This is an optimization exercise on Yosys and OpenROAD, whose aim is small area, not a production implementation.
Function was checked by simulation only, so behaviour that the tests miss may differ from the original.
Some runs may be left out. An edit can pass the tests and still lose a function that they never use.

Figure 1. Routed clock nets over the placement (run 1).
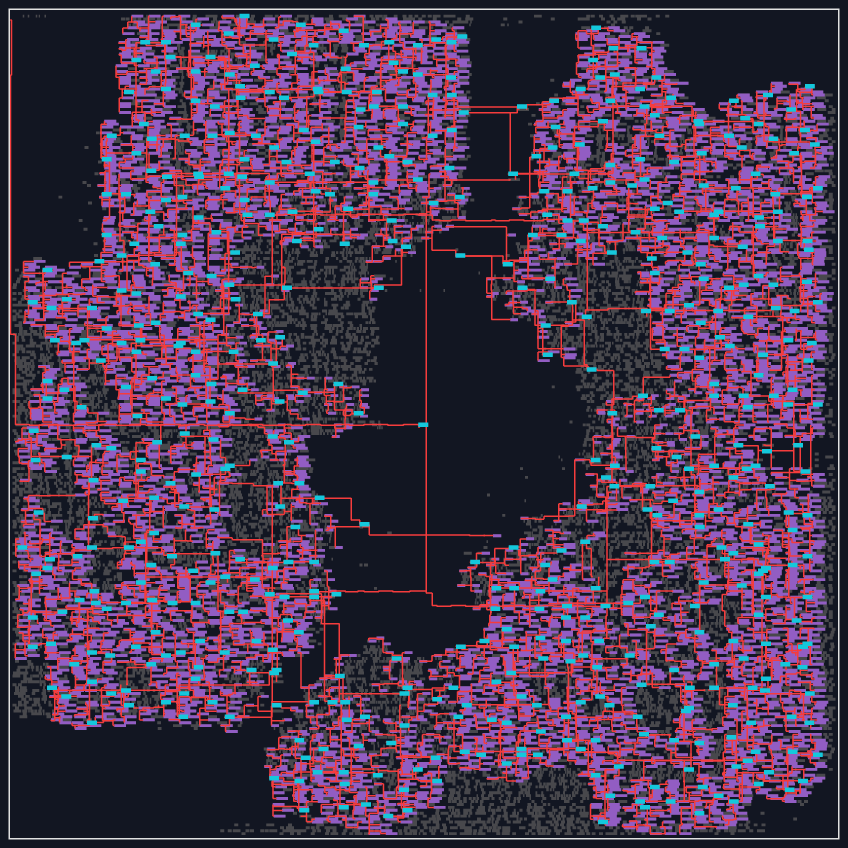
Figure 2. Cell area per tile (run 1).
39 x 39 tiles, from black (low) to pale yellow (high), 0 to 100% covered.
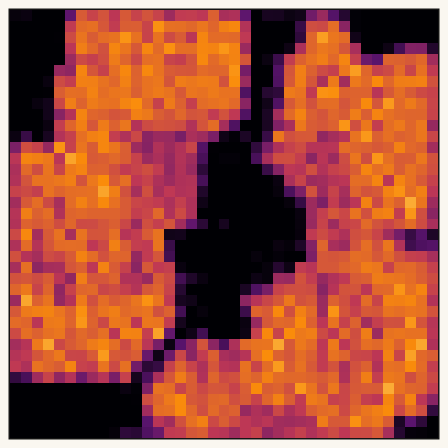
Figure 3. M2 wires (run 1).
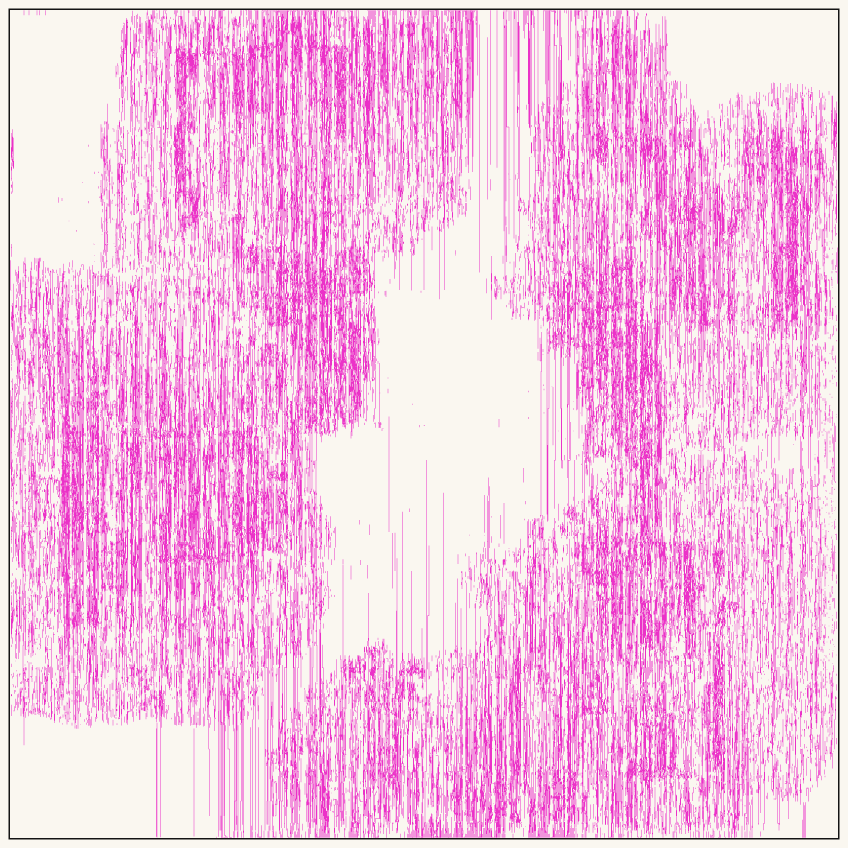
$ cat flow/design.v
module axi_interconnect
      #(parameter W_CID  = 4            
                , W_ID   = 4            
                , W_ADDR = 32           
                , W_LEN  = 8            
                , W_DATA = 32           
                , W_STRB = (W_DATA/8)   
                , W_SID  = (W_CID+W_ID) 
       )
(
       input   wire                      AXI_RSTn
     , input   wire                      AXI_CLK
     , input   wire  [3*(W_ID-1+1)-1:0] M_AXI_AWID
     , input   wire  [3*(W_ADDR-1+1)-1:0] M_AXI_AWADDR
     , input   wire  [3*(W_LEN-1+1)-1:0] M_AXI_AWLEN
     , input   wire  [3*(2+1)-1:0] M_AXI_AWSIZE
     , input   wire  [3*(1+1)-1:0] M_AXI_AWBURST
     , input   wire  [3*(0+1)-1:0] M_AXI_AWVALID
     , output   wire  [3*(0+1)-1:0] M_AXI_AWREADY
     , input   wire  [3*(W_ID-1+1)-1:0] M_AXI_WID
     , input   wire  [3*(W_DATA-1+1)-1:0] M_AXI_WDATA
     , input   wire  [3*(W_STRB-1+1)-1:0] M_AXI_WSTRB
     , input   wire  [3*(0+1)-1:0] M_AXI_WLAST
     , input   wire  [3*(0+1)-1:0] M_AXI_WVALID
     , output   wire  [3*(0+1)-1:0] M_AXI_WREADY
     , output   wire  [3*(W_ID-1+1)-1:0] M_AXI_BID
     , output   wire  [3*(1+1)-1:0] M_AXI_BRESP
     , output   wire  [3*(0+1)-1:0] M_AXI_BVALID
     , input   wire  [3*(0+1)-1:0] M_AXI_BREADY
     , input   wire  [3*(W_ID-1+1)-1:0] M_AXI_ARID
     , input   wire  [3*(W_ADDR-1+1)-1:0] M_AXI_ARADDR
     , input   wire  [3*(W_LEN-1+1)-1:0] M_AXI_ARLEN
     , input   wire  [3*(2+1)-1:0] M_AXI_ARSIZE
     , input   wire  [3*(1+1)-1:0] M_AXI_ARBURST
     , input   wire  [3*(0+1)-1:0] M_AXI_ARVALID
     , output   wire  [3*(0+1)-1:0] M_AXI_ARREADY
     , output   wire  [3*(W_ID-1+1)-1:0] M_AXI_RID
     , output   wire  [3*(W_DATA-1+1)-1:0] M_AXI_RDATA
     , output   wire  [3*(1+1)-1:0] M_AXI_RRESP
     , output   wire  [3*(0+1)-1:0] M_AXI_RLAST
     , output   wire  [3*(0+1)-1:0] M_AXI_RVALID
     , input   wire  [3*(0+1)-1:0] M_AXI_RREADY
     , output   wire  [3*(W_SID-1+1)-1:0] S_AXI_AWID
     , output   wire  [3*(W_ADDR-1+1)-1:0] S_AXI_AWADDR
     , output   wire  [3*(W_LEN-1+1)-1:0] S_AXI_AWLEN
     , output   wire  [3*(2+1)-1:0] S_AXI_AWSIZE
     , output   wire  [3*(1+1)-1:0] S_AXI_AWBURST
     , output   wire  [3*(0+1)-1:0] S_AXI_AWVALID
     , input   wire  [3*(0+1)-1:0] S_AXI_AWREADY
     , output   wire  [3*(W_SID-1+1)-1:0] S_AXI_WID
     , output   wire  [3*(W_DATA-1+1)-1:0] S_AXI_WDATA
     , output   wire  [3*(W_STRB-1+1)-1:0] S_AXI_WSTRB
     , output   wire  [3*(0+1)-1:0] S_AXI_WLAST
     , output   wire  [3*(0+1)-1:0] S_AXI_WVALID
     , input   wire  [3*(0+1)-1:0] S_AXI_WREADY
     , input   wire  [3*(W_SID-1+1)-1:0] S_AXI_BID
     , input   wire  [3*(1+1)-1:0] S_AXI_BRESP
     , input   wire  [3*(0+1)-1:0] S_AXI_BVALID
     , output   wire  [3*(0+1)-1:0] S_AXI_BREADY
     , output   wire  [3*(W_SID-1+1)-1:0] S_AXI_ARID
     , output   wire  [3*(W_ADDR-1+1)-1:0] S_AXI_ARADDR
     , output   wire  [3*(W_LEN-1+1)-1:0] S_AXI_ARLEN
     , output   wire  [3*(2+1)-1:0] S_AXI_ARSIZE
     , output   wire  [3*(1+1)-1:0] S_AXI_ARBURST
     , output   wire  [3*(0+1)-1:0] S_AXI_ARVALID
     , input   wire  [3*(0+1)-1:0] S_AXI_ARREADY
     , input   wire  [3*(W_SID-1+1)-1:0] S_AXI_RID
     , input   wire  [3*(W_DATA-1+1)-1:0] S_AXI_RDATA
     , input   wire  [3*(1+1)-1:0] S_AXI_RRESP
     , input   wire  [3*(0+1)-1:0] S_AXI_RLAST
     , input   wire  [3*(0+1)-1:0] S_AXI_RVALID
     , output   wire  [3*(0+1)-1:0] S_AXI_RREADY
     , input  wire                     pwrite 
     , input  wire                     psel 
     , input  wire                     penable 
     , input  wire    [W_ADDR-1:0]     paddr 
     , input  wire    [W_DATA-1:0]     pwdata 
     , output reg     [W_DATA-1:0]     prdata
);
wire [W_ID-1:0]           M_AXI_AWID_a [0:2];
assign M_AXI_AWID_a[0] = M_AXI_AWID[0*(W_ID-1+1) +: (W_ID-1+1)];
assign M_AXI_AWID_a[1] = M_AXI_AWID[1*(W_ID-1+1) +: (W_ID-1+1)];
assign M_AXI_AWID_a[2] = M_AXI_AWID[2*(W_ID-1+1) +: (W_ID-1+1)];
wire [W_ADDR-1:0]         M_AXI_AWADDR_a [0:2];
assign M_AXI_AWADDR_a[0] = M_AXI_AWADDR[0*(W_ADDR-1+1) +: (W_ADDR-1+1)];
assign M_AXI_AWADDR_a[1] = M_AXI_AWADDR[1*(W_ADDR-1+1) +: (W_ADDR-1+1)];
assign M_AXI_AWADDR_a[2] = M_AXI_AWADDR[2*(W_ADDR-1+1) +: (W_ADDR-1+1)];
wire [W_LEN-1:0]          M_AXI_AWLEN_a [0:2];
assign M_AXI_AWLEN_a[0] = M_AXI_AWLEN[0*(W_LEN-1+1) +: (W_LEN-1+1)];
assign M_AXI_AWLEN_a[1] = M_AXI_AWLEN[1*(W_LEN-1+1) +: (W_LEN-1+1)];
assign M_AXI_AWLEN_a[2] = M_AXI_AWLEN[2*(W_LEN-1+1) +: (W_LEN-1+1)];
wire [2:0]                M_AXI_AWSIZE_a [0:2];
assign M_AXI_AWSIZE_a[0] = M_AXI_AWSIZE[0*(2+1) +: (2+1)];
assign M_AXI_AWSIZE_a[1] = M_AXI_AWSIZE[1*(2+1) +: (2+1)];
assign M_AXI_AWSIZE_a[2] = M_AXI_AWSIZE[2*(2+1) +: (2+1)];
wire [1:0]                M_AXI_AWBURST_a [0:2];
assign M_AXI_AWBURST_a[0] = M_AXI_AWBURST[0*(1+1) +: (1+1)];
assign M_AXI_AWBURST_a[1] = M_AXI_AWBURST[1*(1+1) +: (1+1)];
assign M_AXI_AWBURST_a[2] = M_AXI_AWBURST[2*(1+1) +: (1+1)];
wire                      M_AXI_AWVALID_a [0:2];
assign M_AXI_AWVALID_a[0] = M_AXI_AWVALID[0*(0+1) +: (0+1)];
assign M_AXI_AWVALID_a[1] = M_AXI_AWVALID[1*(0+1) +: (0+1)];
assign M_AXI_AWVALID_a[2] = M_AXI_AWVALID[2*(0+1) +: (0+1)];
wire                      M_AXI_AWREADY_a [0:2];
assign M_AXI_AWREADY[0*(0+1) +: (0+1)] = M_AXI_AWREADY_a[0];
assign M_AXI_AWREADY[1*(0+1) +: (0+1)] = M_AXI_AWREADY_a[1];
assign M_AXI_AWREADY[2*(0+1) +: (0+1)] = M_AXI_AWREADY_a[2];
wire [W_ID-1:0]           M_AXI_WID_a [0:2];
assign M_AXI_WID_a[0] = M_AXI_WID[0*(W_ID-1+1) +: (W_ID-1+1)];
assign M_AXI_WID_a[1] = M_AXI_WID[1*(W_ID-1+1) +: (W_ID-1+1)];
assign M_AXI_WID_a[2] = M_AXI_WID[2*(W_ID-1+1) +: (W_ID-1+1)];
wire [W_DATA-1:0]         M_AXI_WDATA_a [0:2];
assign M_AXI_WDATA_a[0] = M_AXI_WDATA[0*(W_DATA-1+1) +: (W_DATA-1+1)];
assign M_AXI_WDATA_a[1] = M_AXI_WDATA[1*(W_DATA-1+1) +: (W_DATA-1+1)];
assign M_AXI_WDATA_a[2] = M_AXI_WDATA[2*(W_DATA-1+1) +: (W_DATA-1+1)];
wire [W_STRB-1:0]         M_AXI_WSTRB_a [0:2];
assign M_AXI_WSTRB_a[0] = M_AXI_WSTRB[0*(W_STRB-1+1) +: (W_STRB-1+1)];
assign M_AXI_WSTRB_a[1] = M_AXI_WSTRB[1*(W_STRB-1+1) +: (W_STRB-1+1)];
assign M_AXI_WSTRB_a[2] = M_AXI_WSTRB[2*(W_STRB-1+1) +: (W_STRB-1+1)];
wire                      M_AXI_WLAST_a [0:2];
assign M_AXI_WLAST_a[0] = M_AXI_WLAST[0*(0+1) +: (0+1)];
assign M_AXI_WLAST_a[1] = M_AXI_WLAST[1*(0+1) +: (0+1)];
assign M_AXI_WLAST_a[2] = M_AXI_WLAST[2*(0+1) +: (0+1)];
wire                      M_AXI_WVALID_a [0:2];
assign M_AXI_WVALID_a[0] = M_AXI_WVALID[0*(0+1) +: (0+1)];
assign M_AXI_WVALID_a[1] = M_AXI_WVALID[1*(0+1) +: (0+1)];
assign M_AXI_WVALID_a[2] = M_AXI_WVALID[2*(0+1) +: (0+1)];
wire                      M_AXI_WREADY_a [0:2];
assign M_AXI_WREADY[0*(0+1) +: (0+1)] = M_AXI_WREADY_a[0];
assign M_AXI_WREADY[1*(0+1) +: (0+1)] = M_AXI_WREADY_a[1];
assign M_AXI_WREADY[2*(0+1) +: (0+1)] = M_AXI_WREADY_a[2];
wire [W_ID-1:0]           M_AXI_BID_a [0:2];
assign M_AXI_BID[0*(W_ID-1+1) +: (W_ID-1+1)] = M_AXI_BID_a[0];
assign M_AXI_BID[1*(W_ID-1+1) +: (W_ID-1+1)] = M_AXI_BID_a[1];
assign M_AXI_BID[2*(W_ID-1+1) +: (W_ID-1+1)] = M_AXI_BID_a[2];
wire [1:0]                M_AXI_BRESP_a [0:2];
assign M_AXI_BRESP[0*(1+1) +: (1+1)] = M_AXI_BRESP_a[0];
assign M_AXI_BRESP[1*(1+1) +: (1+1)] = M_AXI_BRESP_a[1];
assign M_AXI_BRESP[2*(1+1) +: (1+1)] = M_AXI_BRESP_a[2];
wire                      M_AXI_BVALID_a [0:2];
assign M_AXI_BVALID[0*(0+1) +: (0+1)] = M_AXI_BVALID_a[0];
assign M_AXI_BVALID[1*(0+1) +: (0+1)] = M_AXI_BVALID_a[1];
assign M_AXI_BVALID[2*(0+1) +: (0+1)] = M_AXI_BVALID_a[2];
wire                      M_AXI_BREADY_a [0:2];
assign M_AXI_BREADY_a[0] = M_AXI_BREADY[0*(0+1) +: (0+1)];
assign M_AXI_BREADY_a[1] = M_AXI_BREADY[1*(0+1) +: (0+1)];
assign M_AXI_BREADY_a[2] = M_AXI_BREADY[2*(0+1) +: (0+1)];
wire [W_ID-1:0]           M_AXI_ARID_a [0:2];
assign M_AXI_ARID_a[0] = M_AXI_ARID[0*(W_ID-1+1) +: (W_ID-1+1)];
assign M_AXI_ARID_a[1] = M_AXI_ARID[1*(W_ID-1+1) +: (W_ID-1+1)];
assign M_AXI_ARID_a[2] = M_AXI_ARID[2*(W_ID-1+1) +: (W_ID-1+1)];
wire [W_ADDR-1:0]         M_AXI_ARADDR_a [0:2];
assign M_AXI_ARADDR_a[0] = M_AXI_ARADDR[0*(W_ADDR-1+1) +: (W_ADDR-1+1)];
assign M_AXI_ARADDR_a[1] = M_AXI_ARADDR[1*(W_ADDR-1+1) +: (W_ADDR-1+1)];
assign M_AXI_ARADDR_a[2] = M_AXI_ARADDR[2*(W_ADDR-1+1) +: (W_ADDR-1+1)];
wire [W_LEN-1:0]          M_AXI_ARLEN_a [0:2];
assign M_AXI_ARLEN_a[0] = M_AXI_ARLEN[0*(W_LEN-1+1) +: (W_LEN-1+1)];
assign M_AXI_ARLEN_a[1] = M_AXI_ARLEN[1*(W_LEN-1+1) +: (W_LEN-1+1)];
assign M_AXI_ARLEN_a[2] = M_AXI_ARLEN[2*(W_LEN-1+1) +: (W_LEN-1+1)];
wire [2:0]                M_AXI_ARSIZE_a [0:2];
assign M_AXI_ARSIZE_a[0] = M_AXI_ARSIZE[0*(2+1) +: (2+1)];
assign M_AXI_ARSIZE_a[1] = M_AXI_ARSIZE[1*(2+1) +: (2+1)];
assign M_AXI_ARSIZE_a[2] = M_AXI_ARSIZE[2*(2+1) +: (2+1)];
wire [1:0]                M_AXI_ARBURST_a [0:2];
assign M_AXI_ARBURST_a[0] = M_AXI_ARBURST[0*(1+1) +: (1+1)];
assign M_AXI_ARBURST_a[1] = M_AXI_ARBURST[1*(1+1) +: (1+1)];
assign M_AXI_ARBURST_a[2] = M_AXI_ARBURST[2*(1+1) +: (1+1)];
wire                      M_AXI_ARVALID_a [0:2];
assign M_AXI_ARVALID_a[0] = M_AXI_ARVALID[0*(0+1) +: (0+1)];
assign M_AXI_ARVALID_a[1] = M_AXI_ARVALID[1*(0+1) +: (0+1)];
assign M_AXI_ARVALID_a[2] = M_AXI_ARVALID[2*(0+1) +: (0+1)];
wire                      M_AXI_ARREADY_a [0:2];
assign M_AXI_ARREADY[0*(0+1) +: (0+1)] = M_AXI_ARREADY_a[0];
assign M_AXI_ARREADY[1*(0+1) +: (0+1)] = M_AXI_ARREADY_a[1];
assign M_AXI_ARREADY[2*(0+1) +: (0+1)] = M_AXI_ARREADY_a[2];
wire [W_ID-1:0]           M_AXI_RID_a [0:2];
assign M_AXI_RID[0*(W_ID-1+1) +: (W_ID-1+1)] = M_AXI_RID_a[0];
assign M_AXI_RID[1*(W_ID-1+1) +: (W_ID-1+1)] = M_AXI_RID_a[1];
assign M_AXI_RID[2*(W_ID-1+1) +: (W_ID-1+1)] = M_AXI_RID_a[2];
wire [W_DATA-1:0]         M_AXI_RDATA_a [0:2];
assign M_AXI_RDATA[0*(W_DATA-1+1) +: (W_DATA-1+1)] = M_AXI_RDATA_a[0];
assign M_AXI_RDATA[1*(W_DATA-1+1) +: (W_DATA-1+1)] = M_AXI_RDATA_a[1];
assign M_AXI_RDATA[2*(W_DATA-1+1) +: (W_DATA-1+1)] = M_AXI_RDATA_a[2];
wire [1:0]                M_AXI_RRESP_a [0:2];
assign M_AXI_RRESP[0*(1+1) +: (1+1)] = M_AXI_RRESP_a[0];
assign M_AXI_RRESP[1*(1+1) +: (1+1)] = M_AXI_RRESP_a[1];
assign M_AXI_RRESP[2*(1+1) +: (1+1)] = M_AXI_RRESP_a[2];
wire                      M_AXI_RLAST_a [0:2];
assign M_AXI_RLAST[0*(0+1) +: (0+1)] = M_AXI_RLAST_a[0];
assign M_AXI_RLAST[1*(0+1) +: (0+1)] = M_AXI_RLAST_a[1];
assign M_AXI_RLAST[2*(0+1) +: (0+1)] = M_AXI_RLAST_a[2];
wire                      M_AXI_RVALID_a [0:2];
assign M_AXI_RVALID[0*(0+1) +: (0+1)] = M_AXI_RVALID_a[0];
assign M_AXI_RVALID[1*(0+1) +: (0+1)] = M_AXI_RVALID_a[1];
assign M_AXI_RVALID[2*(0+1) +: (0+1)] = M_AXI_RVALID_a[2];
wire                      M_AXI_RREADY_a [0:2];
assign M_AXI_RREADY_a[0] = M_AXI_RREADY[0*(0+1) +: (0+1)];
assign M_AXI_RREADY_a[1] = M_AXI_RREADY[1*(0+1) +: (0+1)];
assign M_AXI_RREADY_a[2] = M_AXI_RREADY[2*(0+1) +: (0+1)];
wire [W_SID-1:0]          S_AXI_AWID_a [0:2];
assign S_AXI_AWID[0*(W_SID-1+1) +: (W_SID-1+1)] = S_AXI_AWID_a[0];
assign S_AXI_AWID[1*(W_SID-1+1) +: (W_SID-1+1)] = S_AXI_AWID_a[1];
assign S_AXI_AWID[2*(W_SID-1+1) +: (W_SID-1+1)] = S_AXI_AWID_a[2];
wire [W_ADDR-1:0]         S_AXI_AWADDR_a [0:2];
assign S_AXI_AWADDR[0*(W_ADDR-1+1) +: (W_ADDR-1+1)] = S_AXI_AWADDR_a[0];
assign S_AXI_AWADDR[1*(W_ADDR-1+1) +: (W_ADDR-1+1)] = S_AXI_AWADDR_a[1];
assign S_AXI_AWADDR[2*(W_ADDR-1+1) +: (W_ADDR-1+1)] = S_AXI_AWADDR_a[2];
wire [W_LEN-1:0]          S_AXI_AWLEN_a [0:2];
assign S_AXI_AWLEN[0*(W_LEN-1+1) +: (W_LEN-1+1)] = S_AXI_AWLEN_a[0];
assign S_AXI_AWLEN[1*(W_LEN-1+1) +: (W_LEN-1+1)] = S_AXI_AWLEN_a[1];
assign S_AXI_AWLEN[2*(W_LEN-1+1) +: (W_LEN-1+1)] = S_AXI_AWLEN_a[2];
wire [2:0]                S_AXI_AWSIZE_a [0:2];
assign S_AXI_AWSIZE[0*(2+1) +: (2+1)] = S_AXI_AWSIZE_a[0];
assign S_AXI_AWSIZE[1*(2+1) +: (2+1)] = S_AXI_AWSIZE_a[1];
assign S_AXI_AWSIZE[2*(2+1) +: (2+1)] = S_AXI_AWSIZE_a[2];
wire [1:0]                S_AXI_AWBURST_a [0:2];
assign S_AXI_AWBURST[0*(1+1) +: (1+1)] = S_AXI_AWBURST_a[0];
assign S_AXI_AWBURST[1*(1+1) +: (1+1)] = S_AXI_AWBURST_a[1];
assign S_AXI_AWBURST[2*(1+1) +: (1+1)] = S_AXI_AWBURST_a[2];
wire                      S_AXI_AWVALID_a [0:2];
assign S_AXI_AWVALID[0*(0+1) +: (0+1)] = S_AXI_AWVALID_a[0];
assign S_AXI_AWVALID[1*(0+1) +: (0+1)] = S_AXI_AWVALID_a[1];
assign S_AXI_AWVALID[2*(0+1) +: (0+1)] = S_AXI_AWVALID_a[2];
wire                      S_AXI_AWREADY_a [0:2];
assign S_AXI_AWREADY_a[0] = S_AXI_AWREADY[0*(0+1) +: (0+1)];
assign S_AXI_AWREADY_a[1] = S_AXI_AWREADY[1*(0+1) +: (0+1)];
assign S_AXI_AWREADY_a[2] = S_AXI_AWREADY[2*(0+1) +: (0+1)];
wire [W_SID-1:0]          S_AXI_WID_a [0:2];
assign S_AXI_WID[0*(W_SID-1+1) +: (W_SID-1+1)] = S_AXI_WID_a[0];
assign S_AXI_WID[1*(W_SID-1+1) +: (W_SID-1+1)] = S_AXI_WID_a[1];
assign S_AXI_WID[2*(W_SID-1+1) +: (W_SID-1+1)] = S_AXI_WID_a[2];
wire [W_DATA-1:0]         S_AXI_WDATA_a [0:2];
assign S_AXI_WDATA[0*(W_DATA-1+1) +: (W_DATA-1+1)] = S_AXI_WDATA_a[0];
assign S_AXI_WDATA[1*(W_DATA-1+1) +: (W_DATA-1+1)] = S_AXI_WDATA_a[1];
assign S_AXI_WDATA[2*(W_DATA-1+1) +: (W_DATA-1+1)] = S_AXI_WDATA_a[2];
wire [W_STRB-1:0]         S_AXI_WSTRB_a [0:2];
assign S_AXI_WSTRB[0*(W_STRB-1+1) +: (W_STRB-1+1)] = S_AXI_WSTRB_a[0];
assign S_AXI_WSTRB[1*(W_STRB-1+1) +: (W_STRB-1+1)] = S_AXI_WSTRB_a[1];
assign S_AXI_WSTRB[2*(W_STRB-1+1) +: (W_STRB-1+1)] = S_AXI_WSTRB_a[2];
wire                      S_AXI_WLAST_a [0:2];
assign S_AXI_WLAST[0*(0+1) +: (0+1)] = S_AXI_WLAST_a[0];
assign S_AXI_WLAST[1*(0+1) +: (0+1)] = S_AXI_WLAST_a[1];
assign S_AXI_WLAST[2*(0+1) +: (0+1)] = S_AXI_WLAST_a[2];
wire                      S_AXI_WVALID_a [0:2];
assign S_AXI_WVALID[0*(0+1) +: (0+1)] = S_AXI_WVALID_a[0];
assign S_AXI_WVALID[1*(0+1) +: (0+1)] = S_AXI_WVALID_a[1];
assign S_AXI_WVALID[2*(0+1) +: (0+1)] = S_AXI_WVALID_a[2];
wire                      S_AXI_WREADY_a [0:2];
assign S_AXI_WREADY_a[0] = S_AXI_WREADY[0*(0+1) +: (0+1)];
assign S_AXI_WREADY_a[1] = S_AXI_WREADY[1*(0+1) +: (0+1)];
assign S_AXI_WREADY_a[2] = S_AXI_WREADY[2*(0+1) +: (0+1)];
wire [W_SID-1:0]          S_AXI_BID_a [0:2];
assign S_AXI_BID_a[0] = S_AXI_BID[0*(W_SID-1+1) +: (W_SID-1+1)];
assign S_AXI_BID_a[1] = S_AXI_BID[1*(W_SID-1+1) +: (W_SID-1+1)];
assign S_AXI_BID_a[2] = S_AXI_BID[2*(W_SID-1+1) +: (W_SID-1+1)];
wire [1:0]                S_AXI_BRESP_a [0:2];
assign S_AXI_BRESP_a[0] = S_AXI_BRESP[0*(1+1) +: (1+1)];
assign S_AXI_BRESP_a[1] = S_AXI_BRESP[1*(1+1) +: (1+1)];
assign S_AXI_BRESP_a[2] = S_AXI_BRESP[2*(1+1) +: (1+1)];
wire                      S_AXI_BVALID_a [0:2];
assign S_AXI_BVALID_a[0] = S_AXI_BVALID[0*(0+1) +: (0+1)];
assign S_AXI_BVALID_a[1] = S_AXI_BVALID[1*(0+1) +: (0+1)];
assign S_AXI_BVALID_a[2] = S_AXI_BVALID[2*(0+1) +: (0+1)];
wire                      S_AXI_BREADY_a [0:2];
assign S_AXI_BREADY[0*(0+1) +: (0+1)] = S_AXI_BREADY_a[0];
assign S_AXI_BREADY[1*(0+1) +: (0+1)] = S_AXI_BREADY_a[1];
assign S_AXI_BREADY[2*(0+1) +: (0+1)] = S_AXI_BREADY_a[2];
wire [W_SID-1:0]          S_AXI_ARID_a [0:2];
assign S_AXI_ARID[0*(W_SID-1+1) +: (W_SID-1+1)] = S_AXI_ARID_a[0];
assign S_AXI_ARID[1*(W_SID-1+1) +: (W_SID-1+1)] = S_AXI_ARID_a[1];
assign S_AXI_ARID[2*(W_SID-1+1) +: (W_SID-1+1)] = S_AXI_ARID_a[2];
wire [W_ADDR-1:0]         S_AXI_ARADDR_a [0:2];
assign S_AXI_ARADDR[0*(W_ADDR-1+1) +: (W_ADDR-1+1)] = S_AXI_ARADDR_a[0];
assign S_AXI_ARADDR[1*(W_ADDR-1+1) +: (W_ADDR-1+1)] = S_AXI_ARADDR_a[1];
assign S_AXI_ARADDR[2*(W_ADDR-1+1) +: (W_ADDR-1+1)] = S_AXI_ARADDR_a[2];
wire [W_LEN-1:0]          S_AXI_ARLEN_a [0:2];
assign S_AXI_ARLEN[0*(W_LEN-1+1) +: (W_LEN-1+1)] = S_AXI_ARLEN_a[0];
assign S_AXI_ARLEN[1*(W_LEN-1+1) +: (W_LEN-1+1)] = S_AXI_ARLEN_a[1];
assign S_AXI_ARLEN[2*(W_LEN-1+1) +: (W_LEN-1+1)] = S_AXI_ARLEN_a[2];
wire [2:0]                S_AXI_ARSIZE_a [0:2];
assign S_AXI_ARSIZE[0*(2+1) +: (2+1)] = S_AXI_ARSIZE_a[0];
assign S_AXI_ARSIZE[1*(2+1) +: (2+1)] = S_AXI_ARSIZE_a[1];
assign S_AXI_ARSIZE[2*(2+1) +: (2+1)] = S_AXI_ARSIZE_a[2];
wire [1:0]                S_AXI_ARBURST_a [0:2];
assign S_AXI_ARBURST[0*(1+1) +: (1+1)] = S_AXI_ARBURST_a[0];
assign S_AXI_ARBURST[1*(1+1) +: (1+1)] = S_AXI_ARBURST_a[1];
assign S_AXI_ARBURST[2*(1+1) +: (1+1)] = S_AXI_ARBURST_a[2];
wire                      S_AXI_ARVALID_a [0:2];
assign S_AXI_ARVALID[0*(0+1) +: (0+1)] = S_AXI_ARVALID_a[0];
assign S_AXI_ARVALID[1*(0+1) +: (0+1)] = S_AXI_ARVALID_a[1];
assign S_AXI_ARVALID[2*(0+1) +: (0+1)] = S_AXI_ARVALID_a[2];
wire                      S_AXI_ARREADY_a [0:2];
assign S_AXI_ARREADY_a[0] = S_AXI_ARREADY[0*(0+1) +: (0+1)];
assign S_AXI_ARREADY_a[1] = S_AXI_ARREADY[1*(0+1) +: (0+1)];
assign S_AXI_ARREADY_a[2] = S_AXI_ARREADY[2*(0+1) +: (0+1)];
wire [W_SID-1:0]          S_AXI_RID_a [0:2];
assign S_AXI_RID_a[0] = S_AXI_RID[0*(W_SID-1+1) +: (W_SID-1+1)];
assign S_AXI_RID_a[1] = S_AXI_RID[1*(W_SID-1+1) +: (W_SID-1+1)];
assign S_AXI_RID_a[2] = S_AXI_RID[2*(W_SID-1+1) +: (W_SID-1+1)];
wire [W_DATA-1:0]         S_AXI_RDATA_a [0:2];
assign S_AXI_RDATA_a[0] = S_AXI_RDATA[0*(W_DATA-1+1) +: (W_DATA-1+1)];
assign S_AXI_RDATA_a[1] = S_AXI_RDATA[1*(W_DATA-1+1) +: (W_DATA-1+1)];
assign S_AXI_RDATA_a[2] = S_AXI_RDATA[2*(W_DATA-1+1) +: (W_DATA-1+1)];
wire [1:0]                S_AXI_RRESP_a [0:2];
assign S_AXI_RRESP_a[0] = S_AXI_RRESP[0*(1+1) +: (1+1)];
assign S_AXI_RRESP_a[1] = S_AXI_RRESP[1*(1+1) +: (1+1)];
assign S_AXI_RRESP_a[2] = S_AXI_RRESP[2*(1+1) +: (1+1)];
wire                      S_AXI_RLAST_a [0:2];
assign S_AXI_RLAST_a[0] = S_AXI_RLAST[0*(0+1) +: (0+1)];
assign S_AXI_RLAST_a[1] = S_AXI_RLAST[1*(0+1) +: (0+1)];
assign S_AXI_RLAST_a[2] = S_AXI_RLAST[2*(0+1) +: (0+1)];
wire                      S_AXI_RVALID_a [0:2];
assign S_AXI_RVALID_a[0] = S_AXI_RVALID[0*(0+1) +: (0+1)];
assign S_AXI_RVALID_a[1] = S_AXI_RVALID[1*(0+1) +: (0+1)];
assign S_AXI_RVALID_a[2] = S_AXI_RVALID[2*(0+1) +: (0+1)];
wire                      S_AXI_RREADY_a [0:2];
assign S_AXI_RREADY[0*(0+1) +: (0+1)] = S_AXI_RREADY_a[0];
assign S_AXI_RREADY[1*(0+1) +: (0+1)] = S_AXI_RREADY_a[1];
assign S_AXI_RREADY[2*(0+1) +: (0+1)] = S_AXI_RREADY_a[2];
wire [W_ID-1:0]       M_AWID    [0:2] ;
wire [W_ADDR-1:0]     M_AWADDR  [0:2] ;
wire [W_LEN-1:0]      M_AWLEN   [0:2] ;
wire [2:0]            M_AWSIZE  [0:2] ;
wire [1:0]            M_AWBURST [0:2] ;
wire                  M_AWVALID [0:2] ;
wire                  M_AWREADY [0:2] ;
wire [W_ID-1:0]       M_WID     [0:2] ;
wire [W_DATA-1:0]     M_WDATA   [0:2] ;
wire [W_STRB-1:0]     M_WSTRB   [0:2] ;
wire                  M_WLAST   [0:2] ;
wire                  M_WVALID  [0:2] ;
wire                  M_WREADY  [0:2] ;
wire [W_ID-1:0]       M_BID     [0:2] ;
wire [1:0]            M_BRESP   [0:2] ;
wire                  M_BVALID  [0:2] ;
wire                  M_BREADY  [0:2] ;
wire [W_ID-1:0]       M_ARID    [0:2] ;
wire [W_ADDR-1:0]     M_ARADDR  [0:2] ;
wire [W_LEN-1:0]      M_ARLEN   [0:2] ;
wire [2:0]            M_ARSIZE  [0:2] ;
wire [1:0]            M_ARBURST [0:2] ;
wire                  M_ARVALID [0:2] ;
wire                  M_ARREADY [0:2] ;
wire [W_SID-1:0]      M_RSID    [0:2] ;
wire [W_DATA-1:0]     M_RDATA   [0:2] ;
wire [1:0]            M_RRESP   [0:2] ;
wire                  M_RLAST   [0:2] ;
wire                  M_RVALID  [0:2] ;
wire                  M_RREADY  [0:2] ;
wire [W_SID-1:0]      S_AWID    [0:2] ;
wire [W_ADDR-1:0]     S_AWADDR  [0:2] ;
wire [W_LEN-1:0]      S_AWLEN   [0:2] ;
wire [2:0]            S_AWSIZE  [0:2] ;
wire [1:0]            S_AWBURST [0:2] ;
wire                  S_AWVALID [0:2] ;
wire                  S_AWREADY [0:2] ;
wire [W_SID-1:0]      S_WID     [0:2] ;
wire [W_DATA-1:0]     S_WDATA   [0:2] ;
wire [W_STRB-1:0]     S_WSTRB   [0:2] ;
wire                  S_WLAST   [0:2] ;
wire                  S_WVALID  [0:2] ;
wire                  S_WREADY  [0:2] ;
wire [W_SID-1:0]      S_BID     [0:2] ;
wire [1:0]            S_BRESP   [0:2] ;
wire                  S_BVALID  [0:2] ;
wire                  S_BREADY  [0:2] ;
wire [W_SID-1:0]      S_ARID    [0:2] ;
wire [W_ADDR-1:0]     S_ARADDR  [0:2] ;
wire [W_LEN-1:0]      S_ARLEN   [0:2] ;
wire [2:0]            S_ARSIZE  [0:2] ;
wire [1:0]            S_ARBURST [0:2] ;
wire                  S_ARVALID [0:2] ;
wire                  S_ARREADY [0:2] ;
wire [W_SID-1:0]      S_RID     [0:2] ;
wire [W_DATA-1:0]     S_RDATA   [0:2] ;
wire [1:0]            S_RRESP   [0:2] ;
wire                  S_RLAST   [0:2] ;
wire                  S_RVALID  [0:2] ;
wire                  S_RREADY  [0:2] ;
wire      [W_ID-1:0]       c4k_arid    [0:2];
wire      [W_ADDR-1:0]     c4k_araddr  [0:2];
wire      [W_LEN-1:0]      c4k_arlen   [0:2];
wire      [2:0]            c4k_arsize  [0:2];
wire      [1:0]            c4k_arburst [0:2];
wire                       c4k_arvalid [0:2];
wire                       c4k_arready [0:2];
wire      [W_ID-1:0]       c4k_awid    [0:2];
wire      [W_ADDR-1:0]     c4k_awaddr  [0:2];
wire      [W_LEN-1:0]      c4k_awlen   [0:2];
wire      [2:0]            c4k_awsize  [0:2];
wire      [1:0]            c4k_awburst [0:2];
wire                       c4k_awvalid [0:2];
wire                       c4k_awready [0:2];
wire [2:0] s_push_srid_rdy    ;
wire [7:0] ar_sid_buffer [0:3];
wire [31:0] ar_sid_buffer_flat;
assign ar_sid_buffer[0] = ar_sid_buffer_flat[7:0];
assign ar_sid_buffer[1] = ar_sid_buffer_flat[15:8];
assign ar_sid_buffer[2] = ar_sid_buffer_flat[23:16];
assign ar_sid_buffer[3] = ar_sid_buffer_flat[31:24];
wire [2:0] r_order_grant      ;
wire       m0_rsid_clr_rdy    ;
wire       m1_rsid_clr_rdy    ;
wire       m2_rsid_clr_rdy    ;
wire [2:0] S_ARREADY_in       ;
wire [2:0] M_RREADY_in        ;
wire [2:0] fifo_ar_sx_vld     ;
wire [2:0] fifo_r_mx_vld      ;
wire [2:0] s_push_swid_rdy    ;
wire [7:0] aw_sid_buffer [0:3];
wire [31:0] aw_sid_buffer_flat;
assign aw_sid_buffer[0] = aw_sid_buffer_flat[7:0];
assign aw_sid_buffer[1] = aw_sid_buffer_flat[15:8];
assign aw_sid_buffer[2] = aw_sid_buffer_flat[23:16];
assign aw_sid_buffer[3] = aw_sid_buffer_flat[31:24];
wire [2:0] w_order_grant      ;
wire       s0_wsid_clr_rdy    ;
wire       s1_wsid_clr_rdy    ;
wire       s2_wsid_clr_rdy    ;
wire [2:0] S_AWREADY_in       ;
wire [2:0] S_WREADY_in        ;
wire [2:0] fifo_aw_sx_vld     ;
wire [2:0] fifo_w_sx_vld      ;
assign S_ARREADY_in[0] = S_ARREADY[0] & s_push_srid_rdy[0];
assign S_ARREADY_in[1] = S_ARREADY[1] & s_push_srid_rdy[1];
assign S_ARREADY_in[2] = S_ARREADY[2] & s_push_srid_rdy[2];
assign fifo_ar_sx_vld[0] = S_ARVALID[0] & s_push_srid_rdy[0];
assign fifo_ar_sx_vld[1] = S_ARVALID[1] & s_push_srid_rdy[1];
assign fifo_ar_sx_vld[2] = S_ARVALID[2] & s_push_srid_rdy[2];
assign M_RREADY_in[0] = M_RREADY[0] & m0_rsid_clr_rdy;
assign M_RREADY_in[1] = M_RREADY[1] & m1_rsid_clr_rdy;
assign M_RREADY_in[2] = M_RREADY[2] & m2_rsid_clr_rdy;
assign fifo_r_mx_vld[0]  = M_RVALID[0] & m0_rsid_clr_rdy;
assign fifo_r_mx_vld[1]  = M_RVALID[1] & m1_rsid_clr_rdy;
assign fifo_r_mx_vld[2]  = M_RVALID[2] & m2_rsid_clr_rdy;
assign S_AWREADY_in[0] = S_AWREADY[0] & s_push_swid_rdy[0];
assign S_AWREADY_in[1] = S_AWREADY[1] & s_push_swid_rdy[1];
assign S_AWREADY_in[2] = S_AWREADY[2] & s_push_swid_rdy[2];
assign fifo_aw_sx_vld[0] = S_AWVALID[0] & s_push_swid_rdy[0];
assign fifo_aw_sx_vld[1] = S_AWVALID[1] & s_push_swid_rdy[1];
assign fifo_aw_sx_vld[2] = S_AWVALID[2] & s_push_swid_rdy[2];
assign S_WREADY_in[0] = S_WREADY[0] & s0_wsid_clr_rdy;
assign S_WREADY_in[1] = S_WREADY[1] & s1_wsid_clr_rdy;
assign S_WREADY_in[2] = S_WREADY[2] & s2_wsid_clr_rdy;
assign fifo_w_sx_vld[0]  = S_WVALID[0] & s0_wsid_clr_rdy;
assign fifo_w_sx_vld[1]  = S_WVALID[1] & s1_wsid_clr_rdy;
assign fifo_w_sx_vld[2]  = S_WVALID[2] & s2_wsid_clr_rdy;
wire [2:0] aw_decode_err;
wire [2:0] ar_decode_err;
wire       arbiter_type ;
wire       slaver0_en;
wire       slaver1_en;
wire       slaver2_en;
genvar i;
generate
    for (i = 0; i < 3; i++) begin:mx_cross_4k_if
        cross_4k_if #()
        mx_cross_4k_if(
            .clk                       (AXI_CLK         ),
            .rst_n                     (AXI_RSTn        ),
            .m_axi_arid                (M_AXI_ARID_a   [i]),
            .m_axi_araddr              (M_AXI_ARADDR_a [i]),
            .m_axi_arlen               (M_AXI_ARLEN_a  [i]),
            .m_axi_arsize              (M_AXI_ARSIZE_a [i]),
            .m_axi_arburst             (M_AXI_ARBURST_a[i]),
            .m_axi_arvalid             (M_AXI_ARVALID_a[i]),
            .m_axi_arready             (M_AXI_ARREADY_a[i]),
            .m_axi_awid                (M_AXI_AWID_a   [i]),
            .m_axi_awaddr              (M_AXI_AWADDR_a [i]),
            .m_axi_awlen               (M_AXI_AWLEN_a  [i]),
            .m_axi_awsize              (M_AXI_AWSIZE_a [i]),
            .m_axi_awburst             (M_AXI_AWBURST_a[i]),
            .m_axi_awvalid             (M_AXI_AWVALID_a[i]),
            .m_axi_awready             (M_AXI_AWREADY_a[i]),
            .s_axi_arid                (c4k_arid   [i]  ),
            .s_axi_araddr              (c4k_araddr [i]  ),
            .s_axi_arlen               (c4k_arlen  [i]  ),
            .s_axi_arsize              (c4k_arsize [i]  ),
            .s_axi_arburst             (c4k_arburst[i]  ),
            .s_axi_arvalid             (c4k_arvalid[i]  ),
            .s_axi_arready             (c4k_arready[i]  ),
            .s_axi_awid                (c4k_awid   [i]  ),
            .s_axi_awaddr              (c4k_awaddr [i]  ),
            .s_axi_awlen               (c4k_awlen  [i]  ),
            .s_axi_awsize              (c4k_awsize [i]  ),
            .s_axi_awburst             (c4k_awburst[i]  ),
            .s_axi_awvalid             (c4k_awvalid[i]  ),
            .s_axi_awready             (c4k_awready[i]  )
        );
    end
endgenerate
generate
    for (i = 0; i < 3; i = i + 1) begin:fifo_ar_mx
        axi_fifo_sync #(.FDW(4+32+8+3+2), .FAW(2))  
        u_fifo_ar_mx(
              .rstn     (AXI_RSTn)
            , .clr      (1'b0   )
            , .clk      (AXI_CLK   )
            , .wr_rdy   (c4k_arready[i])
            , .wr_vld   (c4k_arvalid[i])
            , .wr_din   ({c4k_arid[i], c4k_araddr[i], c4k_arlen[i], c4k_arsize[i], c4k_arburst[i]})
            , .rd_rdy   (M_ARREADY[i])
            , .rd_vld   (M_ARVALID[i])
            , .rd_dout  ({M_ARID[i], M_ARADDR[i], M_ARLEN[i], M_ARSIZE[i], M_ARBURST[i]})
        );
    end
endgenerate
generate
    for (i = 0; i < 3; i = i + 1) begin:fifo_ar_sx
        axi_fifo_sync #(.FDW(8+32+8+3+2), .FAW(2))
        u_fifo_ar_sx(
              .rstn     (AXI_RSTn)
            , .clr      (1'b0   )
            , .clk      (AXI_CLK   )
            , .wr_rdy   (S_ARREADY[i])
            , .wr_vld   (fifo_ar_sx_vld[i])
            , .wr_din   ({S_ARID[i], S_ARADDR[i], S_ARLEN[i], S_ARSIZE[i], S_ARBURST[i]})
            , .rd_rdy   (S_AXI_ARREADY_a[i])
            , .rd_vld   (S_AXI_ARVALID_a[i])
            , .rd_dout  ({S_AXI_ARID_a[i], S_AXI_ARADDR_a[i], S_AXI_ARLEN_a[i], S_AXI_ARSIZE_a[i], S_AXI_ARBURST_a[i]})
        );
    end
endgenerate
generate
    for (i = 0; i < 3; i = i + 1) begin:fifo_r_sx
        axi_fifo_sync #(.FDW(8+32+2+1), .FAW(2))
        u_fifo_r_sx(
              .rstn     (AXI_RSTn)
            , .clr      (1'b0   )
            , .clk      (AXI_CLK   )
            , .wr_rdy   (S_AXI_RREADY_a[i])
            , .wr_vld   (S_AXI_RVALID_a[i])
            , .wr_din   ({S_AXI_RID_a[i], S_AXI_RDATA_a[i], S_AXI_RRESP_a[i], S_AXI_RLAST_a[i]})
            , .rd_rdy   (S_RREADY[i])
            , .rd_vld   (S_RVALID[i])
            , .rd_dout  ({S_RID[i], S_RDATA[i], S_RRESP[i], S_RLAST[i]})
        );
    end
endgenerate
generate
    for (i = 0; i < 3; i = i + 1) begin:fifo_r_mx
        axi_fifo_sync #(.FDW(4+32+2+1), .FAW(2))
        u_fifo_r_mx(
            .rstn     (AXI_RSTn)
          , .clr      (1'b0   )
          , .clk      (AXI_CLK   )
          , .wr_rdy   (M_RREADY[i])
          , .wr_vld   (fifo_r_mx_vld[i])
          , .wr_din   ({M_RSID[i][3:0], M_RDATA[i], M_RRESP[i], M_RLAST[i]})
          , .rd_rdy   (M_AXI_RREADY_a[i])
          , .rd_vld   (M_AXI_RVALID_a[i])
          , .rd_dout  ({M_AXI_RID_a[i], M_AXI_RDATA_a[i], M_AXI_RRESP_a[i], M_AXI_RLAST_a[i]})
      );
    end
endgenerate
generate
    for (i = 0; i < 3; i = i + 1) begin:fifo_aw_mx
        axi_fifo_sync #(.FDW(4+32+8+3+2), .FAW(2))
        u_fifo_aw_mx(
              .rstn     (AXI_RSTn)
            , .clr      (1'b0   )
            , .clk      (AXI_CLK   )
            , .wr_rdy   (c4k_awready[i])
            , .wr_vld   (c4k_awvalid[i])
            , .wr_din   ({c4k_awid[i], c4k_awaddr[i], c4k_awlen[i], c4k_awsize[i], c4k_awburst[i]})
            , .rd_rdy   (M_AWREADY[i])
            , .rd_vld   (M_AWVALID[i])
            , .rd_dout  ({M_AWID[i], M_AWADDR[i], M_AWLEN[i], M_AWSIZE[i], M_AWBURST[i]})
        );
    end
endgenerate
generate
    for (i = 0; i < 3; i = i + 1) begin:fifo_aw_sx
        axi_fifo_sync #(.FDW(8+32+8+3+2), .FAW(2))
        u_fifo_aw_sx(
              .rstn     (AXI_RSTn)
            , .clr      (1'b0   )
            , .clk      (AXI_CLK   )
            , .wr_rdy   (S_AWREADY[i])
            , .wr_vld   (fifo_aw_sx_vld[i] )
            , .wr_din   ({S_AWID[i], S_AWADDR[i], S_AWLEN[i], S_AWSIZE[i], S_AWBURST[i]})
            , .rd_rdy   (S_AXI_AWREADY_a[i])
            , .rd_vld   (S_AXI_AWVALID_a[i])
            , .rd_dout  ({S_AXI_AWID_a[i], S_AXI_AWADDR_a[i], S_AXI_AWLEN_a[i], S_AXI_AWSIZE_a[i], S_AXI_AWBURST_a[i]})
        );
    end
endgenerate
generate
    for (i = 0; i < 3; i = i + 1) begin:fifo_w_mx
        axi_fifo_sync #(.FDW(4+32+4+1), .FAW(2))
        u_fifo_w_mx(
              .rstn     (AXI_RSTn)
            , .clr      (1'b0   )
            , .clk      (AXI_CLK   )
            , .wr_rdy   (M_AXI_WREADY_a[i])
            , .wr_vld   (M_AXI_WVALID_a[i])
            , .wr_din   ({M_AXI_WID_a[i], M_AXI_WDATA_a[i], M_AXI_WSTRB_a[i], M_AXI_WLAST_a[i]})
            , .rd_rdy   (M_WREADY[i])
            , .rd_vld   (M_WVALID[i])
            , .rd_dout  ({M_WID[i], M_WDATA[i], M_WSTRB[i], M_WLAST[i]})
        );
    end
endgenerate
generate
    for (i = 0; i < 3; i = i + 1) begin:fifo_w_sx
        axi_fifo_sync #(.FDW(8+32+4+1), .FAW(2))
        u_fifo_w_sx(
              .rstn     (AXI_RSTn)
            , .clr      (1'b0   )
            , .clk      (AXI_CLK   )
            , .wr_rdy   (S_WREADY[i])
            , .wr_vld   (fifo_w_sx_vld[i] )
            , .wr_din   ({S_WID[i], S_WDATA[i], S_WSTRB[i], S_WLAST[i]})
            , .rd_rdy   (S_AXI_WREADY_a[i])
            , .rd_vld   (S_AXI_WVALID_a[i])
            , .rd_dout  ({S_AXI_WID_a[i], S_AXI_WDATA_a[i], S_AXI_WSTRB_a[i], S_AXI_WLAST_a[i]})
        );
    end
endgenerate
generate
    for (i = 0; i < 3; i = i + 1) begin:fifo_b_sx
        axi_fifo_sync #(.FDW(8+2), .FAW(2))
        u_fifo_b_sx(
              .rstn     (AXI_RSTn)
            , .clr      (1'b0   )
            , .clk      (AXI_CLK   )
            , .wr_rdy   (S_AXI_BREADY_a[i])
            , .wr_vld   (S_AXI_BVALID_a[i])
            , .wr_din   ({S_AXI_BID_a[i], S_AXI_BRESP_a[i]})
            , .rd_rdy   (S_BREADY[i])
            , .rd_vld   (S_BVALID[i])
            , .rd_dout  ({S_BID[i], S_BRESP[i]})
        );
    end
endgenerate
generate
    for (i = 0; i < 3; i = i + 1) begin:fifo_b_mx
        axi_fifo_sync #(.FDW(4+2), .FAW(2))
        u_fifo_b_mx(
              .rstn     (AXI_RSTn)
            , .clr      (1'b0   )
            , .clk      (AXI_CLK   )
            , .wr_rdy   (M_BREADY[i])
            , .wr_vld   (M_BVALID[i])
            , .wr_din   ({M_BID[i], M_BRESP[i]})
            , .rd_rdy   (M_AXI_BREADY_a[i])
            , .rd_vld   (M_AXI_BVALID_a[i])
            , .rd_dout  ({M_AXI_BID_a[i], M_AXI_BRESP_a[i]})
        );
    end
endgenerate
axi_crossbar #(
)
    u_axi_crossbar(
      .AXI_RSTn                           (AXI_RSTn                    )
    , .AXI_CLK                            (AXI_CLK                     )
    , .M0_MID                             (2'b01                       )
    , .M0_AWID                            (M_AWID    [0]               )
    , .M0_AWADDR                          (M_AWADDR  [0]               )
    , .M0_AWLEN                           (M_AWLEN   [0]               )
    , .M0_AWSIZE                          (M_AWSIZE  [0]               )
    , .M0_AWBURST                         (M_AWBURST [0]               )
    , .M0_AWVALID                         (M_AWVALID [0]               )
    , .M0_AWREADY                         (M_AWREADY [0]               )
    , .M0_WID                             (M_WID     [0]               )
    , .M0_WDATA                           (M_WDATA   [0]               )
    , .M0_WSTRB                           (M_WSTRB   [0]               )
    , .M0_WLAST                           (M_WLAST   [0]               )
    , .M0_WVALID                          (M_WVALID  [0]               )
    , .M0_WREADY                          (M_WREADY  [0]               )
    , .M0_BID                             (M_BID     [0]               )
    , .M0_BRESP                           (M_BRESP   [0]               )
    , .M0_BVALID                          (M_BVALID  [0]               )
    , .M0_BREADY                          (M_BREADY  [0]               )
    , .M0_ARID                            (M_ARID    [0]               )
    , .M0_ARADDR                          (M_ARADDR  [0]               )
    , .M0_ARLEN                           (M_ARLEN   [0]               )
    , .M0_ARSIZE                          (M_ARSIZE  [0]               )
    , .M0_ARBURST                         (M_ARBURST [0]               )
    , .M0_ARVALID                         (M_ARVALID [0]               )
    , .M0_ARREADY                         (M_ARREADY [0]               )
    , .M0_RSID                            (M_RSID    [0]               )
    , .M0_RDATA                           (M_RDATA   [0]               )
    , .M0_RRESP                           (M_RRESP   [0]               )
    , .M0_RLAST                           (M_RLAST   [0]               )
    , .M0_RVALID                          (M_RVALID  [0]               )
    , .M0_RREADY                          (M_RREADY_in[0]              )
    , .M1_MID                             (2'b10                       )
    , .M1_AWID                            (M_AWID    [1]               )
    , .M1_AWADDR                          (M_AWADDR  [1]               )
    , .M1_AWLEN                           (M_AWLEN   [1]               )
    , .M1_AWSIZE                          (M_AWSIZE  [1]               )
    , .M1_AWBURST                         (M_AWBURST [1]               )
    , .M1_AWVALID                         (M_AWVALID [1]               )
    , .M1_AWREADY                         (M_AWREADY [1]               )
    , .M1_WID                             (M_WID     [1]               )
    , .M1_WDATA                           (M_WDATA   [1]               )
    , .M1_WSTRB                           (M_WSTRB   [1]               )
    , .M1_WLAST                           (M_WLAST   [1]               )
    , .M1_WVALID                          (M_WVALID  [1]               )
    , .M1_WREADY                          (M_WREADY  [1]               )
    , .M1_BID                             (M_BID     [1]               )
    , .M1_BRESP                           (M_BRESP   [1]               )
    , .M1_BVALID                          (M_BVALID  [1]               )
    , .M1_BREADY                          (M_BREADY  [1]               )
    , .M1_ARID                            (M_ARID    [1]               )
    , .M1_ARADDR                          (M_ARADDR  [1]               )
    , .M1_ARLEN                           (M_ARLEN   [1]               )
    , .M1_ARSIZE                          (M_ARSIZE  [1]               )
    , .M1_ARBURST                         (M_ARBURST [1]               )
    , .M1_ARVALID                         (M_ARVALID [1]               )
    , .M1_ARREADY                         (M_ARREADY [1]               )
    , .M1_RSID                            (M_RSID    [1]               )
    , .M1_RDATA                           (M_RDATA   [1]               )
    , .M1_RRESP                           (M_RRESP   [1]               )
    , .M1_RLAST                           (M_RLAST   [1]               )
    , .M1_RVALID                          (M_RVALID  [1]               )
    , .M1_RREADY                          (M_RREADY_in[1]              )
    , .M2_MID                             (2'b11                       )
    , .M2_AWID                            (M_AWID    [2]               )
    , .M2_AWADDR                          (M_AWADDR  [2]               )
    , .M2_AWLEN                           (M_AWLEN   [2]               )
    , .M2_AWSIZE                          (M_AWSIZE  [2]               )
    , .M2_AWBURST                         (M_AWBURST [2]               )
    , .M2_AWVALID                         (M_AWVALID [2]               )
    , .M2_AWREADY                         (M_AWREADY [2]               )
    , .M2_WID                             (M_WID     [2]               )
    , .M2_WDATA                           (M_WDATA   [2]               )
    , .M2_WSTRB                           (M_WSTRB   [2]               )
    , .M2_WLAST                           (M_WLAST   [2]               )
    , .M2_WVALID                          (M_WVALID  [2]               )
    , .M2_WREADY                          (M_WREADY  [2]               )
    , .M2_BID                             (M_BID     [2]               )
    , .M2_BRESP                           (M_BRESP   [2]               )
    , .M2_BVALID                          (M_BVALID  [2]               )
    , .M2_BREADY                          (M_BREADY  [2]               )
    , .M2_ARID                            (M_ARID    [2]               )
    , .M2_ARADDR                          (M_ARADDR  [2]               )
    , .M2_ARLEN                           (M_ARLEN   [2]               )
    , .M2_ARSIZE                          (M_ARSIZE  [2]               )
    , .M2_ARBURST                         (M_ARBURST [2]               )
    , .M2_ARVALID                         (M_ARVALID [2]               )
    , .M2_ARREADY                         (M_ARREADY [2]               )
    , .M2_RSID                            (M_RSID    [2]               )
    , .M2_RDATA                           (M_RDATA   [2]               )
    , .M2_RRESP                           (M_RRESP   [2]               )
    , .M2_RLAST                           (M_RLAST   [2]               )
    , .M2_RVALID                          (M_RVALID  [2]               )
    , .M2_RREADY                          (M_RREADY_in[2]              )
    , .S0_AWID                            (S_AWID    [0]               )
    , .S0_AWADDR                          (S_AWADDR  [0]               )
    , .S0_AWLEN                           (S_AWLEN   [0]               )
    , .S0_AWSIZE                          (S_AWSIZE  [0]               )
    , .S0_AWBURST                         (S_AWBURST [0]               )
    , .S0_AWVALID                         (S_AWVALID [0]               )
    , .S0_AWREADY                         (S_AWREADY_in[0]             )
    , .S0_WID                             (S_WID     [0]               )
    , .S0_WDATA                           (S_WDATA   [0]               )
    , .S0_WSTRB                           (S_WSTRB   [0]               )
    , .S0_WLAST                           (S_WLAST   [0]               )
    , .S0_WVALID                          (S_WVALID  [0]               )
    , .S0_WREADY                          (S_WREADY_in[0]              )
    , .S0_BID                             (S_BID     [0]               )
    , .S0_BRESP                           (S_BRESP   [0]               )
    , .S0_BVALID                          (S_BVALID  [0]               )
    , .S0_BREADY                          (S_BREADY  [0]               )
    , .S0_ARID                            (S_ARID    [0]               )
    , .S0_ARADDR                          (S_ARADDR  [0]               )
    , .S0_ARLEN                           (S_ARLEN   [0]               )
    , .S0_ARSIZE                          (S_ARSIZE  [0]               )
    , .S0_ARBURST                         (S_ARBURST [0]               )
    , .S0_ARVALID                         (S_ARVALID [0]               )
    , .S0_ARREADY                         (S_ARREADY_in[0]             )
    , .S0_RID                             (S_RID     [0]               )
    , .S0_RDATA                           (S_RDATA   [0]               )
    , .S0_RRESP                           (S_RRESP   [0]               )
    , .S0_RLAST                           (S_RLAST   [0]               )
    , .S0_RVALID                          (S_RVALID  [0]               )
    , .S0_RREADY                          (S_RREADY  [0]               )
    , .S1_AWID                            (S_AWID    [1]               )
    , .S1_AWADDR                          (S_AWADDR  [1]               )
    , .S1_AWLEN                           (S_AWLEN   [1]               )
    , .S1_AWSIZE                          (S_AWSIZE  [1]               )
    , .S1_AWBURST                         (S_AWBURST [1]               )
    , .S1_AWVALID                         (S_AWVALID [1]               )
    , .S1_AWREADY                         (S_AWREADY_in[1]             )
    , .S1_WID                             (S_WID     [1]               )
    , .S1_WDATA                           (S_WDATA   [1]               )
    , .S1_WSTRB                           (S_WSTRB   [1]               )
    , .S1_WLAST                           (S_WLAST   [1]               )
    , .S1_WVALID                          (S_WVALID  [1]               )
    , .S1_WREADY                          (S_WREADY_in[1]              )
    , .S1_BID                             (S_BID     [1]               )
    , .S1_BRESP                           (S_BRESP   [1]               )
    , .S1_BVALID                          (S_BVALID  [1]               )
    , .S1_BREADY                          (S_BREADY  [1]               )
    , .S1_ARID                            (S_ARID    [1]               )
    , .S1_ARADDR                          (S_ARADDR  [1]               )
    , .S1_ARLEN                           (S_ARLEN   [1]               )
    , .S1_ARSIZE                          (S_ARSIZE  [1]               )
    , .S1_ARBURST                         (S_ARBURST [1]               )
    , .S1_ARVALID                         (S_ARVALID [1]               )
    , .S1_ARREADY                         (S_ARREADY_in[1]             )
    , .S1_RID                             (S_RID     [1]               )
    , .S1_RDATA                           (S_RDATA   [1]               )
    , .S1_RRESP                           (S_RRESP   [1]               )
    , .S1_RLAST                           (S_RLAST   [1]               )
    , .S1_RVALID                          (S_RVALID  [1]               )
    , .S1_RREADY                          (S_RREADY  [1]               )
    , .S2_AWID                            (S_AWID    [2]               )
    , .S2_AWADDR                          (S_AWADDR  [2]               )
    , .S2_AWLEN                           (S_AWLEN   [2]               )
    , .S2_AWSIZE                          (S_AWSIZE  [2]               )
    , .S2_AWBURST                         (S_AWBURST [2]               )
    , .S2_AWVALID                         (S_AWVALID [2]               )
    , .S2_AWREADY                         (S_AWREADY_in[2]             )
    , .S2_WID                             (S_WID     [2]               )
    , .S2_WDATA                           (S_WDATA   [2]               )
    , .S2_WSTRB                           (S_WSTRB   [2]               )
    , .S2_WLAST                           (S_WLAST   [2]               )
    , .S2_WVALID                          (S_WVALID  [2]               )
    , .S2_WREADY                          (S_WREADY_in[2]              )
    , .S2_BID                             (S_BID     [2]               )
    , .S2_BRESP                           (S_BRESP   [2]               )
    , .S2_BVALID                          (S_BVALID  [2]               )
    , .S2_BREADY                          (S_BREADY  [2]               )
    , .S2_ARID                            (S_ARID    [2]               )
    , .S2_ARADDR                          (S_ARADDR  [2]               )
    , .S2_ARLEN                           (S_ARLEN   [2]               )
    , .S2_ARSIZE                          (S_ARSIZE  [2]               )
    , .S2_ARBURST                         (S_ARBURST [2]               )
    , .S2_ARVALID                         (S_ARVALID [2]               )
    , .S2_ARREADY                         (S_ARREADY_in[2]             )
    , .S2_RID                             (S_RID     [2]               )
    , .S2_RDATA                           (S_RDATA   [2]               )
    , .S2_RRESP                           (S_RRESP   [2]               )
    , .S2_RLAST                           (S_RLAST   [2]               )
    , .S2_RVALID                          (S_RVALID  [2]               )
    , .S2_RREADY                          (S_RREADY  [2]               )
    , .r_order_grant                      (r_order_grant               )  
    , .w_order_grant                      (w_order_grant               )
    , .arbiter_type                       (arbiter_type                )
    , .aw_decode_err                      (aw_decode_err               )
    , .ar_decode_err                      (ar_decode_err               )
    , .slaver0_en                         (slaver0_en                  )
    , .slaver1_en                         (slaver1_en                  )
    , .slaver2_en                         (slaver2_en                  )
);
sid_buffer u_ar_sid_buffer(
.clk             (AXI_CLK           ),      
.rstn            (AXI_RSTn          ),      
.s0_axid         (S_ARID    [0]     ),      
.s0_axid_vld     (S_ARVALID [0]     ),      
.s0_fifo_rdy     (S_ARREADY [0]     ),      
.s0_push_rdy     (s_push_srid_rdy[0]),      
.s1_axid         (S_ARID    [1]     ),      
.s1_axid_vld     (S_ARVALID [1]     ),      
.s1_fifo_rdy     (S_ARREADY [1]     ),      
.s1_push_rdy     (s_push_srid_rdy[1]),      
.s2_axid         (S_ARID    [2]     ),      
.s2_axid_vld     (S_ARVALID [2]     ),      
.s2_fifo_rdy     (S_ARREADY [2]     ),      
.s2_push_rdy     (s_push_srid_rdy[2]),      
.last_0          (M_RLAST [0]       ),      
.sid_0           (M_RSID  [0]       ),      
.sid_0_vld       (M_RVALID[0]       ),      
.sid_0_clr_rdy   (m0_rsid_clr_rdy   ),      
.last_1          (M_RLAST [1]       ),      
.sid_1           (M_RSID  [1]       ),      
.sid_1_vld       (M_RVALID[1]       ),      
.sid_1_clr_rdy   (m1_rsid_clr_rdy   ),      
.last_2          (M_RLAST [2]       ),      
.sid_2           (M_RSID  [2]       ),      
.sid_2_vld       (M_RVALID[2]       ),      
.sid_2_clr_rdy   (m2_rsid_clr_rdy   ),      
.sid_buffer_flat (ar_sid_buffer_flat     )       
);
reorder ar_reorder(
.clk            (AXI_CLK       ),     
.rstn           (AXI_RSTn      ),     
.sid_0          (S_RID[0]      ),     
.sid_0_vld      (S_RVALID[0]   ),     
.sid_1          (S_RID[1]      ),     
.sid_1_vld      (S_RVALID[1]   ),     
.sid_2          (S_RID[2]      ),     
.sid_2_vld      (S_RVALID[2]   ),     
.rob_buffer_flat(ar_sid_buffer_flat ),     
.order_grant    (r_order_grant   )      
);
sid_buffer u_aw_sid_buffer(
.clk           (AXI_CLK      ),      
.rstn          (AXI_RSTn     ),      
.s0_axid         (S_AWID    [0]     ),      
.s0_axid_vld     (S_AWVALID [0]     ),      
.s0_fifo_rdy     (S_AWREADY [0]     ),      
.s0_push_rdy     (s_push_swid_rdy[0]),      
.s1_axid         (S_AWID    [1]     ),      
.s1_axid_vld     (S_AWVALID [1]     ),      
.s1_fifo_rdy     (S_AWREADY [1]     ),      
.s1_push_rdy     (s_push_swid_rdy[1]),      
.s2_axid         (S_AWID    [2]     ),      
.s2_axid_vld     (S_AWVALID [2]     ),      
.s2_fifo_rdy     (S_AWREADY [2]     ),      
.s2_push_rdy     (s_push_swid_rdy[2]),      
.last_0          (S_WLAST [0]       ),      
.sid_0           (S_WID  [0]        ),      
.sid_0_vld       (S_WVALID[0]       ),      
.sid_0_clr_rdy   (s0_wsid_clr_rdy   ),      
.last_1          (S_WLAST [1]       ),      
.sid_1           (S_WID  [1]        ),      
.sid_1_vld       (S_WVALID[1]       ),      
.sid_1_clr_rdy   (s1_wsid_clr_rdy   ),      
.last_2          (S_WLAST [2]       ),      
.sid_2           (S_WID  [2]        ),      
.sid_2_vld       (S_WVALID[2]       ),      
.sid_2_clr_rdy   (s2_wsid_clr_rdy   ),      
.sid_buffer_flat (aw_sid_buffer_flat     )       
);
reorder aw_reorder(
.clk         (AXI_CLK  ),     
.rstn        (AXI_RSTn ),     
.sid_0       ({M_WID[0][3:2], 2'b01, M_WID[0]}),     
.sid_0_vld   (M_WVALID[0]                     ),     
.sid_1       ({M_WID[1][3:2], 2'b10, M_WID[1]}),     
.sid_1_vld   (M_WVALID[1]                     ),     
.sid_2       ({M_WID[2][3:2], 2'b11, M_WID[2]}),     
.sid_2_vld   (M_WVALID[2]                     ),     
.rob_buffer_flat(aw_sid_buffer_flat                   ),     
.order_grant (w_order_grant                   )      
);
wire [31:0] aw_count, ar_count;
assign aw_count = |aw_sid_buffer[0] + |aw_sid_buffer[1] + |aw_sid_buffer[2] + |aw_sid_buffer[3];
assign ar_count = |ar_sid_buffer[0] + |ar_sid_buffer[1] + |ar_sid_buffer[2] + |ar_sid_buffer[3];
apb_regs_cfg u_apb_cfg(
      .clk                  (AXI_CLK )
    , .rst_n                (AXI_RSTn)
    , .pwrite               (pwrite  )
    , .psel                 (psel    )
    , .penable              (penable )
    , .paddr                (paddr   )
    , .pwdata               (pwdata  )
    , .prdata               (prdata  )
    , .aw_decode_err_reg    (|aw_decode_err  )
    , .ar_decode_err_reg    (|ar_decode_err  )
    , .aw_sid_buffer3       (aw_sid_buffer[3])
    , .aw_sid_buffer2       (aw_sid_buffer[2])
    , .aw_sid_buffer1       (aw_sid_buffer[1])
    , .aw_sid_buffer0       (aw_sid_buffer[0])
    , .ar_sid_buffer3       (ar_sid_buffer[3])
    , .ar_sid_buffer2       (ar_sid_buffer[2])
    , .ar_sid_buffer1       (ar_sid_buffer[1])
    , .ar_sid_buffer0       (ar_sid_buffer[0])
    , .aw_transation_count  (aw_count        )
    , .ar_transation_count  (ar_count        )
    , .arbiter_type         (arbiter_type    )
    , .slaver2_en           (slaver2_en      )
    , .slaver1_en           (slaver1_en      )
    , .slaver0_en           (slaver0_en      )
);
endmodule
module axi_crossbar
      #(parameter W_CID      = 4                
                , W_ID       = 4                
                , W_ADDR     = 32               
                , W_DATA     = 32               
                , W_STRB     = (W_DATA/8)       
                , W_SID      = (W_CID+W_ID)     
                , ADDR_BASE0 = 32'h00001000 , ADDR_LENGTH0 = 12  
                , ADDR_BASE1 = 32'h00002000 , ADDR_LENGTH1 = 12
                , ADDR_BASE2 = 32'h00003000 , ADDR_LENGTH2 = 12
                , NUM_MASTER = 3
                , NUM_SLAVE  = 3
       )
(
       input   wire                      AXI_RSTn
     , input   wire                      AXI_CLK
     , input   wire  [2-1:0]             M0_MID    
     , input   wire  [W_ID-1:0]          M0_AWID
     , input   wire  [W_ADDR-1:0]        M0_AWADDR
     , input   wire  [7:0]               M0_AWLEN
     , input   wire  [2:0]               M0_AWSIZE
     , input   wire  [1:0]               M0_AWBURST
     , input   wire                      M0_AWVALID
     , output  wire                      M0_AWREADY
     , input   wire  [W_ID-1:0]          M0_WID
     , input   wire  [W_DATA-1:0]        M0_WDATA
     , input   wire  [W_STRB-1:0]        M0_WSTRB
     , input   wire                      M0_WLAST
     , input   wire                      M0_WVALID
     , output  wire                      M0_WREADY
     , output  wire  [W_ID-1:0]          M0_BID
     , output  wire  [1:0]               M0_BRESP
     , output  wire                      M0_BVALID
     , input   wire                      M0_BREADY
     , input   wire  [W_ID-1:0]          M0_ARID
     , input   wire  [W_ADDR-1:0]        M0_ARADDR
     , input   wire  [7:0]               M0_ARLEN
     , input   wire  [2:0]               M0_ARSIZE
     , input   wire  [1:0]               M0_ARBURST
     , input   wire                      M0_ARVALID
     , output  wire                      M0_ARREADY
     , output  wire  [W_SID-1:0]         M0_RSID
     , output  wire  [W_DATA-1:0]        M0_RDATA
     , output  wire  [1:0]               M0_RRESP
     , output  wire                      M0_RLAST
     , output  wire                      M0_RVALID
     , input   wire                      M0_RREADY
     , input   wire  [2-1:0]             M1_MID    
     , input   wire  [W_ID-1:0]          M1_AWID
     , input   wire  [W_ADDR-1:0]        M1_AWADDR
     , input   wire  [7:0]               M1_AWLEN
     , input   wire  [2:0]               M1_AWSIZE
     , input   wire  [1:0]               M1_AWBURST
     , input   wire                      M1_AWVALID
     , output  wire                      M1_AWREADY
     , input   wire  [W_ID-1:0]          M1_WID
     , input   wire  [W_DATA-1:0]        M1_WDATA
     , input   wire  [W_STRB-1:0]        M1_WSTRB
     , input   wire                      M1_WLAST
     , input   wire                      M1_WVALID
     , output  wire                      M1_WREADY
     , output  wire  [W_ID-1:0]          M1_BID
     , output  wire  [1:0]               M1_BRESP
     , output  wire                      M1_BVALID
     , input   wire                      M1_BREADY
     , input   wire  [W_ID-1:0]          M1_ARID
     , input   wire  [W_ADDR-1:0]        M1_ARADDR
     , input   wire  [7:0]               M1_ARLEN
     , input   wire  [2:0]               M1_ARSIZE
     , input   wire  [1:0]               M1_ARBURST
     , input   wire                      M1_ARVALID
     , output  wire                      M1_ARREADY
     , output  wire  [W_SID-1:0]         M1_RSID
     , output  wire  [W_DATA-1:0]        M1_RDATA
     , output  wire  [1:0]               M1_RRESP
     , output  wire                      M1_RLAST
     , output  wire                      M1_RVALID
     , input   wire                      M1_RREADY
     , input   wire  [2-1:0]             M2_MID    
     , input   wire  [W_ID-1:0]          M2_AWID
     , input   wire  [W_ADDR-1:0]        M2_AWADDR
     , input   wire  [7:0]               M2_AWLEN
     , input   wire  [2:0]               M2_AWSIZE
     , input   wire  [1:0]               M2_AWBURST
     , input   wire                      M2_AWVALID
     , output  wire                      M2_AWREADY
     , input   wire  [W_ID-1:0]          M2_WID
     , input   wire  [W_DATA-1:0]        M2_WDATA
     , input   wire  [W_STRB-1:0]        M2_WSTRB
     , input   wire                      M2_WLAST
     , input   wire                      M2_WVALID
     , output  wire                      M2_WREADY
     , output  wire  [W_ID-1:0]          M2_BID
     , output  wire  [1:0]               M2_BRESP
     , output  wire                      M2_BVALID
     , input   wire                      M2_BREADY
     , input   wire  [W_ID-1:0]          M2_ARID
     , input   wire  [W_ADDR-1:0]        M2_ARADDR
     , input   wire  [7:0]               M2_ARLEN
     , input   wire  [2:0]               M2_ARSIZE
     , input   wire  [1:0]               M2_ARBURST
     , input   wire                      M2_ARVALID
     , output  wire                      M2_ARREADY
     , output  wire  [W_SID-1:0]         M2_RSID
     , output  wire  [W_DATA-1:0]        M2_RDATA
     , output  wire  [1:0]               M2_RRESP
     , output  wire                      M2_RLAST
     , output  wire                      M2_RVALID
     , input   wire                      M2_RREADY
     , output  wire   [W_SID-1:0]        S0_AWID
     , output  wire   [W_ADDR-1:0]       S0_AWADDR
     , output  wire   [7:0]              S0_AWLEN
     , output  wire   [2:0]              S0_AWSIZE
     , output  wire   [1:0]              S0_AWBURST
     , output  wire                      S0_AWVALID
     , input   wire                      S0_AWREADY
     , output  wire   [W_SID-1:0]        S0_WID
     , output  wire   [W_DATA-1:0]       S0_WDATA
     , output  wire   [W_STRB-1:0]       S0_WSTRB
     , output  wire                      S0_WLAST
     , output  wire                      S0_WVALID
     , input   wire                      S0_WREADY
     , input   wire   [W_SID-1:0]        S0_BID
     , input   wire   [1:0]              S0_BRESP
     , input   wire                      S0_BVALID
     , output  wire                      S0_BREADY
     , output  wire   [W_SID-1:0]        S0_ARID
     , output  wire   [W_ADDR-1:0]       S0_ARADDR
     , output  wire   [7:0]              S0_ARLEN
     , output  wire   [2:0]              S0_ARSIZE
     , output  wire   [1:0]              S0_ARBURST
     , output  wire                      S0_ARVALID
     , input   wire                      S0_ARREADY
     , input   wire   [W_SID-1:0]        S0_RID
     , input   wire   [W_DATA-1:0]       S0_RDATA
     , input   wire   [1:0]              S0_RRESP
     , input   wire                      S0_RLAST
     , input   wire                      S0_RVALID
     , output  wire                      S0_RREADY
     , output  wire   [W_SID-1:0]        S1_AWID
     , output  wire   [W_ADDR-1:0]       S1_AWADDR
     , output  wire   [7:0]              S1_AWLEN
     , output  wire   [2:0]              S1_AWSIZE
     , output  wire   [1:0]              S1_AWBURST
     , output  wire                      S1_AWVALID
     , input   wire                      S1_AWREADY
     , output  wire   [W_SID-1:0]        S1_WID
     , output  wire   [W_DATA-1:0]       S1_WDATA
     , output  wire   [W_STRB-1:0]       S1_WSTRB
     , output  wire                      S1_WLAST
     , output  wire                      S1_WVALID
     , input   wire                      S1_WREADY
     , input   wire   [W_SID-1:0]        S1_BID
     , input   wire   [1:0]              S1_BRESP
     , input   wire                      S1_BVALID
     , output  wire                      S1_BREADY
     , output  wire   [W_SID-1:0]        S1_ARID
     , output  wire   [W_ADDR-1:0]       S1_ARADDR
     , output  wire   [7:0]              S1_ARLEN
     , output  wire   [2:0]              S1_ARSIZE
     , output  wire   [1:0]              S1_ARBURST
     , output  wire                      S1_ARVALID
     , input   wire                      S1_ARREADY
     , input   wire   [W_SID-1:0]        S1_RID
     , input   wire   [W_DATA-1:0]       S1_RDATA
     , input   wire   [1:0]              S1_RRESP
     , input   wire                      S1_RLAST
     , input   wire                      S1_RVALID
     , output  wire                      S1_RREADY
     , output  wire   [W_SID-1:0]        S2_AWID
     , output  wire   [W_ADDR-1:0]       S2_AWADDR
     , output  wire   [7:0]              S2_AWLEN
     , output  wire   [2:0]              S2_AWSIZE
     , output  wire   [1:0]              S2_AWBURST
     , output  wire                      S2_AWVALID
     , input   wire                      S2_AWREADY
     , output  wire   [W_SID-1:0]        S2_WID
     , output  wire   [W_DATA-1:0]       S2_WDATA
     , output  wire   [W_STRB-1:0]       S2_WSTRB
     , output  wire                      S2_WLAST
     , output  wire                      S2_WVALID
     , input   wire                      S2_WREADY
     , input   wire   [W_SID-1:0]        S2_BID
     , input   wire   [1:0]              S2_BRESP
     , input   wire                      S2_BVALID
     , output  wire                      S2_BREADY
     , output  wire   [W_SID-1:0]        S2_ARID
     , output  wire   [W_ADDR-1:0]       S2_ARADDR
     , output  wire   [7:0]              S2_ARLEN
     , output  wire   [2:0]              S2_ARSIZE
     , output  wire   [1:0]              S2_ARBURST
     , output  wire                      S2_ARVALID
     , input   wire                      S2_ARREADY
     , input   wire   [W_SID-1:0]        S2_RID
     , input   wire   [W_DATA-1:0]       S2_RDATA
     , input   wire   [1:0]              S2_RRESP
     , input   wire                      S2_RLAST
     , input   wire                      S2_RVALID
     , output  wire                      S2_RREADY
     , input   wire  [2:0]               r_order_grant
     , input   wire  [2:0]               w_order_grant
     , input   wire  [0:0]               arbiter_type
     , output  wire  [2:0]               aw_decode_err
     , output  wire  [2:0]               ar_decode_err
     , input   wire                      slaver0_en
     , input   wire                      slaver1_en
     , input   wire                      slaver2_en
);
    wire  [W_SID-1:0]         SD_AWID     ;
    wire  [W_ADDR-1:0]        SD_AWADDR   ;
    wire  [7:0]               SD_AWLEN    ;
    wire  [2:0]               SD_AWSIZE   ;
    wire  [1:0]               SD_AWBURST  ;
    wire                      SD_AWVALID  ;
    wire                      SD_AWREADY  ;
    wire  [W_SID-1:0]         SD_WID      ;
    wire  [W_DATA-1:0]        SD_WDATA    ;
    wire  [W_STRB-1:0]        SD_WSTRB    ;
    wire                      SD_WLAST    ;
    wire                      SD_WVALID   ;
    wire                      SD_WREADY   ;
    wire  [W_SID-1:0]         SD_BID      ;
    wire  [1:0]               SD_BRESP    ;
    wire                      SD_BVALID   ;
    wire                      SD_BREADY   ;
    wire  [W_SID-1:0]         SD_ARID     ;
    wire  [W_ADDR-1:0]        SD_ARADDR   ;
    wire  [7:0]               SD_ARLEN    ;
    wire  [2:0]               SD_ARSIZE   ;
    wire  [1:0]               SD_ARBURST  ;
    wire                      SD_ARVALID  ;
    wire                      SD_ARREADY  ;
    wire  [W_SID-1:0]         SD_RID      ;
    wire  [W_DATA-1:0]        SD_RDATA    ;
    wire  [1:0]               SD_RRESP    ;
    wire                      SD_RLAST    ;
    wire                      SD_RVALID   ;
    wire                      SD_RREADY   ;
    wire M0_AWREADY_S0, M0_AWREADY_S1, M0_AWREADY_S2, M0_AWREADY_SD  ;
    wire M0_WREADY_S0 , M0_WREADY_S1 , M0_WREADY_S2 , M0_WREADY_SD   ;
    wire M0_ARREADY_S0, M0_ARREADY_S1, M0_ARREADY_S2, M0_ARREADY_SD  ;
    wire M1_AWREADY_S0, M1_AWREADY_S1, M1_AWREADY_S2, M1_AWREADY_SD  ;
    wire M1_WREADY_S0 , M1_WREADY_S1 , M1_WREADY_S2 , M1_WREADY_SD   ;
    wire M1_ARREADY_S0, M1_ARREADY_S1, M1_ARREADY_S2, M1_ARREADY_SD  ;
    wire M2_AWREADY_S0, M2_AWREADY_S1, M2_AWREADY_S2, M2_AWREADY_SD  ;
    wire M2_WREADY_S0 , M2_WREADY_S1 , M2_WREADY_S2 , M2_WREADY_SD   ;
    wire M2_ARREADY_S0, M2_ARREADY_S1, M2_ARREADY_S2, M2_ARREADY_SD  ;
    assign M0_AWREADY = M0_AWREADY_S0 | M0_AWREADY_S1 | M0_AWREADY_S2 | M0_AWREADY_SD  ;
    assign M0_WREADY  = M0_WREADY_S0  | M0_WREADY_S1  | M0_WREADY_S2  | M0_WREADY_SD   ;
    assign M0_ARREADY = M0_ARREADY_S0 | M0_ARREADY_S1 | M0_ARREADY_S2 | M0_ARREADY_SD  ;
    assign M1_AWREADY = M1_AWREADY_S0 | M1_AWREADY_S1 | M1_AWREADY_S2 | M1_AWREADY_SD  ;
    assign M1_WREADY  = M1_WREADY_S0  | M1_WREADY_S1  | M1_WREADY_S2  | M1_WREADY_SD   ;
    assign M1_ARREADY = M1_ARREADY_S0 | M1_ARREADY_S1 | M1_ARREADY_S2 | M1_ARREADY_SD  ;
    assign M2_AWREADY = M2_AWREADY_S0 | M2_AWREADY_S1 | M2_AWREADY_S2 | M2_AWREADY_SD  ;
    assign M2_WREADY  = M2_WREADY_S0  | M2_WREADY_S1  | M2_WREADY_S2  | M2_WREADY_SD   ;
    assign M2_ARREADY = M2_ARREADY_S0 | M2_ARREADY_S1 | M2_ARREADY_S2 | M2_ARREADY_SD  ;
    wire S0_BREADY_M0, S0_BREADY_M1, S0_BREADY_M2;
    wire S0_RREADY_M0, S0_RREADY_M1, S0_RREADY_M2;
    wire S1_BREADY_M0, S1_BREADY_M1, S1_BREADY_M2;
    wire S1_RREADY_M0, S1_RREADY_M1, S1_RREADY_M2;
    wire S2_BREADY_M0, S2_BREADY_M1, S2_BREADY_M2;
    wire S2_RREADY_M0, S2_RREADY_M1, S2_RREADY_M2;
    wire SD_BREADY_M0, SD_BREADY_M1, SD_BREADY_M2;
    wire SD_RREADY_M0, SD_RREADY_M1, SD_RREADY_M2;
    assign S0_BREADY = S0_BREADY_M0 | S0_BREADY_M1 | S0_BREADY_M2;
    assign S0_RREADY = S0_RREADY_M0 | S0_RREADY_M1 | S0_RREADY_M2;
    assign S1_BREADY = S1_BREADY_M0 | S1_BREADY_M1 | S1_BREADY_M2;
    assign S1_RREADY = S1_RREADY_M0 | S1_RREADY_M1 | S1_RREADY_M2;
    assign S2_BREADY = S2_BREADY_M0 | S2_BREADY_M1 | S2_BREADY_M2;
    assign S2_RREADY = S2_RREADY_M0 | S2_RREADY_M1 | S2_RREADY_M2;
    assign SD_BREADY = SD_BREADY_M0 | SD_BREADY_M1 | SD_BREADY_M2;
    assign SD_RREADY = SD_RREADY_M0 | SD_RREADY_M1 | SD_RREADY_M2;
    wire [NUM_MASTER-1:0] AWSELECT_OUT [0:NUM_SLAVE-1];
    wire [NUM_MASTER-1:0] ARSELECT_OUT [0:NUM_SLAVE-1];
    wire [NUM_MASTER-1:0] AWSELECT;  
    wire [NUM_MASTER-1:0] ARSELECT;  
    assign AWSELECT[0] = AWSELECT_OUT[0][0] | AWSELECT_OUT[1][0] | AWSELECT_OUT[2][0];
    assign AWSELECT[1] = AWSELECT_OUT[0][1] | AWSELECT_OUT[1][1] | AWSELECT_OUT[2][1];
    assign AWSELECT[2] = AWSELECT_OUT[0][2] | AWSELECT_OUT[1][2] | AWSELECT_OUT[2][2];
    assign ARSELECT[0] = ARSELECT_OUT[0][0] | ARSELECT_OUT[1][0] | ARSELECT_OUT[2][0];
    assign ARSELECT[1] = ARSELECT_OUT[0][1] | ARSELECT_OUT[1][1] | ARSELECT_OUT[2][1];
    assign ARSELECT[2] = ARSELECT_OUT[0][2] | ARSELECT_OUT[1][2] | ARSELECT_OUT[2][2];
     axi_m2s_m3 #(.SLAVE_ID      (1           )
                  ,.ADDR_BASE     (ADDR_BASE0  )
                  ,.ADDR_LENGTH   (ADDR_LENGTH0)
                  ,.W_CID         (W_CID       )
                  ,.W_ID          (W_ID        )
                  ,.W_ADDR        (W_ADDR      )
                  ,.W_DATA        (W_DATA      )
                  ,.W_STRB        (W_STRB      )
                  ,.W_SID         (W_SID       )
                  ,.SLAVE_DEFAULT (1'b0        )
                 )
     u_axi_m2s_s0 (
                                .AXI_RSTn             (AXI_RSTn     )
                              , .AXI_CLK              (AXI_CLK      )
                              , .M0_MID               (M0_MID       )
                              , .M0_AWID              (M0_AWID      )
                              , .M0_AWADDR            (M0_AWADDR    )
                              , .M0_AWLEN             (M0_AWLEN     )
                              , .M0_AWSIZE            (M0_AWSIZE    )
                              , .M0_AWBURST           (M0_AWBURST   )
                              , .M0_AWVALID           (M0_AWVALID   )
                              , .M0_AWREADY           (M0_AWREADY_S0)  
                              , .M0_WID               (M0_WID       )
                              , .M0_WDATA             (M0_WDATA     )
                              , .M0_WSTRB             (M0_WSTRB     )
                              , .M0_WLAST             (M0_WLAST     )
                              , .M0_WVALID            (M0_WVALID    )
                              , .M0_WREADY            (M0_WREADY_S0 )
                              , .M0_ARID              (M0_ARID      )
                              , .M0_ARADDR            (M0_ARADDR    )
                              , .M0_ARLEN             (M0_ARLEN     )
                              , .M0_ARSIZE            (M0_ARSIZE    )
                              , .M0_ARBURST           (M0_ARBURST   )
                              , .M0_ARVALID           (M0_ARVALID   )
                              , .M0_ARREADY           (M0_ARREADY_S0)
                              , .M1_MID               (M1_MID       )
                              , .M1_AWID              (M1_AWID      )
                              , .M1_AWADDR            (M1_AWADDR    )
                              , .M1_AWLEN             (M1_AWLEN     )
                              , .M1_AWSIZE            (M1_AWSIZE    )
                              , .M1_AWBURST           (M1_AWBURST   )
                              , .M1_AWVALID           (M1_AWVALID   )
                              , .M1_AWREADY           (M1_AWREADY_S0)
                              , .M1_WID               (M1_WID       )
                              , .M1_WDATA             (M1_WDATA     )
                              , .M1_WSTRB             (M1_WSTRB     )
                              , .M1_WLAST             (M1_WLAST     )
                              , .M1_WVALID            (M1_WVALID    )
                              , .M1_WREADY            (M1_WREADY_S0 )
                              , .M1_ARID              (M1_ARID      )
                              , .M1_ARADDR            (M1_ARADDR    )
                              , .M1_ARLEN             (M1_ARLEN     )
                              , .M1_ARSIZE            (M1_ARSIZE    )
                              , .M1_ARBURST           (M1_ARBURST   )
                              , .M1_ARVALID           (M1_ARVALID   )
                              , .M1_ARREADY           (M1_ARREADY_S0)
                              , .M2_MID               (M2_MID       )
                              , .M2_AWID              (M2_AWID      )
                              , .M2_AWADDR            (M2_AWADDR    )
                              , .M2_AWLEN             (M2_AWLEN     )
                              , .M2_AWSIZE            (M2_AWSIZE    )
                              , .M2_AWBURST           (M2_AWBURST   )
                              , .M2_AWVALID           (M2_AWVALID   )
                              , .M2_AWREADY           (M2_AWREADY_S0)
                              , .M2_WID               (M2_WID       )
                              , .M2_WDATA             (M2_WDATA     )
                              , .M2_WSTRB             (M2_WSTRB     )
                              , .M2_WLAST             (M2_WLAST     )
                              , .M2_WVALID            (M2_WVALID    )
                              , .M2_WREADY            (M2_WREADY_S0 )
                              , .M2_ARID              (M2_ARID      )
                              , .M2_ARADDR            (M2_ARADDR    )
                              , .M2_ARLEN             (M2_ARLEN     )
                              , .M2_ARSIZE            (M2_ARSIZE    )
                              , .M2_ARBURST           (M2_ARBURST   )
                              , .M2_ARVALID           (M2_ARVALID   )
                              , .M2_ARREADY           (M2_ARREADY_S0)
                              , .w_order_grant        (w_order_grant)
                              , .arbiter_type         (arbiter_type )
                              , .channel_en           (slaver0_en   )
         , .S_AWID               (S0_AWID      )
         , .S_AWADDR             (S0_AWADDR    )
         , .S_AWLEN              (S0_AWLEN     )
         , .S_AWSIZE             (S0_AWSIZE    )
         , .S_AWBURST            (S0_AWBURST   )
         , .S_AWVALID            (S0_AWVALID   )
         , .S_AWREADY            (S0_AWREADY   )
         , .S_WID                (S0_WID       )
         , .S_WDATA              (S0_WDATA     )
         , .S_WSTRB              (S0_WSTRB     )
         , .S_WLAST              (S0_WLAST     )
         , .S_WVALID             (S0_WVALID    )
         , .S_WREADY             (S0_WREADY    )
         , .S_ARID               (S0_ARID      )
         , .S_ARADDR             (S0_ARADDR    )
         , .S_ARLEN              (S0_ARLEN     )
         , .S_ARSIZE             (S0_ARSIZE    )
         , .S_ARBURST            (S0_ARBURST   )
         , .S_ARVALID            (S0_ARVALID   )
         , .S_ARREADY            (S0_ARREADY   )
         , .AWSELECT_OUT         (AWSELECT_OUT[0])
         , .ARSELECT_OUT         (ARSELECT_OUT[0])
         , .AWSELECT_IN          (AWSELECT_OUT[0]) 
         , .ARSELECT_IN          (ARSELECT_OUT[0]) 
     );
     axi_m2s_m3 #(.SLAVE_ID      (2           )
                  ,.ADDR_BASE     (ADDR_BASE1  )
                  ,.ADDR_LENGTH   (ADDR_LENGTH1)
                  ,.W_CID         (W_CID       )
                  ,.W_ID          (W_ID        )
                  ,.W_ADDR        (W_ADDR      )
                  ,.W_DATA        (W_DATA      )
                  ,.W_STRB        (W_STRB      )
                  ,.W_SID         (W_SID       )
                  ,.SLAVE_DEFAULT (1'b0        )
                 )
     u_axi_m2s_s1 (
                                .AXI_RSTn             (AXI_RSTn     )
                              , .AXI_CLK              (AXI_CLK      )
                              , .M0_MID               (M0_MID       )
                              , .M0_AWID              (M0_AWID      )
                              , .M0_AWADDR            (M0_AWADDR    )
                              , .M0_AWLEN             (M0_AWLEN     )
                              , .M0_AWSIZE            (M0_AWSIZE    )
                              , .M0_AWBURST           (M0_AWBURST   )
                              , .M0_AWVALID           (M0_AWVALID   )
                              , .M0_AWREADY           (M0_AWREADY_S1)
                              , .M0_WID               (M0_WID       )
                              , .M0_WDATA             (M0_WDATA     )
                              , .M0_WSTRB             (M0_WSTRB     )
                              , .M0_WLAST             (M0_WLAST     )
                              , .M0_WVALID            (M0_WVALID    )
                              , .M0_WREADY            (M0_WREADY_S1 )
                              , .M0_ARID              (M0_ARID      )
                              , .M0_ARADDR            (M0_ARADDR    )
                              , .M0_ARLEN             (M0_ARLEN     )
                              , .M0_ARSIZE            (M0_ARSIZE    )
                              , .M0_ARBURST           (M0_ARBURST   )
                              , .M0_ARVALID           (M0_ARVALID   )
                              , .M0_ARREADY           (M0_ARREADY_S1)
                              , .M1_MID               (M1_MID       )
                              , .M1_AWID              (M1_AWID      )
                              , .M1_AWADDR            (M1_AWADDR    )
                              , .M1_AWLEN             (M1_AWLEN     )
                              , .M1_AWSIZE            (M1_AWSIZE    )
                              , .M1_AWBURST           (M1_AWBURST   )
                              , .M1_AWVALID           (M1_AWVALID   )
                              , .M1_AWREADY           (M1_AWREADY_S1)
                              , .M1_WID               (M1_WID       )
                              , .M1_WDATA             (M1_WDATA     )
                              , .M1_WSTRB             (M1_WSTRB     )
                              , .M1_WLAST             (M1_WLAST     )
                              , .M1_WVALID            (M1_WVALID    )
                              , .M1_WREADY            (M1_WREADY_S1 )
                              , .M1_ARID              (M1_ARID      )
                              , .M1_ARADDR            (M1_ARADDR    )
                              , .M1_ARLEN             (M1_ARLEN     )
                              , .M1_ARSIZE            (M1_ARSIZE    )
                              , .M1_ARBURST           (M1_ARBURST   )
                              , .M1_ARVALID           (M1_ARVALID   )
                              , .M1_ARREADY           (M1_ARREADY_S1)
                              , .M2_MID               (M2_MID       )
                              , .M2_AWID              (M2_AWID      )
                              , .M2_AWADDR            (M2_AWADDR    )
                              , .M2_AWLEN             (M2_AWLEN     )
                              , .M2_AWSIZE            (M2_AWSIZE    )
                              , .M2_AWBURST           (M2_AWBURST   )
                              , .M2_AWVALID           (M2_AWVALID   )
                              , .M2_AWREADY           (M2_AWREADY_S1)
                              , .M2_WID               (M2_WID       )
                              , .M2_WDATA             (M2_WDATA     )
                              , .M2_WSTRB             (M2_WSTRB     )
                              , .M2_WLAST             (M2_WLAST     )
                              , .M2_WVALID            (M2_WVALID    )
                              , .M2_WREADY            (M2_WREADY_S1 )
                              , .M2_ARID              (M2_ARID      )
                              , .M2_ARADDR            (M2_ARADDR    )
                              , .M2_ARLEN             (M2_ARLEN     )
                              , .M2_ARSIZE            (M2_ARSIZE    )
                              , .M2_ARBURST           (M2_ARBURST   )
                              , .M2_ARVALID           (M2_ARVALID   )
                              , .M2_ARREADY           (M2_ARREADY_S1)
                              , .w_order_grant        (w_order_grant)
                              , .arbiter_type         (arbiter_type )
                              , .channel_en           (slaver1_en   )
         , .S_AWID               (S1_AWID      )
         , .S_AWADDR             (S1_AWADDR    )
         , .S_AWLEN              (S1_AWLEN     )
         , .S_AWSIZE             (S1_AWSIZE    )
         , .S_AWBURST            (S1_AWBURST   )
         , .S_AWVALID            (S1_AWVALID   )
         , .S_AWREADY            (S1_AWREADY   )
         , .S_WID                (S1_WID       )
         , .S_WDATA              (S1_WDATA     )
         , .S_WSTRB              (S1_WSTRB     )
         , .S_WLAST              (S1_WLAST     )
         , .S_WVALID             (S1_WVALID    )
         , .S_WREADY             (S1_WREADY    )
         , .S_ARID               (S1_ARID      )
         , .S_ARADDR             (S1_ARADDR    )
         , .S_ARLEN              (S1_ARLEN     )
         , .S_ARSIZE             (S1_ARSIZE    )
         , .S_ARBURST            (S1_ARBURST   )
         , .S_ARVALID            (S1_ARVALID   )
         , .S_ARREADY            (S1_ARREADY   )
         , .AWSELECT_OUT         (AWSELECT_OUT[1])
         , .ARSELECT_OUT         (ARSELECT_OUT[1])
         , .AWSELECT_IN          (AWSELECT_OUT[1]) 
         , .ARSELECT_IN          (ARSELECT_OUT[1]) 
     );
     axi_m2s_m3 #(.SLAVE_ID      (3           )
                  ,.ADDR_BASE     (ADDR_BASE2  )
                  ,.ADDR_LENGTH   (ADDR_LENGTH2)
                  ,.W_CID         (W_CID       )
                  ,.W_ID          (W_ID        )
                  ,.W_ADDR        (W_ADDR      )
                  ,.W_DATA        (W_DATA      )
                  ,.W_STRB        (W_STRB      )
                  ,.W_SID         (W_SID       )
                  ,.SLAVE_DEFAULT (1'b0        )
                 )
     u_axi_m2s_s2 (
                                .AXI_RSTn             (AXI_RSTn     )
                              , .AXI_CLK              (AXI_CLK      )
                              , .M0_MID               (M0_MID       )
                              , .M0_AWID              (M0_AWID      )
                              , .M0_AWADDR            (M0_AWADDR    )
                              , .M0_AWLEN             (M0_AWLEN     )
                              , .M0_AWSIZE            (M0_AWSIZE    )
                              , .M0_AWBURST           (M0_AWBURST   )
                              , .M0_AWVALID           (M0_AWVALID   )
                              , .M0_AWREADY           (M0_AWREADY_S2)
                              , .M0_WID               (M0_WID       )
                              , .M0_WDATA             (M0_WDATA     )
                              , .M0_WSTRB             (M0_WSTRB     )
                              , .M0_WLAST             (M0_WLAST     )
                              , .M0_WVALID            (M0_WVALID    )
                              , .M0_WREADY            (M0_WREADY_S2 )
                              , .M0_ARID              (M0_ARID      )
                              , .M0_ARADDR            (M0_ARADDR    )
                              , .M0_ARLEN             (M0_ARLEN     )
                              , .M0_ARSIZE            (M0_ARSIZE    )
                              , .M0_ARBURST           (M0_ARBURST   )
                              , .M0_ARVALID           (M0_ARVALID   )
                              , .M0_ARREADY           (M0_ARREADY_S2)
                              , .M1_MID               (M1_MID       )
                              , .M1_AWID              (M1_AWID      )
                              , .M1_AWADDR            (M1_AWADDR    )
                              , .M1_AWLEN             (M1_AWLEN     )
                              , .M1_AWSIZE            (M1_AWSIZE    )
                              , .M1_AWBURST           (M1_AWBURST   )
                              , .M1_AWVALID           (M1_AWVALID   )
                              , .M1_AWREADY           (M1_AWREADY_S2)
                              , .M1_WID               (M1_WID       )
                              , .M1_WDATA             (M1_WDATA     )
                              , .M1_WSTRB             (M1_WSTRB     )
                              , .M1_WLAST             (M1_WLAST     )
                              , .M1_WVALID            (M1_WVALID    )
                              , .M1_WREADY            (M1_WREADY_S2 )
                              , .M1_ARID              (M1_ARID      )
                              , .M1_ARADDR            (M1_ARADDR    )
                              , .M1_ARLEN             (M1_ARLEN     )
                              , .M1_ARSIZE            (M1_ARSIZE    )
                              , .M1_ARBURST           (M1_ARBURST   )
                              , .M1_ARVALID           (M1_ARVALID   )
                              , .M1_ARREADY           (M1_ARREADY_S2)
                              , .M2_MID               (M2_MID       )
                              , .M2_AWID              (M2_AWID      )
                              , .M2_AWADDR            (M2_AWADDR    )
                              , .M2_AWLEN             (M2_AWLEN     )
                              , .M2_AWSIZE            (M2_AWSIZE    )
                              , .M2_AWBURST           (M2_AWBURST   )
                              , .M2_AWVALID           (M2_AWVALID   )
                              , .M2_AWREADY           (M2_AWREADY_S2)
                              , .M2_WID               (M2_WID       )
                              , .M2_WDATA             (M2_WDATA     )
                              , .M2_WSTRB             (M2_WSTRB     )
                              , .M2_WLAST             (M2_WLAST     )
                              , .M2_WVALID            (M2_WVALID    )
                              , .M2_WREADY            (M2_WREADY_S2 )
                              , .M2_ARID              (M2_ARID      )
                              , .M2_ARADDR            (M2_ARADDR    )
                              , .M2_ARLEN             (M2_ARLEN     )
                              , .M2_ARSIZE            (M2_ARSIZE    )
                              , .M2_ARBURST           (M2_ARBURST   )
                              , .M2_ARVALID           (M2_ARVALID   )
                              , .M2_ARREADY           (M2_ARREADY_S2)
                              , .w_order_grant        (w_order_grant)
                              , .arbiter_type         (arbiter_type )
                              , .channel_en           (slaver2_en   )
         , .S_AWID               (S2_AWID      )
         , .S_AWADDR             (S2_AWADDR    )
         , .S_AWLEN              (S2_AWLEN     )
         , .S_AWSIZE             (S2_AWSIZE    )
         , .S_AWBURST            (S2_AWBURST   )
         , .S_AWVALID            (S2_AWVALID   )
         , .S_AWREADY            (S2_AWREADY   )
         , .S_WID                (S2_WID       )
         , .S_WDATA              (S2_WDATA     )
         , .S_WSTRB              (S2_WSTRB     )
         , .S_WLAST              (S2_WLAST     )
         , .S_WVALID             (S2_WVALID    )
         , .S_WREADY             (S2_WREADY    )
         , .S_ARID               (S2_ARID      )
         , .S_ARADDR             (S2_ARADDR    )
         , .S_ARLEN              (S2_ARLEN     )
         , .S_ARSIZE             (S2_ARSIZE    )
         , .S_ARBURST            (S2_ARBURST   )
         , .S_ARVALID            (S2_ARVALID   )
         , .S_ARREADY            (S2_ARREADY   )
         , .AWSELECT_OUT         (AWSELECT_OUT[2])
         , .ARSELECT_OUT         (ARSELECT_OUT[2])
         , .AWSELECT_IN          (AWSELECT_OUT[2]) 
         , .ARSELECT_IN          (ARSELECT_OUT[2]) 
     );
     axi_m2s_m3 #(.SLAVE_ID      (0           )
                  ,.ADDR_BASE     (            )
                  ,.ADDR_LENGTH   (ADDR_LENGTH1)
                  ,.W_CID         (W_CID       )
                  ,.W_ID          (W_ID        )
                  ,.W_ADDR        (W_ADDR      )
                  ,.W_DATA        (W_DATA      )
                  ,.W_STRB        (W_STRB      )
                  ,.W_SID         (W_SID       )
                  ,.SLAVE_DEFAULT (1'b1        )
                 )
     u_axi_m2s_sd (
                                .AXI_RSTn             (AXI_RSTn     )
                              , .AXI_CLK              (AXI_CLK      )
                              , .M0_MID               (M0_MID       )
                              , .M0_AWID              (M0_AWID      )
                              , .M0_AWADDR            (M0_AWADDR    )
                              , .M0_AWLEN             (M0_AWLEN     )
                              , .M0_AWSIZE            (M0_AWSIZE    )
                              , .M0_AWBURST           (M0_AWBURST   )
                              , .M0_AWVALID           (M0_AWVALID   )
                              , .M0_AWREADY           (M0_AWREADY_SD)
                              , .M0_WID               (M0_WID       )
                              , .M0_WDATA             (M0_WDATA     )
                              , .M0_WSTRB             (M0_WSTRB     )
                              , .M0_WLAST             (M0_WLAST     )
                              , .M0_WVALID            (M0_WVALID    )
                              , .M0_WREADY            (M0_WREADY_SD )
                              , .M0_ARID              (M0_ARID      )
                              , .M0_ARADDR            (M0_ARADDR    )
                              , .M0_ARLEN             (M0_ARLEN     )
                              , .M0_ARSIZE            (M0_ARSIZE    )
                              , .M0_ARBURST           (M0_ARBURST   )
                              , .M0_ARVALID           (M0_ARVALID   )
                              , .M0_ARREADY           (M0_ARREADY_SD)
                              , .M1_MID               (M1_MID       )
                              , .M1_AWID              (M1_AWID      )
                              , .M1_AWADDR            (M1_AWADDR    )
                              , .M1_AWLEN             (M1_AWLEN     )
                              , .M1_AWSIZE            (M1_AWSIZE    )
                              , .M1_AWBURST           (M1_AWBURST   )
                              , .M1_AWVALID           (M1_AWVALID   )
                              , .M1_AWREADY           (M1_AWREADY_SD)
                              , .M1_WID               (M1_WID       )
                              , .M1_WDATA             (M1_WDATA     )
                              , .M1_WSTRB             (M1_WSTRB     )
                              , .M1_WLAST             (M1_WLAST     )
                              , .M1_WVALID            (M1_WVALID    )
                              , .M1_WREADY            (M1_WREADY_SD )
                              , .M1_ARID              (M1_ARID      )
                              , .M1_ARADDR            (M1_ARADDR    )
                              , .M1_ARLEN             (M1_ARLEN     )
                              , .M1_ARSIZE            (M1_ARSIZE    )
                              , .M1_ARBURST           (M1_ARBURST   )
                              , .M1_ARVALID           (M1_ARVALID   )
                              , .M1_ARREADY           (M1_ARREADY_SD)
                              , .M2_MID               (M2_MID       )
                              , .M2_AWID              (M2_AWID      )
                              , .M2_AWADDR            (M2_AWADDR    )
                              , .M2_AWLEN             (M2_AWLEN     )
                              , .M2_AWSIZE            (M2_AWSIZE    )
                              , .M2_AWBURST           (M2_AWBURST   )
                              , .M2_AWVALID           (M2_AWVALID   )
                              , .M2_AWREADY           (M2_AWREADY_SD)
                              , .M2_WID               (M2_WID       )
                              , .M2_WDATA             (M2_WDATA     )
                              , .M2_WSTRB             (M2_WSTRB     )
                              , .M2_WLAST             (M2_WLAST     )
                              , .M2_WVALID            (M2_WVALID    )
                              , .M2_WREADY            (M2_WREADY_SD )
                              , .M2_ARID              (M2_ARID      )
                              , .M2_ARADDR            (M2_ARADDR    )
                              , .M2_ARLEN             (M2_ARLEN     )
                              , .M2_ARSIZE            (M2_ARSIZE    )
                              , .M2_ARBURST           (M2_ARBURST   )
                              , .M2_ARVALID           (M2_ARVALID   )
                              , .M2_ARREADY           (M2_ARREADY_SD)
                              , .w_order_grant        (w_order_grant)
                              , .arbiter_type         (arbiter_type)
                              , .channel_en           (1'b1)
         , .S_AWID               (SD_AWID      )
         , .S_AWADDR             (SD_AWADDR    )
         , .S_AWLEN              (SD_AWLEN     )
         , .S_AWSIZE             (SD_AWSIZE    )
         , .S_AWBURST            (SD_AWBURST   )
         , .S_AWVALID            (SD_AWVALID   )
         , .S_AWREADY            (SD_AWREADY   )
         , .S_WID                (SD_WID       )
         , .S_WDATA              (SD_WDATA     )
         , .S_WSTRB              (SD_WSTRB     )
         , .S_WLAST              (SD_WLAST     )
         , .S_WVALID             (SD_WVALID    )
         , .S_WREADY             (SD_WREADY    )
         , .S_ARID               (SD_ARID      )
         , .S_ARADDR             (SD_ARADDR    )
         , .S_ARLEN              (SD_ARLEN     )
         , .S_ARSIZE             (SD_ARSIZE    )
         , .S_ARBURST            (SD_ARBURST   )
         , .S_ARVALID            (SD_ARVALID   )
         , .S_ARREADY            (SD_ARREADY   )
         , .AWSELECT_OUT         (aw_decode_err)
         , .ARSELECT_OUT         (ar_decode_err)
         , .AWSELECT_IN          (AWSELECT     )
         , .ARSELECT_IN          (ARSELECT     )
     );
    axi_default_slave #(  .W_CID  (W_CID  )
                        , .W_ID   (W_ID   )
                        , .W_ADDR (W_ADDR )
                        , .W_DATA (W_DATA )
    ) 
    u_axi_default_slave (
      .AXI_RSTn (AXI_RSTn   )  
    , .AXI_CLK  (AXI_CLK    )  
    , .AWID     (SD_AWID    )  
    , .AWADDR   (SD_AWADDR  )  
    , .AWLEN    (SD_AWLEN   )  
    , .AWSIZE   (SD_AWSIZE  )  
    , .AWBURST  (SD_AWBURST )  
    , .AWVALID  (SD_AWVALID )  
    , .AWREADY  (SD_AWREADY )  
    , .WID      (SD_WID     )  
    , .WDATA    (SD_WDATA   )  
    , .WSTRB    (SD_WSTRB   )  
    , .WLAST    (SD_WLAST   )  
    , .WVALID   (SD_WVALID  )  
    , .WREADY   (SD_WREADY  )  
    , .BID      (SD_BID     )  
    , .BRESP    (SD_BRESP   )  
    , .BVALID   (SD_BVALID  )  
    , .BREADY   (SD_BREADY  )  
    , .ARID     (SD_ARID    )  
    , .ARADDR   (SD_ARADDR  )  
    , .ARLEN    (SD_ARLEN   )  
    , .ARSIZE   (SD_ARSIZE  )  
    , .ARBURST  (SD_ARBURST )  
    , .ARVALID  (SD_ARVALID )  
    , .ARREADY  (SD_ARREADY )  
    , .RID      (SD_RID     )  
    , .RDATA    (SD_RDATA   )  
    , .RRESP    (SD_RRESP   )  
    , .RLAST    (SD_RLAST   )  
    , .RVALID   (SD_RVALID  )  
    , .RREADY   (SD_RREADY  )  
    );
     axi_s2m_s3 #( .MASTER_ID (1       )
                  , .W_CID     (W_CID   )
                  , .W_ID      (W_ID    )
                  , .W_ADDR    (W_ADDR  )
                  , .W_DATA    (W_DATA  )
                  , .W_STRB    (W_STRB  )
                  , .W_SID     (W_SID   )
                 )
     u_axi_stom_m0 (
           .AXI_RSTn             (AXI_RSTn    )
         , .AXI_CLK              (AXI_CLK     )
         , .M_MID                (M0_MID      )
         , .M_BID                (M0_BID      )
         , .M_BRESP              (M0_BRESP    )
         , .M_BVALID             (M0_BVALID   )
         , .M_BREADY             (M0_BREADY   )
         , .M_RSID               (M0_RSID     )
         , .M_RDATA              (M0_RDATA    )
         , .M_RRESP              (M0_RRESP    )
         , .M_RLAST              (M0_RLAST    )
         , .M_RVALID             (M0_RVALID   )
         , .M_RREADY             (M0_RREADY   )
                           , .S0_BID               (S0_BID      )
                           , .S0_BRESP             (S0_BRESP    )
                           , .S0_BVALID            (S0_BVALID   )
                           , .S0_BREADY            (S0_BREADY_M0)
                           , .S0_RID               (S0_RID      )
                           , .S0_RDATA             (S0_RDATA    )
                           , .S0_RRESP             (S0_RRESP    )
                           , .S0_RLAST             (S0_RLAST    )
                           , .S0_RVALID            (S0_RVALID   )
                           , .S0_RREADY            (S0_RREADY_M0)
                           , .S1_BID               (S1_BID      )
                           , .S1_BRESP             (S1_BRESP    )
                           , .S1_BVALID            (S1_BVALID   )
                           , .S1_BREADY            (S1_BREADY_M0)
                           , .S1_RID               (S1_RID      )
                           , .S1_RDATA             (S1_RDATA    )
                           , .S1_RRESP             (S1_RRESP    )
                           , .S1_RLAST             (S1_RLAST    )
                           , .S1_RVALID            (S1_RVALID   )
                           , .S1_RREADY            (S1_RREADY_M0)
                           , .S2_BID               (S2_BID      )
                           , .S2_BRESP             (S2_BRESP    )
                           , .S2_BVALID            (S2_BVALID   )
                           , .S2_BREADY            (S2_BREADY_M0)
                           , .S2_RID               (S2_RID      )
                           , .S2_RDATA             (S2_RDATA    )
                           , .S2_RRESP             (S2_RRESP    )
                           , .S2_RLAST             (S2_RLAST    )
                           , .S2_RVALID            (S2_RVALID   )
                           , .S2_RREADY            (S2_RREADY_M0)
                           , .SD_BID               (SD_BID      )
                           , .SD_BRESP             (SD_BRESP    )
                           , .SD_BVALID            (SD_BVALID   )
                           , .SD_BREADY            (SD_BREADY_M0)
                           , .SD_RID               (SD_RID      )
                           , .SD_RDATA             (SD_RDATA    )
                           , .SD_RRESP             (SD_RRESP    )
                           , .SD_RLAST             (SD_RLAST    )
                           , .SD_RVALID            (SD_RVALID   )
                           , .SD_RREADY            (SD_RREADY_M0)
                           , .r_order_grant        (r_order_grant)  
                           , .arbiter_type         (arbiter_type)
     );
     axi_s2m_s3 #( .MASTER_ID   (2       )
                  , .W_CID       (W_CID   )
                  , .W_ID        (W_ID    )
                  , .W_ADDR      (W_ADDR  )
                  , .W_DATA      (W_DATA  )
                  , .W_STRB      (W_STRB  )
                  , .W_SID       (W_SID   )
                 )
     u_axi_stom_m1 (
           .AXI_RSTn             (AXI_RSTn    )
         , .AXI_CLK              (AXI_CLK     )
         , .M_MID                (M1_MID      )
         , .M_BID                (M1_BID      )
         , .M_BRESP              (M1_BRESP    )
         , .M_BVALID             (M1_BVALID   )
         , .M_BREADY             (M1_BREADY   )
         , .M_RSID               (M1_RSID     )
         , .M_RDATA              (M1_RDATA    )
         , .M_RRESP              (M1_RRESP    )
         , .M_RLAST              (M1_RLAST    )
         , .M_RVALID             (M1_RVALID   )
         , .M_RREADY             (M1_RREADY   )
                           , .S0_BID               (S0_BID      )
                           , .S0_BRESP             (S0_BRESP    )
                           , .S0_BVALID            (S0_BVALID   )
                           , .S0_BREADY            (S0_BREADY_M1)
                           , .S0_RID               (S0_RID      )
                           , .S0_RDATA             (S0_RDATA    )
                           , .S0_RRESP             (S0_RRESP    )
                           , .S0_RLAST             (S0_RLAST    )
                           , .S0_RVALID            (S0_RVALID   )
                           , .S0_RREADY            (S0_RREADY_M1)
                           , .S1_BID               (S1_BID      )
                           , .S1_BRESP             (S1_BRESP    )
                           , .S1_BVALID            (S1_BVALID   )
                           , .S1_BREADY            (S1_BREADY_M1)
                           , .S1_RID               (S1_RID      )
                           , .S1_RDATA             (S1_RDATA    )
                           , .S1_RRESP             (S1_RRESP    )
                           , .S1_RLAST             (S1_RLAST    )
                           , .S1_RVALID            (S1_RVALID   )
                           , .S1_RREADY            (S1_RREADY_M1)
                           , .S2_BID               (S2_BID      )
                           , .S2_BRESP             (S2_BRESP    )
                           , .S2_BVALID            (S2_BVALID   )
                           , .S2_BREADY            (S2_BREADY_M1)
                           , .S2_RID               (S2_RID      )
                           , .S2_RDATA             (S2_RDATA    )
                           , .S2_RRESP             (S2_RRESP    )
                           , .S2_RLAST             (S2_RLAST    )
                           , .S2_RVALID            (S2_RVALID   )
                           , .S2_RREADY            (S2_RREADY_M1)
                           , .SD_BID               (SD_BID      )
                           , .SD_BRESP             (SD_BRESP    )
                           , .SD_BVALID            (SD_BVALID   )
                           , .SD_BREADY            (SD_BREADY_M1)
                           , .SD_RID               (SD_RID      )
                           , .SD_RDATA             (SD_RDATA    )
                           , .SD_RRESP             (SD_RRESP    )
                           , .SD_RLAST             (SD_RLAST    )
                           , .SD_RVALID            (SD_RVALID   )
                           , .SD_RREADY            (SD_RREADY_M1)
                           , .r_order_grant        (r_order_grant)  
                           , .arbiter_type         (arbiter_type)
     );
     axi_s2m_s3 #( .MASTER_ID (3       )
                  , .W_CID     (W_CID   )
                  , .W_ID      (W_ID    )
                  , .W_ADDR    (W_ADDR  )
                  , .W_DATA    (W_DATA  )
                  , .W_STRB    (W_STRB  )
                  , .W_SID     (W_SID   )
                 )
     u_axi_stom_m2 (
           .AXI_RSTn             (AXI_RSTn    )
         , .AXI_CLK              (AXI_CLK     )
         , .M_MID                (M2_MID      )
         , .M_BID                (M2_BID      )
         , .M_BRESP              (M2_BRESP    )
         , .M_BVALID             (M2_BVALID   )
         , .M_BREADY             (M2_BREADY   )
         , .M_RSID               (M2_RSID     )
         , .M_RDATA              (M2_RDATA    )
         , .M_RRESP              (M2_RRESP    )
         , .M_RLAST              (M2_RLAST    )
         , .M_RVALID             (M2_RVALID   )
         , .M_RREADY             (M2_RREADY   )
                           , .S0_BID               (S0_BID      )
                           , .S0_BRESP             (S0_BRESP    )
                           , .S0_BVALID            (S0_BVALID   )
                           , .S0_BREADY            (S0_BREADY_M2)
                           , .S0_RID               (S0_RID      )
                           , .S0_RDATA             (S0_RDATA    )
                           , .S0_RRESP             (S0_RRESP    )
                           , .S0_RLAST             (S0_RLAST    )
                           , .S0_RVALID            (S0_RVALID   )
                           , .S0_RREADY            (S0_RREADY_M2)
                           , .S1_BID               (S1_BID      )
                           , .S1_BRESP             (S1_BRESP    )
                           , .S1_BVALID            (S1_BVALID   )
                           , .S1_BREADY            (S1_BREADY_M2)
                           , .S1_RID               (S1_RID      )
                           , .S1_RDATA             (S1_RDATA    )
                           , .S1_RRESP             (S1_RRESP    )
                           , .S1_RLAST             (S1_RLAST    )
                           , .S1_RVALID            (S1_RVALID   )
                           , .S1_RREADY            (S1_RREADY_M2)
                           , .S2_BID               (S2_BID      )
                           , .S2_BRESP             (S2_BRESP    )
                           , .S2_BVALID            (S2_BVALID   )
                           , .S2_BREADY            (S2_BREADY_M2)
                           , .S2_RID               (S2_RID      )
                           , .S2_RDATA             (S2_RDATA    )
                           , .S2_RRESP             (S2_RRESP    )
                           , .S2_RLAST             (S2_RLAST    )
                           , .S2_RVALID            (S2_RVALID   )
                           , .S2_RREADY            (S2_RREADY_M2)
                           , .SD_BID               (SD_BID      )
                           , .SD_BRESP             (SD_BRESP    )
                           , .SD_BVALID            (SD_BVALID   )
                           , .SD_BREADY            (SD_BREADY_M2)
                           , .SD_RID               (SD_RID      )
                           , .SD_RDATA             (SD_RDATA    )
                           , .SD_RRESP             (SD_RRESP    )
                           , .SD_RLAST             (SD_RLAST    )
                           , .SD_RVALID            (SD_RVALID   )
                           , .SD_RREADY            (SD_RREADY_M2)
                           , .r_order_grant        (r_order_grant)  
                           , .arbiter_type         (arbiter_type)
     );
endmodule
module axi_m2s_m3
#(parameter SLAVE_ID      = 0              
          , ADDR_BASE     = 32'h0
          , ADDR_LENGTH   = 12             
          , W_CID         = 4              
          , W_ID          = 4              
          , W_ADDR        = 32             
          , W_DATA        = 32             
          , W_STRB        = (W_DATA/8)     
          , W_SID         = W_CID+W_ID     
          , NUM_MASTER    = 3
          , SLAVE_DEFAULT = 1'b0   
 )
(
       input   wire                      AXI_RSTn
     , input   wire                      AXI_CLK
     , input   wire  [2-1:0]             M0_MID
     , input   wire  [W_ID-1:0]          M0_AWID
     , input   wire  [W_ADDR-1:0]        M0_AWADDR
     , input   wire  [7:0]               M0_AWLEN
     , input   wire  [2:0]               M0_AWSIZE
     , input   wire  [1:0]               M0_AWBURST
     , input   wire                      M0_AWVALID
     , output  wire                      M0_AWREADY
     , input   wire  [W_ID-1:0]          M0_WID
     , input   wire  [W_DATA-1:0]        M0_WDATA
     , input   wire  [W_STRB-1:0]        M0_WSTRB
     , input   wire                      M0_WLAST
     , input   wire                      M0_WVALID
     , output  wire                      M0_WREADY
     , input   wire  [W_ID-1:0]          M0_ARID
     , input   wire  [W_ADDR-1:0]        M0_ARADDR
     , input   wire  [7:0]               M0_ARLEN
     , input   wire  [2:0]               M0_ARSIZE
     , input   wire  [1:0]               M0_ARBURST
     , input   wire                      M0_ARVALID
     , output  wire                      M0_ARREADY
     , input   wire  [2-1:0]             M1_MID
     , input   wire  [W_ID-1:0]          M1_AWID
     , input   wire  [W_ADDR-1:0]        M1_AWADDR
     , input   wire  [7:0]               M1_AWLEN
     , input   wire  [2:0]               M1_AWSIZE
     , input   wire  [1:0]               M1_AWBURST
     , input   wire                      M1_AWVALID
     , output  wire                      M1_AWREADY
     , input   wire  [W_ID-1:0]          M1_WID
     , input   wire  [W_DATA-1:0]        M1_WDATA
     , input   wire  [W_STRB-1:0]        M1_WSTRB
     , input   wire                      M1_WLAST
     , input   wire                      M1_WVALID
     , output  wire                      M1_WREADY
     , input   wire  [W_ID-1:0]          M1_ARID
     , input   wire  [W_ADDR-1:0]        M1_ARADDR
     , input   wire  [7:0]               M1_ARLEN
     , input   wire  [2:0]               M1_ARSIZE
     , input   wire  [1:0]               M1_ARBURST
     , input   wire                      M1_ARVALID
     , output  wire                      M1_ARREADY
     , input   wire  [2-1:0]             M2_MID
     , input   wire  [W_ID-1:0]          M2_AWID
     , input   wire  [W_ADDR-1:0]        M2_AWADDR
     , input   wire  [7:0]               M2_AWLEN
     , input   wire  [2:0]               M2_AWSIZE
     , input   wire  [1:0]               M2_AWBURST
     , input   wire                      M2_AWVALID
     , output  wire                      M2_AWREADY
     , input   wire  [W_ID-1:0]          M2_WID
     , input   wire  [W_DATA-1:0]        M2_WDATA
     , input   wire  [W_STRB-1:0]        M2_WSTRB
     , input   wire                      M2_WLAST
     , input   wire                      M2_WVALID
     , output  wire                      M2_WREADY
     , input   wire  [W_ID-1:0]          M2_ARID
     , input   wire  [W_ADDR-1:0]        M2_ARADDR
     , input   wire  [7:0]               M2_ARLEN
     , input   wire  [2:0]               M2_ARSIZE
     , input   wire  [1:0]               M2_ARBURST
     , input   wire                      M2_ARVALID
     , output  wire                      M2_ARREADY
     , output  reg    [W_SID-1:0]        S_AWID
     , output  reg    [W_ADDR-1:0]       S_AWADDR
     , output  reg    [7:0]              S_AWLEN
     , output  reg    [2:0]              S_AWSIZE
     , output  reg    [1:0]              S_AWBURST
     , output  reg                       S_AWVALID
     , input   wire                      S_AWREADY
     , output  reg    [W_SID-1:0]        S_WID
     , output  reg    [W_DATA-1:0]       S_WDATA
     , output  reg    [W_STRB-1:0]       S_WSTRB
     , output  reg                       S_WLAST
     , output  reg                       S_WVALID
     , input   wire                      S_WREADY
     , output  reg    [W_SID-1:0]        S_ARID
     , output  reg    [W_ADDR-1:0]       S_ARADDR
     , output  reg    [7:0]              S_ARLEN
     , output  reg    [2:0]              S_ARSIZE
     , output  reg    [1:0]              S_ARBURST
     , output  reg                       S_ARVALID
     , input   wire                      S_ARREADY
     , output  wire  [NUM_MASTER-1:0]    AWSELECT_OUT
     , output  wire  [NUM_MASTER-1:0]    ARSELECT_OUT
     , input   wire  [NUM_MASTER-1:0]    AWSELECT_IN
     , input   wire  [NUM_MASTER-1:0]    ARSELECT_IN
     , input   wire  [2:0]               w_order_grant
     , input   wire                      arbiter_type
     , input   wire                      channel_en
);
reg  [NUM_MASTER-1:0] AWSELECT  ;
reg  [NUM_MASTER-1:0] ARSELECT  ;
reg  [NUM_MASTER-1:0] WSELECT   ;
wire [2:0]            WSELECT_in;
wire [NUM_MASTER-1:0] AWGRANT, WGRANT, ARGRANT;
assign  AWSELECT_OUT = AWSELECT;
assign  ARSELECT_OUT = ARSELECT;
always@(*) begin
 if (SLAVE_DEFAULT=='h0) begin
     AWSELECT[0] = channel_en & (M0_AWADDR[W_ADDR-1:ADDR_LENGTH] == ADDR_BASE[W_ADDR-1:ADDR_LENGTH]);
     AWSELECT[1] = channel_en & (M1_AWADDR[W_ADDR-1:ADDR_LENGTH] == ADDR_BASE[W_ADDR-1:ADDR_LENGTH]);
     AWSELECT[2] = channel_en & (M2_AWADDR[W_ADDR-1:ADDR_LENGTH] == ADDR_BASE[W_ADDR-1:ADDR_LENGTH]);
     ARSELECT[0] = channel_en & (M0_ARADDR[W_ADDR-1:ADDR_LENGTH] == ADDR_BASE[W_ADDR-1:ADDR_LENGTH]);
     ARSELECT[1] = channel_en & (M1_ARADDR[W_ADDR-1:ADDR_LENGTH] == ADDR_BASE[W_ADDR-1:ADDR_LENGTH]);
     ARSELECT[2] = channel_en & (M2_ARADDR[W_ADDR-1:ADDR_LENGTH] == ADDR_BASE[W_ADDR-1:ADDR_LENGTH]);
 end else begin
     AWSELECT = ~AWSELECT_IN & {M2_AWVALID,M1_AWVALID,M0_AWVALID};
     ARSELECT = ~ARSELECT_IN & {M2_ARVALID,M1_ARVALID,M0_ARVALID};
 end
 begin
     WSELECT[0]  = channel_en & (M0_WID[3:2] == ADDR_BASE[ADDR_LENGTH+1:ADDR_LENGTH]); 
     WSELECT[1]  = channel_en & (M1_WID[3:2] == ADDR_BASE[ADDR_LENGTH+1:ADDR_LENGTH]); 
     WSELECT[2]  = channel_en & (M2_WID[3:2] == ADDR_BASE[ADDR_LENGTH+1:ADDR_LENGTH]); 
 end
end
assign WSELECT_in = WSELECT & w_order_grant;
wire [NUM_MASTER-1:0] AWVALID_ALL = {M2_AWVALID  , M1_AWVALID  , M0_AWVALID  };
wire [NUM_MASTER-1:0] AWREADY_ALL = {M2_AWREADY  , M1_AWREADY  , M0_AWREADY  };
wire [NUM_MASTER-1:0] ARVALID_ALL = {M2_ARVALID  , M1_ARVALID  , M0_ARVALID  };
wire [NUM_MASTER-1:0] ARREADY_ALL = {M2_ARREADY  , M1_ARREADY  , M0_ARREADY  };
wire [NUM_MASTER-1:0] WVALID_ALL  = {M2_WVALID   , M1_WVALID   , M0_WVALID   };
wire [NUM_MASTER-1:0] WREADY_ALL  = {M2_WREADY   , M1_WREADY   , M0_WREADY   };
wire [NUM_MASTER-1:0] WLAST_ALL   = {M2_WLAST    , M1_WLAST    , M0_WLAST    };
axi_arbiter_m2s_m3 #( .W_CID (W_CID)
                     , .W_ID (W_ID )
                   )
u_axi_arbiter_m2s_m3 (
    .AXI_RSTn (AXI_RSTn          )  
  , .AXI_CLK  (AXI_CLK           )  
  , .AXI_CLKEN(channel_en        )  
  , .AWSELECT (AWSELECT          )  
  , .AWVALID  (AWVALID_ALL       )  
  , .AWREADY  (AWREADY_ALL       )  
  , .AWGRANT  (AWGRANT           )  
  , .WSELECT  (WSELECT_in        )
  , .WVALID   (WVALID_ALL        )  
  , .WREADY   (WREADY_ALL        )  
  , .WLAST    (WLAST_ALL         )  
  , .WGRANT   (WGRANT            )  
  , .ARSELECT (ARSELECT          )  
  , .ARVALID  (ARVALID_ALL       )  
  , .ARREADY  (ARREADY_ALL       )  
  , .ARGRANT  (ARGRANT           )  
  , .arbiter_type (arbiter_type  )  
);
localparam NUM_AW_WIDTH = W_SID + W_ADDR + 8 + 3 + 2 + 1;   
localparam NUM_W_WIDTH = W_SID + W_DATA + W_STRB + 1 + 1; 
localparam NUM_AR_WIDTH = W_SID + W_ADDR + 8 + 3 + 2 + 1;   
wire [NUM_AW_WIDTH-1:0] bus_aw [0:NUM_MASTER-1];
wire [NUM_W_WIDTH-1 :0] bus_w  [0:NUM_MASTER-1];
wire [NUM_AR_WIDTH-1:0] bus_ar [0:NUM_MASTER-1];
assign M0_AWREADY = AWGRANT[0] & S_AWREADY;
assign M1_AWREADY = AWGRANT[1] & S_AWREADY;
assign M2_AWREADY = AWGRANT[2] & S_AWREADY;
assign M0_WREADY  = WGRANT [0] & S_WREADY;
assign M1_WREADY  = WGRANT [1] & S_WREADY;
assign M2_WREADY  = WGRANT [2] & S_WREADY;
assign M0_ARREADY = ARGRANT[0] & S_ARREADY;
assign M1_ARREADY = ARGRANT[1] & S_ARREADY;
assign M2_ARREADY = ARGRANT[2] & S_ARREADY;
assign bus_aw[0] = {ADDR_BASE[13:12], M0_MID, M0_AWID, M0_AWADDR, M0_AWLEN, M0_AWSIZE, M0_AWBURST, M0_AWVALID};
assign bus_aw[1] = {ADDR_BASE[13:12], M1_MID, M1_AWID, M1_AWADDR, M1_AWLEN, M1_AWSIZE, M1_AWBURST, M1_AWVALID};
assign bus_aw[2] = {ADDR_BASE[13:12], M2_MID, M2_AWID, M2_AWADDR, M2_AWLEN, M2_AWSIZE, M2_AWBURST, M2_AWVALID};
assign bus_w[0]  = {ADDR_BASE[13:12], M0_MID, M0_WID, M0_WDATA, M0_WSTRB, M0_WLAST, M0_WVALID};
assign bus_w[1]  = {ADDR_BASE[13:12], M1_MID, M1_WID, M1_WDATA, M1_WSTRB, M1_WLAST, M1_WVALID};
assign bus_w[2]  = {ADDR_BASE[13:12], M2_MID, M2_WID, M2_WDATA, M2_WSTRB, M2_WLAST, M2_WVALID};
assign bus_ar[0] = {ADDR_BASE[13:12], M0_MID, M0_ARID, M0_ARADDR, M0_ARLEN, M0_ARSIZE, M0_ARBURST, M0_ARVALID};
assign bus_ar[1] = {ADDR_BASE[13:12], M1_MID, M1_ARID, M1_ARADDR, M1_ARLEN, M1_ARSIZE, M1_ARBURST, M1_ARVALID};
assign bus_ar[2] = {ADDR_BASE[13:12], M2_MID, M2_ARID, M2_ARADDR, M2_ARLEN, M2_ARSIZE, M2_ARBURST, M2_ARVALID};
always @ ( AWGRANT, bus_aw[0], bus_aw[1], bus_aw[2] ) begin
     case (AWGRANT)
         3'h1:   {S_AWID, S_AWADDR, S_AWLEN, S_AWSIZE, S_AWBURST, S_AWVALID} = bus_aw[0];
         3'h2:   {S_AWID, S_AWADDR, S_AWLEN, S_AWSIZE, S_AWBURST, S_AWVALID} = bus_aw[1];
         3'h4:   {S_AWID, S_AWADDR, S_AWLEN, S_AWSIZE, S_AWBURST, S_AWVALID} = bus_aw[2];
         default:{S_AWID, S_AWADDR, S_AWLEN, S_AWSIZE, S_AWBURST, S_AWVALID} = 'h0;
     endcase
end
always @ ( WGRANT, bus_w[0], bus_w[1], bus_w[2] ) begin
     case (WGRANT)
         3'h1:   {S_WID, S_WDATA, S_WSTRB, S_WLAST, S_WVALID} = bus_w[0];
         3'h2:   {S_WID, S_WDATA, S_WSTRB, S_WLAST, S_WVALID} = bus_w[1];
         3'h4:   {S_WID, S_WDATA, S_WSTRB, S_WLAST, S_WVALID} = bus_w[2];
         default:{S_WID, S_WDATA, S_WSTRB, S_WLAST, S_WVALID} = 'h0;
     endcase
end
always @ ( ARGRANT, bus_ar[0], bus_ar[1], bus_ar[2] ) begin
     case (ARGRANT)
         3'h1:   {S_ARID, S_ARADDR, S_ARLEN, S_ARSIZE, S_ARBURST, S_ARVALID} = bus_ar[0];
         3'h2:   {S_ARID, S_ARADDR, S_ARLEN, S_ARSIZE, S_ARBURST, S_ARVALID} = bus_ar[1];
         3'h4:   {S_ARID, S_ARADDR, S_ARLEN, S_ARSIZE, S_ARBURST, S_ARVALID} = bus_ar[2];
         default:{S_ARID, S_ARADDR, S_ARLEN, S_ARSIZE, S_ARBURST, S_ARVALID} = 'h0;
     endcase
end
endmodule
module axi_s2m_s3
#(parameter MASTER_ID   = 0             
          , W_CID       = 4             
          , W_ID        = 4             
          , W_ADDR      = 32            
          , W_DATA      = 32            
          , W_STRB      = (W_DATA/8)    
          , W_SID       = W_CID+W_ID    
 )
(
      input   wire                      AXI_RSTn
    , input   wire                      AXI_CLK
    , input   wire  [2-1:0]             M_MID
    , output  reg   [W_ID-1:0]          M_BID
    , output  reg   [ 1:0]              M_BRESP
    , output  reg                       M_BVALID
    , input   wire                      M_BREADY
    , output  reg   [W_SID-1:0]         M_RSID
    , output  reg   [W_DATA-1:0]        M_RDATA
    , output  reg   [ 1:0]              M_RRESP
    , output  reg                       M_RLAST
    , output  reg                       M_RVALID
    , input   wire                      M_RREADY
    , input   wire   [W_SID-1:0]        S0_BID
    , input   wire   [ 1:0]             S0_BRESP
    , input   wire                      S0_BVALID
    , output  wire                      S0_BREADY
    , input   wire   [W_SID-1:0]        S0_RID
    , input   wire   [W_DATA-1:0]       S0_RDATA
    , input   wire   [ 1:0]             S0_RRESP
    , input   wire                      S0_RLAST
    , input   wire                      S0_RVALID
    , output  wire                      S0_RREADY
    , input   wire   [W_SID-1:0]        S1_BID
    , input   wire   [ 1:0]             S1_BRESP
    , input   wire                      S1_BVALID
    , output  wire                      S1_BREADY
    , input   wire   [W_SID-1:0]        S1_RID
    , input   wire   [W_DATA-1:0]       S1_RDATA
    , input   wire   [ 1:0]             S1_RRESP
    , input   wire                      S1_RLAST
    , input   wire                      S1_RVALID
    , output  wire                      S1_RREADY
    , input   wire   [W_SID-1:0]        S2_BID
    , input   wire   [ 1:0]             S2_BRESP
    , input   wire                      S2_BVALID
    , output  wire                      S2_BREADY
    , input   wire   [W_SID-1:0]        S2_RID
    , input   wire   [W_DATA-1:0]       S2_RDATA
    , input   wire   [ 1:0]             S2_RRESP
    , input   wire                      S2_RLAST
    , input   wire                      S2_RVALID
    , output  wire                      S2_RREADY
    , input   wire   [W_SID-1:0]        SD_BID
    , input   wire   [ 1:0]             SD_BRESP
    , input   wire                      SD_BVALID
    , output  wire                      SD_BREADY
    , input   wire   [W_SID-1:0]        SD_RID
    , input   wire   [W_DATA-1:0]       SD_RDATA
    , input   wire   [ 1:0]             SD_RRESP
    , input   wire                      SD_RLAST
    , input   wire                      SD_RVALID
    , output  wire                      SD_RREADY
    , input wire [2:0]                  r_order_grant
    , input wire                        arbiter_type
);
localparam NUM=3;
wire [NUM:0] BSELECT, RSELECT;
wire [NUM:0] RSELECT_in;
wire [NUM:0] BGRANT, RGRANT;
assign BSELECT[0] = (S0_BID[W_ID+1:W_ID] == M_MID);
assign BSELECT[1] = (S1_BID[W_ID+1:W_ID] == M_MID);
assign BSELECT[2] = (S2_BID[W_ID+1:W_ID] == M_MID);
assign BSELECT[3] = (SD_BID[W_ID+1:W_ID] == M_MID);
assign RSELECT[0] = (S0_RID[W_ID+1:W_ID] == M_MID); 
assign RSELECT[1] = (S1_RID[W_ID+1:W_ID] == M_MID);
assign RSELECT[2] = (S2_RID[W_ID+1:W_ID] == M_MID);
assign RSELECT[3] = (SD_RID[W_ID+1:W_ID] == M_MID);
assign RSELECT_in = RSELECT & {1'b1,r_order_grant};
axi_arbiter_s2m_s3 #(.NUM(NUM))
u_axi_arbiter_s2m_s3 (
    .AXI_RSTn     (AXI_RSTn    )
  , .AXI_CLK      (AXI_CLK     )
  , .BSELECT      (BSELECT)
  , .BVALID       ({SD_BVALID,S2_BVALID,S1_BVALID,S0_BVALID})
  , .BREADY       ({SD_BREADY,S2_BREADY,S1_BREADY,S0_BREADY})
  , .BGRANT       (BGRANT      )
  , .RSELECT      (RSELECT_in  )
  , .RVALID       ({SD_RVALID,S2_RVALID,S1_RVALID,S0_RVALID})
  , .RREADY       ({SD_RREADY,S2_RREADY,S1_RREADY,S0_RREADY})
  , .RLAST        ({SD_RLAST,S2_RLAST,S1_RLAST,S0_RLAST})
  , .RGRANT       (RGRANT      )
  , .arbiter_type (arbiter_type)
);
localparam NUM_B_WIDTH = W_ID+2+1 ;  
localparam NUM_R_WIDTH = W_SID+W_DATA+2+1+1;  
wire [NUM_B_WIDTH-1:0] bus_b [0:NUM];
wire [NUM_R_WIDTH-1:0] bus_r [0:NUM];
assign bus_b[0] = {  S0_BID[W_ID-1:0], S0_BRESP, S0_BVALID};
assign bus_b[1] = {  S1_BID[W_ID-1:0], S1_BRESP, S1_BVALID};
assign bus_b[2] = {  S2_BID[W_ID-1:0], S2_BRESP, S2_BVALID};
assign bus_b[NUM] = {SD_BID[W_ID-1:0], SD_BRESP, SD_BVALID};
assign bus_r[0] = {  S0_RID, S0_RDATA, S0_RRESP, S0_RLAST, S0_RVALID};
assign bus_r[1] = {  S1_RID, S1_RDATA, S1_RRESP, S1_RLAST, S1_RVALID};
assign bus_r[2] = {  S2_RID, S2_RDATA, S2_RRESP, S2_RLAST, S2_RVALID};
assign bus_r[NUM] = {SD_RID, SD_RDATA, SD_RRESP, SD_RLAST, SD_RVALID};
always @ ( BGRANT, bus_b[0], bus_b[1], bus_b[2], bus_b[NUM] ) begin
    case (BGRANT)
        4'h1:   {M_BID[W_ID-1:0], M_BRESP, M_BVALID } = bus_b[0];
        4'h2:   {M_BID[W_ID-1:0], M_BRESP, M_BVALID } = bus_b[1];
        4'h4:   {M_BID[W_ID-1:0], M_BRESP, M_BVALID } = bus_b[2];
        4'h8:   {M_BID[W_ID-1:0], M_BRESP, M_BVALID } = bus_b[NUM];
        default:{M_BID[W_ID-1:0], M_BRESP, M_BVALID } = 'h0;
    endcase
end
always @ ( RGRANT, bus_r[0], bus_r[1], bus_r[2], bus_r[NUM] ) begin
    case (RGRANT)
        4'h1:   {M_RSID, M_RDATA, M_RRESP, M_RLAST, M_RVALID} = bus_r[0];
        4'h2:   {M_RSID, M_RDATA, M_RRESP, M_RLAST, M_RVALID} = bus_r[1];
        4'h4:   {M_RSID, M_RDATA, M_RRESP, M_RLAST, M_RVALID} = bus_r[2];
        4'h8:   {M_RSID, M_RDATA, M_RRESP, M_RLAST, M_RVALID} = bus_r[NUM];
        default:{M_RSID, M_RDATA, M_RRESP, M_RLAST, M_RVALID} = 'h0;
    endcase
end
assign S0_BREADY = BGRANT[0]   & M_BREADY;
assign S1_BREADY = BGRANT[1]   & M_BREADY;
assign S2_BREADY = BGRANT[2]   & M_BREADY;
assign SD_BREADY = BGRANT[NUM] & M_BREADY;
assign S0_RREADY = RGRANT[0]   & M_RREADY;
assign S1_RREADY = RGRANT[1]   & M_RREADY;
assign S2_RREADY = RGRANT[2]   & M_RREADY;
assign SD_RREADY = RGRANT[NUM] & M_RREADY;
endmodule
module axi_default_slave
     #(parameter W_CID  = 4         
               , W_ID   = 4         
               , W_ADDR = 32        
               , W_DATA = 32        
               , W_STRB = W_DATA/8  
               , W_SID  = W_CID+W_ID
      )
(
       input  wire                  AXI_RSTn
     , input  wire                  AXI_CLK
     , input  wire [W_SID-1:0]      AWID
     , input  wire [W_ADDR-1:0]     AWADDR
     , input  wire [ 7:0]           AWLEN
     , input  wire [ 2:0]           AWSIZE
     , input  wire [ 1:0]           AWBURST
     , input  wire                  AWVALID
     , output reg                   AWREADY
     , input  wire [W_SID-1:0]      WID
     , input  wire [W_DATA-1:0]     WDATA
     , input  wire [W_STRB-1:0]     WSTRB
     , input  wire                  WLAST
     , input  wire                  WVALID
     , output reg                   WREADY
     , output reg  [W_SID-1:0]      BID
     , output wire [ 1:0]           BRESP
     , output reg                   BVALID
     , input  wire                  BREADY
     , input  wire [W_SID-1:0]      ARID
     , input  wire [W_ADDR-1:0]     ARADDR
     , input  wire [ 7:0]           ARLEN
     , input  wire [ 2:0]           ARSIZE
     , input  wire [ 1:0]           ARBURST
     , input  wire                  ARVALID
     , output reg                   ARREADY
     , output reg  [W_SID-1:0]      RID
     , output wire [W_DATA-1:0]     RDATA
     , output wire [ 1:0]           RRESP
     , output reg                   RLAST
     , output reg                   RVALID
     , input  wire                  RREADY
);
     assign BRESP = 2'b11;  
     reg [W_SID-1:0] awid_reg;
     reg [8:0] countW, awlen_reg;
     localparam STW_IDLE   = 'h0,
                STW_RUN    = 'h1,
                STW_WAIT   = 'h2,
                STW_RSP    = 'h3;
     reg [1:0] stateW;
     always @ (posedge AXI_CLK) begin
         if (!AXI_RSTn) begin
             AWREADY   <= 1'b0;
             WREADY    <= 1'b0;
             BID       <=  'h0;
             BVALID    <= 1'b0;
             countW    <=  'h0;
             awlen_reg <=  'h0;
             awid_reg  <=  'h0;
             stateW    <= STW_IDLE;
         end else begin
             case (stateW)
             STW_IDLE: begin
                 if (AWVALID==1'b1) begin
                     AWREADY <= 1'b1;
                     stateW  <= STW_RUN;
                 end
                 end  
             STW_RUN: begin
                 if ((AWVALID==1'b1)&&(AWREADY==1'b1)) begin
                      AWREADY   <= 1'b0;
                      WREADY    <= 1'b1;
                      awlen_reg <= {1'b0,AWLEN};
                      awid_reg  <= AWID;
                      stateW    <= STW_WAIT;
                 end else begin
                 end
                 end  
             STW_WAIT: begin
                 if (WVALID==1'b1) begin
                     if ((countW>=awlen_reg)||(WLAST==1'b1)) begin
                         BID    <= awid_reg;
                         BVALID <= 1'b1;
                         WREADY <= 1'b0;
                         countW <= 'h0;
                         stateW <= STW_RSP;
                     end else begin
                         countW <= countW + 1;
                     end
                 end
                 end  
             STW_RSP: begin
                 if (BREADY==1'b1) begin
                     BVALID  <= 1'b0;
                     if (AWVALID==1'b1) begin
                         AWREADY <= 1'b1;
                         stateW  <= STW_RUN;
                     end else begin
                         stateW  <= STW_IDLE;
                     end
                 end
                 end  
             endcase
         end
     end
     assign RRESP = 2'b11;  
     assign RDATA = ~'h0;
     reg [W_SID-1:0] arid_reg;
     reg [8:0] countR, arlen_reg;
     localparam STR_IDLE   = 'h0,
                STR_RUN    = 'h1,
                STR_WAIT   = 'h2,
                STR_END    = 'h3;
     reg [1:0] stateR;
     always @ (posedge AXI_CLK) begin
         if (!AXI_RSTn) begin
             ARREADY   <= 1'b0;
             RID       <=  'h0;
             RLAST     <= 1'b0;
             RVALID    <= 1'b0;
             arid_reg  <=  'h0;
             arlen_reg <=  'h0;
             countR    <=  'h0;
             stateR    <= STR_IDLE;
         end else begin
             case (stateR)
             STR_IDLE: begin
                 if (ARVALID==1'b1) begin
                      ARREADY   <= 1'b1;
                      stateR    <= STR_RUN;
                 end
                 end  
             STR_RUN: begin
                 if ((ARVALID==1'b1)&&(ARREADY==1'b1)) begin
                      ARREADY   <= 1'b0;
                      arlen_reg <= ARLEN+1;
                      arid_reg  <= ARID;
                      RID       <= ARID;
                      RVALID    <= 1'b1;
                      RLAST     <= (ARLEN=='h0) ? 1'b1 : 1'b0;
                      countR    <=  'h2;
                      stateR    <= STR_WAIT;
                 end
                 end  
             STR_WAIT: begin
                 if (RREADY==1'b1) begin
                     if (countR>=(arlen_reg+1)) begin
                         RVALID  <= 1'b0;
                         RLAST   <= 1'b0;
                         countR  <= 'h0;
                         stateR  <= STR_END;
                     end else begin
                         if (countR==arlen_reg) RLAST  <= 1'b1;
                         countR <= countR + 1;
                     end
                 end
                 end  
             STR_END: begin
                 if (ARVALID==1'b1) begin
                      ARREADY   <= 1'b1;
                      stateR    <= STR_RUN;
                 end else begin
                      stateR    <= STR_IDLE;
                 end
                 end  
             endcase
         end
     end
endmodule
module axi_fifo_sync
     #(parameter FDW =32,  
                 FAW =5    
                 )
(
       input   wire           rstn
     , input   wire           clr 
     , input   wire           clk
     , output  wire           wr_rdy
     , input   wire           wr_vld
     , input   wire [FDW-1:0] wr_din
     , input   wire           rd_rdy
     , output  wire           rd_vld
     , output  wire [FDW-1:0] rd_dout
);
   localparam FDT = 1 << FAW;
   wire           full     ;
   wire           empty    ;
   reg  [FAW:0]   item_cnt ;
   reg  [FAW:0]   fifo_head;  
   reg  [FAW:0]   fifo_tail;  
   reg  [FAW:0]   next_tail;
   reg  [FAW:0]   next_head;
   always @(posedge clk) begin
      if (!rstn) begin
          fifo_tail <= 0;
          next_tail <= 1;
      end else if (clr) begin
          fifo_tail <= 0;
          next_tail <= 1;
      end else begin
          if (!full && wr_vld) begin
              fifo_tail <= next_tail;
              next_tail <= next_tail + 1;
          end 
      end
   end
   always @(posedge clk) begin
      if (!rstn) begin
          fifo_head <= 0;
          next_head <= 1;
      end else if (clr) begin
          fifo_head <= 0;
          next_head <= 1;
      end else begin
          if (!empty && rd_rdy) begin
              fifo_head <= next_head;
              next_head <= next_head + 1;
          end
      end
   end
   always @(posedge clk) begin
      if (!rstn) begin
         item_cnt <= 0;
      end else if (clr) begin
         item_cnt <= 0;
      end else begin
         if (wr_vld && !full && (!rd_rdy || (rd_rdy && empty))) begin
             item_cnt <= item_cnt + 1;
         end else
         if (rd_rdy && !empty && (!wr_vld || (wr_vld && full))) begin
             item_cnt <= item_cnt - 1;
         end
      end
   end
   assign rd_vld = ~empty;
   assign wr_rdy = ~full;
   assign empty  = (fifo_head == fifo_tail);
   assign full   = (item_cnt >= FDT);
   reg [FDW-1:0] Mem [0:FDT-1];
   assign rd_dout  = Mem[fifo_head[FAW-1:0]];
   always @(posedge clk) begin
       if (!full && wr_vld) begin
           Mem[fifo_tail[FAW-1:0]] <= wr_din;
       end
   end
endmodule
module axi_arbiter_m2s_m3
#(parameter W_CID = 4
          , W_ID  = 4
          , W_SID = (W_CID+W_ID)
          , NUM   = 3
          )
(
      input  wire                  AXI_RSTn
    , input  wire                  AXI_CLK
    , input  wire                  AXI_CLKEN  
    , input  wire  [NUM-1:0]       AWSELECT
    , input  wire  [NUM-1:0]       AWVALID
    , input  wire  [NUM-1:0]       AWREADY
    , output wire  [NUM-1:0]       AWGRANT
    , input  wire  [NUM-1:0]       WSELECT
    , input  wire  [NUM-1:0]       WVALID
    , input  wire  [NUM-1:0]       WREADY
    , input  wire  [NUM-1:0]       WLAST
    , output wire  [NUM-1:0]       WGRANT
    , input  wire  [NUM-1:0]       ARSELECT
    , input  wire  [NUM-1:0]       ARVALID
    , input  wire  [NUM-1:0]       ARREADY
    , output wire  [NUM-1:0]       ARGRANT
    ,input   wire                  arbiter_type
);
localparam STAR_RUN = 'h0, STAR_WAIT = 'h1;
reg  [NUM-1:0] argrant_reg;
reg  [1:0]     stateAR;
always @(posedge AXI_CLK) if (AXI_CLKEN) begin
    if (!AXI_RSTn) begin
        argrant_reg <= 'h0;
        stateAR     <= STAR_RUN;
    end else begin
        case (stateAR)
            STAR_RUN: begin
                if (|ARGRANT) begin
                   if (~|(ARGRANT & ARREADY)) begin  
                       argrant_reg <= ARGRANT;
                       stateAR     <= STAR_WAIT;
                   end
                end
            end  
            STAR_WAIT: begin  
                if (|(ARGRANT & ARVALID & ARREADY)) begin
                    stateAR <= STAR_RUN;
                end
            end  
        endcase
    end
end
wire [2:0] ARREQ;
wire [2:0] ar_sel;
assign ARREQ = ARSELECT & ARVALID;
rr_fixed_arbiter u_arbiter_ar(
.clk          (AXI_CLK      ),
.clk_en       (AXI_CLKEN    ),
.rst_n        (AXI_RSTn     ),
.arbiter_type (arbiter_type ),
.req          ({1'b0, ARREQ}),
.sel          (ar_sel       ) 
);
assign ARGRANT = (stateAR == STAR_RUN) ? ar_sel : argrant_reg;
localparam STAW_RUN = 'h0, STAW_WAIT = 'h1;
reg [NUM-1:0] awgrant_reg;
reg [1:0]     stateAW;
always @(posedge AXI_CLK) if (AXI_CLKEN) begin
    if (!AXI_RSTn) begin
        awgrant_reg <=  'h0;
        stateAW     <= STAW_RUN;
    end else begin
    case (stateAW)
        STAW_RUN: begin
            if (|AWGRANT) begin
                if (~|(AWGRANT & AWREADY)) begin
                    awgrant_reg <= AWGRANT;
                    stateAW     <= STAW_WAIT;
                end
            end
        end  
        STAW_WAIT: begin
            if (|(AWGRANT & AWVALID & AWREADY)) begin
                stateAW     <= STAW_RUN;
            end
        end  
    endcase
    end
end
wire [2:0] AWREQ;
wire [2:0] aw_sel;
assign AWREQ = AWSELECT & AWVALID;
rr_fixed_arbiter u_arbiter_aw(
.clk          (AXI_CLK      ),
.clk_en       (AXI_CLKEN    ),
.rst_n        (AXI_RSTn     ),
.arbiter_type (arbiter_type ),
.req          ({1'b0, AWREQ}),
.sel          (aw_sel       ) 
);
assign AWGRANT = ((stateAW == STAW_RUN)) ? aw_sel : awgrant_reg;
localparam STW_RUN = 'h0, STW_WAIT = 'h1;
reg [NUM:0] wgrant_reg;
reg         stateW;
always @(posedge AXI_CLK) if (AXI_CLKEN) begin
    if (!AXI_RSTn) begin
        wgrant_reg  <= 'h0;
        stateW      <= STW_RUN;
    end else begin
        case (stateW)
        STW_RUN: begin
             if (|WGRANT) begin
                if (~|(WGRANT & WREADY )) begin
                    wgrant_reg <= WGRANT;
                    stateW     <= STW_WAIT;
                end
             end
             end  
        STW_WAIT: begin
             if (|(WGRANT & WVALID & WREADY )) begin
                 stateW     <= STW_RUN;
             end
             end  
        endcase
    end
end
wire [2:0] WREQ;
wire [2:0] w_sel;
assign WREQ = WSELECT & WVALID;
rr_fixed_arbiter u_arbiter_w(
.clk          (AXI_CLK      ),
.clk_en       (AXI_CLKEN    ),
.rst_n        (AXI_RSTn     ),
.arbiter_type (arbiter_type ),
.req          ({1'b0, WREQ} ),
.sel          (w_sel        ) 
);
assign WGRANT = (stateW==STW_RUN) ? w_sel : wgrant_reg;
endmodule
module axi_arbiter_s2m_s3
#(parameter NUM=3)
(
  input  wire           AXI_RSTn
, input  wire           AXI_CLK
, input  wire  [NUM:0]  BSELECT
, input  wire  [NUM:0]  BVALID
, input  wire  [NUM:0]  BREADY
, output wire  [NUM:0]  BGRANT
, input  wire  [NUM:0]  RSELECT
, input  wire  [NUM:0]  RVALID
, input  wire  [NUM:0]  RREADY
, input  wire  [NUM:0]  RLAST
, output wire  [NUM:0]  RGRANT
, input wire            arbiter_type
);
localparam  STR_RUN = 'h0, STR_WAIT= 'h1;
reg [NUM:0] rgrant_reg;
reg         stateR;
always @ (posedge AXI_CLK) begin
      if (!AXI_RSTn) begin
          rgrant_reg  <= 'h0;
          stateR      <= STR_RUN;
      end else begin
          case (stateR)
          STR_RUN: begin
               if (|RGRANT) begin
                  if (~|(RGRANT & RREADY )) begin
                      rgrant_reg <= RGRANT;
                      stateR     <= STR_WAIT;
                  end
               end
               end  
          STR_WAIT: begin
               if (|(RGRANT & RVALID & RREADY )) begin
                   stateR     <= STR_RUN;
               end
               end  
          endcase
      end
end
wire [3:0] RREQ;
wire [3:0] r_sel;
assign RREQ = RSELECT & RVALID;
rr_fixed_arbiter u_arbiter_r(
.clk          (AXI_CLK      ),
.clk_en       (1'b1         ),
.rst_n        (AXI_RSTn     ),
.arbiter_type (arbiter_type ),
.req          (RREQ         ),
.sel          (r_sel       ) 
);
assign RGRANT = (stateR==STR_RUN) ? r_sel : rgrant_reg;
localparam  STB_RUN = 'h0, STB_WAIT = 'h1;
reg [NUM:0] bgrant_reg;
reg         stateB;
always @ (posedge AXI_CLK) begin
      if (!AXI_RSTn) begin
          bgrant_reg  <= 'h0;
          stateB      <= STB_RUN;
      end else begin
          case (stateB)
          STB_RUN: begin
               if (|BGRANT) begin
                  if (~|(BGRANT&BREADY)) begin
                      bgrant_reg <= BGRANT;
                      stateB     <= STB_WAIT;
                  end
               end
               end  
          STB_WAIT: begin
               if (|(BGRANT&BVALID&BREADY)) begin
                   stateB     <= STB_RUN;
               end
               end  
          endcase
      end
end
wire [3:0] BREQ;
wire [3:0] b_sel;
assign BREQ = BSELECT & BVALID;
rr_fixed_arbiter u_arbiter_b(
.clk          (AXI_CLK      ),
.clk_en       (1'b1         ),
.rst_n        (AXI_RSTn     ),
.arbiter_type (arbiter_type ),
.req          (BREQ         ),
.sel          (b_sel       ) 
);
assign BGRANT = (stateB==STB_RUN) ? b_sel : bgrant_reg;
endmodule
module rr_fixed_arbiter (
    input        clk         ,
    input        clk_en      ,  
    input        rst_n       ,
    input        arbiter_type,  
    input  [3:0] req         ,
    output [3:0] sel     
);
wire          rr_vld       ;     
reg [3:0]    last_winner   ;     
reg [3:0]    curr_winner   ;     
assign rr_vld = req[0] | req[1] | req[2] | req[3];    
always @ (posedge clk) if (clk_en) begin 
    if (!rst_n) 
        last_winner <= 4'b0; 
    else if (rr_vld == 1'b1)  
        last_winner <= curr_winner;            
end 
always @ (*) begin 
    if (last_winner == 4'b0001) begin       
        if(req[1] == 1'b1)
            curr_winner = 4'b0010;           
        else if(req[2] == 1'b1)
            curr_winner = 4'b0100;
        else if(req[3] == 1'b1)
                curr_winner = 4'b1000;        
        else if(req[0] == 1'b1)
            curr_winner = 4'b0001; 
        else  
            curr_winner = 4'b0000;    
    end 
    else if(last_winner == 4'b0010)begin 
        if(req[2] == 1'b1)
            curr_winner = 4'b0100;
        else if(req[3] == 1'b1)
            curr_winner = 4'b1000;        
        else if(req[0] == 1'b1)
            curr_winner = 4'b0001; 
        else if(req[1] == 1'b1)
            curr_winner = 4'b0010;    
        else  
            curr_winner = 4'b0000;    
    end  
    else if(last_winner == 4'b0100)begin 
        if(req[3] == 1'b1)
            curr_winner = 4'b1000; 
        else if(req[0] == 1'b1)
            curr_winner = 4'b0001; 
        else if(req[1] == 1'b1)
            curr_winner = 4'b0010;    
        else if(req[2] == 1'b1)
            curr_winner = 4'b0100; 
        else  
            curr_winner = 4'b0000;    
    end
    else begin 
        if(req[0] == 1'b1)
            curr_winner = 4'b0001; 
        else if(req[1] == 1'b1)
            curr_winner = 4'b0010;    
        else if(req[2] == 1'b1)
            curr_winner = 4'b0100; 
        else if(req[3] == 1'b1)
            curr_winner = 4'b1000; 
        else  
            curr_winner = 4'b0000;    
    end     
end 
parameter NUM = 4;
function [NUM-1:0] priority_sel;
     input    [NUM-1:0] request;
     begin
          casex (request)
          4'bxxx1: priority_sel = 4'h1;
          4'bxx10: priority_sel = 4'h2;
          4'bx100: priority_sel = 4'h4;
          4'b1000: priority_sel = 4'h8;
          default: priority_sel = 4'h0;
          endcase
     end
endfunction
assign sel = arbiter_type ? priority_sel(req) : curr_winner;
endmodule
module sid_buffer(
    input            clk          ,
    input            rstn         ,
    input [7:0]      s0_axid      ,
    input            s0_axid_vld  ,
    input            s0_fifo_rdy  ,
    output           s0_push_rdy  ,
    input [7:0]      s1_axid      ,
    input            s1_axid_vld  ,
    input            s1_fifo_rdy  ,
    output           s1_push_rdy  ,
    input [7:0]      s2_axid      ,
    input            s2_axid_vld  ,
    input            s2_fifo_rdy  ,
    output           s2_push_rdy  ,
    input            last_0       ,      
    input [7:0]      sid_0        ,
    input            sid_0_vld    ,
    output           sid_0_clr_rdy,
    input            last_1       ,      
    input [7:0]      sid_1        ,
    input            sid_1_vld    ,
    output           sid_1_clr_rdy,
    input            last_2       ,      
    input [7:0]      sid_2        ,
    input            sid_2_vld    ,
    output           sid_2_clr_rdy,
    output [31:0]    sid_buffer_flat
);
reg [7:0] sid_buf [0:3];
assign sid_buffer_flat = {sid_buf[3], sid_buf[2], sid_buf[1], sid_buf[0]};
parameter NUM = 3;
reg  [2:0] push_select;
wire [2:0] push_grant;
wire       full;
wire [2:0] clr_select;
wire [2:0] clr_grant;
wire [3:0] clr_idx;
wire       clr_rdy;
always @(*) begin
    if (!rstn) begin
        push_select = 'd0;
    end else begin
        push_select[0] = s0_axid_vld & s0_fifo_rdy;
        push_select[1] = s1_axid_vld & s1_fifo_rdy;
        push_select[2] = s2_axid_vld & s2_fifo_rdy;
    end
end
assign push_grant = priority_sel(push_select);
assign clr_rdy = (~|clr_grant) && (~full);
assign s0_push_rdy = ~(push_select[0] ^ push_grant[0]) && clr_rdy;
assign s1_push_rdy = ~(push_select[1] ^ push_grant[1]) && clr_rdy;
assign s2_push_rdy = ~(push_select[2] ^ push_grant[2]) && clr_rdy;
always @(posedge clk ) begin
    if(!rstn) begin
        sid_buf[0] <= 1'b0;
        sid_buf[1] <= 1'b0;
        sid_buf[2] <= 1'b0;
        sid_buf[3] <= 1'b0;
    end 
    else if(push_grant[0] && s0_push_rdy) begin
        if (sid_buf[0] == 1'b0) begin
            sid_buf[0] <= s0_axid;
        end 
        else if (sid_buf[1] == 1'b0) begin
            sid_buf[1] <= s0_axid;
        end
        else if (sid_buf[2] == 1'b0) begin
            sid_buf[2] <= s0_axid;
        end
        else if (sid_buf[3] == 1'b0) begin
            sid_buf[3] <= s0_axid;
        end
    end
    else if(push_grant[1] && s1_push_rdy) begin
        if (sid_buf[0] == 1'b0) begin
            sid_buf[0] <= s1_axid;
        end 
        else if (sid_buf[1] == 1'b0) begin
            sid_buf[1] <= s1_axid;
        end
        else if (sid_buf[2] == 1'b0) begin
            sid_buf[2] <= s1_axid;
        end
        else if (sid_buf[3] == 1'b0) begin
            sid_buf[3] <= s1_axid;
        end
    end
    else if(push_grant[2] && s2_push_rdy) begin
        if (sid_buf[0] == 1'b0) begin
            sid_buf[0] <= s2_axid;
        end 
        else if (sid_buf[1] == 1'b0) begin
            sid_buf[1] <= s2_axid;
        end
        else if (sid_buf[2] == 1'b0) begin
            sid_buf[2] <= s2_axid;
        end
        else if (sid_buf[3] == 1'b0) begin
            sid_buf[3] <= s2_axid;
        end
    end
    if (rstn) begin
        if (clr_idx[0]) begin
            sid_buf[0] <= sid_buf[1];
            sid_buf[1] <= sid_buf[2];
            sid_buf[2] <= sid_buf[3];
            sid_buf[3] <= 1'b0;
        end 
        else if (clr_idx[1]) begin
            sid_buf[1] <= sid_buf[2];
            sid_buf[2] <= sid_buf[3];
            sid_buf[3] <= 1'b0;
        end
        else if(clr_idx[2]) begin
            sid_buf[2] <= sid_buf[3];
            sid_buf[3] <= 1'b0;
        end
        else if (clr_idx[3]) begin
            sid_buf[3] <= 1'b0;
        end
    end
end
assign full = (sid_buf[3] == 1'b0) ? 0 : 1;
assign clr_select[0] = last_0 & sid_0_vld;
assign clr_select[1] = last_1 & sid_1_vld;
assign clr_select[2] = last_2 & sid_2_vld;
assign clr_grant = priority_sel(clr_select);
assign sid_0_clr_rdy = ~(clr_select[0] ^ clr_grant[0]);
assign sid_1_clr_rdy = ~(clr_select[1] ^ clr_grant[1]);
assign sid_2_clr_rdy = ~(clr_select[2] ^ clr_grant[2]);
genvar i;
generate
    for (i = 0; i < 4; i=i+1) begin : idx_loop
        assign clr_idx[i] = (clr_grant[0] && (sid_0 == sid_buf[i])) ? 1'b1 :
                            (clr_grant[1] && (sid_1 == sid_buf[i])) ? 1'b1 :
                            (clr_grant[2] && (sid_2 == sid_buf[i])) ? 1'b1 : 1'b0;
    end
endgenerate
function [NUM-1:0] priority_sel;
    input    [NUM-1:0] request;
    begin
        casex (request)
            3'bxx1: priority_sel = 3'h1;
            3'bx10: priority_sel = 3'h2;
            3'b100: priority_sel = 3'h4;
            default:priority_sel = 3'h0;
        endcase
    end
endfunction
endmodule
module reorder (
    input            clk        ,
    input            rstn       ,
    input [7:0]      sid_0      ,
    input            sid_0_vld  ,
    input [7:0]      sid_1      ,
    input            sid_1_vld  ,
    input [7:0]      sid_2      ,
    input            sid_2_vld  ,
    input wire [31:0] rob_buffer_flat ,
    output reg [2:0] order_grant   
);
wire [7:0] rob_buffer [0:3];
assign rob_buffer[0] = rob_buffer_flat[7:0];
assign rob_buffer[1] = rob_buffer_flat[15:8];
assign rob_buffer[2] = rob_buffer_flat[23:16];
assign rob_buffer[3] = rob_buffer_flat[31:24];
wire [3:0] s0_rid_low, s0_rid_high;
wire [3:0] s1_rid_low, s1_rid_high;
wire [3:0] s2_rid_low, s2_rid_high;
assign s0_rid_low[0] = (sid_0_vld && sid_0[3:0]==rob_buffer[0][3:0]) ? 1'b1 : 1'b0;
assign s0_rid_low[1] = (sid_0_vld && sid_0[3:0]==rob_buffer[1][3:0]) ? 1'b1 : 1'b0;
assign s0_rid_low[2] = (sid_0_vld && sid_0[3:0]==rob_buffer[2][3:0]) ? 1'b1 : 1'b0;
assign s0_rid_low[3] = (sid_0_vld && sid_0[3:0]==rob_buffer[3][3:0]) ? 1'b1 : 1'b0;
assign s1_rid_low[0] = (sid_1_vld && sid_1[3:0]==rob_buffer[0][3:0]) ? 1'b1 : 1'b0;
assign s1_rid_low[1] = (sid_1_vld && sid_1[3:0]==rob_buffer[1][3:0]) ? 1'b1 : 1'b0;
assign s1_rid_low[2] = (sid_1_vld && sid_1[3:0]==rob_buffer[2][3:0]) ? 1'b1 : 1'b0;
assign s1_rid_low[3] = (sid_1_vld && sid_1[3:0]==rob_buffer[3][3:0]) ? 1'b1 : 1'b0;
assign s2_rid_low[0] = (sid_2_vld && sid_2[3:0]==rob_buffer[0][3:0]) ? 1'b1 : 1'b0;
assign s2_rid_low[1] = (sid_2_vld && sid_2[3:0]==rob_buffer[1][3:0]) ? 1'b1 : 1'b0;
assign s2_rid_low[2] = (sid_2_vld && sid_2[3:0]==rob_buffer[2][3:0]) ? 1'b1 : 1'b0;
assign s2_rid_low[3] = (sid_2_vld && sid_2[3:0]==rob_buffer[3][3:0]) ? 1'b1 : 1'b0;
assign s0_rid_high[0] = (sid_0_vld && sid_0[7:4]==rob_buffer[0][7:4]) ? 1'b1 : 1'b0;
assign s0_rid_high[1] = (sid_0_vld && sid_0[7:4]==rob_buffer[1][7:4]) ? 1'b1 : 1'b0;
assign s0_rid_high[2] = (sid_0_vld && sid_0[7:4]==rob_buffer[2][7:4]) ? 1'b1 : 1'b0;
assign s0_rid_high[3] = (sid_0_vld && sid_0[7:4]==rob_buffer[3][7:4]) ? 1'b1 : 1'b0;
assign s1_rid_high[0] = (sid_1_vld && sid_1[7:4]==rob_buffer[0][7:4]) ? 1'b1 : 1'b0;
assign s1_rid_high[1] = (sid_1_vld && sid_1[7:4]==rob_buffer[1][7:4]) ? 1'b1 : 1'b0;
assign s1_rid_high[2] = (sid_1_vld && sid_1[7:4]==rob_buffer[2][7:4]) ? 1'b1 : 1'b0;
assign s1_rid_high[3] = (sid_1_vld && sid_1[7:4]==rob_buffer[3][7:4]) ? 1'b1 : 1'b0;
assign s2_rid_high[0] = (sid_2_vld && sid_2[7:4]==rob_buffer[0][7:4]) ? 1'b1 : 1'b0;
assign s2_rid_high[1] = (sid_2_vld && sid_2[7:4]==rob_buffer[1][7:4]) ? 1'b1 : 1'b0;
assign s2_rid_high[2] = (sid_2_vld && sid_2[7:4]==rob_buffer[2][7:4]) ? 1'b1 : 1'b0;
assign s2_rid_high[3] = (sid_2_vld && sid_2[7:4]==rob_buffer[3][7:4]) ? 1'b1 : 1'b0;
always @(posedge clk) begin
    if(!rstn) begin
        order_grant[0] <= 'd0;
    end
    else begin
        if(s0_rid_high[0]==1'b1 && s0_rid_low[0]==1'b1)
            order_grant[0] <= 1'b1;
        else if(s0_rid_high[1:0]==2'b10 && s0_rid_low[1:0]==2'b10)
            order_grant[0] <= 1'b1;
        else if(s0_rid_high[2:0]==3'b100 && s0_rid_low[2:0]==3'b100)
            order_grant[0] <= 1'b1;
        else if(s0_rid_high[3:0]==4'b1000 && s0_rid_low[3:0]==4'b1000)
            order_grant[0] <= 1'b1;
        else
            order_grant[0] <= 1'b0;
    end
end  
always @(posedge clk) begin
    if(!rstn) begin
        order_grant[1] <= 'd0;
    end
    else begin
        if(s1_rid_high[0]==1'b1 && s1_rid_low[0]==1'b1)
            order_grant[1] <= 1'b1;
        else if(s1_rid_high[1:0]==2'b10 && s1_rid_low[1:0]==2'b10)
            order_grant[1] <= 1'b1;
        else if(s1_rid_high[2:0]==3'b100 && s1_rid_low[2:0]==3'b100)
            order_grant[1] <= 1'b1;
        else if(s1_rid_high[3:0]==4'b1000 && s1_rid_low[3:0]==4'b1000)
            order_grant[1] <= 1'b1;
        else
            order_grant[1] <= 1'b0;
    end
end  
always @(posedge clk) begin
    if(!rstn) begin
        order_grant[2] <= 'd0;
    end
    else begin
        if(s2_rid_high[0]==1'b1 && s2_rid_low[0]==1'b1)
            order_grant[2] <= 1'b1;
        else if(s2_rid_high[1:0]==2'b10 && s2_rid_low[1:0]==2'b10)
            order_grant[2] <= 1'b1;
        else if(s2_rid_high[2:0]==3'b100 && s2_rid_low[2:0]==3'b100)
            order_grant[2] <= 1'b1;
        else if(s2_rid_high[3:0]==4'b1000 && s2_rid_low[3:0]==4'b1000)
            order_grant[2] <= 1'b1;
        else
            order_grant[2] <= 1'b0;
    end
end  
endmodule
module cross_4k_if #(
      parameter W_ID   = 4            
              , W_CID  = 4
              , W_ADDR = 32           
              , W_LEN  = 8
              , W_DATA = 32           
              , W_STRB = (W_DATA/8)   
              , W_SID  = (W_CID+W_ID) 
) (
      input                          clk        
    , input                          rst_n      
    , input  wire    [W_ID-1 :0]     m_axi_arid    
    , input  wire    [W_ADDR-1:0]    m_axi_araddr  
    , input  wire    [W_LEN-1 :0]    m_axi_arlen   
    , input  wire    [2 :0]          m_axi_arsize  
    , input  wire    [1 :0]          m_axi_arburst 
    , input  wire                    m_axi_arvalid 
    , output reg                     m_axi_arready 
    , input  wire    [W_ID-1 :0]     m_axi_awid    
    , input  wire    [W_ADDR-1:0]    m_axi_awaddr  
    , input  wire    [W_LEN-1 :0]    m_axi_awlen   
    , input  wire    [2 :0]          m_axi_awsize  
    , input  wire    [1 :0]          m_axi_awburst 
    , input  wire                    m_axi_awvalid 
    , output reg                     m_axi_awready 
    , output  reg    [W_ID-1:0]      s_axi_arid    
    , output  reg    [W_ADDR-1:0]    s_axi_araddr  
    , output  reg    [W_LEN-1:0]     s_axi_arlen   
    , output  reg    [2:0]           s_axi_arsize  
    , output  reg    [1:0]           s_axi_arburst 
    , output  reg                    s_axi_arvalid 
    , input   wire                   s_axi_arready
    , output  reg    [W_ID-1:0]      s_axi_awid    
    , output  reg    [W_ADDR-1:0]    s_axi_awaddr  
    , output  reg    [W_LEN-1:0]     s_axi_awlen   
    , output  reg    [2:0]           s_axi_awsize  
    , output  reg    [1:0]           s_axi_awburst 
    , output  reg                    s_axi_awvalid 
    , input   wire                   s_axi_awready
);
wire [W_ADDR-1 : 0]    m_araddr_end  ;
wire [W_ADDR-1 : 0]    m_awaddr_end  ;
assign m_araddr_end = m_axi_araddr + (m_axi_arlen << 2);  
assign m_awaddr_end = m_axi_awaddr + (m_axi_awlen << 2);
assign ar_cross4k_flag = m_axi_araddr[12] ^ m_araddr_end[12];
assign aw_cross4k_flag = m_axi_awaddr[12] ^ m_awaddr_end[12];
reg [W_ID-1:0]      trans_arid    ; 
reg [2:0]           trans_arsize  ; 
reg [1:0]           trans_arburst ; 
reg [W_ADDR-1:0]    trans1_araddr ; 
reg [W_LEN-1:0]     trans1_arlen  ; 
reg [W_ADDR-1:0]    trans2_araddr ; 
reg [W_LEN-1:0]     trans2_arlen  ; 
reg                 trans_arvalid ; 
reg [W_ID-1:0]      trans_awid    ; 
reg [2:0]           trans_awsize  ; 
reg [1:0]           trans_awburst ; 
reg [W_ADDR-1:0]    trans1_awaddr ; 
reg [W_LEN-1:0]     trans1_awlen  ; 
reg [W_ADDR-1:0]    trans2_awaddr ; 
reg [W_LEN-1:0]     trans2_awlen  ; 
reg                 trans_awvalid ; 
reg                 aw_trans_stall;
always @(*) begin
    begin  
        trans_arid    = m_axi_arid   ;
        trans_arsize  = m_axi_arsize ;
        trans_arburst = m_axi_arburst;
        trans1_araddr = m_axi_araddr ;
        trans1_arlen  = ({m_axi_araddr[29:12], 12'hfff} - m_axi_araddr + 1'b1) >> 2;
        trans2_araddr = {m_axi_araddr[29:12] + 1'b1, 12'h0};
        trans2_arlen  = (m_araddr_end - {m_axi_araddr[29:12] + 1'b1, 12'h0} + 1'b1) >> 2;
        trans_arvalid = m_axi_arvalid;
    end
    begin  
        trans_awid    = m_axi_awid   ;
        trans_awsize  = m_axi_awsize ;
        trans_awburst = m_axi_awburst;
        trans1_awaddr = m_axi_awaddr ;
        trans1_awlen  = ({m_axi_awaddr[29:12], 12'hfff} - m_axi_awaddr + 1'b1) >> 2;
        trans2_awaddr = {m_axi_awaddr[29:12] + 1'b1, 12'h0};
        trans2_awlen  = (m_awaddr_end - {m_axi_awaddr[29:12] + 1'b1, 12'h0} + 1'b1) >> 2;
        trans_awvalid = m_axi_awvalid;
    end
end
reg [2:0] ST_AR_C4K, ST_AW_C4K;
parameter IDLE   = 3'h0,
          TRANS1 = 3'h1,
          TRANS2 = 3'h2;
always @(posedge clk) begin
    if (!rst_n) begin
        ST_AR_C4K <= 0;
    end else begin
        case (ST_AR_C4K)
            IDLE: begin 
                if (ar_cross4k_flag) begin
                    ST_AR_C4K  <= TRANS1;
                end
            end
            TRANS1: begin
                if (s_axi_arready) begin
                    ST_AR_C4K  <= TRANS2;
                end
            end
            TRANS2: if (s_axi_arready) begin
                ST_AR_C4K  <= IDLE;
            end
        endcase
    end
end
always @(*) begin
    if (ST_AR_C4K==TRANS1) begin
        s_axi_arid    = trans_arid   ;
        s_axi_araddr  = trans1_araddr ;
        s_axi_arlen   = trans1_arlen  ;
        s_axi_arsize  = trans_arsize ;
        s_axi_arburst = trans_arburst;
        s_axi_arvalid = trans_arvalid;
        m_axi_arready = 0;
    end
    else if (ST_AR_C4K==TRANS2) begin
        s_axi_arid    = trans_arid   ;
        s_axi_araddr  = trans2_araddr ;
        s_axi_arlen   = trans2_arlen  ;
        s_axi_arsize  = trans_arsize ;
        s_axi_arburst = trans_arburst;
        s_axi_arvalid = trans_arvalid;
        m_axi_arready = 1;
    end
    else begin  
        if(!ar_cross4k_flag && s_axi_arready) begin
            s_axi_arid    = m_axi_arid   ;
            s_axi_araddr  = m_axi_araddr ;
            s_axi_arlen   = m_axi_arlen  ;
            s_axi_arsize  = m_axi_arsize ;
            s_axi_arburst = m_axi_arburst;
            s_axi_arvalid = m_axi_arvalid;
            m_axi_arready = 1;
        end
        else begin
            s_axi_arid    = 0;
            s_axi_araddr  = 0;
            s_axi_arlen   = 0;
            s_axi_arsize  = 0;
            s_axi_arburst = 0;
            s_axi_arvalid = 0;
            m_axi_arready = 0;
        end
    end
end
always @(posedge clk) begin
    if (!rst_n) begin
        ST_AW_C4K <= 0;
    end else begin
        case (ST_AW_C4K)
            IDLE: begin 
                if (aw_cross4k_flag) begin
                    ST_AW_C4K  <= TRANS1;
                end
            end
            TRANS1: begin
                if (s_axi_awready) begin
                    ST_AW_C4K  <= TRANS2;
                end
            end
            TRANS2: if (s_axi_awready) begin
                ST_AW_C4K  <= IDLE;
            end
        endcase
    end
end
always @(*) begin
    if (ST_AW_C4K == TRANS1) begin
        s_axi_awid    = trans_awid   ;
        s_axi_awaddr  = trans1_awaddr ;
        s_axi_awlen   = trans1_awlen  ;
        s_axi_awsize  = trans_awsize ;
        s_axi_awburst = trans_awburst;
        s_axi_awvalid = trans_awvalid;
        m_axi_awready = 0;
    end
    else if (ST_AW_C4K == TRANS2) begin
        s_axi_awid    = {(trans_awid[3:2] + 2'b1), trans_awid[1:0]};
        s_axi_awaddr  = trans2_awaddr ;
        s_axi_awlen   = trans2_awlen  ;
        s_axi_awsize  = trans_awsize ;
        s_axi_awburst = trans_awburst;
        s_axi_awvalid = trans_awvalid;
        m_axi_awready = 1;
    end
    else begin  
        if(!aw_cross4k_flag && s_axi_awready) begin
            s_axi_awid    = m_axi_awid   ;
            s_axi_awaddr  = m_axi_awaddr ;
            s_axi_awlen   = m_axi_awlen  ;
            s_axi_awsize  = m_axi_awsize ;
            s_axi_awburst = m_axi_awburst;
            s_axi_awvalid = m_axi_awvalid;
            m_axi_awready = 1;
        end
        else begin
            s_axi_awid    = 0;
            s_axi_awaddr  = 0;
            s_axi_awlen   = 0;
            s_axi_awsize  = 0;
            s_axi_awburst = 0;
            s_axi_awvalid = 0;
            m_axi_awready = 0;
        end
    end
end
endmodule
module apb_regs_cfg (
                 clk
                ,rst_n
                ,pwrite
                ,psel
                ,penable
                ,paddr
                ,pwdata
                ,prdata
                ,aw_decode_err_reg
                ,ar_decode_err_reg
                ,aw_sid_buffer3
                ,aw_sid_buffer2
                ,aw_sid_buffer1
                ,aw_sid_buffer0
                ,ar_sid_buffer3
                ,ar_sid_buffer2
                ,ar_sid_buffer1
                ,ar_sid_buffer0
                ,aw_transation_count
                ,ar_transation_count
                ,arbiter_type
                ,slaver2_en
                ,slaver1_en
                ,slaver0_en
                );
input           clk;
input           rst_n;
input           pwrite;
input           psel;
input           penable;
input  [31:0]   paddr;
input  [31:0]   pwdata;
output [31:0]   prdata;
input           aw_decode_err_reg;
input           ar_decode_err_reg;
input  [7:0]    aw_sid_buffer3;
input  [7:0]    aw_sid_buffer2;
input  [7:0]    aw_sid_buffer1;
input  [7:0]    aw_sid_buffer0;
input  [7:0]    ar_sid_buffer3;
input  [7:0]    ar_sid_buffer2;
input  [7:0]    ar_sid_buffer1;
input  [7:0]    ar_sid_buffer0;
input  [31:0]   aw_transation_count;
input  [31:0]   ar_transation_count;
output          arbiter_type;
output          slaver2_en;
output          slaver1_en;
output          slaver0_en;
wire            clk;
wire            rst_n;
wire            pwrite;
wire            psel;
wire            penable;
wire [31:0]     paddr;
wire [31:0]     pwdata;
reg  [31:0]     prdata;
wire            aw_decode_err_reg;
wire            ar_decode_err_reg;
wire [7:0]      aw_sid_buffer3;
wire [7:0]      aw_sid_buffer2;
wire [7:0]      aw_sid_buffer1;
wire [7:0]      aw_sid_buffer0;
wire [7:0]      ar_sid_buffer3;
wire [7:0]      ar_sid_buffer2;
wire [7:0]      ar_sid_buffer1;
wire [7:0]      ar_sid_buffer0;
wire [31:0]     aw_transation_count;
wire [31:0]     ar_transation_count;
reg             arbiter_type;
reg             slaver2_en;
reg             slaver1_en;
reg             slaver0_en;
wire [31:0]     DECODE_ERR_REG;
wire [31:0]     AW_SID_BUFFER;
wire [31:0]     AR_SID_BUFFER;
wire [31:0]     AW_TRANSATION_COUNT;
wire [31:0]     AR_TRANSATION_COUNT;
wire [31:0]     ARBITER_TYPE;
wire [31:0]     SLAVER_EN;
wire            decode_err_reg_wr;
wire            decode_err_reg_rd;
wire            aw_sid_buffer_wr;
wire            aw_sid_buffer_rd;
wire            ar_sid_buffer_wr;
wire            ar_sid_buffer_rd;
wire            aw_transation_count_wr;
wire            aw_transation_count_rd;
wire            ar_transation_count_wr;
wire            ar_transation_count_rd;
wire            arbiter_type_wr;
wire            arbiter_type_rd;
wire            slaver_en_wr;
wire            slaver_en_rd;
wire            reg_wr;
wire            reg_rd;
wire            apb_wr_en;
wire            apb_rd_en;
assign reg_wr = psel & pwrite & penable;
assign reg_rd = psel & (~pwrite) & (~penable);
assign decode_err_reg_wr = (paddr == 32'h50000000 + 8'h00) & reg_wr;
assign decode_err_reg_rd = (paddr == 32'h50000000 + 8'h00) & reg_rd;
assign aw_sid_buffer_wr = (paddr == 32'h50000000 + 8'h04) & reg_wr;
assign aw_sid_buffer_rd = (paddr == 32'h50000000 + 8'h04) & reg_rd;
assign ar_sid_buffer_wr = (paddr == 32'h50000000 + 8'h08) & reg_wr;
assign ar_sid_buffer_rd = (paddr == 32'h50000000 + 8'h08) & reg_rd;
assign aw_transation_count_wr = (paddr == 32'h50000000 + 8'h0c) & reg_wr;
assign aw_transation_count_rd = (paddr == 32'h50000000 + 8'h0c) & reg_rd;
assign ar_transation_count_wr = (paddr == 32'h50000000 + 8'h10) & reg_wr;
assign ar_transation_count_rd = (paddr == 32'h50000000 + 8'h10) & reg_rd;
assign arbiter_type_wr = (paddr == 32'h50000000 + 8'h14) & reg_wr;
assign arbiter_type_rd = (paddr == 32'h50000000 + 8'h14) & reg_rd;
assign slaver_en_wr = (paddr == 32'h50000000 + 8'h18) & reg_wr;
assign slaver_en_rd = (paddr == 32'h50000000 + 8'h18) & reg_rd;
assign apb_wr_en = decode_err_reg_wr | aw_sid_buffer_wr | ar_sid_buffer_wr | aw_transation_count_wr | ar_transation_count_wr | arbiter_type_wr | slaver_en_wr;
assign apb_rd_en = decode_err_reg_rd | aw_sid_buffer_rd | ar_sid_buffer_rd | aw_transation_count_rd | ar_transation_count_rd | arbiter_type_rd | slaver_en_rd;
assign DECODE_ERR_REG[31:2] = 30'b0;
assign DECODE_ERR_REG[1] = aw_decode_err_reg;
assign DECODE_ERR_REG[0] = ar_decode_err_reg;
assign AW_SID_BUFFER[31:24] = aw_sid_buffer3;
assign AW_SID_BUFFER[23:16] = aw_sid_buffer2;
assign AW_SID_BUFFER[15:8] = aw_sid_buffer1;
assign AW_SID_BUFFER[7:0] = aw_sid_buffer0;
assign AR_SID_BUFFER[31:24] = ar_sid_buffer3;
assign AR_SID_BUFFER[23:16] = ar_sid_buffer2;
assign AR_SID_BUFFER[15:8] = ar_sid_buffer1;
assign AR_SID_BUFFER[7:0] = ar_sid_buffer0;
assign AW_TRANSATION_COUNT[31:0] = aw_transation_count;
assign AR_TRANSATION_COUNT[31:0] = ar_transation_count;
assign ARBITER_TYPE[31:1] = 31'b0;
assign ARBITER_TYPE[0] = 1'b0;
assign SLAVER_EN[31:3] = 29'b0;
assign SLAVER_EN[2] = 1'b1;
assign SLAVER_EN[1] = 1'b1;
assign SLAVER_EN[0] = 1'b1;
always@(posedge clk) begin
    if(!rst_n) begin
        arbiter_type <= 1'b0;
    end
    else if(arbiter_type_wr) begin
        arbiter_type <= pwdata[0];
    end
end
always@(posedge clk) begin
    if(!rst_n) begin
        slaver2_en <= 1'b1;
    end
    else if(slaver_en_wr) begin
        slaver2_en <= pwdata[2];
    end
end
always@(posedge clk) begin
    if(!rst_n) begin
        slaver1_en <= 1'b1;
    end
    else if(slaver_en_wr) begin
        slaver1_en <= pwdata[1];
    end
end
always@(posedge clk) begin
    if(!rst_n) begin
        slaver0_en <= 1'b1;
    end
    else if(slaver_en_wr) begin
        slaver0_en <= pwdata[0];
    end
end
always@(posedge clk) begin
    if(!rst_n) begin
        prdata <= 32'b0;
    end
    else if (apb_rd_en) begin
        case(paddr)
        32'h50000000 + 8'h00 : prdata <= DECODE_ERR_REG;
        32'h50000000 + 8'h04 : prdata <= AW_SID_BUFFER;
        32'h50000000 + 8'h08 : prdata <= AR_SID_BUFFER;
        32'h50000000 + 8'h0c : prdata <= AW_TRANSATION_COUNT;
        32'h50000000 + 8'h10 : prdata <= AR_TRANSATION_COUNT;
        32'h50000000 + 8'h14 : prdata <= ARBITER_TYPE;
        32'h50000000 + 8'h18 : prdata <= SLAVER_EN ;
        default:prdata <= 32'b0;
        endcase
    end
end
endmodule
$ cat flow/run.sh
#!/bin/bash
# synth_recipe.tcl (not shown) runs the flow's synth.tcl, then flattens the netlist and writes it again
# the make line also repeats each setting of config.mk as NAME=value (left out here)
make -C /OpenROAD-flow-scripts/flow DESIGN_CONFIG=/design/flow/config.mk WORK_HOME=/design/flow/orfs CLKGATE_MAP_FILE= SYNTH_SCRIPT=/design/flow/synth_recipe.tcl finish
$ cat flow/config.mk
export PLATFORM = sky130hd
export DESIGN_NAME = axi_interconnect
export DESIGN_NICKNAME = axi_interconnect
export VERILOG_FILES = /design/flow/design.v
export SDC_FILE = /design/flow/constraint.sdc
export NUM_CORES = 4
export LEC_CHECK = 0
export CAP_MARGIN = 20
export CORE_MARGIN = 2
export CORE_UTILIZATION = 40
export SLEW_MARGIN = 20
$ cat flow/constraint.sdc
create_clock -name core_clock -period 10.0 [get_ports {AXI_CLK}]
set_input_delay 2.0000 -clock core_clock [delete_from_list [all_inputs] [get_ports {AXI_CLK}]]
set_output_delay 2.0000 -clock core_clock [all_outputs]
set_load 0.01 [all_outputs]
==> qor.csv, run 1 <==
metric,value,unit
Non-CTS inverters,293,
Seq area share,56.2,%
WL per Instance,30.1,um
"Slowest-stage cell, CP",dfxtp_2,
initial antenna violation count,191,
status,"complete, no violations",
All-Layer GR Usage,24.8,%
Post-Synth Adder-Cell Area,1.56,%
Post-synth top flop,edfxtp_1,
post-synthesis compound-gate area fraction,7.68,%
met1 usage,33.9,%
HP Start,fifo_aw_sx[0].u_fifo_aw_sx.next_head[2],
# hold bufs at CTS,0,
post-route setup TNS,0,ns
post-route setup slack,1.76,ns
Post-Route M1 WL,304000,um
largest class,sequential cells,
Post-synth top cells,"4659 x edfxtp_1, 1488 x nand2_1, 1146 x mux4_2",
pre-CTS WS,1.99,ns
Register-to-Register Path Depth,15,
Slew Limit Fails,0,
TritonCTS Buffers,577,
CP bufs+invs,2,
"top cells by area, synth","edfxtp_1 59%, mux4_2 11%, dfxtp_1 6.5%, nand2_1 2.4%, xnor2_1 1.6%",
post-synthesis mux area share,11.8,%
RR Endpoint,fifo_r_mx[2].u_fifo_r_mx.Mem[1][1],
final std cells w/o fill,25400,
GRT busiest layer,met2,
most frequent cells in the layout,"4659 x edfxtp_1, 1484 x nand2_1, 1282 x clkdlybuf4s50_1",
placed instance count,24300,
count of multi-input gates,9139,
CP arrival,8.97,ns
"slowest stage delay, CP",0.83,ns
CTS tree,done,
met3 track demand over resource,6.15,%
fraction of area in multi-input gates,27.5,%
Post-synth EDFFs,4659,
Worst-Margin Slew,1.28,ns
worst skew pair latency,1.10,ns
Slew HR,14.0,%
largest net degree at the start of global routing,140,
Hold EP,fifo_aw_sx[0].u_fifo_aw_sx.fifo_head[2],
sequential element share of the synthesized area,65.9,%
sequence of cells on the critical path,mux4_2 > o31a_1 > nand2_1 > a2111oi_2 > or2_1 > nor4_4 > buf_4 > a221o_1 > o21a_1 > or2_1 > a21oi_1 > and2_1 > nand2_1 > nor2_4 > buf_4,
GRT overflow,0,
fill cell count,50400,
"critical path fanouts, max",41,
Placement Rows,281,
worst hold path class,flop to flop,
first-pass GRT wire length,1070000,um
CTS sink cnt,5425,
Met3 Wirelength,78900,um
xor-xnor portion of the synthesized cell area,2.76,%
"reg-to-reg slack, setup",1.76,ns
Non-clock buffers,1624,
FMAX,121,MHz
worst hold path stage count,2,
clock-pin slew of the registers on the worst-case setup and hold paths,0.06,ns
Residual DRC,0,
About Figure 1:
[clock drivers] cyan | count: 577
[flip-flops] purple | count: 5425
[clock wires] red | length: 65.3 mm
flops lie: widely spread
routed clock nets: 578
Clock Skews: 0.0899 ns

About Figure 2:
emptiest ninth of the die: center
mean over tiles: 45%
fullest tile: 82%
tiles over 75% full: 2.6%
core area: 0.586 mm^2
final core utilization: 47.2%
Initial Util: 40.2%

About Figure 3:
nets with wire on the layer: 15383
share of all routed wire: 46%
longest straight run: 306 um
main direction: vertical
via count: 150000
met2 Usage GRT: 38.6%
Post-Route WL: 764000 um

Figure 4. Worst path highlighted (run 1).
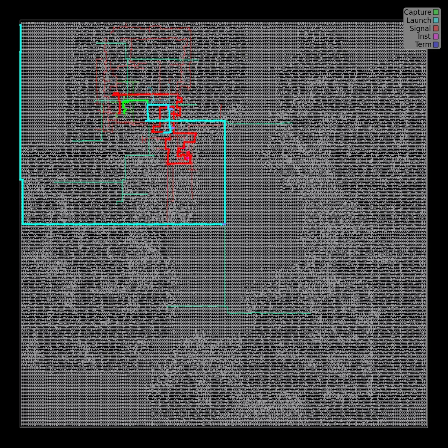

## Run 2: large edit since run 1, in outline
flow/design.v: 3443 -> 3212 lines; modules unchanged: 6
  axi_interconnect: edited, 960 -> 971 lines
  axi_default_slave: edited, 169 -> 160 lines
  axi_fifo_sync: edited, 77 -> 42 lines
  axi_arbiter_m2s_m3: edited, 137 -> 137 lines
  rr_fixed_arbiter: edited, 83 -> 46 lines
  sid_buffer: edited, 151 -> 101 lines
  cross_4k_if: edited, 212 -> 101 lines
==> module sid_buffer as of run 2 <==
module sid_buffer(
    input            clk          ,
    input            rstn         ,
    input [7:0]      s0_axid      ,
    input            s0_axid_vld  ,
    input            s0_fifo_rdy  ,
    output           s0_push_rdy  ,
    input [7:0]      s1_axid      ,
    input            s1_axid_vld  ,
    input            s1_fifo_rdy  ,
    output           s1_push_rdy  ,
    input [7:0]      s2_axid      ,
    input            s2_axid_vld  ,
    input            s2_fifo_rdy  ,
    output           s2_push_rdy  ,
    input            last_0       ,      
    input [7:0]      sid_0        ,
    input            sid_0_vld    ,
    output           sid_0_clr_rdy,
    input            last_1       ,      
    input [7:0]      sid_1        ,
    input            sid_1_vld    ,
    output           sid_1_clr_rdy,
    input            last_2       ,      
    input [7:0]      sid_2        ,
    input            sid_2_vld    ,
    output           sid_2_clr_rdy,
    output [31:0]    sid_buffer_flat
);
reg [7:0] sid_buf [0:3];
assign sid_buffer_flat = {sid_buf[3], sid_buf[2], sid_buf[1], sid_buf[0]};
parameter NUM = 3;
reg  [2:0] push_select;
wire [2:0] push_grant;
wire       full;
wire [2:0] clr_select;
wire [2:0] clr_grant;
wire [3:0] clr_idx;
wire       clr_rdy;
always @(*) begin
    if (!rstn) begin
        push_select = 'd0;
    end else begin
        push_select[0] = s0_axid_vld & s0_fifo_rdy;
        push_select[1] = s1_axid_vld & s1_fifo_rdy;
        push_select[2] = s2_axid_vld & s2_fifo_rdy;
    end
end
assign push_grant = priority_sel(push_select);
assign clr_rdy = (~|clr_grant) && (~full);
assign s0_push_rdy = ~(push_select[0] ^ push_grant[0]) && clr_rdy;
assign s1_push_rdy = ~(push_select[1] ^ push_grant[1]) && clr_rdy;
assign s2_push_rdy = ~(push_select[2] ^ push_grant[2]) && clr_rdy;
wire       push    = |push_select && clr_rdy;
wire [7:0] push_id = push_select[0] ? s0_axid : push_select[1] ? s1_axid : s2_axid;
wire [3:0] v;
assign v[0] = |sid_buf[0];
assign v[1] = |sid_buf[1];
assign v[2] = |sid_buf[2];
assign v[3] = |sid_buf[3];
wire [3:0] wr_at = {v[0] & v[1] & v[2] & ~v[3], v[0] & v[1] & ~v[2], v[0] & ~v[1], ~v[0]};
wire [3:0] shift = {|clr_idx[3:0], |clr_idx[2:0], |clr_idx[1:0], clr_idx[0]};
always @(posedge clk) begin
    if (!rstn) begin
        sid_buf[0] <= 8'd0;
        sid_buf[1] <= 8'd0;
        sid_buf[2] <= 8'd0;
        sid_buf[3] <= 8'd0;
    end else begin
        if (push & wr_at[0]) sid_buf[0] <= push_id; else if (shift[0]) sid_buf[0] <= sid_buf[1];
        if (push & wr_at[1]) sid_buf[1] <= push_id; else if (shift[1]) sid_buf[1] <= sid_buf[2];
        if (push & wr_at[2]) sid_buf[2] <= push_id; else if (shift[2]) sid_buf[2] <= sid_buf[3];
        if (push & wr_at[3]) sid_buf[3] <= push_id; else if (shift[3]) sid_buf[3] <= 8'd0;
    end
end
assign full = (sid_buf[3] == 1'b0) ? 0 : 1;
assign clr_select[0] = last_0 & sid_0_vld;
assign clr_select[1] = last_1 & sid_1_vld;
assign clr_select[2] = last_2 & sid_2_vld;
assign clr_grant = priority_sel(clr_select);
assign sid_0_clr_rdy = ~(clr_select[0] ^ clr_grant[0]);
assign sid_1_clr_rdy = ~(clr_select[1] ^ clr_grant[1]);
assign sid_2_clr_rdy = ~(clr_select[2] ^ clr_grant[2]);
wire [7:0] clr_sid = ({8{clr_grant[0]}} & sid_0) | ({8{clr_grant[1]}} & sid_1) | ({8{clr_grant[2]}} & sid_2);
wire       clr_any = |clr_grant;
assign clr_idx[0] = clr_any && (clr_sid == sid_buf[0]);
assign clr_idx[1] = clr_any && (clr_sid == sid_buf[1]);
assign clr_idx[2] = clr_any && (clr_sid == sid_buf[2]);
assign clr_idx[3] = clr_any && (clr_sid == sid_buf[3]);
function [NUM-1:0] priority_sel;
    input    [NUM-1:0] request;
    begin
        casex (request)
            3'bxx1: priority_sel = 3'h1;
            3'bx10: priority_sel = 3'h2;
            3'b100: priority_sel = 3'h4;
            default:priority_sel = 3'h0;
        endcase
    end
endfunction
endmodule
==> module cross_4k_if as of run 2 <==
module cross_4k_if #(
      parameter W_ID   = 4            
              , W_CID  = 4
              , W_ADDR = 32           
              , W_LEN  = 8
              , W_DATA = 32           
              , W_STRB = (W_DATA/8)   
              , W_SID  = (W_CID+W_ID) 
) (
      input                          clk        
    , input                          rst_n      
    , input  wire    [W_ID-1 :0]     m_axi_arid    
    , input  wire    [W_ADDR-1:0]    m_axi_araddr  
    , input  wire    [W_LEN-1 :0]    m_axi_arlen   
    , input  wire    [2 :0]          m_axi_arsize  
    , input  wire    [1 :0]          m_axi_arburst 
    , input  wire                    m_axi_arvalid 
    , output reg                     m_axi_arready 
    , input  wire    [W_ID-1 :0]     m_axi_awid    
    , input  wire    [W_ADDR-1:0]    m_axi_awaddr  
    , input  wire    [W_LEN-1 :0]    m_axi_awlen   
    , input  wire    [2 :0]          m_axi_awsize  
    , input  wire    [1 :0]          m_axi_awburst 
    , input  wire                    m_axi_awvalid 
    , output reg                     m_axi_awready 
    , output  reg    [W_ID-1:0]      s_axi_arid    
    , output  reg    [W_ADDR-1:0]    s_axi_araddr  
    , output  reg    [W_LEN-1:0]     s_axi_arlen   
    , output  reg    [2:0]           s_axi_arsize  
    , output  reg    [1:0]           s_axi_arburst 
    , output  reg                    s_axi_arvalid 
    , input   wire                   s_axi_arready
    , output  reg    [W_ID-1:0]      s_axi_awid    
    , output  reg    [W_ADDR-1:0]    s_axi_awaddr  
    , output  reg    [W_LEN-1:0]     s_axi_awlen   
    , output  reg    [2:0]           s_axi_awsize  
    , output  reg    [1:0]           s_axi_awburst 
    , output  reg                    s_axi_awvalid 
    , input   wire                   s_axi_awready
);
wire [10:0] ar_sum = {1'b0, m_axi_araddr[11:2]} + {3'b0, m_axi_arlen};
wire [10:0] aw_sum = {1'b0, m_axi_awaddr[11:2]} + {3'b0, m_axi_awlen};
wire ar_cross4k_flag = ar_sum[10];
wire aw_cross4k_flag = aw_sum[10];
wire [7:0]  trans1_arlen  = ~m_axi_araddr[9:2] + {7'd0, m_axi_araddr[1:0] == 2'b00};
wire [7:0]  trans2_arlen  = ar_sum[7:0] + {7'd0, m_axi_araddr[1:0] == 2'b11};
wire [17:0] ar_page2      = m_axi_araddr[29:12] + 1'b1;
wire [7:0]  trans1_awlen  = ~m_axi_awaddr[9:2] + {7'd0, m_axi_awaddr[1:0] == 2'b00};
wire [7:0]  trans2_awlen  = aw_sum[7:0] + {7'd0, m_axi_awaddr[1:0] == 2'b11};
wire [17:0] aw_page2      = m_axi_awaddr[29:12] + 1'b1;
reg [1:0] ST_AR_C4K, ST_AW_C4K;
localparam IDLE   = 2'h0,
           TRANS1 = 2'h1,
           TRANS2 = 2'h2;
always @(posedge clk) begin
    if (!rst_n) begin
        ST_AR_C4K <= IDLE;
    end else begin
        case (ST_AR_C4K)
            IDLE:    if (ar_cross4k_flag) ST_AR_C4K <= TRANS1;
            TRANS1:  if (s_axi_arready)   ST_AR_C4K <= TRANS2;
            TRANS2:  if (s_axi_arready)   ST_AR_C4K <= IDLE;
            default: ;
        endcase
    end
end
always @(posedge clk) begin
    if (!rst_n) begin
        ST_AW_C4K <= IDLE;
    end else begin
        case (ST_AW_C4K)
            IDLE:    if (aw_cross4k_flag) ST_AW_C4K <= TRANS1;
            TRANS1:  if (s_axi_awready)   ST_AW_C4K <= TRANS2;
            TRANS2:  if (s_axi_awready)   ST_AW_C4K <= IDLE;
            default: ;
        endcase
    end
end
wire ar_t1 = (ST_AR_C4K == TRANS1);
wire ar_t2 = (ST_AR_C4K == TRANS2);
wire ar_id = (ST_AR_C4K == IDLE);
wire aw_t1 = (ST_AW_C4K == TRANS1);
wire aw_t2 = (ST_AW_C4K == TRANS2);
wire aw_id = (ST_AW_C4K == IDLE);
always @(*) begin
    s_axi_arid    = m_axi_arid;
    s_axi_araddr  = ar_t2 ? {2'b00, ar_page2, 12'h000} : m_axi_araddr;
    s_axi_arlen   = ar_t1 ? trans1_arlen : ar_t2 ? trans2_arlen : m_axi_arlen;
    s_axi_arsize  = m_axi_arsize;
    s_axi_arburst = m_axi_arburst;
    s_axi_arvalid = m_axi_arvalid & (ar_t1 | ar_t2 | (ar_id & ~ar_cross4k_flag & s_axi_arready));
    m_axi_arready = ar_t2 | (ar_id & ~ar_cross4k_flag & s_axi_arready);
    s_axi_awid    = aw_t2 ? {m_axi_awid[3:2] + 2'b1, m_axi_awid[1:0]} : m_axi_awid;
    s_axi_awaddr  = aw_t2 ? {2'b00, aw_page2, 12'h000} : m_axi_awaddr;
    s_axi_awlen   = aw_t1 ? trans1_awlen : aw_t2 ? trans2_awlen : m_axi_awlen;
    s_axi_awsize  = m_axi_awsize;
    s_axi_awburst = m_axi_awburst;
    s_axi_awvalid = m_axi_awvalid & (aw_t1 | aw_t2 | (aw_id & ~aw_cross4k_flag & s_axi_awready));
    m_axi_awready = aw_t2 | (aw_id & ~aw_cross4k_flag & s_axi_awready);
end
endmodule
==> module rr_fixed_arbiter as of run 2 <==
module rr_fixed_arbiter #(parameter N = 4) (
    input          clk         ,
    input          clk_en      ,  
    input          rst_n       ,
    input          arbiter_type,  
    input  [N-1:0] req         ,
    output [N-1:0] sel
);
reg  [1:0]   lw;
reg  [N-1:0] curr_winner;
wire [N-1:0] fixed_winner = req & ~(req - 1'b1);
wire rr_vld = |req;
reg [1:0] lw_next;
integer k;
always @(*) begin
    lw_next = 2'd0;
    for (k = 0; k < N-1; k = k + 1)
        if (curr_winner[k]) lw_next = k + 1;
end
always @(posedge clk) if (clk_en) begin
    if (!rst_n)
        lw <= 2'd0;
    else if (rr_vld)
        lw <= lw_next;
end
wire [2*N-1:0] req2 = {req, req};
reg  [N-1:0]   rot, rot_sel;
reg  [2*N-1:0] back2;
always @(*) begin
    case (lw)
        2'd0:    rot = req;
        2'd1:    rot = req2[1 +: N];
        2'd2:    rot = req2[2 +: N];
        default: rot = req2[3 +: N];
    endcase
    rot_sel = rot & ~(rot - 1'b1);
    back2   = {rot_sel, rot_sel};
    case (lw)
        2'd0:    curr_winner = rot_sel;
        2'd1:    curr_winner = back2[N-1 +: N];
        2'd2:    curr_winner = back2[N-2 +: N];
        default: curr_winner = back2[N-3 +: N];
    endcase
end
assign sel = arbiter_type ? fixed_winner : curr_winner;
endmodule
==> module axi_fifo_sync as of run 2 <==
module axi_fifo_sync
     #(parameter FDW =32,  
                 FAW =5    
                 )
(
       input   wire           rstn
     , input   wire           clr
     , input   wire           clk
     , output  wire           wr_rdy
     , input   wire           wr_vld
     , input   wire [FDW-1:0] wr_din
     , input   wire           rd_rdy
     , output  wire           rd_vld
     , output  wire [FDW-1:0] rd_dout
);
   localparam FDT = 1 << FAW;
   reg  [FAW:0]   fifo_head;
   reg  [FAW:0]   fifo_tail;
   wire empty = (fifo_head == fifo_tail);
   wire full  = (fifo_head[FAW-1:0] == fifo_tail[FAW-1:0]) & (fifo_head[FAW] ^ fifo_tail[FAW]);
   wire push  = wr_vld & ~full;
   wire pop   = rd_rdy & ~empty;
   always @(posedge clk) begin
      if (!rstn || clr) begin
          fifo_tail <= 0;
          fifo_head <= 0;
      end else begin
          if (push) fifo_tail <= fifo_tail + 1'b1;
          if (pop)  fifo_head <= fifo_head + 1'b1;
      end
   end
   assign rd_vld = ~empty;
   assign wr_rdy = ~full;
   reg [FDW-1:0] Mem [0:FDT-1];
   wire [3:0] hsel = 4'b0001 << fifo_head[1:0];
   assign rd_dout = ({FDW{hsel[0]}} & Mem[0]) | ({FDW{hsel[1]}} & Mem[1]) | ({FDW{hsel[2]}} & Mem[2]) | ({FDW{hsel[3]}} & Mem[3]);
   always @(posedge clk) begin
       if (push) begin
           Mem[fifo_tail[FAW-1:0]] <= wr_din;
       end
   end
endmodule
==> module axi_default_slave as of run 2 <==
module axi_default_slave
     #(parameter W_CID  = 4         
               , W_ID   = 4         
               , W_ADDR = 32        
               , W_DATA = 32        
               , W_STRB = W_DATA/8  
               , W_SID  = W_CID+W_ID
      )
(
       input  wire                  AXI_RSTn
     , input  wire                  AXI_CLK
     , input  wire [W_SID-1:0]      AWID
     , input  wire [W_ADDR-1:0]     AWADDR
     , input  wire [ 7:0]           AWLEN
     , input  wire [ 2:0]           AWSIZE
     , input  wire [ 1:0]           AWBURST
     , input  wire                  AWVALID
     , output reg                   AWREADY
     , input  wire [W_SID-1:0]      WID
     , input  wire [W_DATA-1:0]     WDATA
     , input  wire [W_STRB-1:0]     WSTRB
     , input  wire                  WLAST
     , input  wire                  WVALID
     , output reg                   WREADY
     , output reg  [W_SID-1:0]      BID
     , output wire [ 1:0]           BRESP
     , output reg                   BVALID
     , input  wire                  BREADY
     , input  wire [W_SID-1:0]      ARID
     , input  wire [W_ADDR-1:0]     ARADDR
     , input  wire [ 7:0]           ARLEN
     , input  wire [ 2:0]           ARSIZE
     , input  wire [ 1:0]           ARBURST
     , input  wire                  ARVALID
     , output reg                   ARREADY
     , output reg  [W_SID-1:0]      RID
     , output wire [W_DATA-1:0]     RDATA
     , output wire [ 1:0]           RRESP
     , output reg                   RLAST
     , output reg                   RVALID
     , input  wire                  RREADY
);
     assign BRESP = 2'b11;  
     reg [W_SID-1:0] awid_reg;
     reg [7:0] remW;
     localparam STW_IDLE   = 'h0,
                STW_RUN    = 'h1,
                STW_WAIT   = 'h2,
                STW_RSP    = 'h3;
     reg [1:0] stateW;
     always @ (posedge AXI_CLK) begin
         if (!AXI_RSTn) begin
             AWREADY   <= 1'b0;
             WREADY    <= 1'b0;
             BID       <=  'h0;
             BVALID    <= 1'b0;
             remW      <=  'h0;
             awid_reg  <=  'h0;
             stateW    <= STW_IDLE;
         end else begin
             case (stateW)
             STW_IDLE: begin
                 if (AWVALID==1'b1) begin
                     AWREADY <= 1'b1;
                     stateW  <= STW_RUN;
                 end
                 end
             STW_RUN: begin
                 if ((AWVALID==1'b1)&&(AWREADY==1'b1)) begin
                      AWREADY   <= 1'b0;
                      WREADY    <= 1'b1;
                      remW      <= AWLEN;
                      awid_reg  <= AWID;
                      stateW    <= STW_WAIT;
                 end
                 end
             STW_WAIT: begin
                 if (WVALID==1'b1) begin
                     if ((remW==8'd0)||(WLAST==1'b1)) begin
                         BID    <= awid_reg;
                         BVALID <= 1'b1;
                         WREADY <= 1'b0;
                         stateW <= STW_RSP;
                     end else begin
                         remW <= remW - 1'b1;
                     end
                 end
                 end
             STW_RSP: begin
                 if (BREADY==1'b1) begin
                     BVALID  <= 1'b0;
                     if (AWVALID==1'b1) begin
                         AWREADY <= 1'b1;
                         stateW  <= STW_RUN;
                     end else begin
                         stateW  <= STW_IDLE;
                     end
                 end
                 end
             endcase
         end
     end
     assign RRESP = 2'b11;  
     assign RDATA = ~'h0;
     reg [7:0] remR;
     localparam STR_IDLE   = 'h0,
                STR_RUN    = 'h1,
                STR_WAIT   = 'h2,
                STR_END    = 'h3;
     reg [1:0] stateR;
     always @ (posedge AXI_CLK) begin
         if (!AXI_RSTn) begin
             ARREADY   <= 1'b0;
             RID       <=  'h0;
             RLAST     <= 1'b0;
             RVALID    <= 1'b0;
             remR      <=  'h0;
             stateR    <= STR_IDLE;
         end else begin
             case (stateR)
             STR_IDLE: begin
                 if (ARVALID==1'b1) begin
                      ARREADY   <= 1'b1;
                      stateR    <= STR_RUN;
                 end
                 end
             STR_RUN: begin
                 if ((ARVALID==1'b1)&&(ARREADY==1'b1)) begin
                      ARREADY   <= 1'b0;
                      RID       <= ARID;
                      RVALID    <= 1'b1;
                      RLAST     <= (ARLEN=='h0) ? 1'b1 : 1'b0;
                      remR      <= ARLEN;
                      stateR    <= STR_WAIT;
                 end
                 end
             STR_WAIT: begin
                 if (RREADY==1'b1) begin
                     if (remR==8'd0) begin
                         RVALID  <= 1'b0;
                         RLAST   <= 1'b0;
                         stateR  <= STR_END;
                     end else begin
                         if (remR==8'd1) RLAST  <= 1'b1;
                         remR <= remR - 1'b1;
                     end
                 end
                 end
             STR_END: begin
                 if (ARVALID==1'b1) begin
                      ARREADY   <= 1'b1;
                      stateR    <= STR_RUN;
                 end else begin
                      stateR    <= STR_IDLE;
                 end
                 end
             endcase
         end
     end
endmodule
Figure 5. Worst path highlighted (run 2).
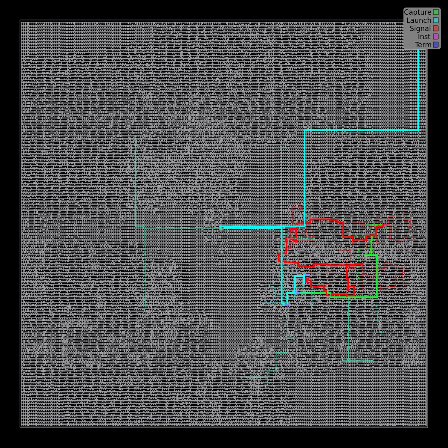
post-route setup TNS: 0 ns
final std cells w/o fill: 24400
final core utilization: 47.4%
Tmin final: 8.03 ns

Figure 6. Cell area per tile (run 2).
37 x 37 tiles, from black (low) to pale yellow (high), 0 to 100% covered.
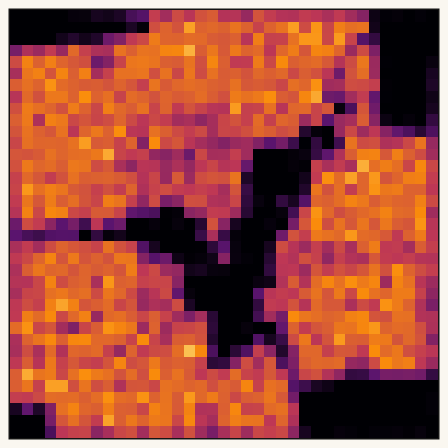
fullest tile: 87%
nearly empty tiles: 16%
emptiest ninth of the die: center
tiles over 75% full: 3.1%
core area: 0.533 mm^2
Initial Util: 40.2%

==> run 2 against run 1 <==
Net effect: still clean; first-iteration DRC count is 2.7% higher; non-clock buffer count is 32 higher; register-to-register slack better by 0.20 ns; flip-flop and latch count is 409 lower; critical path depth is 2 higher; hold slack better by 0.020 ns; final cell count is 3.9% lower; sequential share of layout area is 1.9 points higher; synthesized cell count is 1.1% lower; clock skew is 0.012 ns lower; via count is 1.6% lower; critical path type unchanged; critical endpoint is now fifo_aw_sx[2].u_fifo_aw_sx.Mem[2][5].
==> qor.csv, run 2 <==
metric,value,unit
largest class,sequential cells,
unrepaired setup endpoints after global routing,no,
WL per Instance,30.7,um
Non-CTS inverters,312,
"count leader, synth",edfxtp_1,
largest net degree at the start of global routing,85,
Fin Hold WS,0.468,ns
clock-pin slew of the registers on the worst-case setup and hold paths,0.06,ns
Post-synth top flop,edfxtp_1,
"reg-to-reg slack, setup",1.97,ns
met1 usage,35.1,%
die span in y,736,um
# IOs,1325,
CTS tree,done,
root cell of the clock tree,clkbuf_16,
HPWL after detailed placement,524000,um
FMAX,124,MHz
"FF+latch count, synth",5016,
pre-CTS WS,2.02,ns
Post-synth EDFFs,4614,
initial DRC count,19000,
number of library cell types mapped by synthesis,135,
buffering overhead,6.17,%
Die Span X,736,um
placed instance count,23300,
GRT overflow,0,
met2 Usage GRT,41.5,%
fill cell count,46500,
Placement Rows,268,
placed instance area,0.235,mm^2
Setup Buffers After CTS,0,
Slew Limit Fails,0,
Synth Warn #,26,
fraction of area in multi-input gates,25.0,%
"CP delay by family, top",compound AO/OA/AOI/OAI gates,
worst hold path stage count,2,
via count,147000,
Max-Cap Viols,0,
"slowest stage delay, CP",0.94,ns
Post-synth top cells,"4614 x edfxtp_1, 1995 x a22oi_1, 1562 x nand2_1",
Met3 Wirelength,72100,um
clock buf count,689,
Async SR Flop Fraction,0,%
Post-Route WL,749000,um
first-pass GRT wire length,1040000,um
worst hold path class,flop to flop,
Worst Setup EP,fifo_aw_sx[2].u_fifo_aw_sx.Mem[2][5],
DR vias/cell,6.04,
# hold bufs at CTS,0,
post-synthesis compound-gate area fraction,15.9,%
post-route setup slack,1.97,ns
met2 wire length,344000,um
fin area,0.253,mm^2
Register-to-Register Path Depth,17,
RR Endpoint,fifo_aw_sx[2].u_fifo_aw_sx.Mem[2][5],
GRT busiest layer,met2,
Syn Inst Count,15700,
"critical path fanouts, max",31,
Non-clock buffers,1656,
# diodes,80,
CP Class,flop to flop,
port bufs,1271,
CP bufs+invs,3,
sequential element share of the synthesized area,68.4,%
Seq area share,58.1,%
"top cells by area, synth","edfxtp_1 65%, a22oi_1 7.0%, dfxtp_1 3.8%, nand2_1 2.7%, ha_1 2.3%",
met3 track demand over resource,5.75,%
most frequent cells in the layout,"4614 x edfxtp_1, 1995 x a22oi_1, 1555 x nand2_1",
WP depth,17,
status,"complete, no violations",
sequence of cells on the critical path,inv_1 > ha_2 > buf_4 > a22o_1 > a221oi_1 > and2_1 > nand3_1 > nor4_1 > nand2_1 > a21oi_1 > o31a_1 > mux2i_1 > o31a_1 > a221oi_2 > a211oi_2 > and2_2 > buf_4,
"area leader, netlist",edfxtp_1,
Syn Area/Cell,13.7,um^2
CP arrival,8.74,ns
fin nets,17900,
multi-input logic area,0.0630,mm^2
"Slowest-stage cell, CP",nor4_1,
fraction of layout cells with a size suffix above 1,8.88,%
post-synthesis mux area share,0.779,%
DRT Pass-1 Iters,14,
"Clock buffers and inverters, area share",6.80,%
initial antenna violation count,212,
All-Layer GR Usage,26.5,%
Residual DRC,0,
CTS H-tree depth,6,
count of multi-input gates,9330,
Post-Route M1 WL,293000,um
Post-Synth Adder-Cell Area,2.33,%
DR top layer,met5,
Synth Cell Area,0.214,mm^2
Slew HR,17.9,%
xor-xnor portion of the synthesized cell area,2.54,%
gp weighted congestion,0.922,
Worst-Margin Slew,1.23,ns
Figure 7. CTS result over the die (run 2).
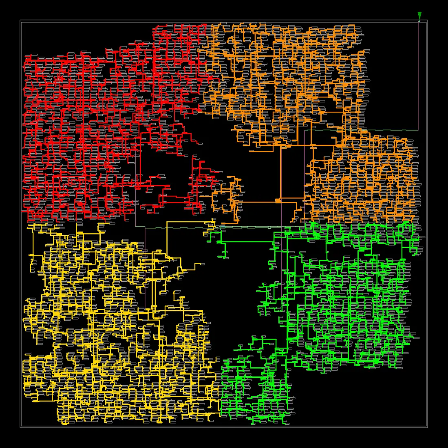
CTS sink cnt: 5016
TritonCTS Buffers: 542
flip-flop and latch count: 5016

Figure 8. Routed clock nets over the placement (run 2).
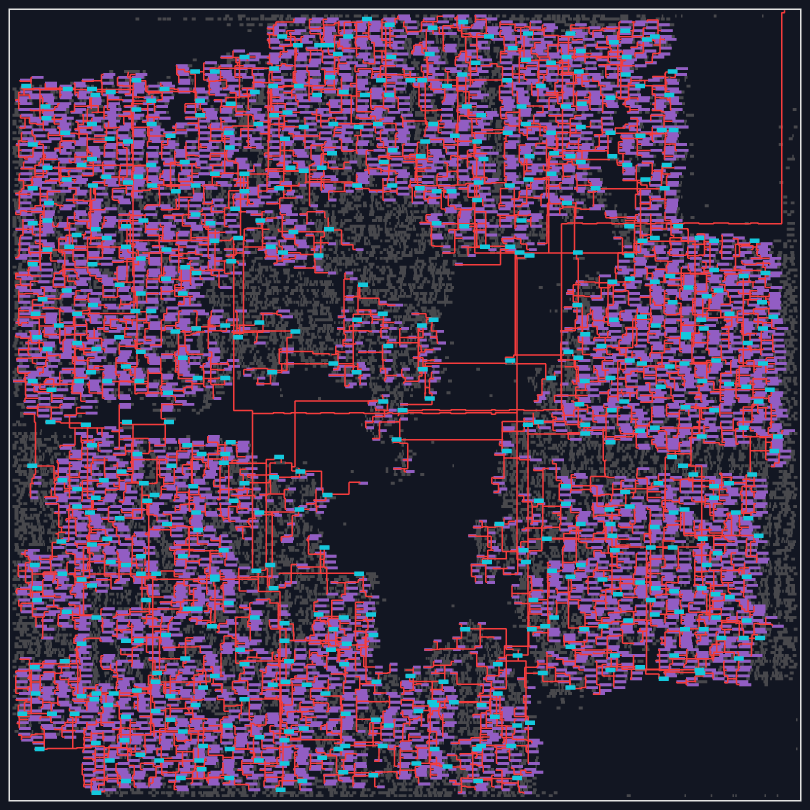
[clock wires] red | length: 59.2 mm
[flip-flops] purple | count: 5016
[clock drivers] cyan | count: 542
flops lie: widely spread
Clock Skews: 0.0777 ns
worst skew pair latency: 1.07 ns

==> run 2 -> run 3 <==
--- a/flow/design.v
+++ b/flow/design.v
@@ -940,8 +940,16 @@
 .order_grant (w_order_grant                   )      
 );
 wire [31:0] aw_count, ar_count;
-assign aw_count = |aw_sid_buffer[0] + |aw_sid_buffer[1] + |aw_sid_buffer[2] + |aw_sid_buffer[3];
-assign ar_count = |ar_sid_buffer[0] + |ar_sid_buffer[1] + |ar_sid_buffer[2] + |ar_sid_buffer[3];
+function [2:0] cnt4;
+    input [3:0] v;
+    begin
+        cnt4[0] = v[0] ^ v[1] ^ v[2] ^ v[3];
+        cnt4[1] = ((v[0] ^ v[1]) & (v[2] ^ v[3])) | ((v[0] & v[1]) ^ (v[2] & v[3]));
+        cnt4[2] = v[0] & v[1] & v[2] & v[3];
+    end
+endfunction
+assign aw_count = {29'd0, cnt4({|aw_sid_buffer[3], |aw_sid_buffer[2], |aw_sid_buffer[1], |aw_sid_buffer[0]})};
+assign ar_count = {29'd0, cnt4({|ar_sid_buffer[3], |ar_sid_buffer[2], |ar_sid_buffer[1], |ar_sid_buffer[0]})};
 apb_regs_cfg u_apb_cfg(
       .clk                  (AXI_CLK )
     , .rst_n                (AXI_RSTn)
@@ -2295,6 +2303,18 @@
      assign BRESP = 2'b11;  
      reg [W_SID-1:0] awid_reg;
      reg [7:0] remW;
+     function [7:0] dec8;
+         input [7:0] a;
+         integer k;
+         reg b;
+         begin
+             b = 1'b1;
+             for (k = 0; k < 8; k = k + 1) begin
+                 dec8[k] = a[k] ^ b;
+                 b = b & ~a[k];
+             end
+         end
+     endfunction
      localparam STW_IDLE   = 'h0,
                 STW_RUN    = 'h1,
                 STW_WAIT   = 'h2,
@@ -2334,7 +2354,7 @@
                          WREADY <= 1'b0;
                          stateW <= STW_RSP;
                      end else begin
-                         remW <= remW - 1'b1;
+                         remW <= dec8(remW);
                      end
                  end
                  end
@@ -2394,7 +2414,7 @@
                          stateR  <= STR_END;
                      end else begin
                          if (remR==8'd1) RLAST  <= 1'b1;
-                         remR <= remR - 1'b1;
+                         remR <= dec8(remR);
                      end
                  end
                  end
@@ -2412,7 +2432,7 @@
 endmodule
 module axi_fifo_sync
      #(parameter FDW =32,  
-                 FAW =5    
+                 FAW =2    
                  )
 (
        input   wire           rstn
@@ -2425,31 +2445,36 @@
      , output  wire           rd_vld
      , output  wire [FDW-1:0] rd_dout
 );
-   localparam FDT = 1 << FAW;
-   reg  [FAW:0]   fifo_head;
-   reg  [FAW:0]   fifo_tail;
-   wire empty = (fifo_head == fifo_tail);
-   wire full  = (fifo_head[FAW-1:0] == fifo_tail[FAW-1:0]) & (fifo_head[FAW] ^ fifo_tail[FAW]);
+   reg  [2:0]   fifo_head;
+   reg  [2:0]   fifo_tail;
+   wire same  = (fifo_head[1:0] == fifo_tail[1:0]);
+   wire empty = same & (fifo_head[2] == fifo_tail[2]);
+   wire full  = same & (fifo_head[2] != fifo_tail[2]);
    wire push  = wr_vld & ~full;
    wire pop   = rd_rdy & ~empty;
    always @(posedge clk) begin
       if (!rstn || clr) begin
-          fifo_tail <= 0;
-          fifo_head <= 0;
+          fifo_tail <= 3'd0;
+          fifo_head <= 3'd0;
       end else begin
-          if (push) fifo_tail <= fifo_tail + 1'b1;
-          if (pop)  fifo_head <= fifo_head + 1'b1;
+          if (push) fifo_tail <= {fifo_tail[2] ^ (fifo_tail[1] & fifo_tail[0]), fifo_tail[1] ^ fifo_tail[0], ~fifo_tail[0]};
+          if (pop)  fifo_head <= {fifo_head[2] ^ (fifo_head[1] & fifo_head[0]), fifo_head[1] ^ fifo_head[0], ~fifo_head[0]};
       end
    end
    assign rd_vld = ~empty;
    assign wr_rdy = ~full;
-   reg [FDW-1:0] Mem [0:FDT-1];
-   wire [3:0] hsel = 4'b0001 << fifo_head[1:0];
-   assign rd_dout = ({FDW{hsel[0]}} & Mem[0]) | ({FDW{hsel[1]}} & Mem[1]) | ({FDW{hsel[2]}} & Mem[2]) | ({FDW{hsel[3]}} & Mem[3]);
+   reg [FDW-1:0] Mem0, Mem1, Mem2, Mem3;
+   wire [3:0] hsel = {fifo_head[1] & fifo_head[0], fifo_head[1] & ~fifo_head[0],
+                      ~fifo_head[1] & fifo_head[0], ~fifo_head[1] & ~fifo_head[0]};
+   wire [3:0] tsel = {fifo_tail[1] & fifo_tail[0], fifo_tail[1] & ~fifo_tail[0],
+                      ~fifo_tail[1] & fifo_tail[0], ~fifo_tail[1] & ~fifo_tail[0]};
+   assign rd_dout = ({FDW{hsel[0]}} & Mem0) | ({FDW{hsel[1]}} & Mem1) |
+                    ({FDW{hsel[2]}} & Mem2) | ({FDW{hsel[3]}} & Mem3);
    always @(posedge clk) begin
-       if (push) begin
-           Mem[fifo_tail[FAW-1:0]] <= wr_din;
-       end
+       if (push & tsel[0]) Mem0 <= wr_din;
+       if (push & tsel[1]) Mem1 <= wr_din;
+       if (push & tsel[2]) Mem2 <= wr_din;
+       if (push & tsel[3]) Mem3 <= wr_din;
    end
 endmodule
 module axi_arbiter_m2s_m3
@@ -2688,43 +2713,29 @@
     input  [N-1:0] req         ,
     output [N-1:0] sel
 );
-reg  [1:0]   lw;
-reg  [N-1:0] curr_winner;
-wire [N-1:0] fixed_winner = req & ~(req - 1'b1);
-wire rr_vld = |req;
-reg [1:0] lw_next;
-integer k;
-always @(*) begin
-    lw_next = 2'd0;
-    for (k = 0; k < N-1; k = k + 1)
-        if (curr_winner[k]) lw_next = k + 1;
-end
+reg  [1:0] lw;
+wire [3:0] r = (N == 3) ? {1'b0, req[2:0]} : req;
+function [3:0] pick;
+    input [1:0] s;
+    input [3:0] q;
+    begin
+        case (s)
+            2'd0: pick = {q[3] & ~q[2] & ~q[1] & ~q[0], q[2] & ~q[1] & ~q[0], q[1] & ~q[0], q[0]};
+            2'd1: pick = {q[3] & ~q[2] & ~q[1], q[2] & ~q[1], q[1], q[0] & ~q[3] & ~q[2] & ~q[1]};
+            2'd2: pick = {q[3] & ~q[2], q[2], q[1] & ~q[0] & ~q[3] & ~q[2], q[0] & ~q[3] & ~q[2]};
+            default: pick = {q[3], q[2] & ~q[1] & ~q[0] & ~q[3], q[1] & ~q[0] & ~q[3], q[0] & ~q[3]};
+        endcase
+    end
+endfunction
+wire [3:0] rr_win = pick(lw, r);
+wire [3:0] win    = pick(arbiter_type ? 2'd0 : lw, r);
 always @(posedge clk) if (clk_en) begin
     if (!rst_n)
         lw <= 2'd0;
-    else if (rr_vld)
-        lw <= lw_next;
+    else if (|r)
+        lw <= {rr_win[1] | (rr_win[2] & (N == 4)), rr_win[0] | (rr_win[2] & (N == 4))} ;
 end
-wire [2*N-1:0] req2 = {req, req};
-reg  [N-1:0]   rot, rot_sel;
-reg  [2*N-1:0] back2;
-always @(*) begin
-    case (lw)
-        2'd0:    rot = req;
-        2'd1:    rot = req2[1 +: N];
-        2'd2:    rot = req2[2 +: N];
-        default: rot = req2[3 +: N];
-    endcase
-    rot_sel = rot & ~(rot - 1'b1);
-    back2   = {rot_sel, rot_sel};
-    case (lw)
-        2'd0:    curr_winner = rot_sel;
-        2'd1:    curr_winner = back2[N-1 +: N];
-        2'd2:    curr_winner = back2[N-2 +: N];
-        default: curr_winner = back2[N-3 +: N];
-    endcase
-end
-assign sel = arbiter_type ? fixed_winner : curr_winner;
+assign sel = win[N-1:0];
 endmodule
 module sid_buffer(
     input            clk          ,
@@ -2963,16 +2974,49 @@
     , output  reg                    s_axi_awvalid 
     , input   wire                   s_axi_awready
 );
-wire [10:0] ar_sum = {1'b0, m_axi_araddr[11:2]} + {3'b0, m_axi_arlen};
-wire [10:0] aw_sum = {1'b0, m_axi_awaddr[11:2]} + {3'b0, m_axi_awlen};
+function [10:0] add10_8;           
+    input [9:0] a;
+    input [7:0] b;
+    integer k;
+    reg c;
+    reg [9:0] bb;
+    begin
+        c = 1'b0;
+        bb = {2'b00, b};
+        for (k = 0; k < 10; k = k + 1) begin
+            add10_8[k] = a[k] ^ bb[k] ^ c;
+            c = (a[k] & bb[k]) | (c & (a[k] ^ bb[k]));
+        end
+        add10_8[10] = c;
+    end
+endfunction
+function [17:0] inc18;
+    input [17:0] a;
+    input        ci;
+    integer k;
+    reg c;
+    begin
+        c = ci;
+        for (k = 0; k < 18; k = k + 1) begin
+            inc18[k] = a[k] ^ c;
+            c = c & a[k];
+        end
+    end
+endfunction
+wire [10:0] ar_sum = add10_8(m_axi_araddr[11:2], m_axi_arlen);
+wire [10:0] aw_sum = add10_8(m_axi_awaddr[11:2], m_axi_awlen);
 wire ar_cross4k_flag = ar_sum[10];
 wire aw_cross4k_flag = aw_sum[10];
-wire [7:0]  trans1_arlen  = ~m_axi_araddr[9:2] + {7'd0, m_axi_araddr[1:0] == 2'b00};
-wire [7:0]  trans2_arlen  = ar_sum[7:0] + {7'd0, m_axi_araddr[1:0] == 2'b11};
-wire [17:0] ar_page2      = m_axi_araddr[29:12] + 1'b1;
-wire [7:0]  trans1_awlen  = ~m_axi_awaddr[9:2] + {7'd0, m_axi_awaddr[1:0] == 2'b00};
-wire [7:0]  trans2_awlen  = aw_sum[7:0] + {7'd0, m_axi_awaddr[1:0] == 2'b11};
-wire [17:0] aw_page2      = m_axi_awaddr[29:12] + 1'b1;
+wire [17:0] ar_t1l  = inc18({10'd0, ~m_axi_araddr[9:2]}, m_axi_araddr[1:0] == 2'b00);
+wire [17:0] ar_t2l  = inc18({10'd0, ar_sum[7:0]}, m_axi_araddr[1:0] == 2'b11);
+wire [17:0] aw_t1l  = inc18({10'd0, ~m_axi_awaddr[9:2]}, m_axi_awaddr[1:0] == 2'b00);
+wire [17:0] aw_t2l  = inc18({10'd0, aw_sum[7:0]}, m_axi_awaddr[1:0] == 2'b11);
+wire [7:0]  trans1_arlen = ar_t1l[7:0];
+wire [7:0]  trans2_arlen = ar_t2l[7:0];
+wire [7:0]  trans1_awlen = aw_t1l[7:0];
+wire [7:0]  trans2_awlen = aw_t2l[7:0];
+wire [17:0] ar_page2  = inc18(m_axi_araddr[29:12], 1'b1);
+wire [17:0] aw_page2  = inc18(m_axi_awaddr[29:12], 1'b1);
 reg [1:0] ST_AR_C4K, ST_AW_C4K;
 localparam IDLE   = 2'h0,
            TRANS1 = 2'h1,
@@ -3015,7 +3059,7 @@
     s_axi_arburst = m_axi_arburst;
     s_axi_arvalid = m_axi_arvalid & (ar_t1 | ar_t2 | (ar_id & ~ar_cross4k_flag & s_axi_arready));
     m_axi_arready = ar_t2 | (ar_id & ~ar_cross4k_flag & s_axi_arready);
-    s_axi_awid    = aw_t2 ? {m_axi_awid[3:2] + 2'b1, m_axi_awid[1:0]} : m_axi_awid;
+    s_axi_awid    = aw_t2 ? {m_axi_awid[3] ^ m_axi_awid[2], ~m_axi_awid[2], m_axi_awid[1:0]} : m_axi_awid;
     s_axi_awaddr  = aw_t2 ? {2'b00, aw_page2, 12'h000} : m_axi_awaddr;
     s_axi_awlen   = aw_t1 ? trans1_awlen : aw_t2 ? trans2_awlen : m_axi_awlen;
     s_axi_awsize  = m_axi_awsize;
--- a/flow/config.mk
+++ b/flow/config.mk
@@ -7,5 +7,5 @@
 export LEC_CHECK = 0
 export CAP_MARGIN = 20
 export CORE_MARGIN = 2
-export CORE_UTILIZATION = 40
+export CORE_UTILIZATION = 60
 export SLEW_MARGIN = 20
==> run 3 against run 2 <==
Net effect: sequential share of layout area rose by 0.92 points; worst setup slack got worse by 0.27 ns; register-to-register slack got worse by 0.27 ns; clock skew rose by 0.012 ns; routed wire length fell by 6.4%; synthesized cell count fell by 0.68%; count of clock-buffer cells in the layout fell by 63; critical endpoint is now fifo_ar_sx[0].u_fifo_ar_sx.Mem0[13]; design area fell by 1.6%.
==> qor.csv, run 3 <==
metric,value,unit
status,"complete, no violations",
GRT overflow,0,
port bufs,1271,
placed instance area,0.232,mm^2
sequence of cells on the critical path,inv_1 > ha_1 > buf_4 > a22o_1 > or2_0 > or3_4 > o41ai_2 > or2_0 > nor4_2 > a222oi_1 > buf_4 > nor2_2 > buf_4 > nor4_4 > nand2_1 > a21oi_1 > and2_2 > buf_4,
# diodes,111,
Post-Route M1 WL,257000,um
multi-input logic area,0.0625,mm^2
unrepaired setup endpoints after global routing,no,
worst skew pair latency,1.03,ns
Residual DRC,0,
Slew Limit Fails,0,
fraction of area in multi-input gates,25.1,%
CP Class,flop to flop,
largest class,sequential cells,
placed instance count,20900,
first-pass GRT wire length,988000,um
Clock Skews,0.0895,ns
"reg-to-reg slack, setup",1.70,ns
DR top layer,met5,
Non-CTS inverters,434,
"Slowest-stage cell, CP",and2_2,
GRT busiest layer,met2,
Syn Inst Count,15600,
fin nets,17900,
Worst-Margin Slew,1.22,ns
"CP delay by family, top",simple AND/OR/NAND/NOR gates,
worst hold path stage count,2,
"critical path fanouts, max",43,
Post-synth top flop,edfxtp_1,
Slew HR,18.6,%
RR Endpoint,fifo_ar_sx[0].u_fifo_ar_sx.Mem0[13],
post-synthesis compound-gate area fraction,15.4,%
clock buf count,626,
post-route setup TNS,0,ns
xor-xnor portion of the synthesized cell area,1.84,%
Placement Rows,219,
# IOs,1325,
CP bufs+invs,5,
HPWL after detailed placement,485000,um
fill cell count,23600,
Setup Buffers After CTS,0,
DRT Pass-1 Iters,11,
die span in y,602,um
CP arrival,8.99,ns
largest net degree at the start of global routing,82,
"slowest stage delay, CP",0.96,ns
Figure 9. CTS result over the die (run 3).
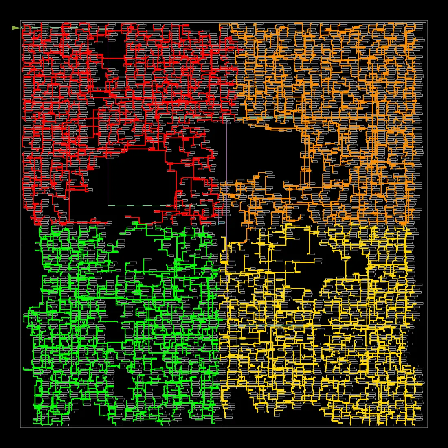
root cell of the clock tree: clkbuf_16
TritonCTS Buffers: 483
CTS H-tree depth: 5

Figure 10. Cell area per tile (run 3).
30 x 30 tiles, from black (low) to pale yellow (high), 0 to 100% covered.
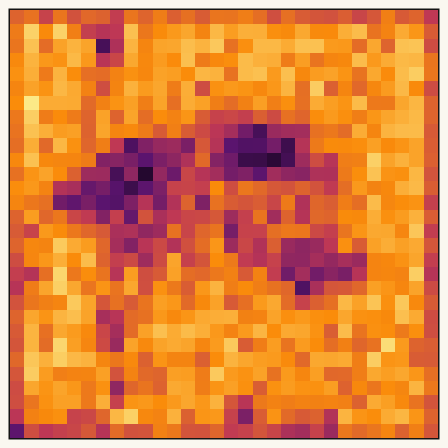
mean over tiles: 67%
fullest tile: 95%
tiles over 75% full: 37%
core area: 0.356 mm^2
Initial Util: 60.3%
final core utilization: 69.9%

Figure 11. M2 wires (run 3).
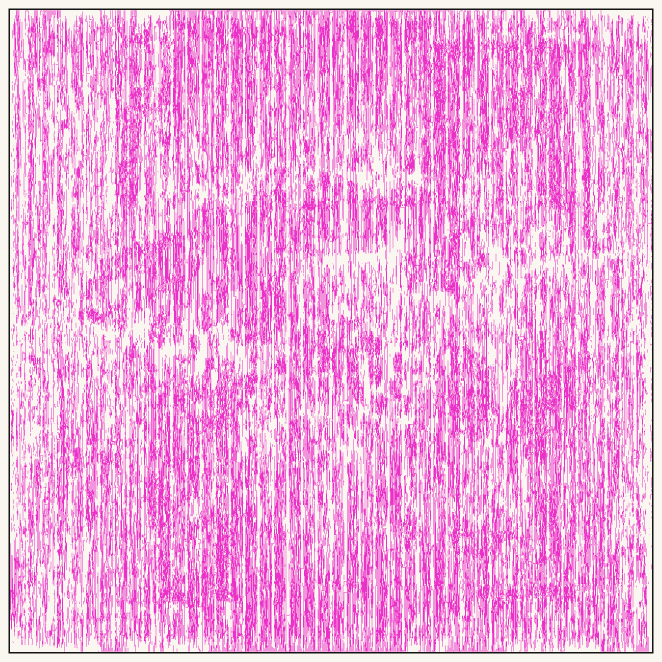
share of all routed wire: 45%
longest straight run: 239 um
Post-Route WL: 701000 um
met2 Usage GRT: 57.0%
via count: 148000

Figure 12. Worst path highlighted (run 3).
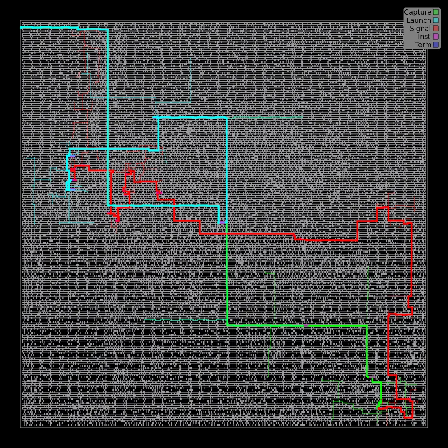
post-route setup slack: 1.70 ns
Tmin final: 8.30 ns

Figure 13. Routed clock nets over the placement (run 3).
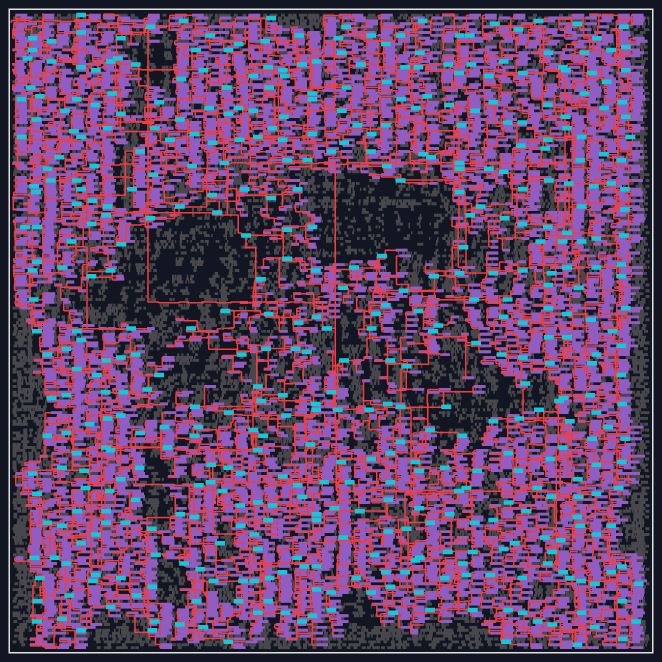

==> run 3 -> run 4 <==
--- a/flow/config.mk
+++ b/flow/config.mk
@@ -7,5 +7,6 @@
 export LEC_CHECK = 0
 export CAP_MARGIN = 20
 export CORE_MARGIN = 2
-export CORE_UTILIZATION = 60
+export CORE_UTILIZATION = 40
+export CTS_BUF_LIST = sky130_fd_sc_hd__clkbuf_4
 export SLEW_MARGIN = 20
Figure 14. Routed clock nets over the placement (run 4).
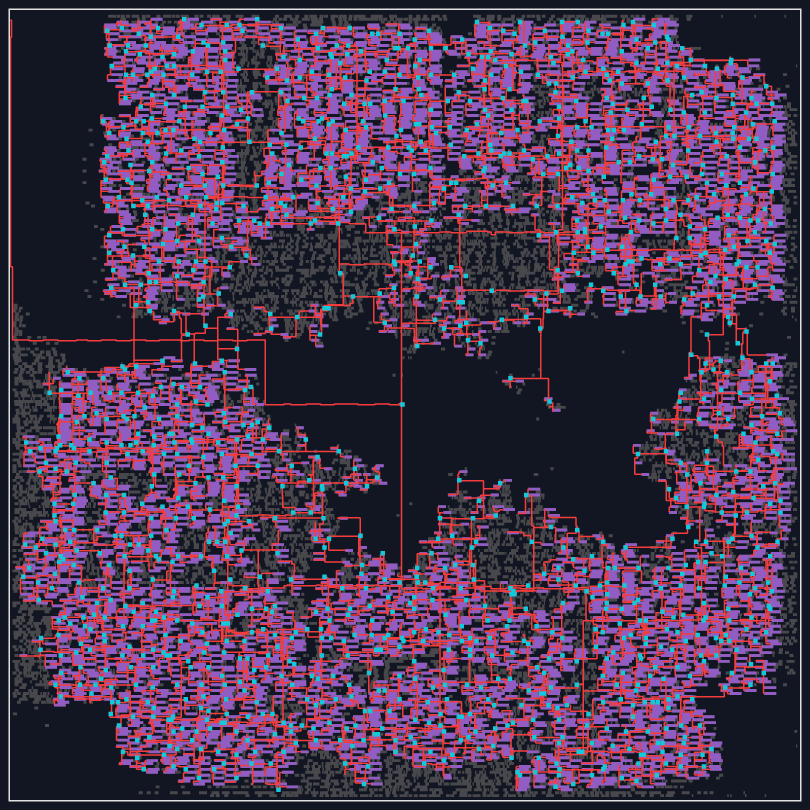
[flip-flops] purple | count: 5016
[clock drivers] cyan | count: 1372
[clock wires] red | length: 66.8 mm
routed clock nets: 1373
flops lie: widely spread
worst skew pair latency: 1.83 ns
Clock Skews: 0.191 ns

Figure 15. M2 wires (run 4).
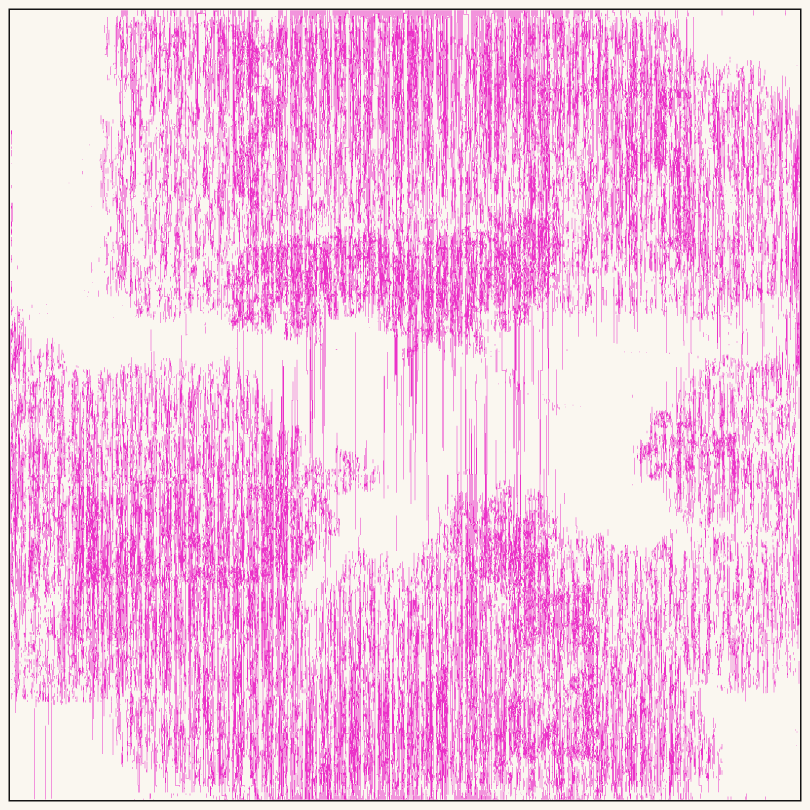
nets with wire on the layer: 15431
longest straight run: 191 um
main direction: vertical
wire length on this layer: 332 mm
via count: 151000
met2 Usage GRT: 39.6%

==> run 4 against run 3 <==
Net effect: flip-flop and latch count is the same; clock skew is 0.10 ns higher; sequential share of layout area down 0.78 points; count of clock-buffer cells in the layout grew 1339; hold slack got worse by 0.023 ns; critical path type is now input pin to primary output; critical endpoint is now M_AXI_AWREADY[0]; largest cell class unchanged.
==> qor.csv, run 4 <==
metric,value,unit
FMAX,123,MHz
sequential element share of the synthesized area,68.4,%
fin area,0.252,mm^2
Register-to-Register Path Depth,17,
CP Capture Type,primary output,
"area leader, netlist",edfxtp_1,
"Slowest-stage cell, CP",clkdlybuf4s50_1,
All-Layer GR Usage,26.9,%
Residual DRC,0,
core area,0.533,mm^2
Worst Setup EP,M_AXI_AWREADY[0],
most frequent cells in the layout,"4614 x edfxtp_1, 2002 x a22oi_1, 1974 x clkbuf_4",
sequence of cells on the critical path,clkdlybuf4s50_1 > ha_1 > inv_1 > fa_1 > fa_1 > fa_1 > fa_1 > inv_1 > fa_1 > fa_1 > inv_1 > fa_1 > o21ai_0 > o21bai_1 > clkdlybuf4s50_1,
CTS sink cnt,5016,
vias in the first global route,143000,
post-synthesis mux area share,1.34,%
clock buf count,1965,
first-pass GRT wire length,1040000,um
status,"complete, no violations",
DIE AREA,0.542,mm^2
Clock Path Buffers,5,
port bufs,1271,
"critical path fanouts, max",3,
met1 usage,36.5,%
count of multi-input gates,9078,
worst hold path class,flop to flop,
pre-CTS WS,1.85,ns
fill cell count,47200,
GRT busiest layer,met2,
HPWL after detailed placement,525000,um
placed instance count,23200,
WL per Instance,29.5,um
multi-input logic area,0.0626,mm^2
Async SR Flop Fraction,0,%
# IOs,1325,
flip-flop and latch count,5016,
CP Class,input pin to primary output,
initial DRC count,18100,
Initial Util,40.2,%
DRT Pass-1 Iters,7,
unrepaired setup endpoints after global routing,no,
Non-clock buffers,1684,
xor-xnor portion of the synthesized cell area,1.84,%
Met3 Wirelength,83300,um
DR top layer,met5,
# diodes,105,
"slowest stage delay, CP",0.53,ns
"FF+latch count, synth",5016,
Non-CTS inverters,434,
Slew Limit Fails,0,
Placement Rows,268,
Max-Cap Viols,0,
Setup Buffers After CTS,0,
met2 wire length,332000,um
RR Endpoint,fifo_ar_sx[1].u_fifo_ar_sx.Mem1[18],
placed instance area,0.235,mm^2
Syn Area/Cell,13.8,um^2
number of library cell types mapped by synthesis,118,
GRT overflow,0,
DR vias/cell,5.91,
Post-synth top cells,"4614 x edfxtp_1, 2002 x a22oi_1, 1383 x nand2_1",
Seq area share,58.2,%
Slew HR,13.2,%
Post-Route M1 WL,306000,um
Post-Synth Adder-Cell Area,3.46,%
gp weighted congestion,0.939,
post-synthesis compound-gate area fraction,15.4,%
CTS tree,done,
clock-pin slew of the registers on the worst-case setup and hold paths,0.06,ns
"CP delay by family, top",adder cells,
fraction of area in multi-input gates,24.8,%
post-route setup TNS,0,ns
met3 track demand over resource,8.53,%
Synth Cell Area,0.214,mm^2
Post-synth top flop,edfxtp_1,
buffering overhead,6.28,%
Worst-Margin Slew,1.29,ns
largest net degree at the start of global routing,77,
Die Span X,736,um
"count leader, synth",edfxtp_1,
Post-Route WL,753000,um
Synth Warn #,26,
fin nets,18800,
Syn Inst Count,15600,
initial antenna violation count,187,
"reg-to-reg slack, setup",1.88,ns
die span in y,736,um
"Clock buffers and inverters, area share",6.46,%
Fin Hold WS,0.467,ns
Post-synth EDFFs,4614,
Figure 16. CTS result over the die (run 4).
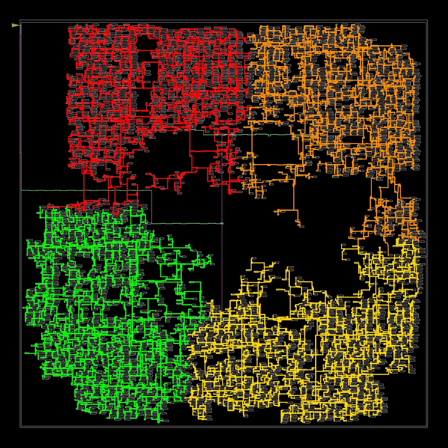
CTS H-tree depth: 7
root cell of the clock tree: clkbuf_4
TritonCTS Buffers: 1372

Figure 17. Worst path highlighted (run 4).
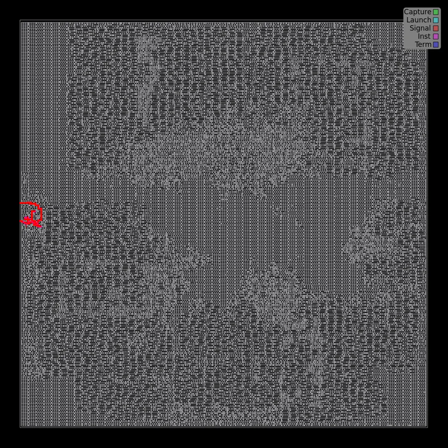
post-route setup slack: 1.84 ns
final std cells w/o fill: 25600
Tmin final: 8.16 ns
final core utilization: 47.3%

==> run 4 -> run 5 <==
--- a/flow/design.v
+++ b/flow/design.v
@@ -2282,7 +2282,7 @@
      , input  wire                  WLAST
      , input  wire                  WVALID
      , output reg                   WREADY
-     , output reg  [W_SID-1:0]      BID
+     , output wire [W_SID-1:0]      BID
      , output wire [ 1:0]           BRESP
      , output reg                   BVALID
      , input  wire                  BREADY
@@ -2303,6 +2303,7 @@
      assign BRESP = 2'b11;  
      reg [W_SID-1:0] awid_reg;
      reg [7:0] remW;
+     assign BID = awid_reg;
      function [7:0] dec8;
          input [7:0] a;
          integer k;
@@ -2324,7 +2325,6 @@
          if (!AXI_RSTn) begin
              AWREADY   <= 1'b0;
              WREADY    <= 1'b0;
-             BID       <=  'h0;
              BVALID    <= 1'b0;
              remW      <=  'h0;
              awid_reg  <=  'h0;
@@ -2349,7 +2349,6 @@
              STW_WAIT: begin
                  if (WVALID==1'b1) begin
                      if ((remW==8'd0)||(WLAST==1'b1)) begin
-                         BID    <= awid_reg;
                          BVALID <= 1'b1;
                          WREADY <= 1'b0;
                          stateW <= STW_RSP;
@@ -2502,117 +2501,66 @@
     , output wire  [NUM-1:0]       ARGRANT
     ,input   wire                  arbiter_type
 );
-localparam STAR_RUN = 'h0, STAR_WAIT = 'h1;
-reg  [NUM-1:0] argrant_reg;
-reg            stateAR;
+reg  [NUM-1:0] ar_held;
+wire [2:0]     ar_sel;
+assign ARGRANT = (|ar_held) ? ar_held : ar_sel;
 always @(posedge AXI_CLK) if (AXI_CLKEN) begin
-    if (!AXI_RSTn) begin
-        argrant_reg <= 'h0;
-        stateAR     <= STAR_RUN;
+    if (!AXI_RSTn)
+        ar_held <= 'h0;
+    else if (~|ar_held) begin
+        if (|ARGRANT && ~|(ARGRANT & ARREADY)) ar_held <= ARGRANT;
     end else begin
-        case (stateAR)
-            STAR_RUN: begin
-                if (|ARGRANT) begin
-                   if (~|(ARGRANT & ARREADY)) begin  
-                       argrant_reg <= ARGRANT;
-                       stateAR     <= STAR_WAIT;
-                   end
-                end
-            end  
-            STAR_WAIT: begin  
-                if (|(ARGRANT & ARVALID & ARREADY)) begin
-                    stateAR <= STAR_RUN;
-                end
-            end  
-        endcase
+        if (|(ARGRANT & ARVALID & ARREADY)) ar_held <= 'h0;
     end
 end
-wire [2:0] ARREQ;
-wire [2:0] ar_sel;
-assign ARREQ = ARSELECT & ARVALID;
 rr_fixed_arbiter #(.N(3)) u_arbiter_ar(
 .clk          (AXI_CLK      ),
 .clk_en       (AXI_CLKEN    ),
 .rst_n        (AXI_RSTn     ),
 .arbiter_type (arbiter_type ),
-.req          (ARREQ        ),
-.sel          (ar_sel       ) 
+.req          (ARSELECT & ARVALID),
+.sel          (ar_sel       )
 );
-assign ARGRANT = (stateAR == STAR_RUN) ? ar_sel : argrant_reg;
-localparam STAW_RUN = 'h0, STAW_WAIT = 'h1;
-reg [NUM-1:0] awgrant_reg;
-reg           stateAW;
+reg  [NUM-1:0] aw_held;
+wire [2:0]     aw_sel;
+assign AWGRANT = (|aw_held) ? aw_held : aw_sel;
 always @(posedge AXI_CLK) if (AXI_CLKEN) begin
-    if (!AXI_RSTn) begin
-        awgrant_reg <=  'h0;
-        stateAW     <= STAW_RUN;
+    if (!AXI_RSTn)
+        aw_held <= 'h0;
+    else if (~|aw_held) begin
+        if (|AWGRANT && ~|(AWGRANT & AWREADY)) aw_held <= AWGRANT;
     end else begin
-    case (stateAW)
-        STAW_RUN: begin
-            if (|AWGRANT) begin
-                if (~|(AWGRANT & AWREADY)) begin
-                    awgrant_reg <= AWGRANT;
-                    stateAW     <= STAW_WAIT;
-                end
-            end
-        end  
-        STAW_WAIT: begin
-            if (|(AWGRANT & AWVALID & AWREADY)) begin
-                stateAW     <= STAW_RUN;
-            end
-        end  
-    endcase
+        if (|(AWGRANT & AWVALID & AWREADY)) aw_held <= 'h0;
     end
 end
-wire [2:0] AWREQ;
-wire [2:0] aw_sel;
-assign AWREQ = AWSELECT & AWVALID;
 rr_fixed_arbiter #(.N(3)) u_arbiter_aw(
 .clk          (AXI_CLK      ),
 .clk_en       (AXI_CLKEN    ),
 .rst_n        (AXI_RSTn     ),
 .arbiter_type (arbiter_type ),
-.req          (AWREQ        ),
-.sel          (aw_sel       ) 
+.req          (AWSELECT & AWVALID),
+.sel          (aw_sel       )
 );
-assign AWGRANT = ((stateAW == STAW_RUN)) ? aw_sel : awgrant_reg;
-localparam STW_RUN = 'h0, STW_WAIT = 'h1;
-reg [NUM-1:0] wgrant_reg;
-reg         stateW;
+reg  [NUM-1:0] w_held;
+wire [2:0]     w_sel;
+assign WGRANT = (|w_held) ? w_held : w_sel;
 always @(posedge AXI_CLK) if (AXI_CLKEN) begin
-    if (!AXI_RSTn) begin
-        wgrant_reg  <= 'h0;
-        stateW      <= STW_RUN;
+    if (!AXI_RSTn)
+        w_held <= 'h0;
+    else if (~|w_held) begin
+        if (|WGRANT && ~|(WGRANT & WREADY)) w_held <= WGRANT;
     end else begin
-        case (stateW)
-        STW_RUN: begin
-             if (|WGRANT) begin
-                if (~|(WGRANT & WREADY )) begin
-                    wgrant_reg <= WGRANT;
-                    stateW     <= STW_WAIT;
-                end
-             end
-             end  
-        STW_WAIT: begin
-             if (|(WGRANT & WVALID & WREADY )) begin
-                 stateW     <= STW_RUN;
-             end
-             end  
-        endcase
+        if (|(WGRANT & WVALID & WREADY)) w_held <= 'h0;
     end
 end
-wire [2:0] WREQ;
-wire [2:0] w_sel;
-assign WREQ = WSELECT & WVALID;
 rr_fixed_arbiter #(.N(3)) u_arbiter_w(
 .clk          (AXI_CLK      ),
 .clk_en       (AXI_CLKEN    ),
 .rst_n        (AXI_RSTn     ),
 .arbiter_type (arbiter_type ),
-.req          (WREQ         ),
-.sel          (w_sel        ) 
+.req          (WSELECT & WVALID),
+.sel          (w_sel        )
 );
-assign WGRANT = (stateW==STW_RUN) ? w_sel : wgrant_reg;
 endmodule
 module axi_arbiter_s2m_s3
 #(parameter NUM=3)
@@ -2630,80 +2578,46 @@
 , output wire  [NUM:0]  RGRANT
 , input wire            arbiter_type
 );
-localparam  STR_RUN = 'h0, STR_WAIT= 'h1;
-reg [NUM:0] rgrant_reg;
-reg         stateR;
-always @ (posedge AXI_CLK) begin
-      if (!AXI_RSTn) begin
-          rgrant_reg  <= 'h0;
-          stateR      <= STR_RUN;
-      end else begin
-          case (stateR)
-          STR_RUN: begin
-               if (|RGRANT) begin
-                  if (~|(RGRANT & RREADY )) begin
-                      rgrant_reg <= RGRANT;
-                      stateR     <= STR_WAIT;
-                  end
-               end
-               end  
-          STR_WAIT: begin
-               if (|(RGRANT & RVALID & RREADY )) begin
-                   stateR     <= STR_RUN;
-               end
-               end  
-          endcase
-      end
+reg  [NUM:0] r_held;
+wire [3:0]   r_sel;
+assign RGRANT = (|r_held) ? r_held : r_sel;
+always @(posedge AXI_CLK) begin
+    if (!AXI_RSTn)
+        r_held <= 'h0;
+    else if (~|r_held) begin
+        if (|RGRANT && ~|(RGRANT & RREADY)) r_held <= RGRANT;
+    end else begin
+        if (|(RGRANT & RVALID & RREADY)) r_held <= 'h0;
+    end
 end
-wire [3:0] RREQ;
-wire [3:0] r_sel;
-assign RREQ = RSELECT & RVALID;
 rr_fixed_arbiter u_arbiter_r(
 .clk          (AXI_CLK      ),
 .clk_en       (1'b1         ),
 .rst_n        (AXI_RSTn     ),
 .arbiter_type (arbiter_type ),
-.req          (RREQ         ),
-.sel          (r_sel       ) 
+.req          (RSELECT & RVALID),
+.sel          (r_sel        )
 );
-assign RGRANT = (stateR==STR_RUN) ? r_sel : rgrant_reg;
-localparam  STB_RUN = 'h0, STB_WAIT = 'h1;
-reg [NUM:0] bgrant_reg;
-reg         stateB;
-always @ (posedge AXI_CLK) begin
-      if (!AXI_RSTn) begin
-          bgrant_reg  <= 'h0;
-          stateB      <= STB_RUN;
-      end else begin
-          case (stateB)
-          STB_RUN: begin
-               if (|BGRANT) begin
-                  if (~|(BGRANT&BREADY)) begin
-                      bgrant_reg <= BGRANT;
-                      stateB     <= STB_WAIT;
-                  end
-               end
-               end  
-          STB_WAIT: begin
-               if (|(BGRANT&BVALID&BREADY)) begin
-                   stateB     <= STB_RUN;
-               end
-               end  
-          endcase
-      end
+reg  [NUM:0] b_held;
+wire [3:0]   b_sel;
+assign BGRANT = (|b_held) ? b_held : b_sel;
+always @(posedge AXI_CLK) begin
+    if (!AXI_RSTn)
+        b_held <= 'h0;
+    else if (~|b_held) begin
+        if (|BGRANT && ~|(BGRANT & BREADY)) b_held <= BGRANT;
+    end else begin
+        if (|(BGRANT & BVALID & BREADY)) b_held <= 'h0;
+    end
 end
-wire [3:0] BREQ;
-wire [3:0] b_sel;
-assign BREQ = BSELECT & BVALID;
 rr_fixed_arbiter u_arbiter_b(
 .clk          (AXI_CLK      ),
 .clk_en       (1'b1         ),
 .rst_n        (AXI_RSTn     ),
 .arbiter_type (arbiter_type ),
-.req          (BREQ         ),
-.sel          (b_sel       ) 
+.req          (BSELECT & BVALID),
+.sel          (b_sel        )
 );
-assign BGRANT = (stateB==STB_RUN) ? b_sel : bgrant_reg;
 endmodule
 module rr_fixed_arbiter #(parameter N = 4) (
     input          clk         ,
@@ -3007,20 +2921,22 @@
 wire [10:0] aw_sum = add10_8(m_axi_awaddr[11:2], m_axi_awlen);
 wire ar_cross4k_flag = ar_sum[10];
 wire aw_cross4k_flag = aw_sum[10];
-wire [17:0] ar_t1l  = inc18({10'd0, ~m_axi_araddr[9:2]}, m_axi_araddr[1:0] == 2'b00);
-wire [17:0] ar_t2l  = inc18({10'd0, ar_sum[7:0]}, m_axi_araddr[1:0] == 2'b11);
-wire [17:0] aw_t1l  = inc18({10'd0, ~m_axi_awaddr[9:2]}, m_axi_awaddr[1:0] == 2'b00);
-wire [17:0] aw_t2l  = inc18({10'd0, aw_sum[7:0]}, m_axi_awaddr[1:0] == 2'b11);
-wire [7:0]  trans1_arlen = ar_t1l[7:0];
-wire [7:0]  trans2_arlen = ar_t2l[7:0];
-wire [7:0]  trans1_awlen = aw_t1l[7:0];
-wire [7:0]  trans2_awlen = aw_t2l[7:0];
 wire [17:0] ar_page2  = inc18(m_axi_araddr[29:12], 1'b1);
 wire [17:0] aw_page2  = inc18(m_axi_awaddr[29:12], 1'b1);
 reg [1:0] ST_AR_C4K, ST_AW_C4K;
 localparam IDLE   = 2'h0,
            TRANS1 = 2'h1,
            TRANS2 = 2'h2;
+wire ar_t1 = (ST_AR_C4K == TRANS1);
+wire ar_t2 = (ST_AR_C4K == TRANS2);
+wire ar_id = (ST_AR_C4K == IDLE);
+wire aw_t1 = (ST_AW_C4K == TRANS1);
+wire aw_t2 = (ST_AW_C4K == TRANS2);
+wire aw_id = (ST_AW_C4K == IDLE);
+wire [17:0] ar_lenx = inc18({10'd0, ar_t1 ? ~m_axi_araddr[9:2] : ar_t2 ? ar_sum[7:0] : m_axi_arlen},
+                            ar_t1 ? (m_axi_araddr[1:0] == 2'b00) : ar_t2 & (m_axi_araddr[1:0] == 2'b11));
+wire [17:0] aw_lenx = inc18({10'd0, aw_t1 ? ~m_axi_awaddr[9:2] : aw_t2 ? aw_sum[7:0] : m_axi_awlen},
+                            aw_t1 ? (m_axi_awaddr[1:0] == 2'b00) : aw_t2 & (m_axi_awaddr[1:0] == 2'b11));
 always @(posedge clk) begin
     if (!rst_n) begin
         ST_AR_C4K <= IDLE;
@@ -3045,23 +2961,17 @@
         endcase
     end
 end
-wire ar_t1 = (ST_AR_C4K == TRANS1);
-wire ar_t2 = (ST_AR_C4K == TRANS2);
-wire ar_id = (ST_AR_C4K == IDLE);
-wire aw_t1 = (ST_AW_C4K == TRANS1);
-wire aw_t2 = (ST_AW_C4K == TRANS2);
-wire aw_id = (ST_AW_C4K == IDLE);
 always @(*) begin
     s_axi_arid    = m_axi_arid;
     s_axi_araddr  = ar_t2 ? {2'b00, ar_page2, 12'h000} : m_axi_araddr;
-    s_axi_arlen   = ar_t1 ? trans1_arlen : ar_t2 ? trans2_arlen : m_axi_arlen;
+    s_axi_arlen   = ar_lenx[7:0];
     s_axi_arsize  = m_axi_arsize;
     s_axi_arburst = m_axi_arburst;
     s_axi_arvalid = m_axi_arvalid & (ar_t1 | ar_t2 | (ar_id & ~ar_cross4k_flag & s_axi_arready));
     m_axi_arready = ar_t2 | (ar_id & ~ar_cross4k_flag & s_axi_arready);
     s_axi_awid    = aw_t2 ? {m_axi_awid[3] ^ m_axi_awid[2], ~m_axi_awid[2], m_axi_awid[1:0]} : m_axi_awid;
     s_axi_awaddr  = aw_t2 ? {2'b00, aw_page2, 12'h000} : m_axi_awaddr;
-    s_axi_awlen   = aw_t1 ? trans1_awlen : aw_t2 ? trans2_awlen : m_axi_awlen;
+    s_axi_awlen   = aw_lenx[7:0];
     s_axi_awsize  = m_axi_awsize;
     s_axi_awburst = m_axi_awburst;
     s_axi_awvalid = m_axi_awvalid & (aw_t1 | aw_t2 | (aw_id & ~aw_cross4k_flag & s_axi_awready));
==> flow/flow/run.sh (new file) <==
#!/bin/bash
set -euo pipefail
cd "$(dirname "$0")/.."
bash standard.sh \
  "BUFFER_PORTS_ARGS=-buffer_cell sky130_fd_sc_hd__buf_1" \
  "CTS_ARGS=-sink_clustering_enable -repair_clock_nets -dont_use_dummy_load -sink_clustering_size 25 -sink_clustering_max_diameter 100" \
  finish > make_finish.log 2>&1
==> flow/standard.sh (new file) <==
#!/bin/bash
# synth_recipe.tcl (not shown) runs the flow's synth.tcl, then flattens the netlist and writes it again
# the make line also repeats each setting of config.mk as NAME=value (left out here)
make -C /OpenROAD-flow-scripts/flow DESIGN_CONFIG=/design/flow/config.mk WORK_HOME=/design/flow/orfs CLKGATE_MAP_FILE= SYNTH_SCRIPT=/design/flow/synth_recipe.tcl "${@:-finish}"
--- a/flow/config.mk
+++ b/flow/config.mk
@@ -8,5 +8,6 @@
 export CAP_MARGIN = 20
 export CORE_MARGIN = 2
 export CORE_UTILIZATION = 40
-export CTS_BUF_LIST = sky130_fd_sc_hd__clkbuf_4
+export CTS_CLUSTER_DIAMETER = 100
+export CTS_CLUSTER_SIZE = 25
 export SLEW_MARGIN = 20
removed: flow/run.sh
Figure 18. Routed clock nets over the placement (run 5).
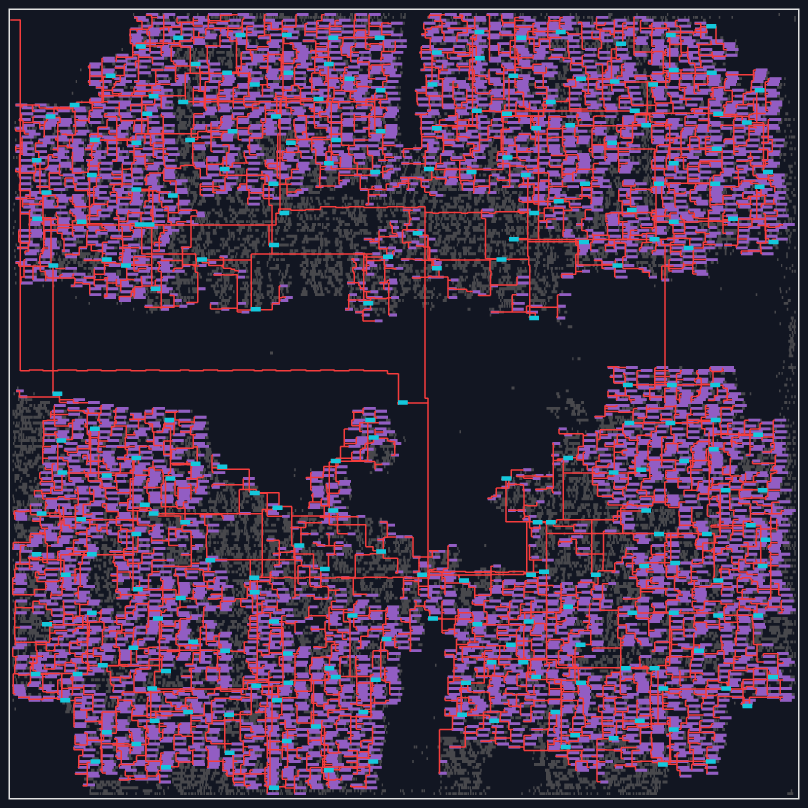
[clock drivers] cyan | count: 237
[flip-flops] purple | count: 4992
[clock wires] red | length: 52.5 mm
routed clock nets: 238
worst skew pair latency: 1.07 ns
Clock Skews: 0.165 ns

Figure 19. CTS result over the die (run 5).
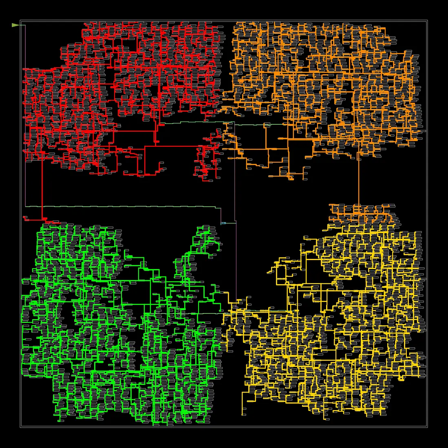
flip-flop and latch count: 4992
CTS sink cnt: 4992
root cell of the clock tree: clkbuf_16
TritonCTS Buffers: 237

==> run 5 against run 4 <==
Net effect: die area down 0.46%; still clean; fmax up 2.7%; critical endpoint is now u_ar_sid_buffer.sid_buf[3][4]; area after synthesis down 0.46%; global-route usage down 0.86 points; worst setup slack better by 0.21 ns; clock skew down 0.026 ns; synthesized cell count down 0.65%.
==> qor.csv, run 5 <==
metric,value,unit
status,"complete, no violations",
Met3 Wirelength,70800,um
pre-CTS WS,2.36,ns
initial DRC count,18900,
FMAX,126,MHz
sequence of cells on the critical path,inv_1 > ha_1 > buf_4 > a22oi_1 > o211ai_1 > nor2_1 > o311ai_0 > nand2_1 > mux2i_1 > o211ai_1 > nand2_2 > a311oi_1 > o311ai_0 > nor4_1 > nand4_1 > nand3_1 > o31ai_1,
worst hold path stage count,2,
"reg-to-reg slack, setup",2.06,ns
buffering overhead,3.37,%
initial antenna violation count,190,
final std cells w/o fill,23400,
Hold EP,u_axi_crossbar.u_axi_default_slave.remR[3],
port bufs,1271,
fraction of area in multi-input gates,26.8,%
Post-Route WL,735000,um
die span in y,734,um
largest class,sequential cells,
"CP delay by family, top",simple AND/OR/NAND/NOR gates,
multi-input logic area,0.0624,mm^2
post-route setup TNS,0,ns
unrepaired setup endpoints after global routing,no,
Synth Cell Area,0.213,mm^2
DR top layer,met5,
Residual DRC,0,
# IOs,1325,
synthesis-to-layout area growth,9.10,%
placed instance count,23100,
GRT overflow,0,
CP Class,flop to flop,
Async SR Flop Fraction,0,%
Non-CTS inverters,450,
"FF+latch count, synth",4992,
first-pass GRT wire length,1010000,um
DR vias/cell,6.10,
# diodes,77,
"top cells by area, synth","edfxtp_1 65%, a22oi_1 6.9%, dfxtp_1 3.6%, ha_1 2.8%, nand2_1 2.5%",
via count,143000,
fraction of layout cells with a size suffix above 1,6.73,%
Placement Rows,268,
Synth Warn #,26,
"Clock buffers and inverters, area share",2.55,%
Critical path origin,fifo_r_sx[2].u_fifo_r_sx.fifo_head[0],
met3 track demand over resource,5.53,%
"Slowest-stage cell, CP",o211ai_1,
Seq area share,62.7,%
Post-Synth Adder-Cell Area,3.23,%
post-synthesis mux area share,1.19,%
Setup Buffers After CTS,0,
Post-Route M1 WL,304000,um
RR Endpoint,u_ar_sid_buffer.sid_buf[3][4],
clock buf count,237,
Max-Cap Viols,0,
fill cell count,47800,
WP depth,17,
DIE AREA,0.539,mm^2
Worst Setup EP,u_ar_sid_buffer.sid_buf[3][4],
Post-synth top flop,edfxtp_1,
All-Layer GR Usage,26.0,%
count of multi-input gates,9004,
Slew Limit Fails,0,
HPWL after detailed placement,522000,um
Fin Hold WS,0.455,ns
HP Start,u_axi_crossbar.u_axi_default_slave.remR[3],
Worst-Margin Slew,1.29,ns
gp weighted congestion,0.928,
placed instance area,0.227,mm^2
Die Span X,734,um
Post-synth EDFFs,4605,
CP Capture Type,flop,
Post-synth top cells,"4605 x edfxtp_1, 1960 x a22oi_1, 1434 x nand2_1",
met2 Usage GRT,40.0,%
# hold bufs at CTS,0,
most frequent cells in the layout,"4605 x edfxtp_1, 1960 x a22oi_1, 1430 x nand2_1",
fin area,0.233,mm^2
Clock Path Buffers,4,
met1 usage,36.7,%
Syn Inst Count,15500,
DRT Pass-1 Iters,7,
CP bufs+invs,2,
xor-xnor portion of the synthesized cell area,1.78,%
Slew HR,13.2,%
met2 wire length,330000,um
CTS tree,done,
"count leader, synth",edfxtp_1,
clock-pin slew of the registers on the worst-case setup and hold paths,0.10,ns
"slowest stage delay, CP",0.80,ns
Register-to-Register Path Depth,17,
CTS H-tree depth,4,
CP arrival,8.74,ns
sequential element share of the synthesized area,68.4,%
number of library cell types mapped by synthesis,111,
Syn Area/Cell,13.8,um^2
post-synthesis compound-gate area fraction,15.8,%
Non-clock buffers,1666,
GRT busiest layer,met2,
WL per Instance,31.3,um
"area leader, netlist",edfxtp_1,
worst hold path class,flop to flop,
largest net degree at the start of global routing,121,
Figure 20. Cell area per tile (run 5).
37 x 37 tiles, from black (low) to pale yellow (high), 0 to 100% covered.
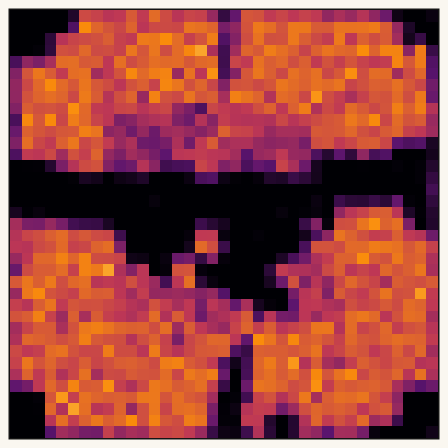
tiles over 75% full: 1.2%
nearly empty tiles: 18%
mean over tiles: 42%
fullest tile: 80%
final core utilization: 43.8%
core area: 0.532 mm^2
Initial Util: 40.1%

Figure 21. Worst path highlighted (run 5).
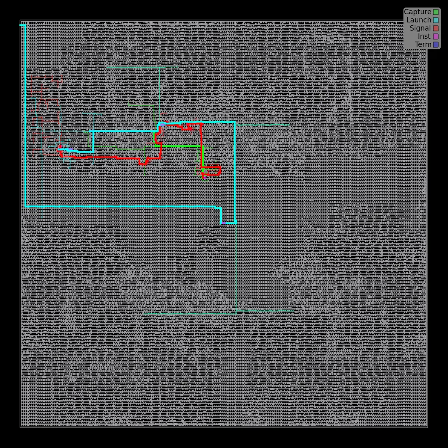
Tmin final: 7.94 ns
post-route setup slack: 2.06 ns

==> run 5 -> run 6 <==
==> flow/flow/run.sh (replaced) <==
#!/bin/bash
set -euo pipefail
cd "$(dirname "$0")/.."
bash standard.sh \
  "BUFFER_PORTS_ARGS=-buffer_cell sky130_fd_sc_hd__buf_1" \
  "CTS_ARGS=-sink_clustering_enable -repair_clock_nets -dont_use_dummy_load -sink_clustering_size 25 -sink_clustering_max_diameter 100" \
  "RECOVER_POWER=100" \
  finish > make_finish.log 2>&1
Figure 22. CTS result over the die (run 6).
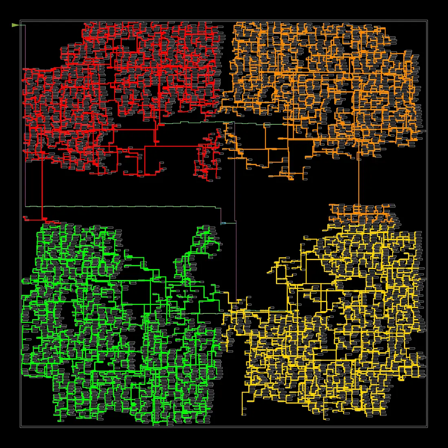
CTS H-tree depth: 4

Figure 23. Worst path highlighted (run 6).
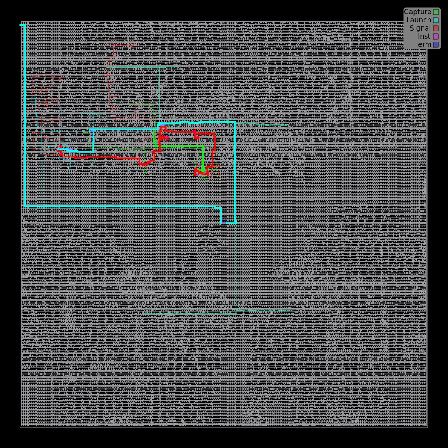
Tmin final: 8.92 ns
final std cells w/o fill: 23500
final core utilization: 43.6%

Figure 24. M2 wires (run 6).
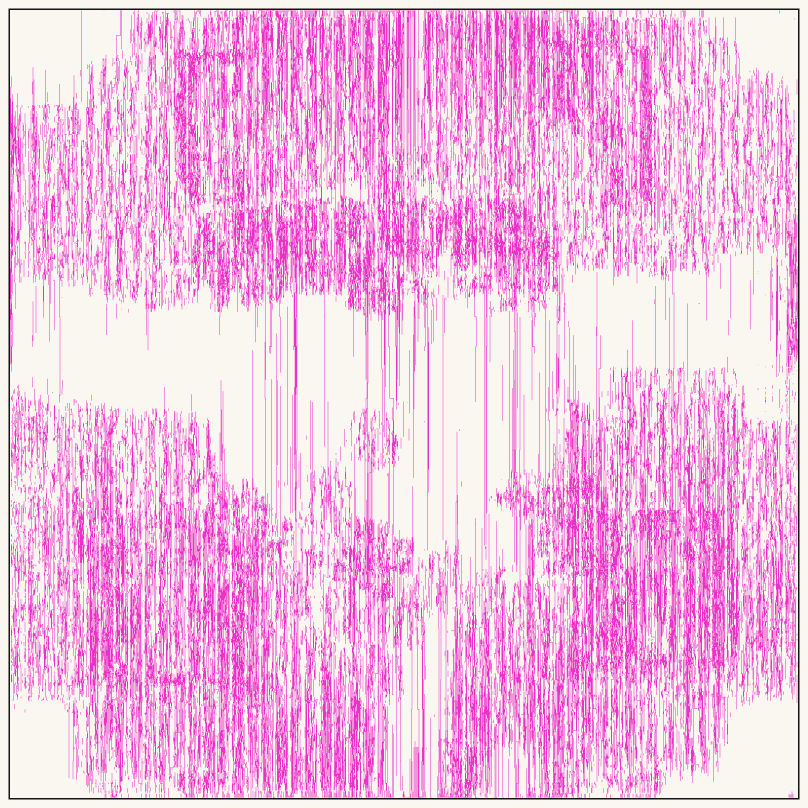
nets with wire on the layer: 14241
longest straight run: 252 um
main direction: vertical
share of all routed wire: 45%
via count: 144000
met2 Usage GRT: 40.0%

Figure 25. Routed clock nets over the placement (run 6).
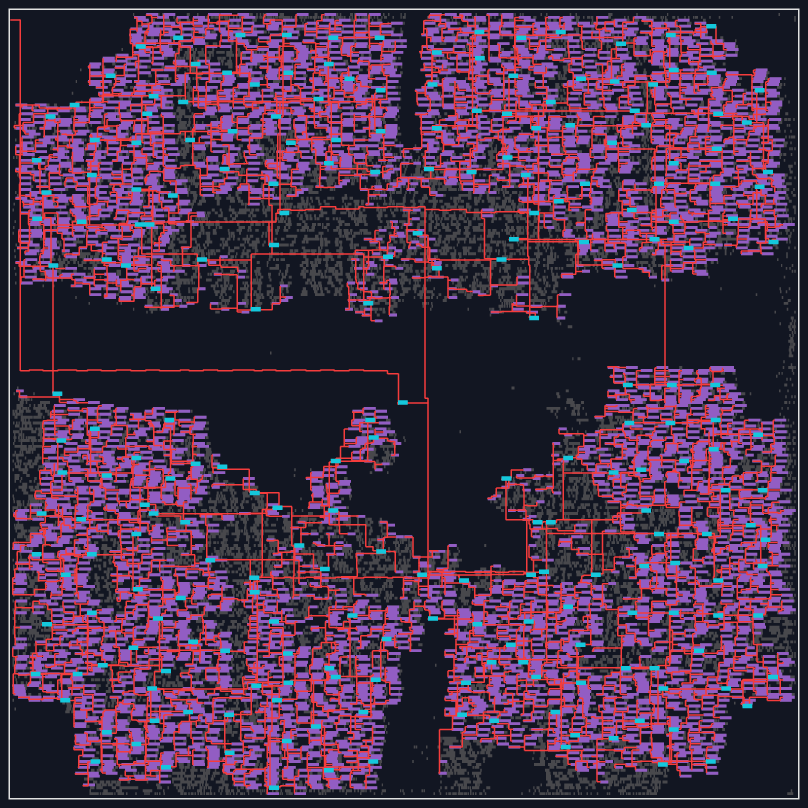
[clock wires] red | length: 52.4 mm
[flip-flops] purple | count: 4992
[clock drivers] cyan | count: 237
routed clock nets: 238
flops lie: widely spread
Clock Skews: 0.170 ns

==> run 6 against run 5 <==
Net effect: sequential share of layout area grew 0.18 points; first-iteration DRC count is 2.0% higher; the layout now fails its checks (max-capacitance violations, max-slew violations); final cell count barely moved; fmax fell by 11%; highest routed layer unchanged; via count is 0.36% higher; count of clock-buffer cells in the layout stayed put; clock skew rose by 0.0050 ns; routed wire length about the same.
==> qor.csv, run 6 <==
metric,value,unit
port bufs,1271,
post-synthesis mux area share,1.19,%
most frequent cells in the layout,"4605 x edfxtp_1, 1961 x a22oi_1, 1430 x nand2_1",
Async SR Flop Fraction,0,%
met3 track demand over resource,5.53,%
Slew Limit Fails,4263,
placed instance count,23100,
TritonCTS Buffers,237,
"reg-to-reg slack, setup",1.08,ns
clock-pin slew of the registers on the worst-case setup and hold paths,0.10,ns
initial antenna violation count,189,
# diodes,86,
Non-CTS inverters,450,
FMAX,112,MHz
"critical path fanouts, max",43,
largest net degree at the start of global routing,121,
status,"complete, but fails checks",
# IOs,1325,
post-synthesis compound-gate area fraction,15.8,%
fraction of area in multi-input gates,26.7,%
post-route setup slack,1.08,ns
count of multi-input gates,9004,
fin nets,17600,
"CP delay by family, top",simple AND/OR/NAND/NOR gates,
Initial Util,40.1,%
# hold bufs at CTS,0,
Syn Inst Count,15500,
flip-flop and latch count,4992,
Non-clock buffers,1666,
first-pass GRT wire length,1010000,um
Post-synth EDFFs,4605,
worst skew pair latency,1.07,ns
Synth Cell Area,0.213,mm^2
Residual DRC,0,
post-route setup TNS,0,ns
violated checks,"max-capacitance violations, max-slew violations",
Critical path origin,fifo_r_sx[2].u_fifo_r_sx.fifo_head[0],
Setup Buffers After CTS,0,
Clock Path Buffers,4,
largest class,sequential cells,
sequential element share of the synthesized area,68.4,%
Worst Setup EP,u_ar_sid_buffer.sid_buf[3][3],
Max-Cap Viols,103,
Syn Area/Cell,13.8,um^2
multi-input logic area,0.0621,mm^2
RR Endpoint,u_ar_sid_buffer.sid_buf[3][3],
met1 usage,36.7,%
All-Layer GR Usage,26.0,%
Post-synth top flop,edfxtp_1,
fraction of layout cells with a size suffix above 1,4.96,%
Post-synth top cells,"4605 x edfxtp_1, 1960 x a22oi_1, 1434 x nand2_1",
vias in the first global route,132000,
Fin Hold WS,0.455,ns

==> afterwards: timing with drivers on the ports <==
How much do the figures lean on ideal ports? The routed layouts below were timed once more, with nothing changed but the port constraints.
Step 1 assumes that a clkbuf_16 drives the clock port and a buf_2 every other input.
Step 2 moves the port delays by t, midway between the first and last clock arrival at a register: inputs arrive t later, outputs are due t later. That takes back most of the time a late clock gives input paths.
Three values: ideal ports, drivers, drivers and shift; two values: the first two.
run | t (ns) | slack for setup (ns) | worst data-port slew with drivers (ns)
run 1 | 1.204 | 1.763 / 1.763 / 1.763 | 0.26
run 2 | 1.165 | 1.967 / 1.967 / 1.967 | 0.38
run 3 | 1.123 | 1.699 / 1.699 / 1.699 | 0.46
run 4 | 1.841 | 1.843 / 1.819 / 1.819 | 0.52
run 5 | 1.107 | 2.055 / 2.055 / 2.055 | 0.41
run 6 | 1.108 | 1.084 / 1.084 / 0.934 | 0.41
For run 6, which loses most, drivers alone change the setup slack by 0.000 ns; drivers and shift together by -0.150 ns.
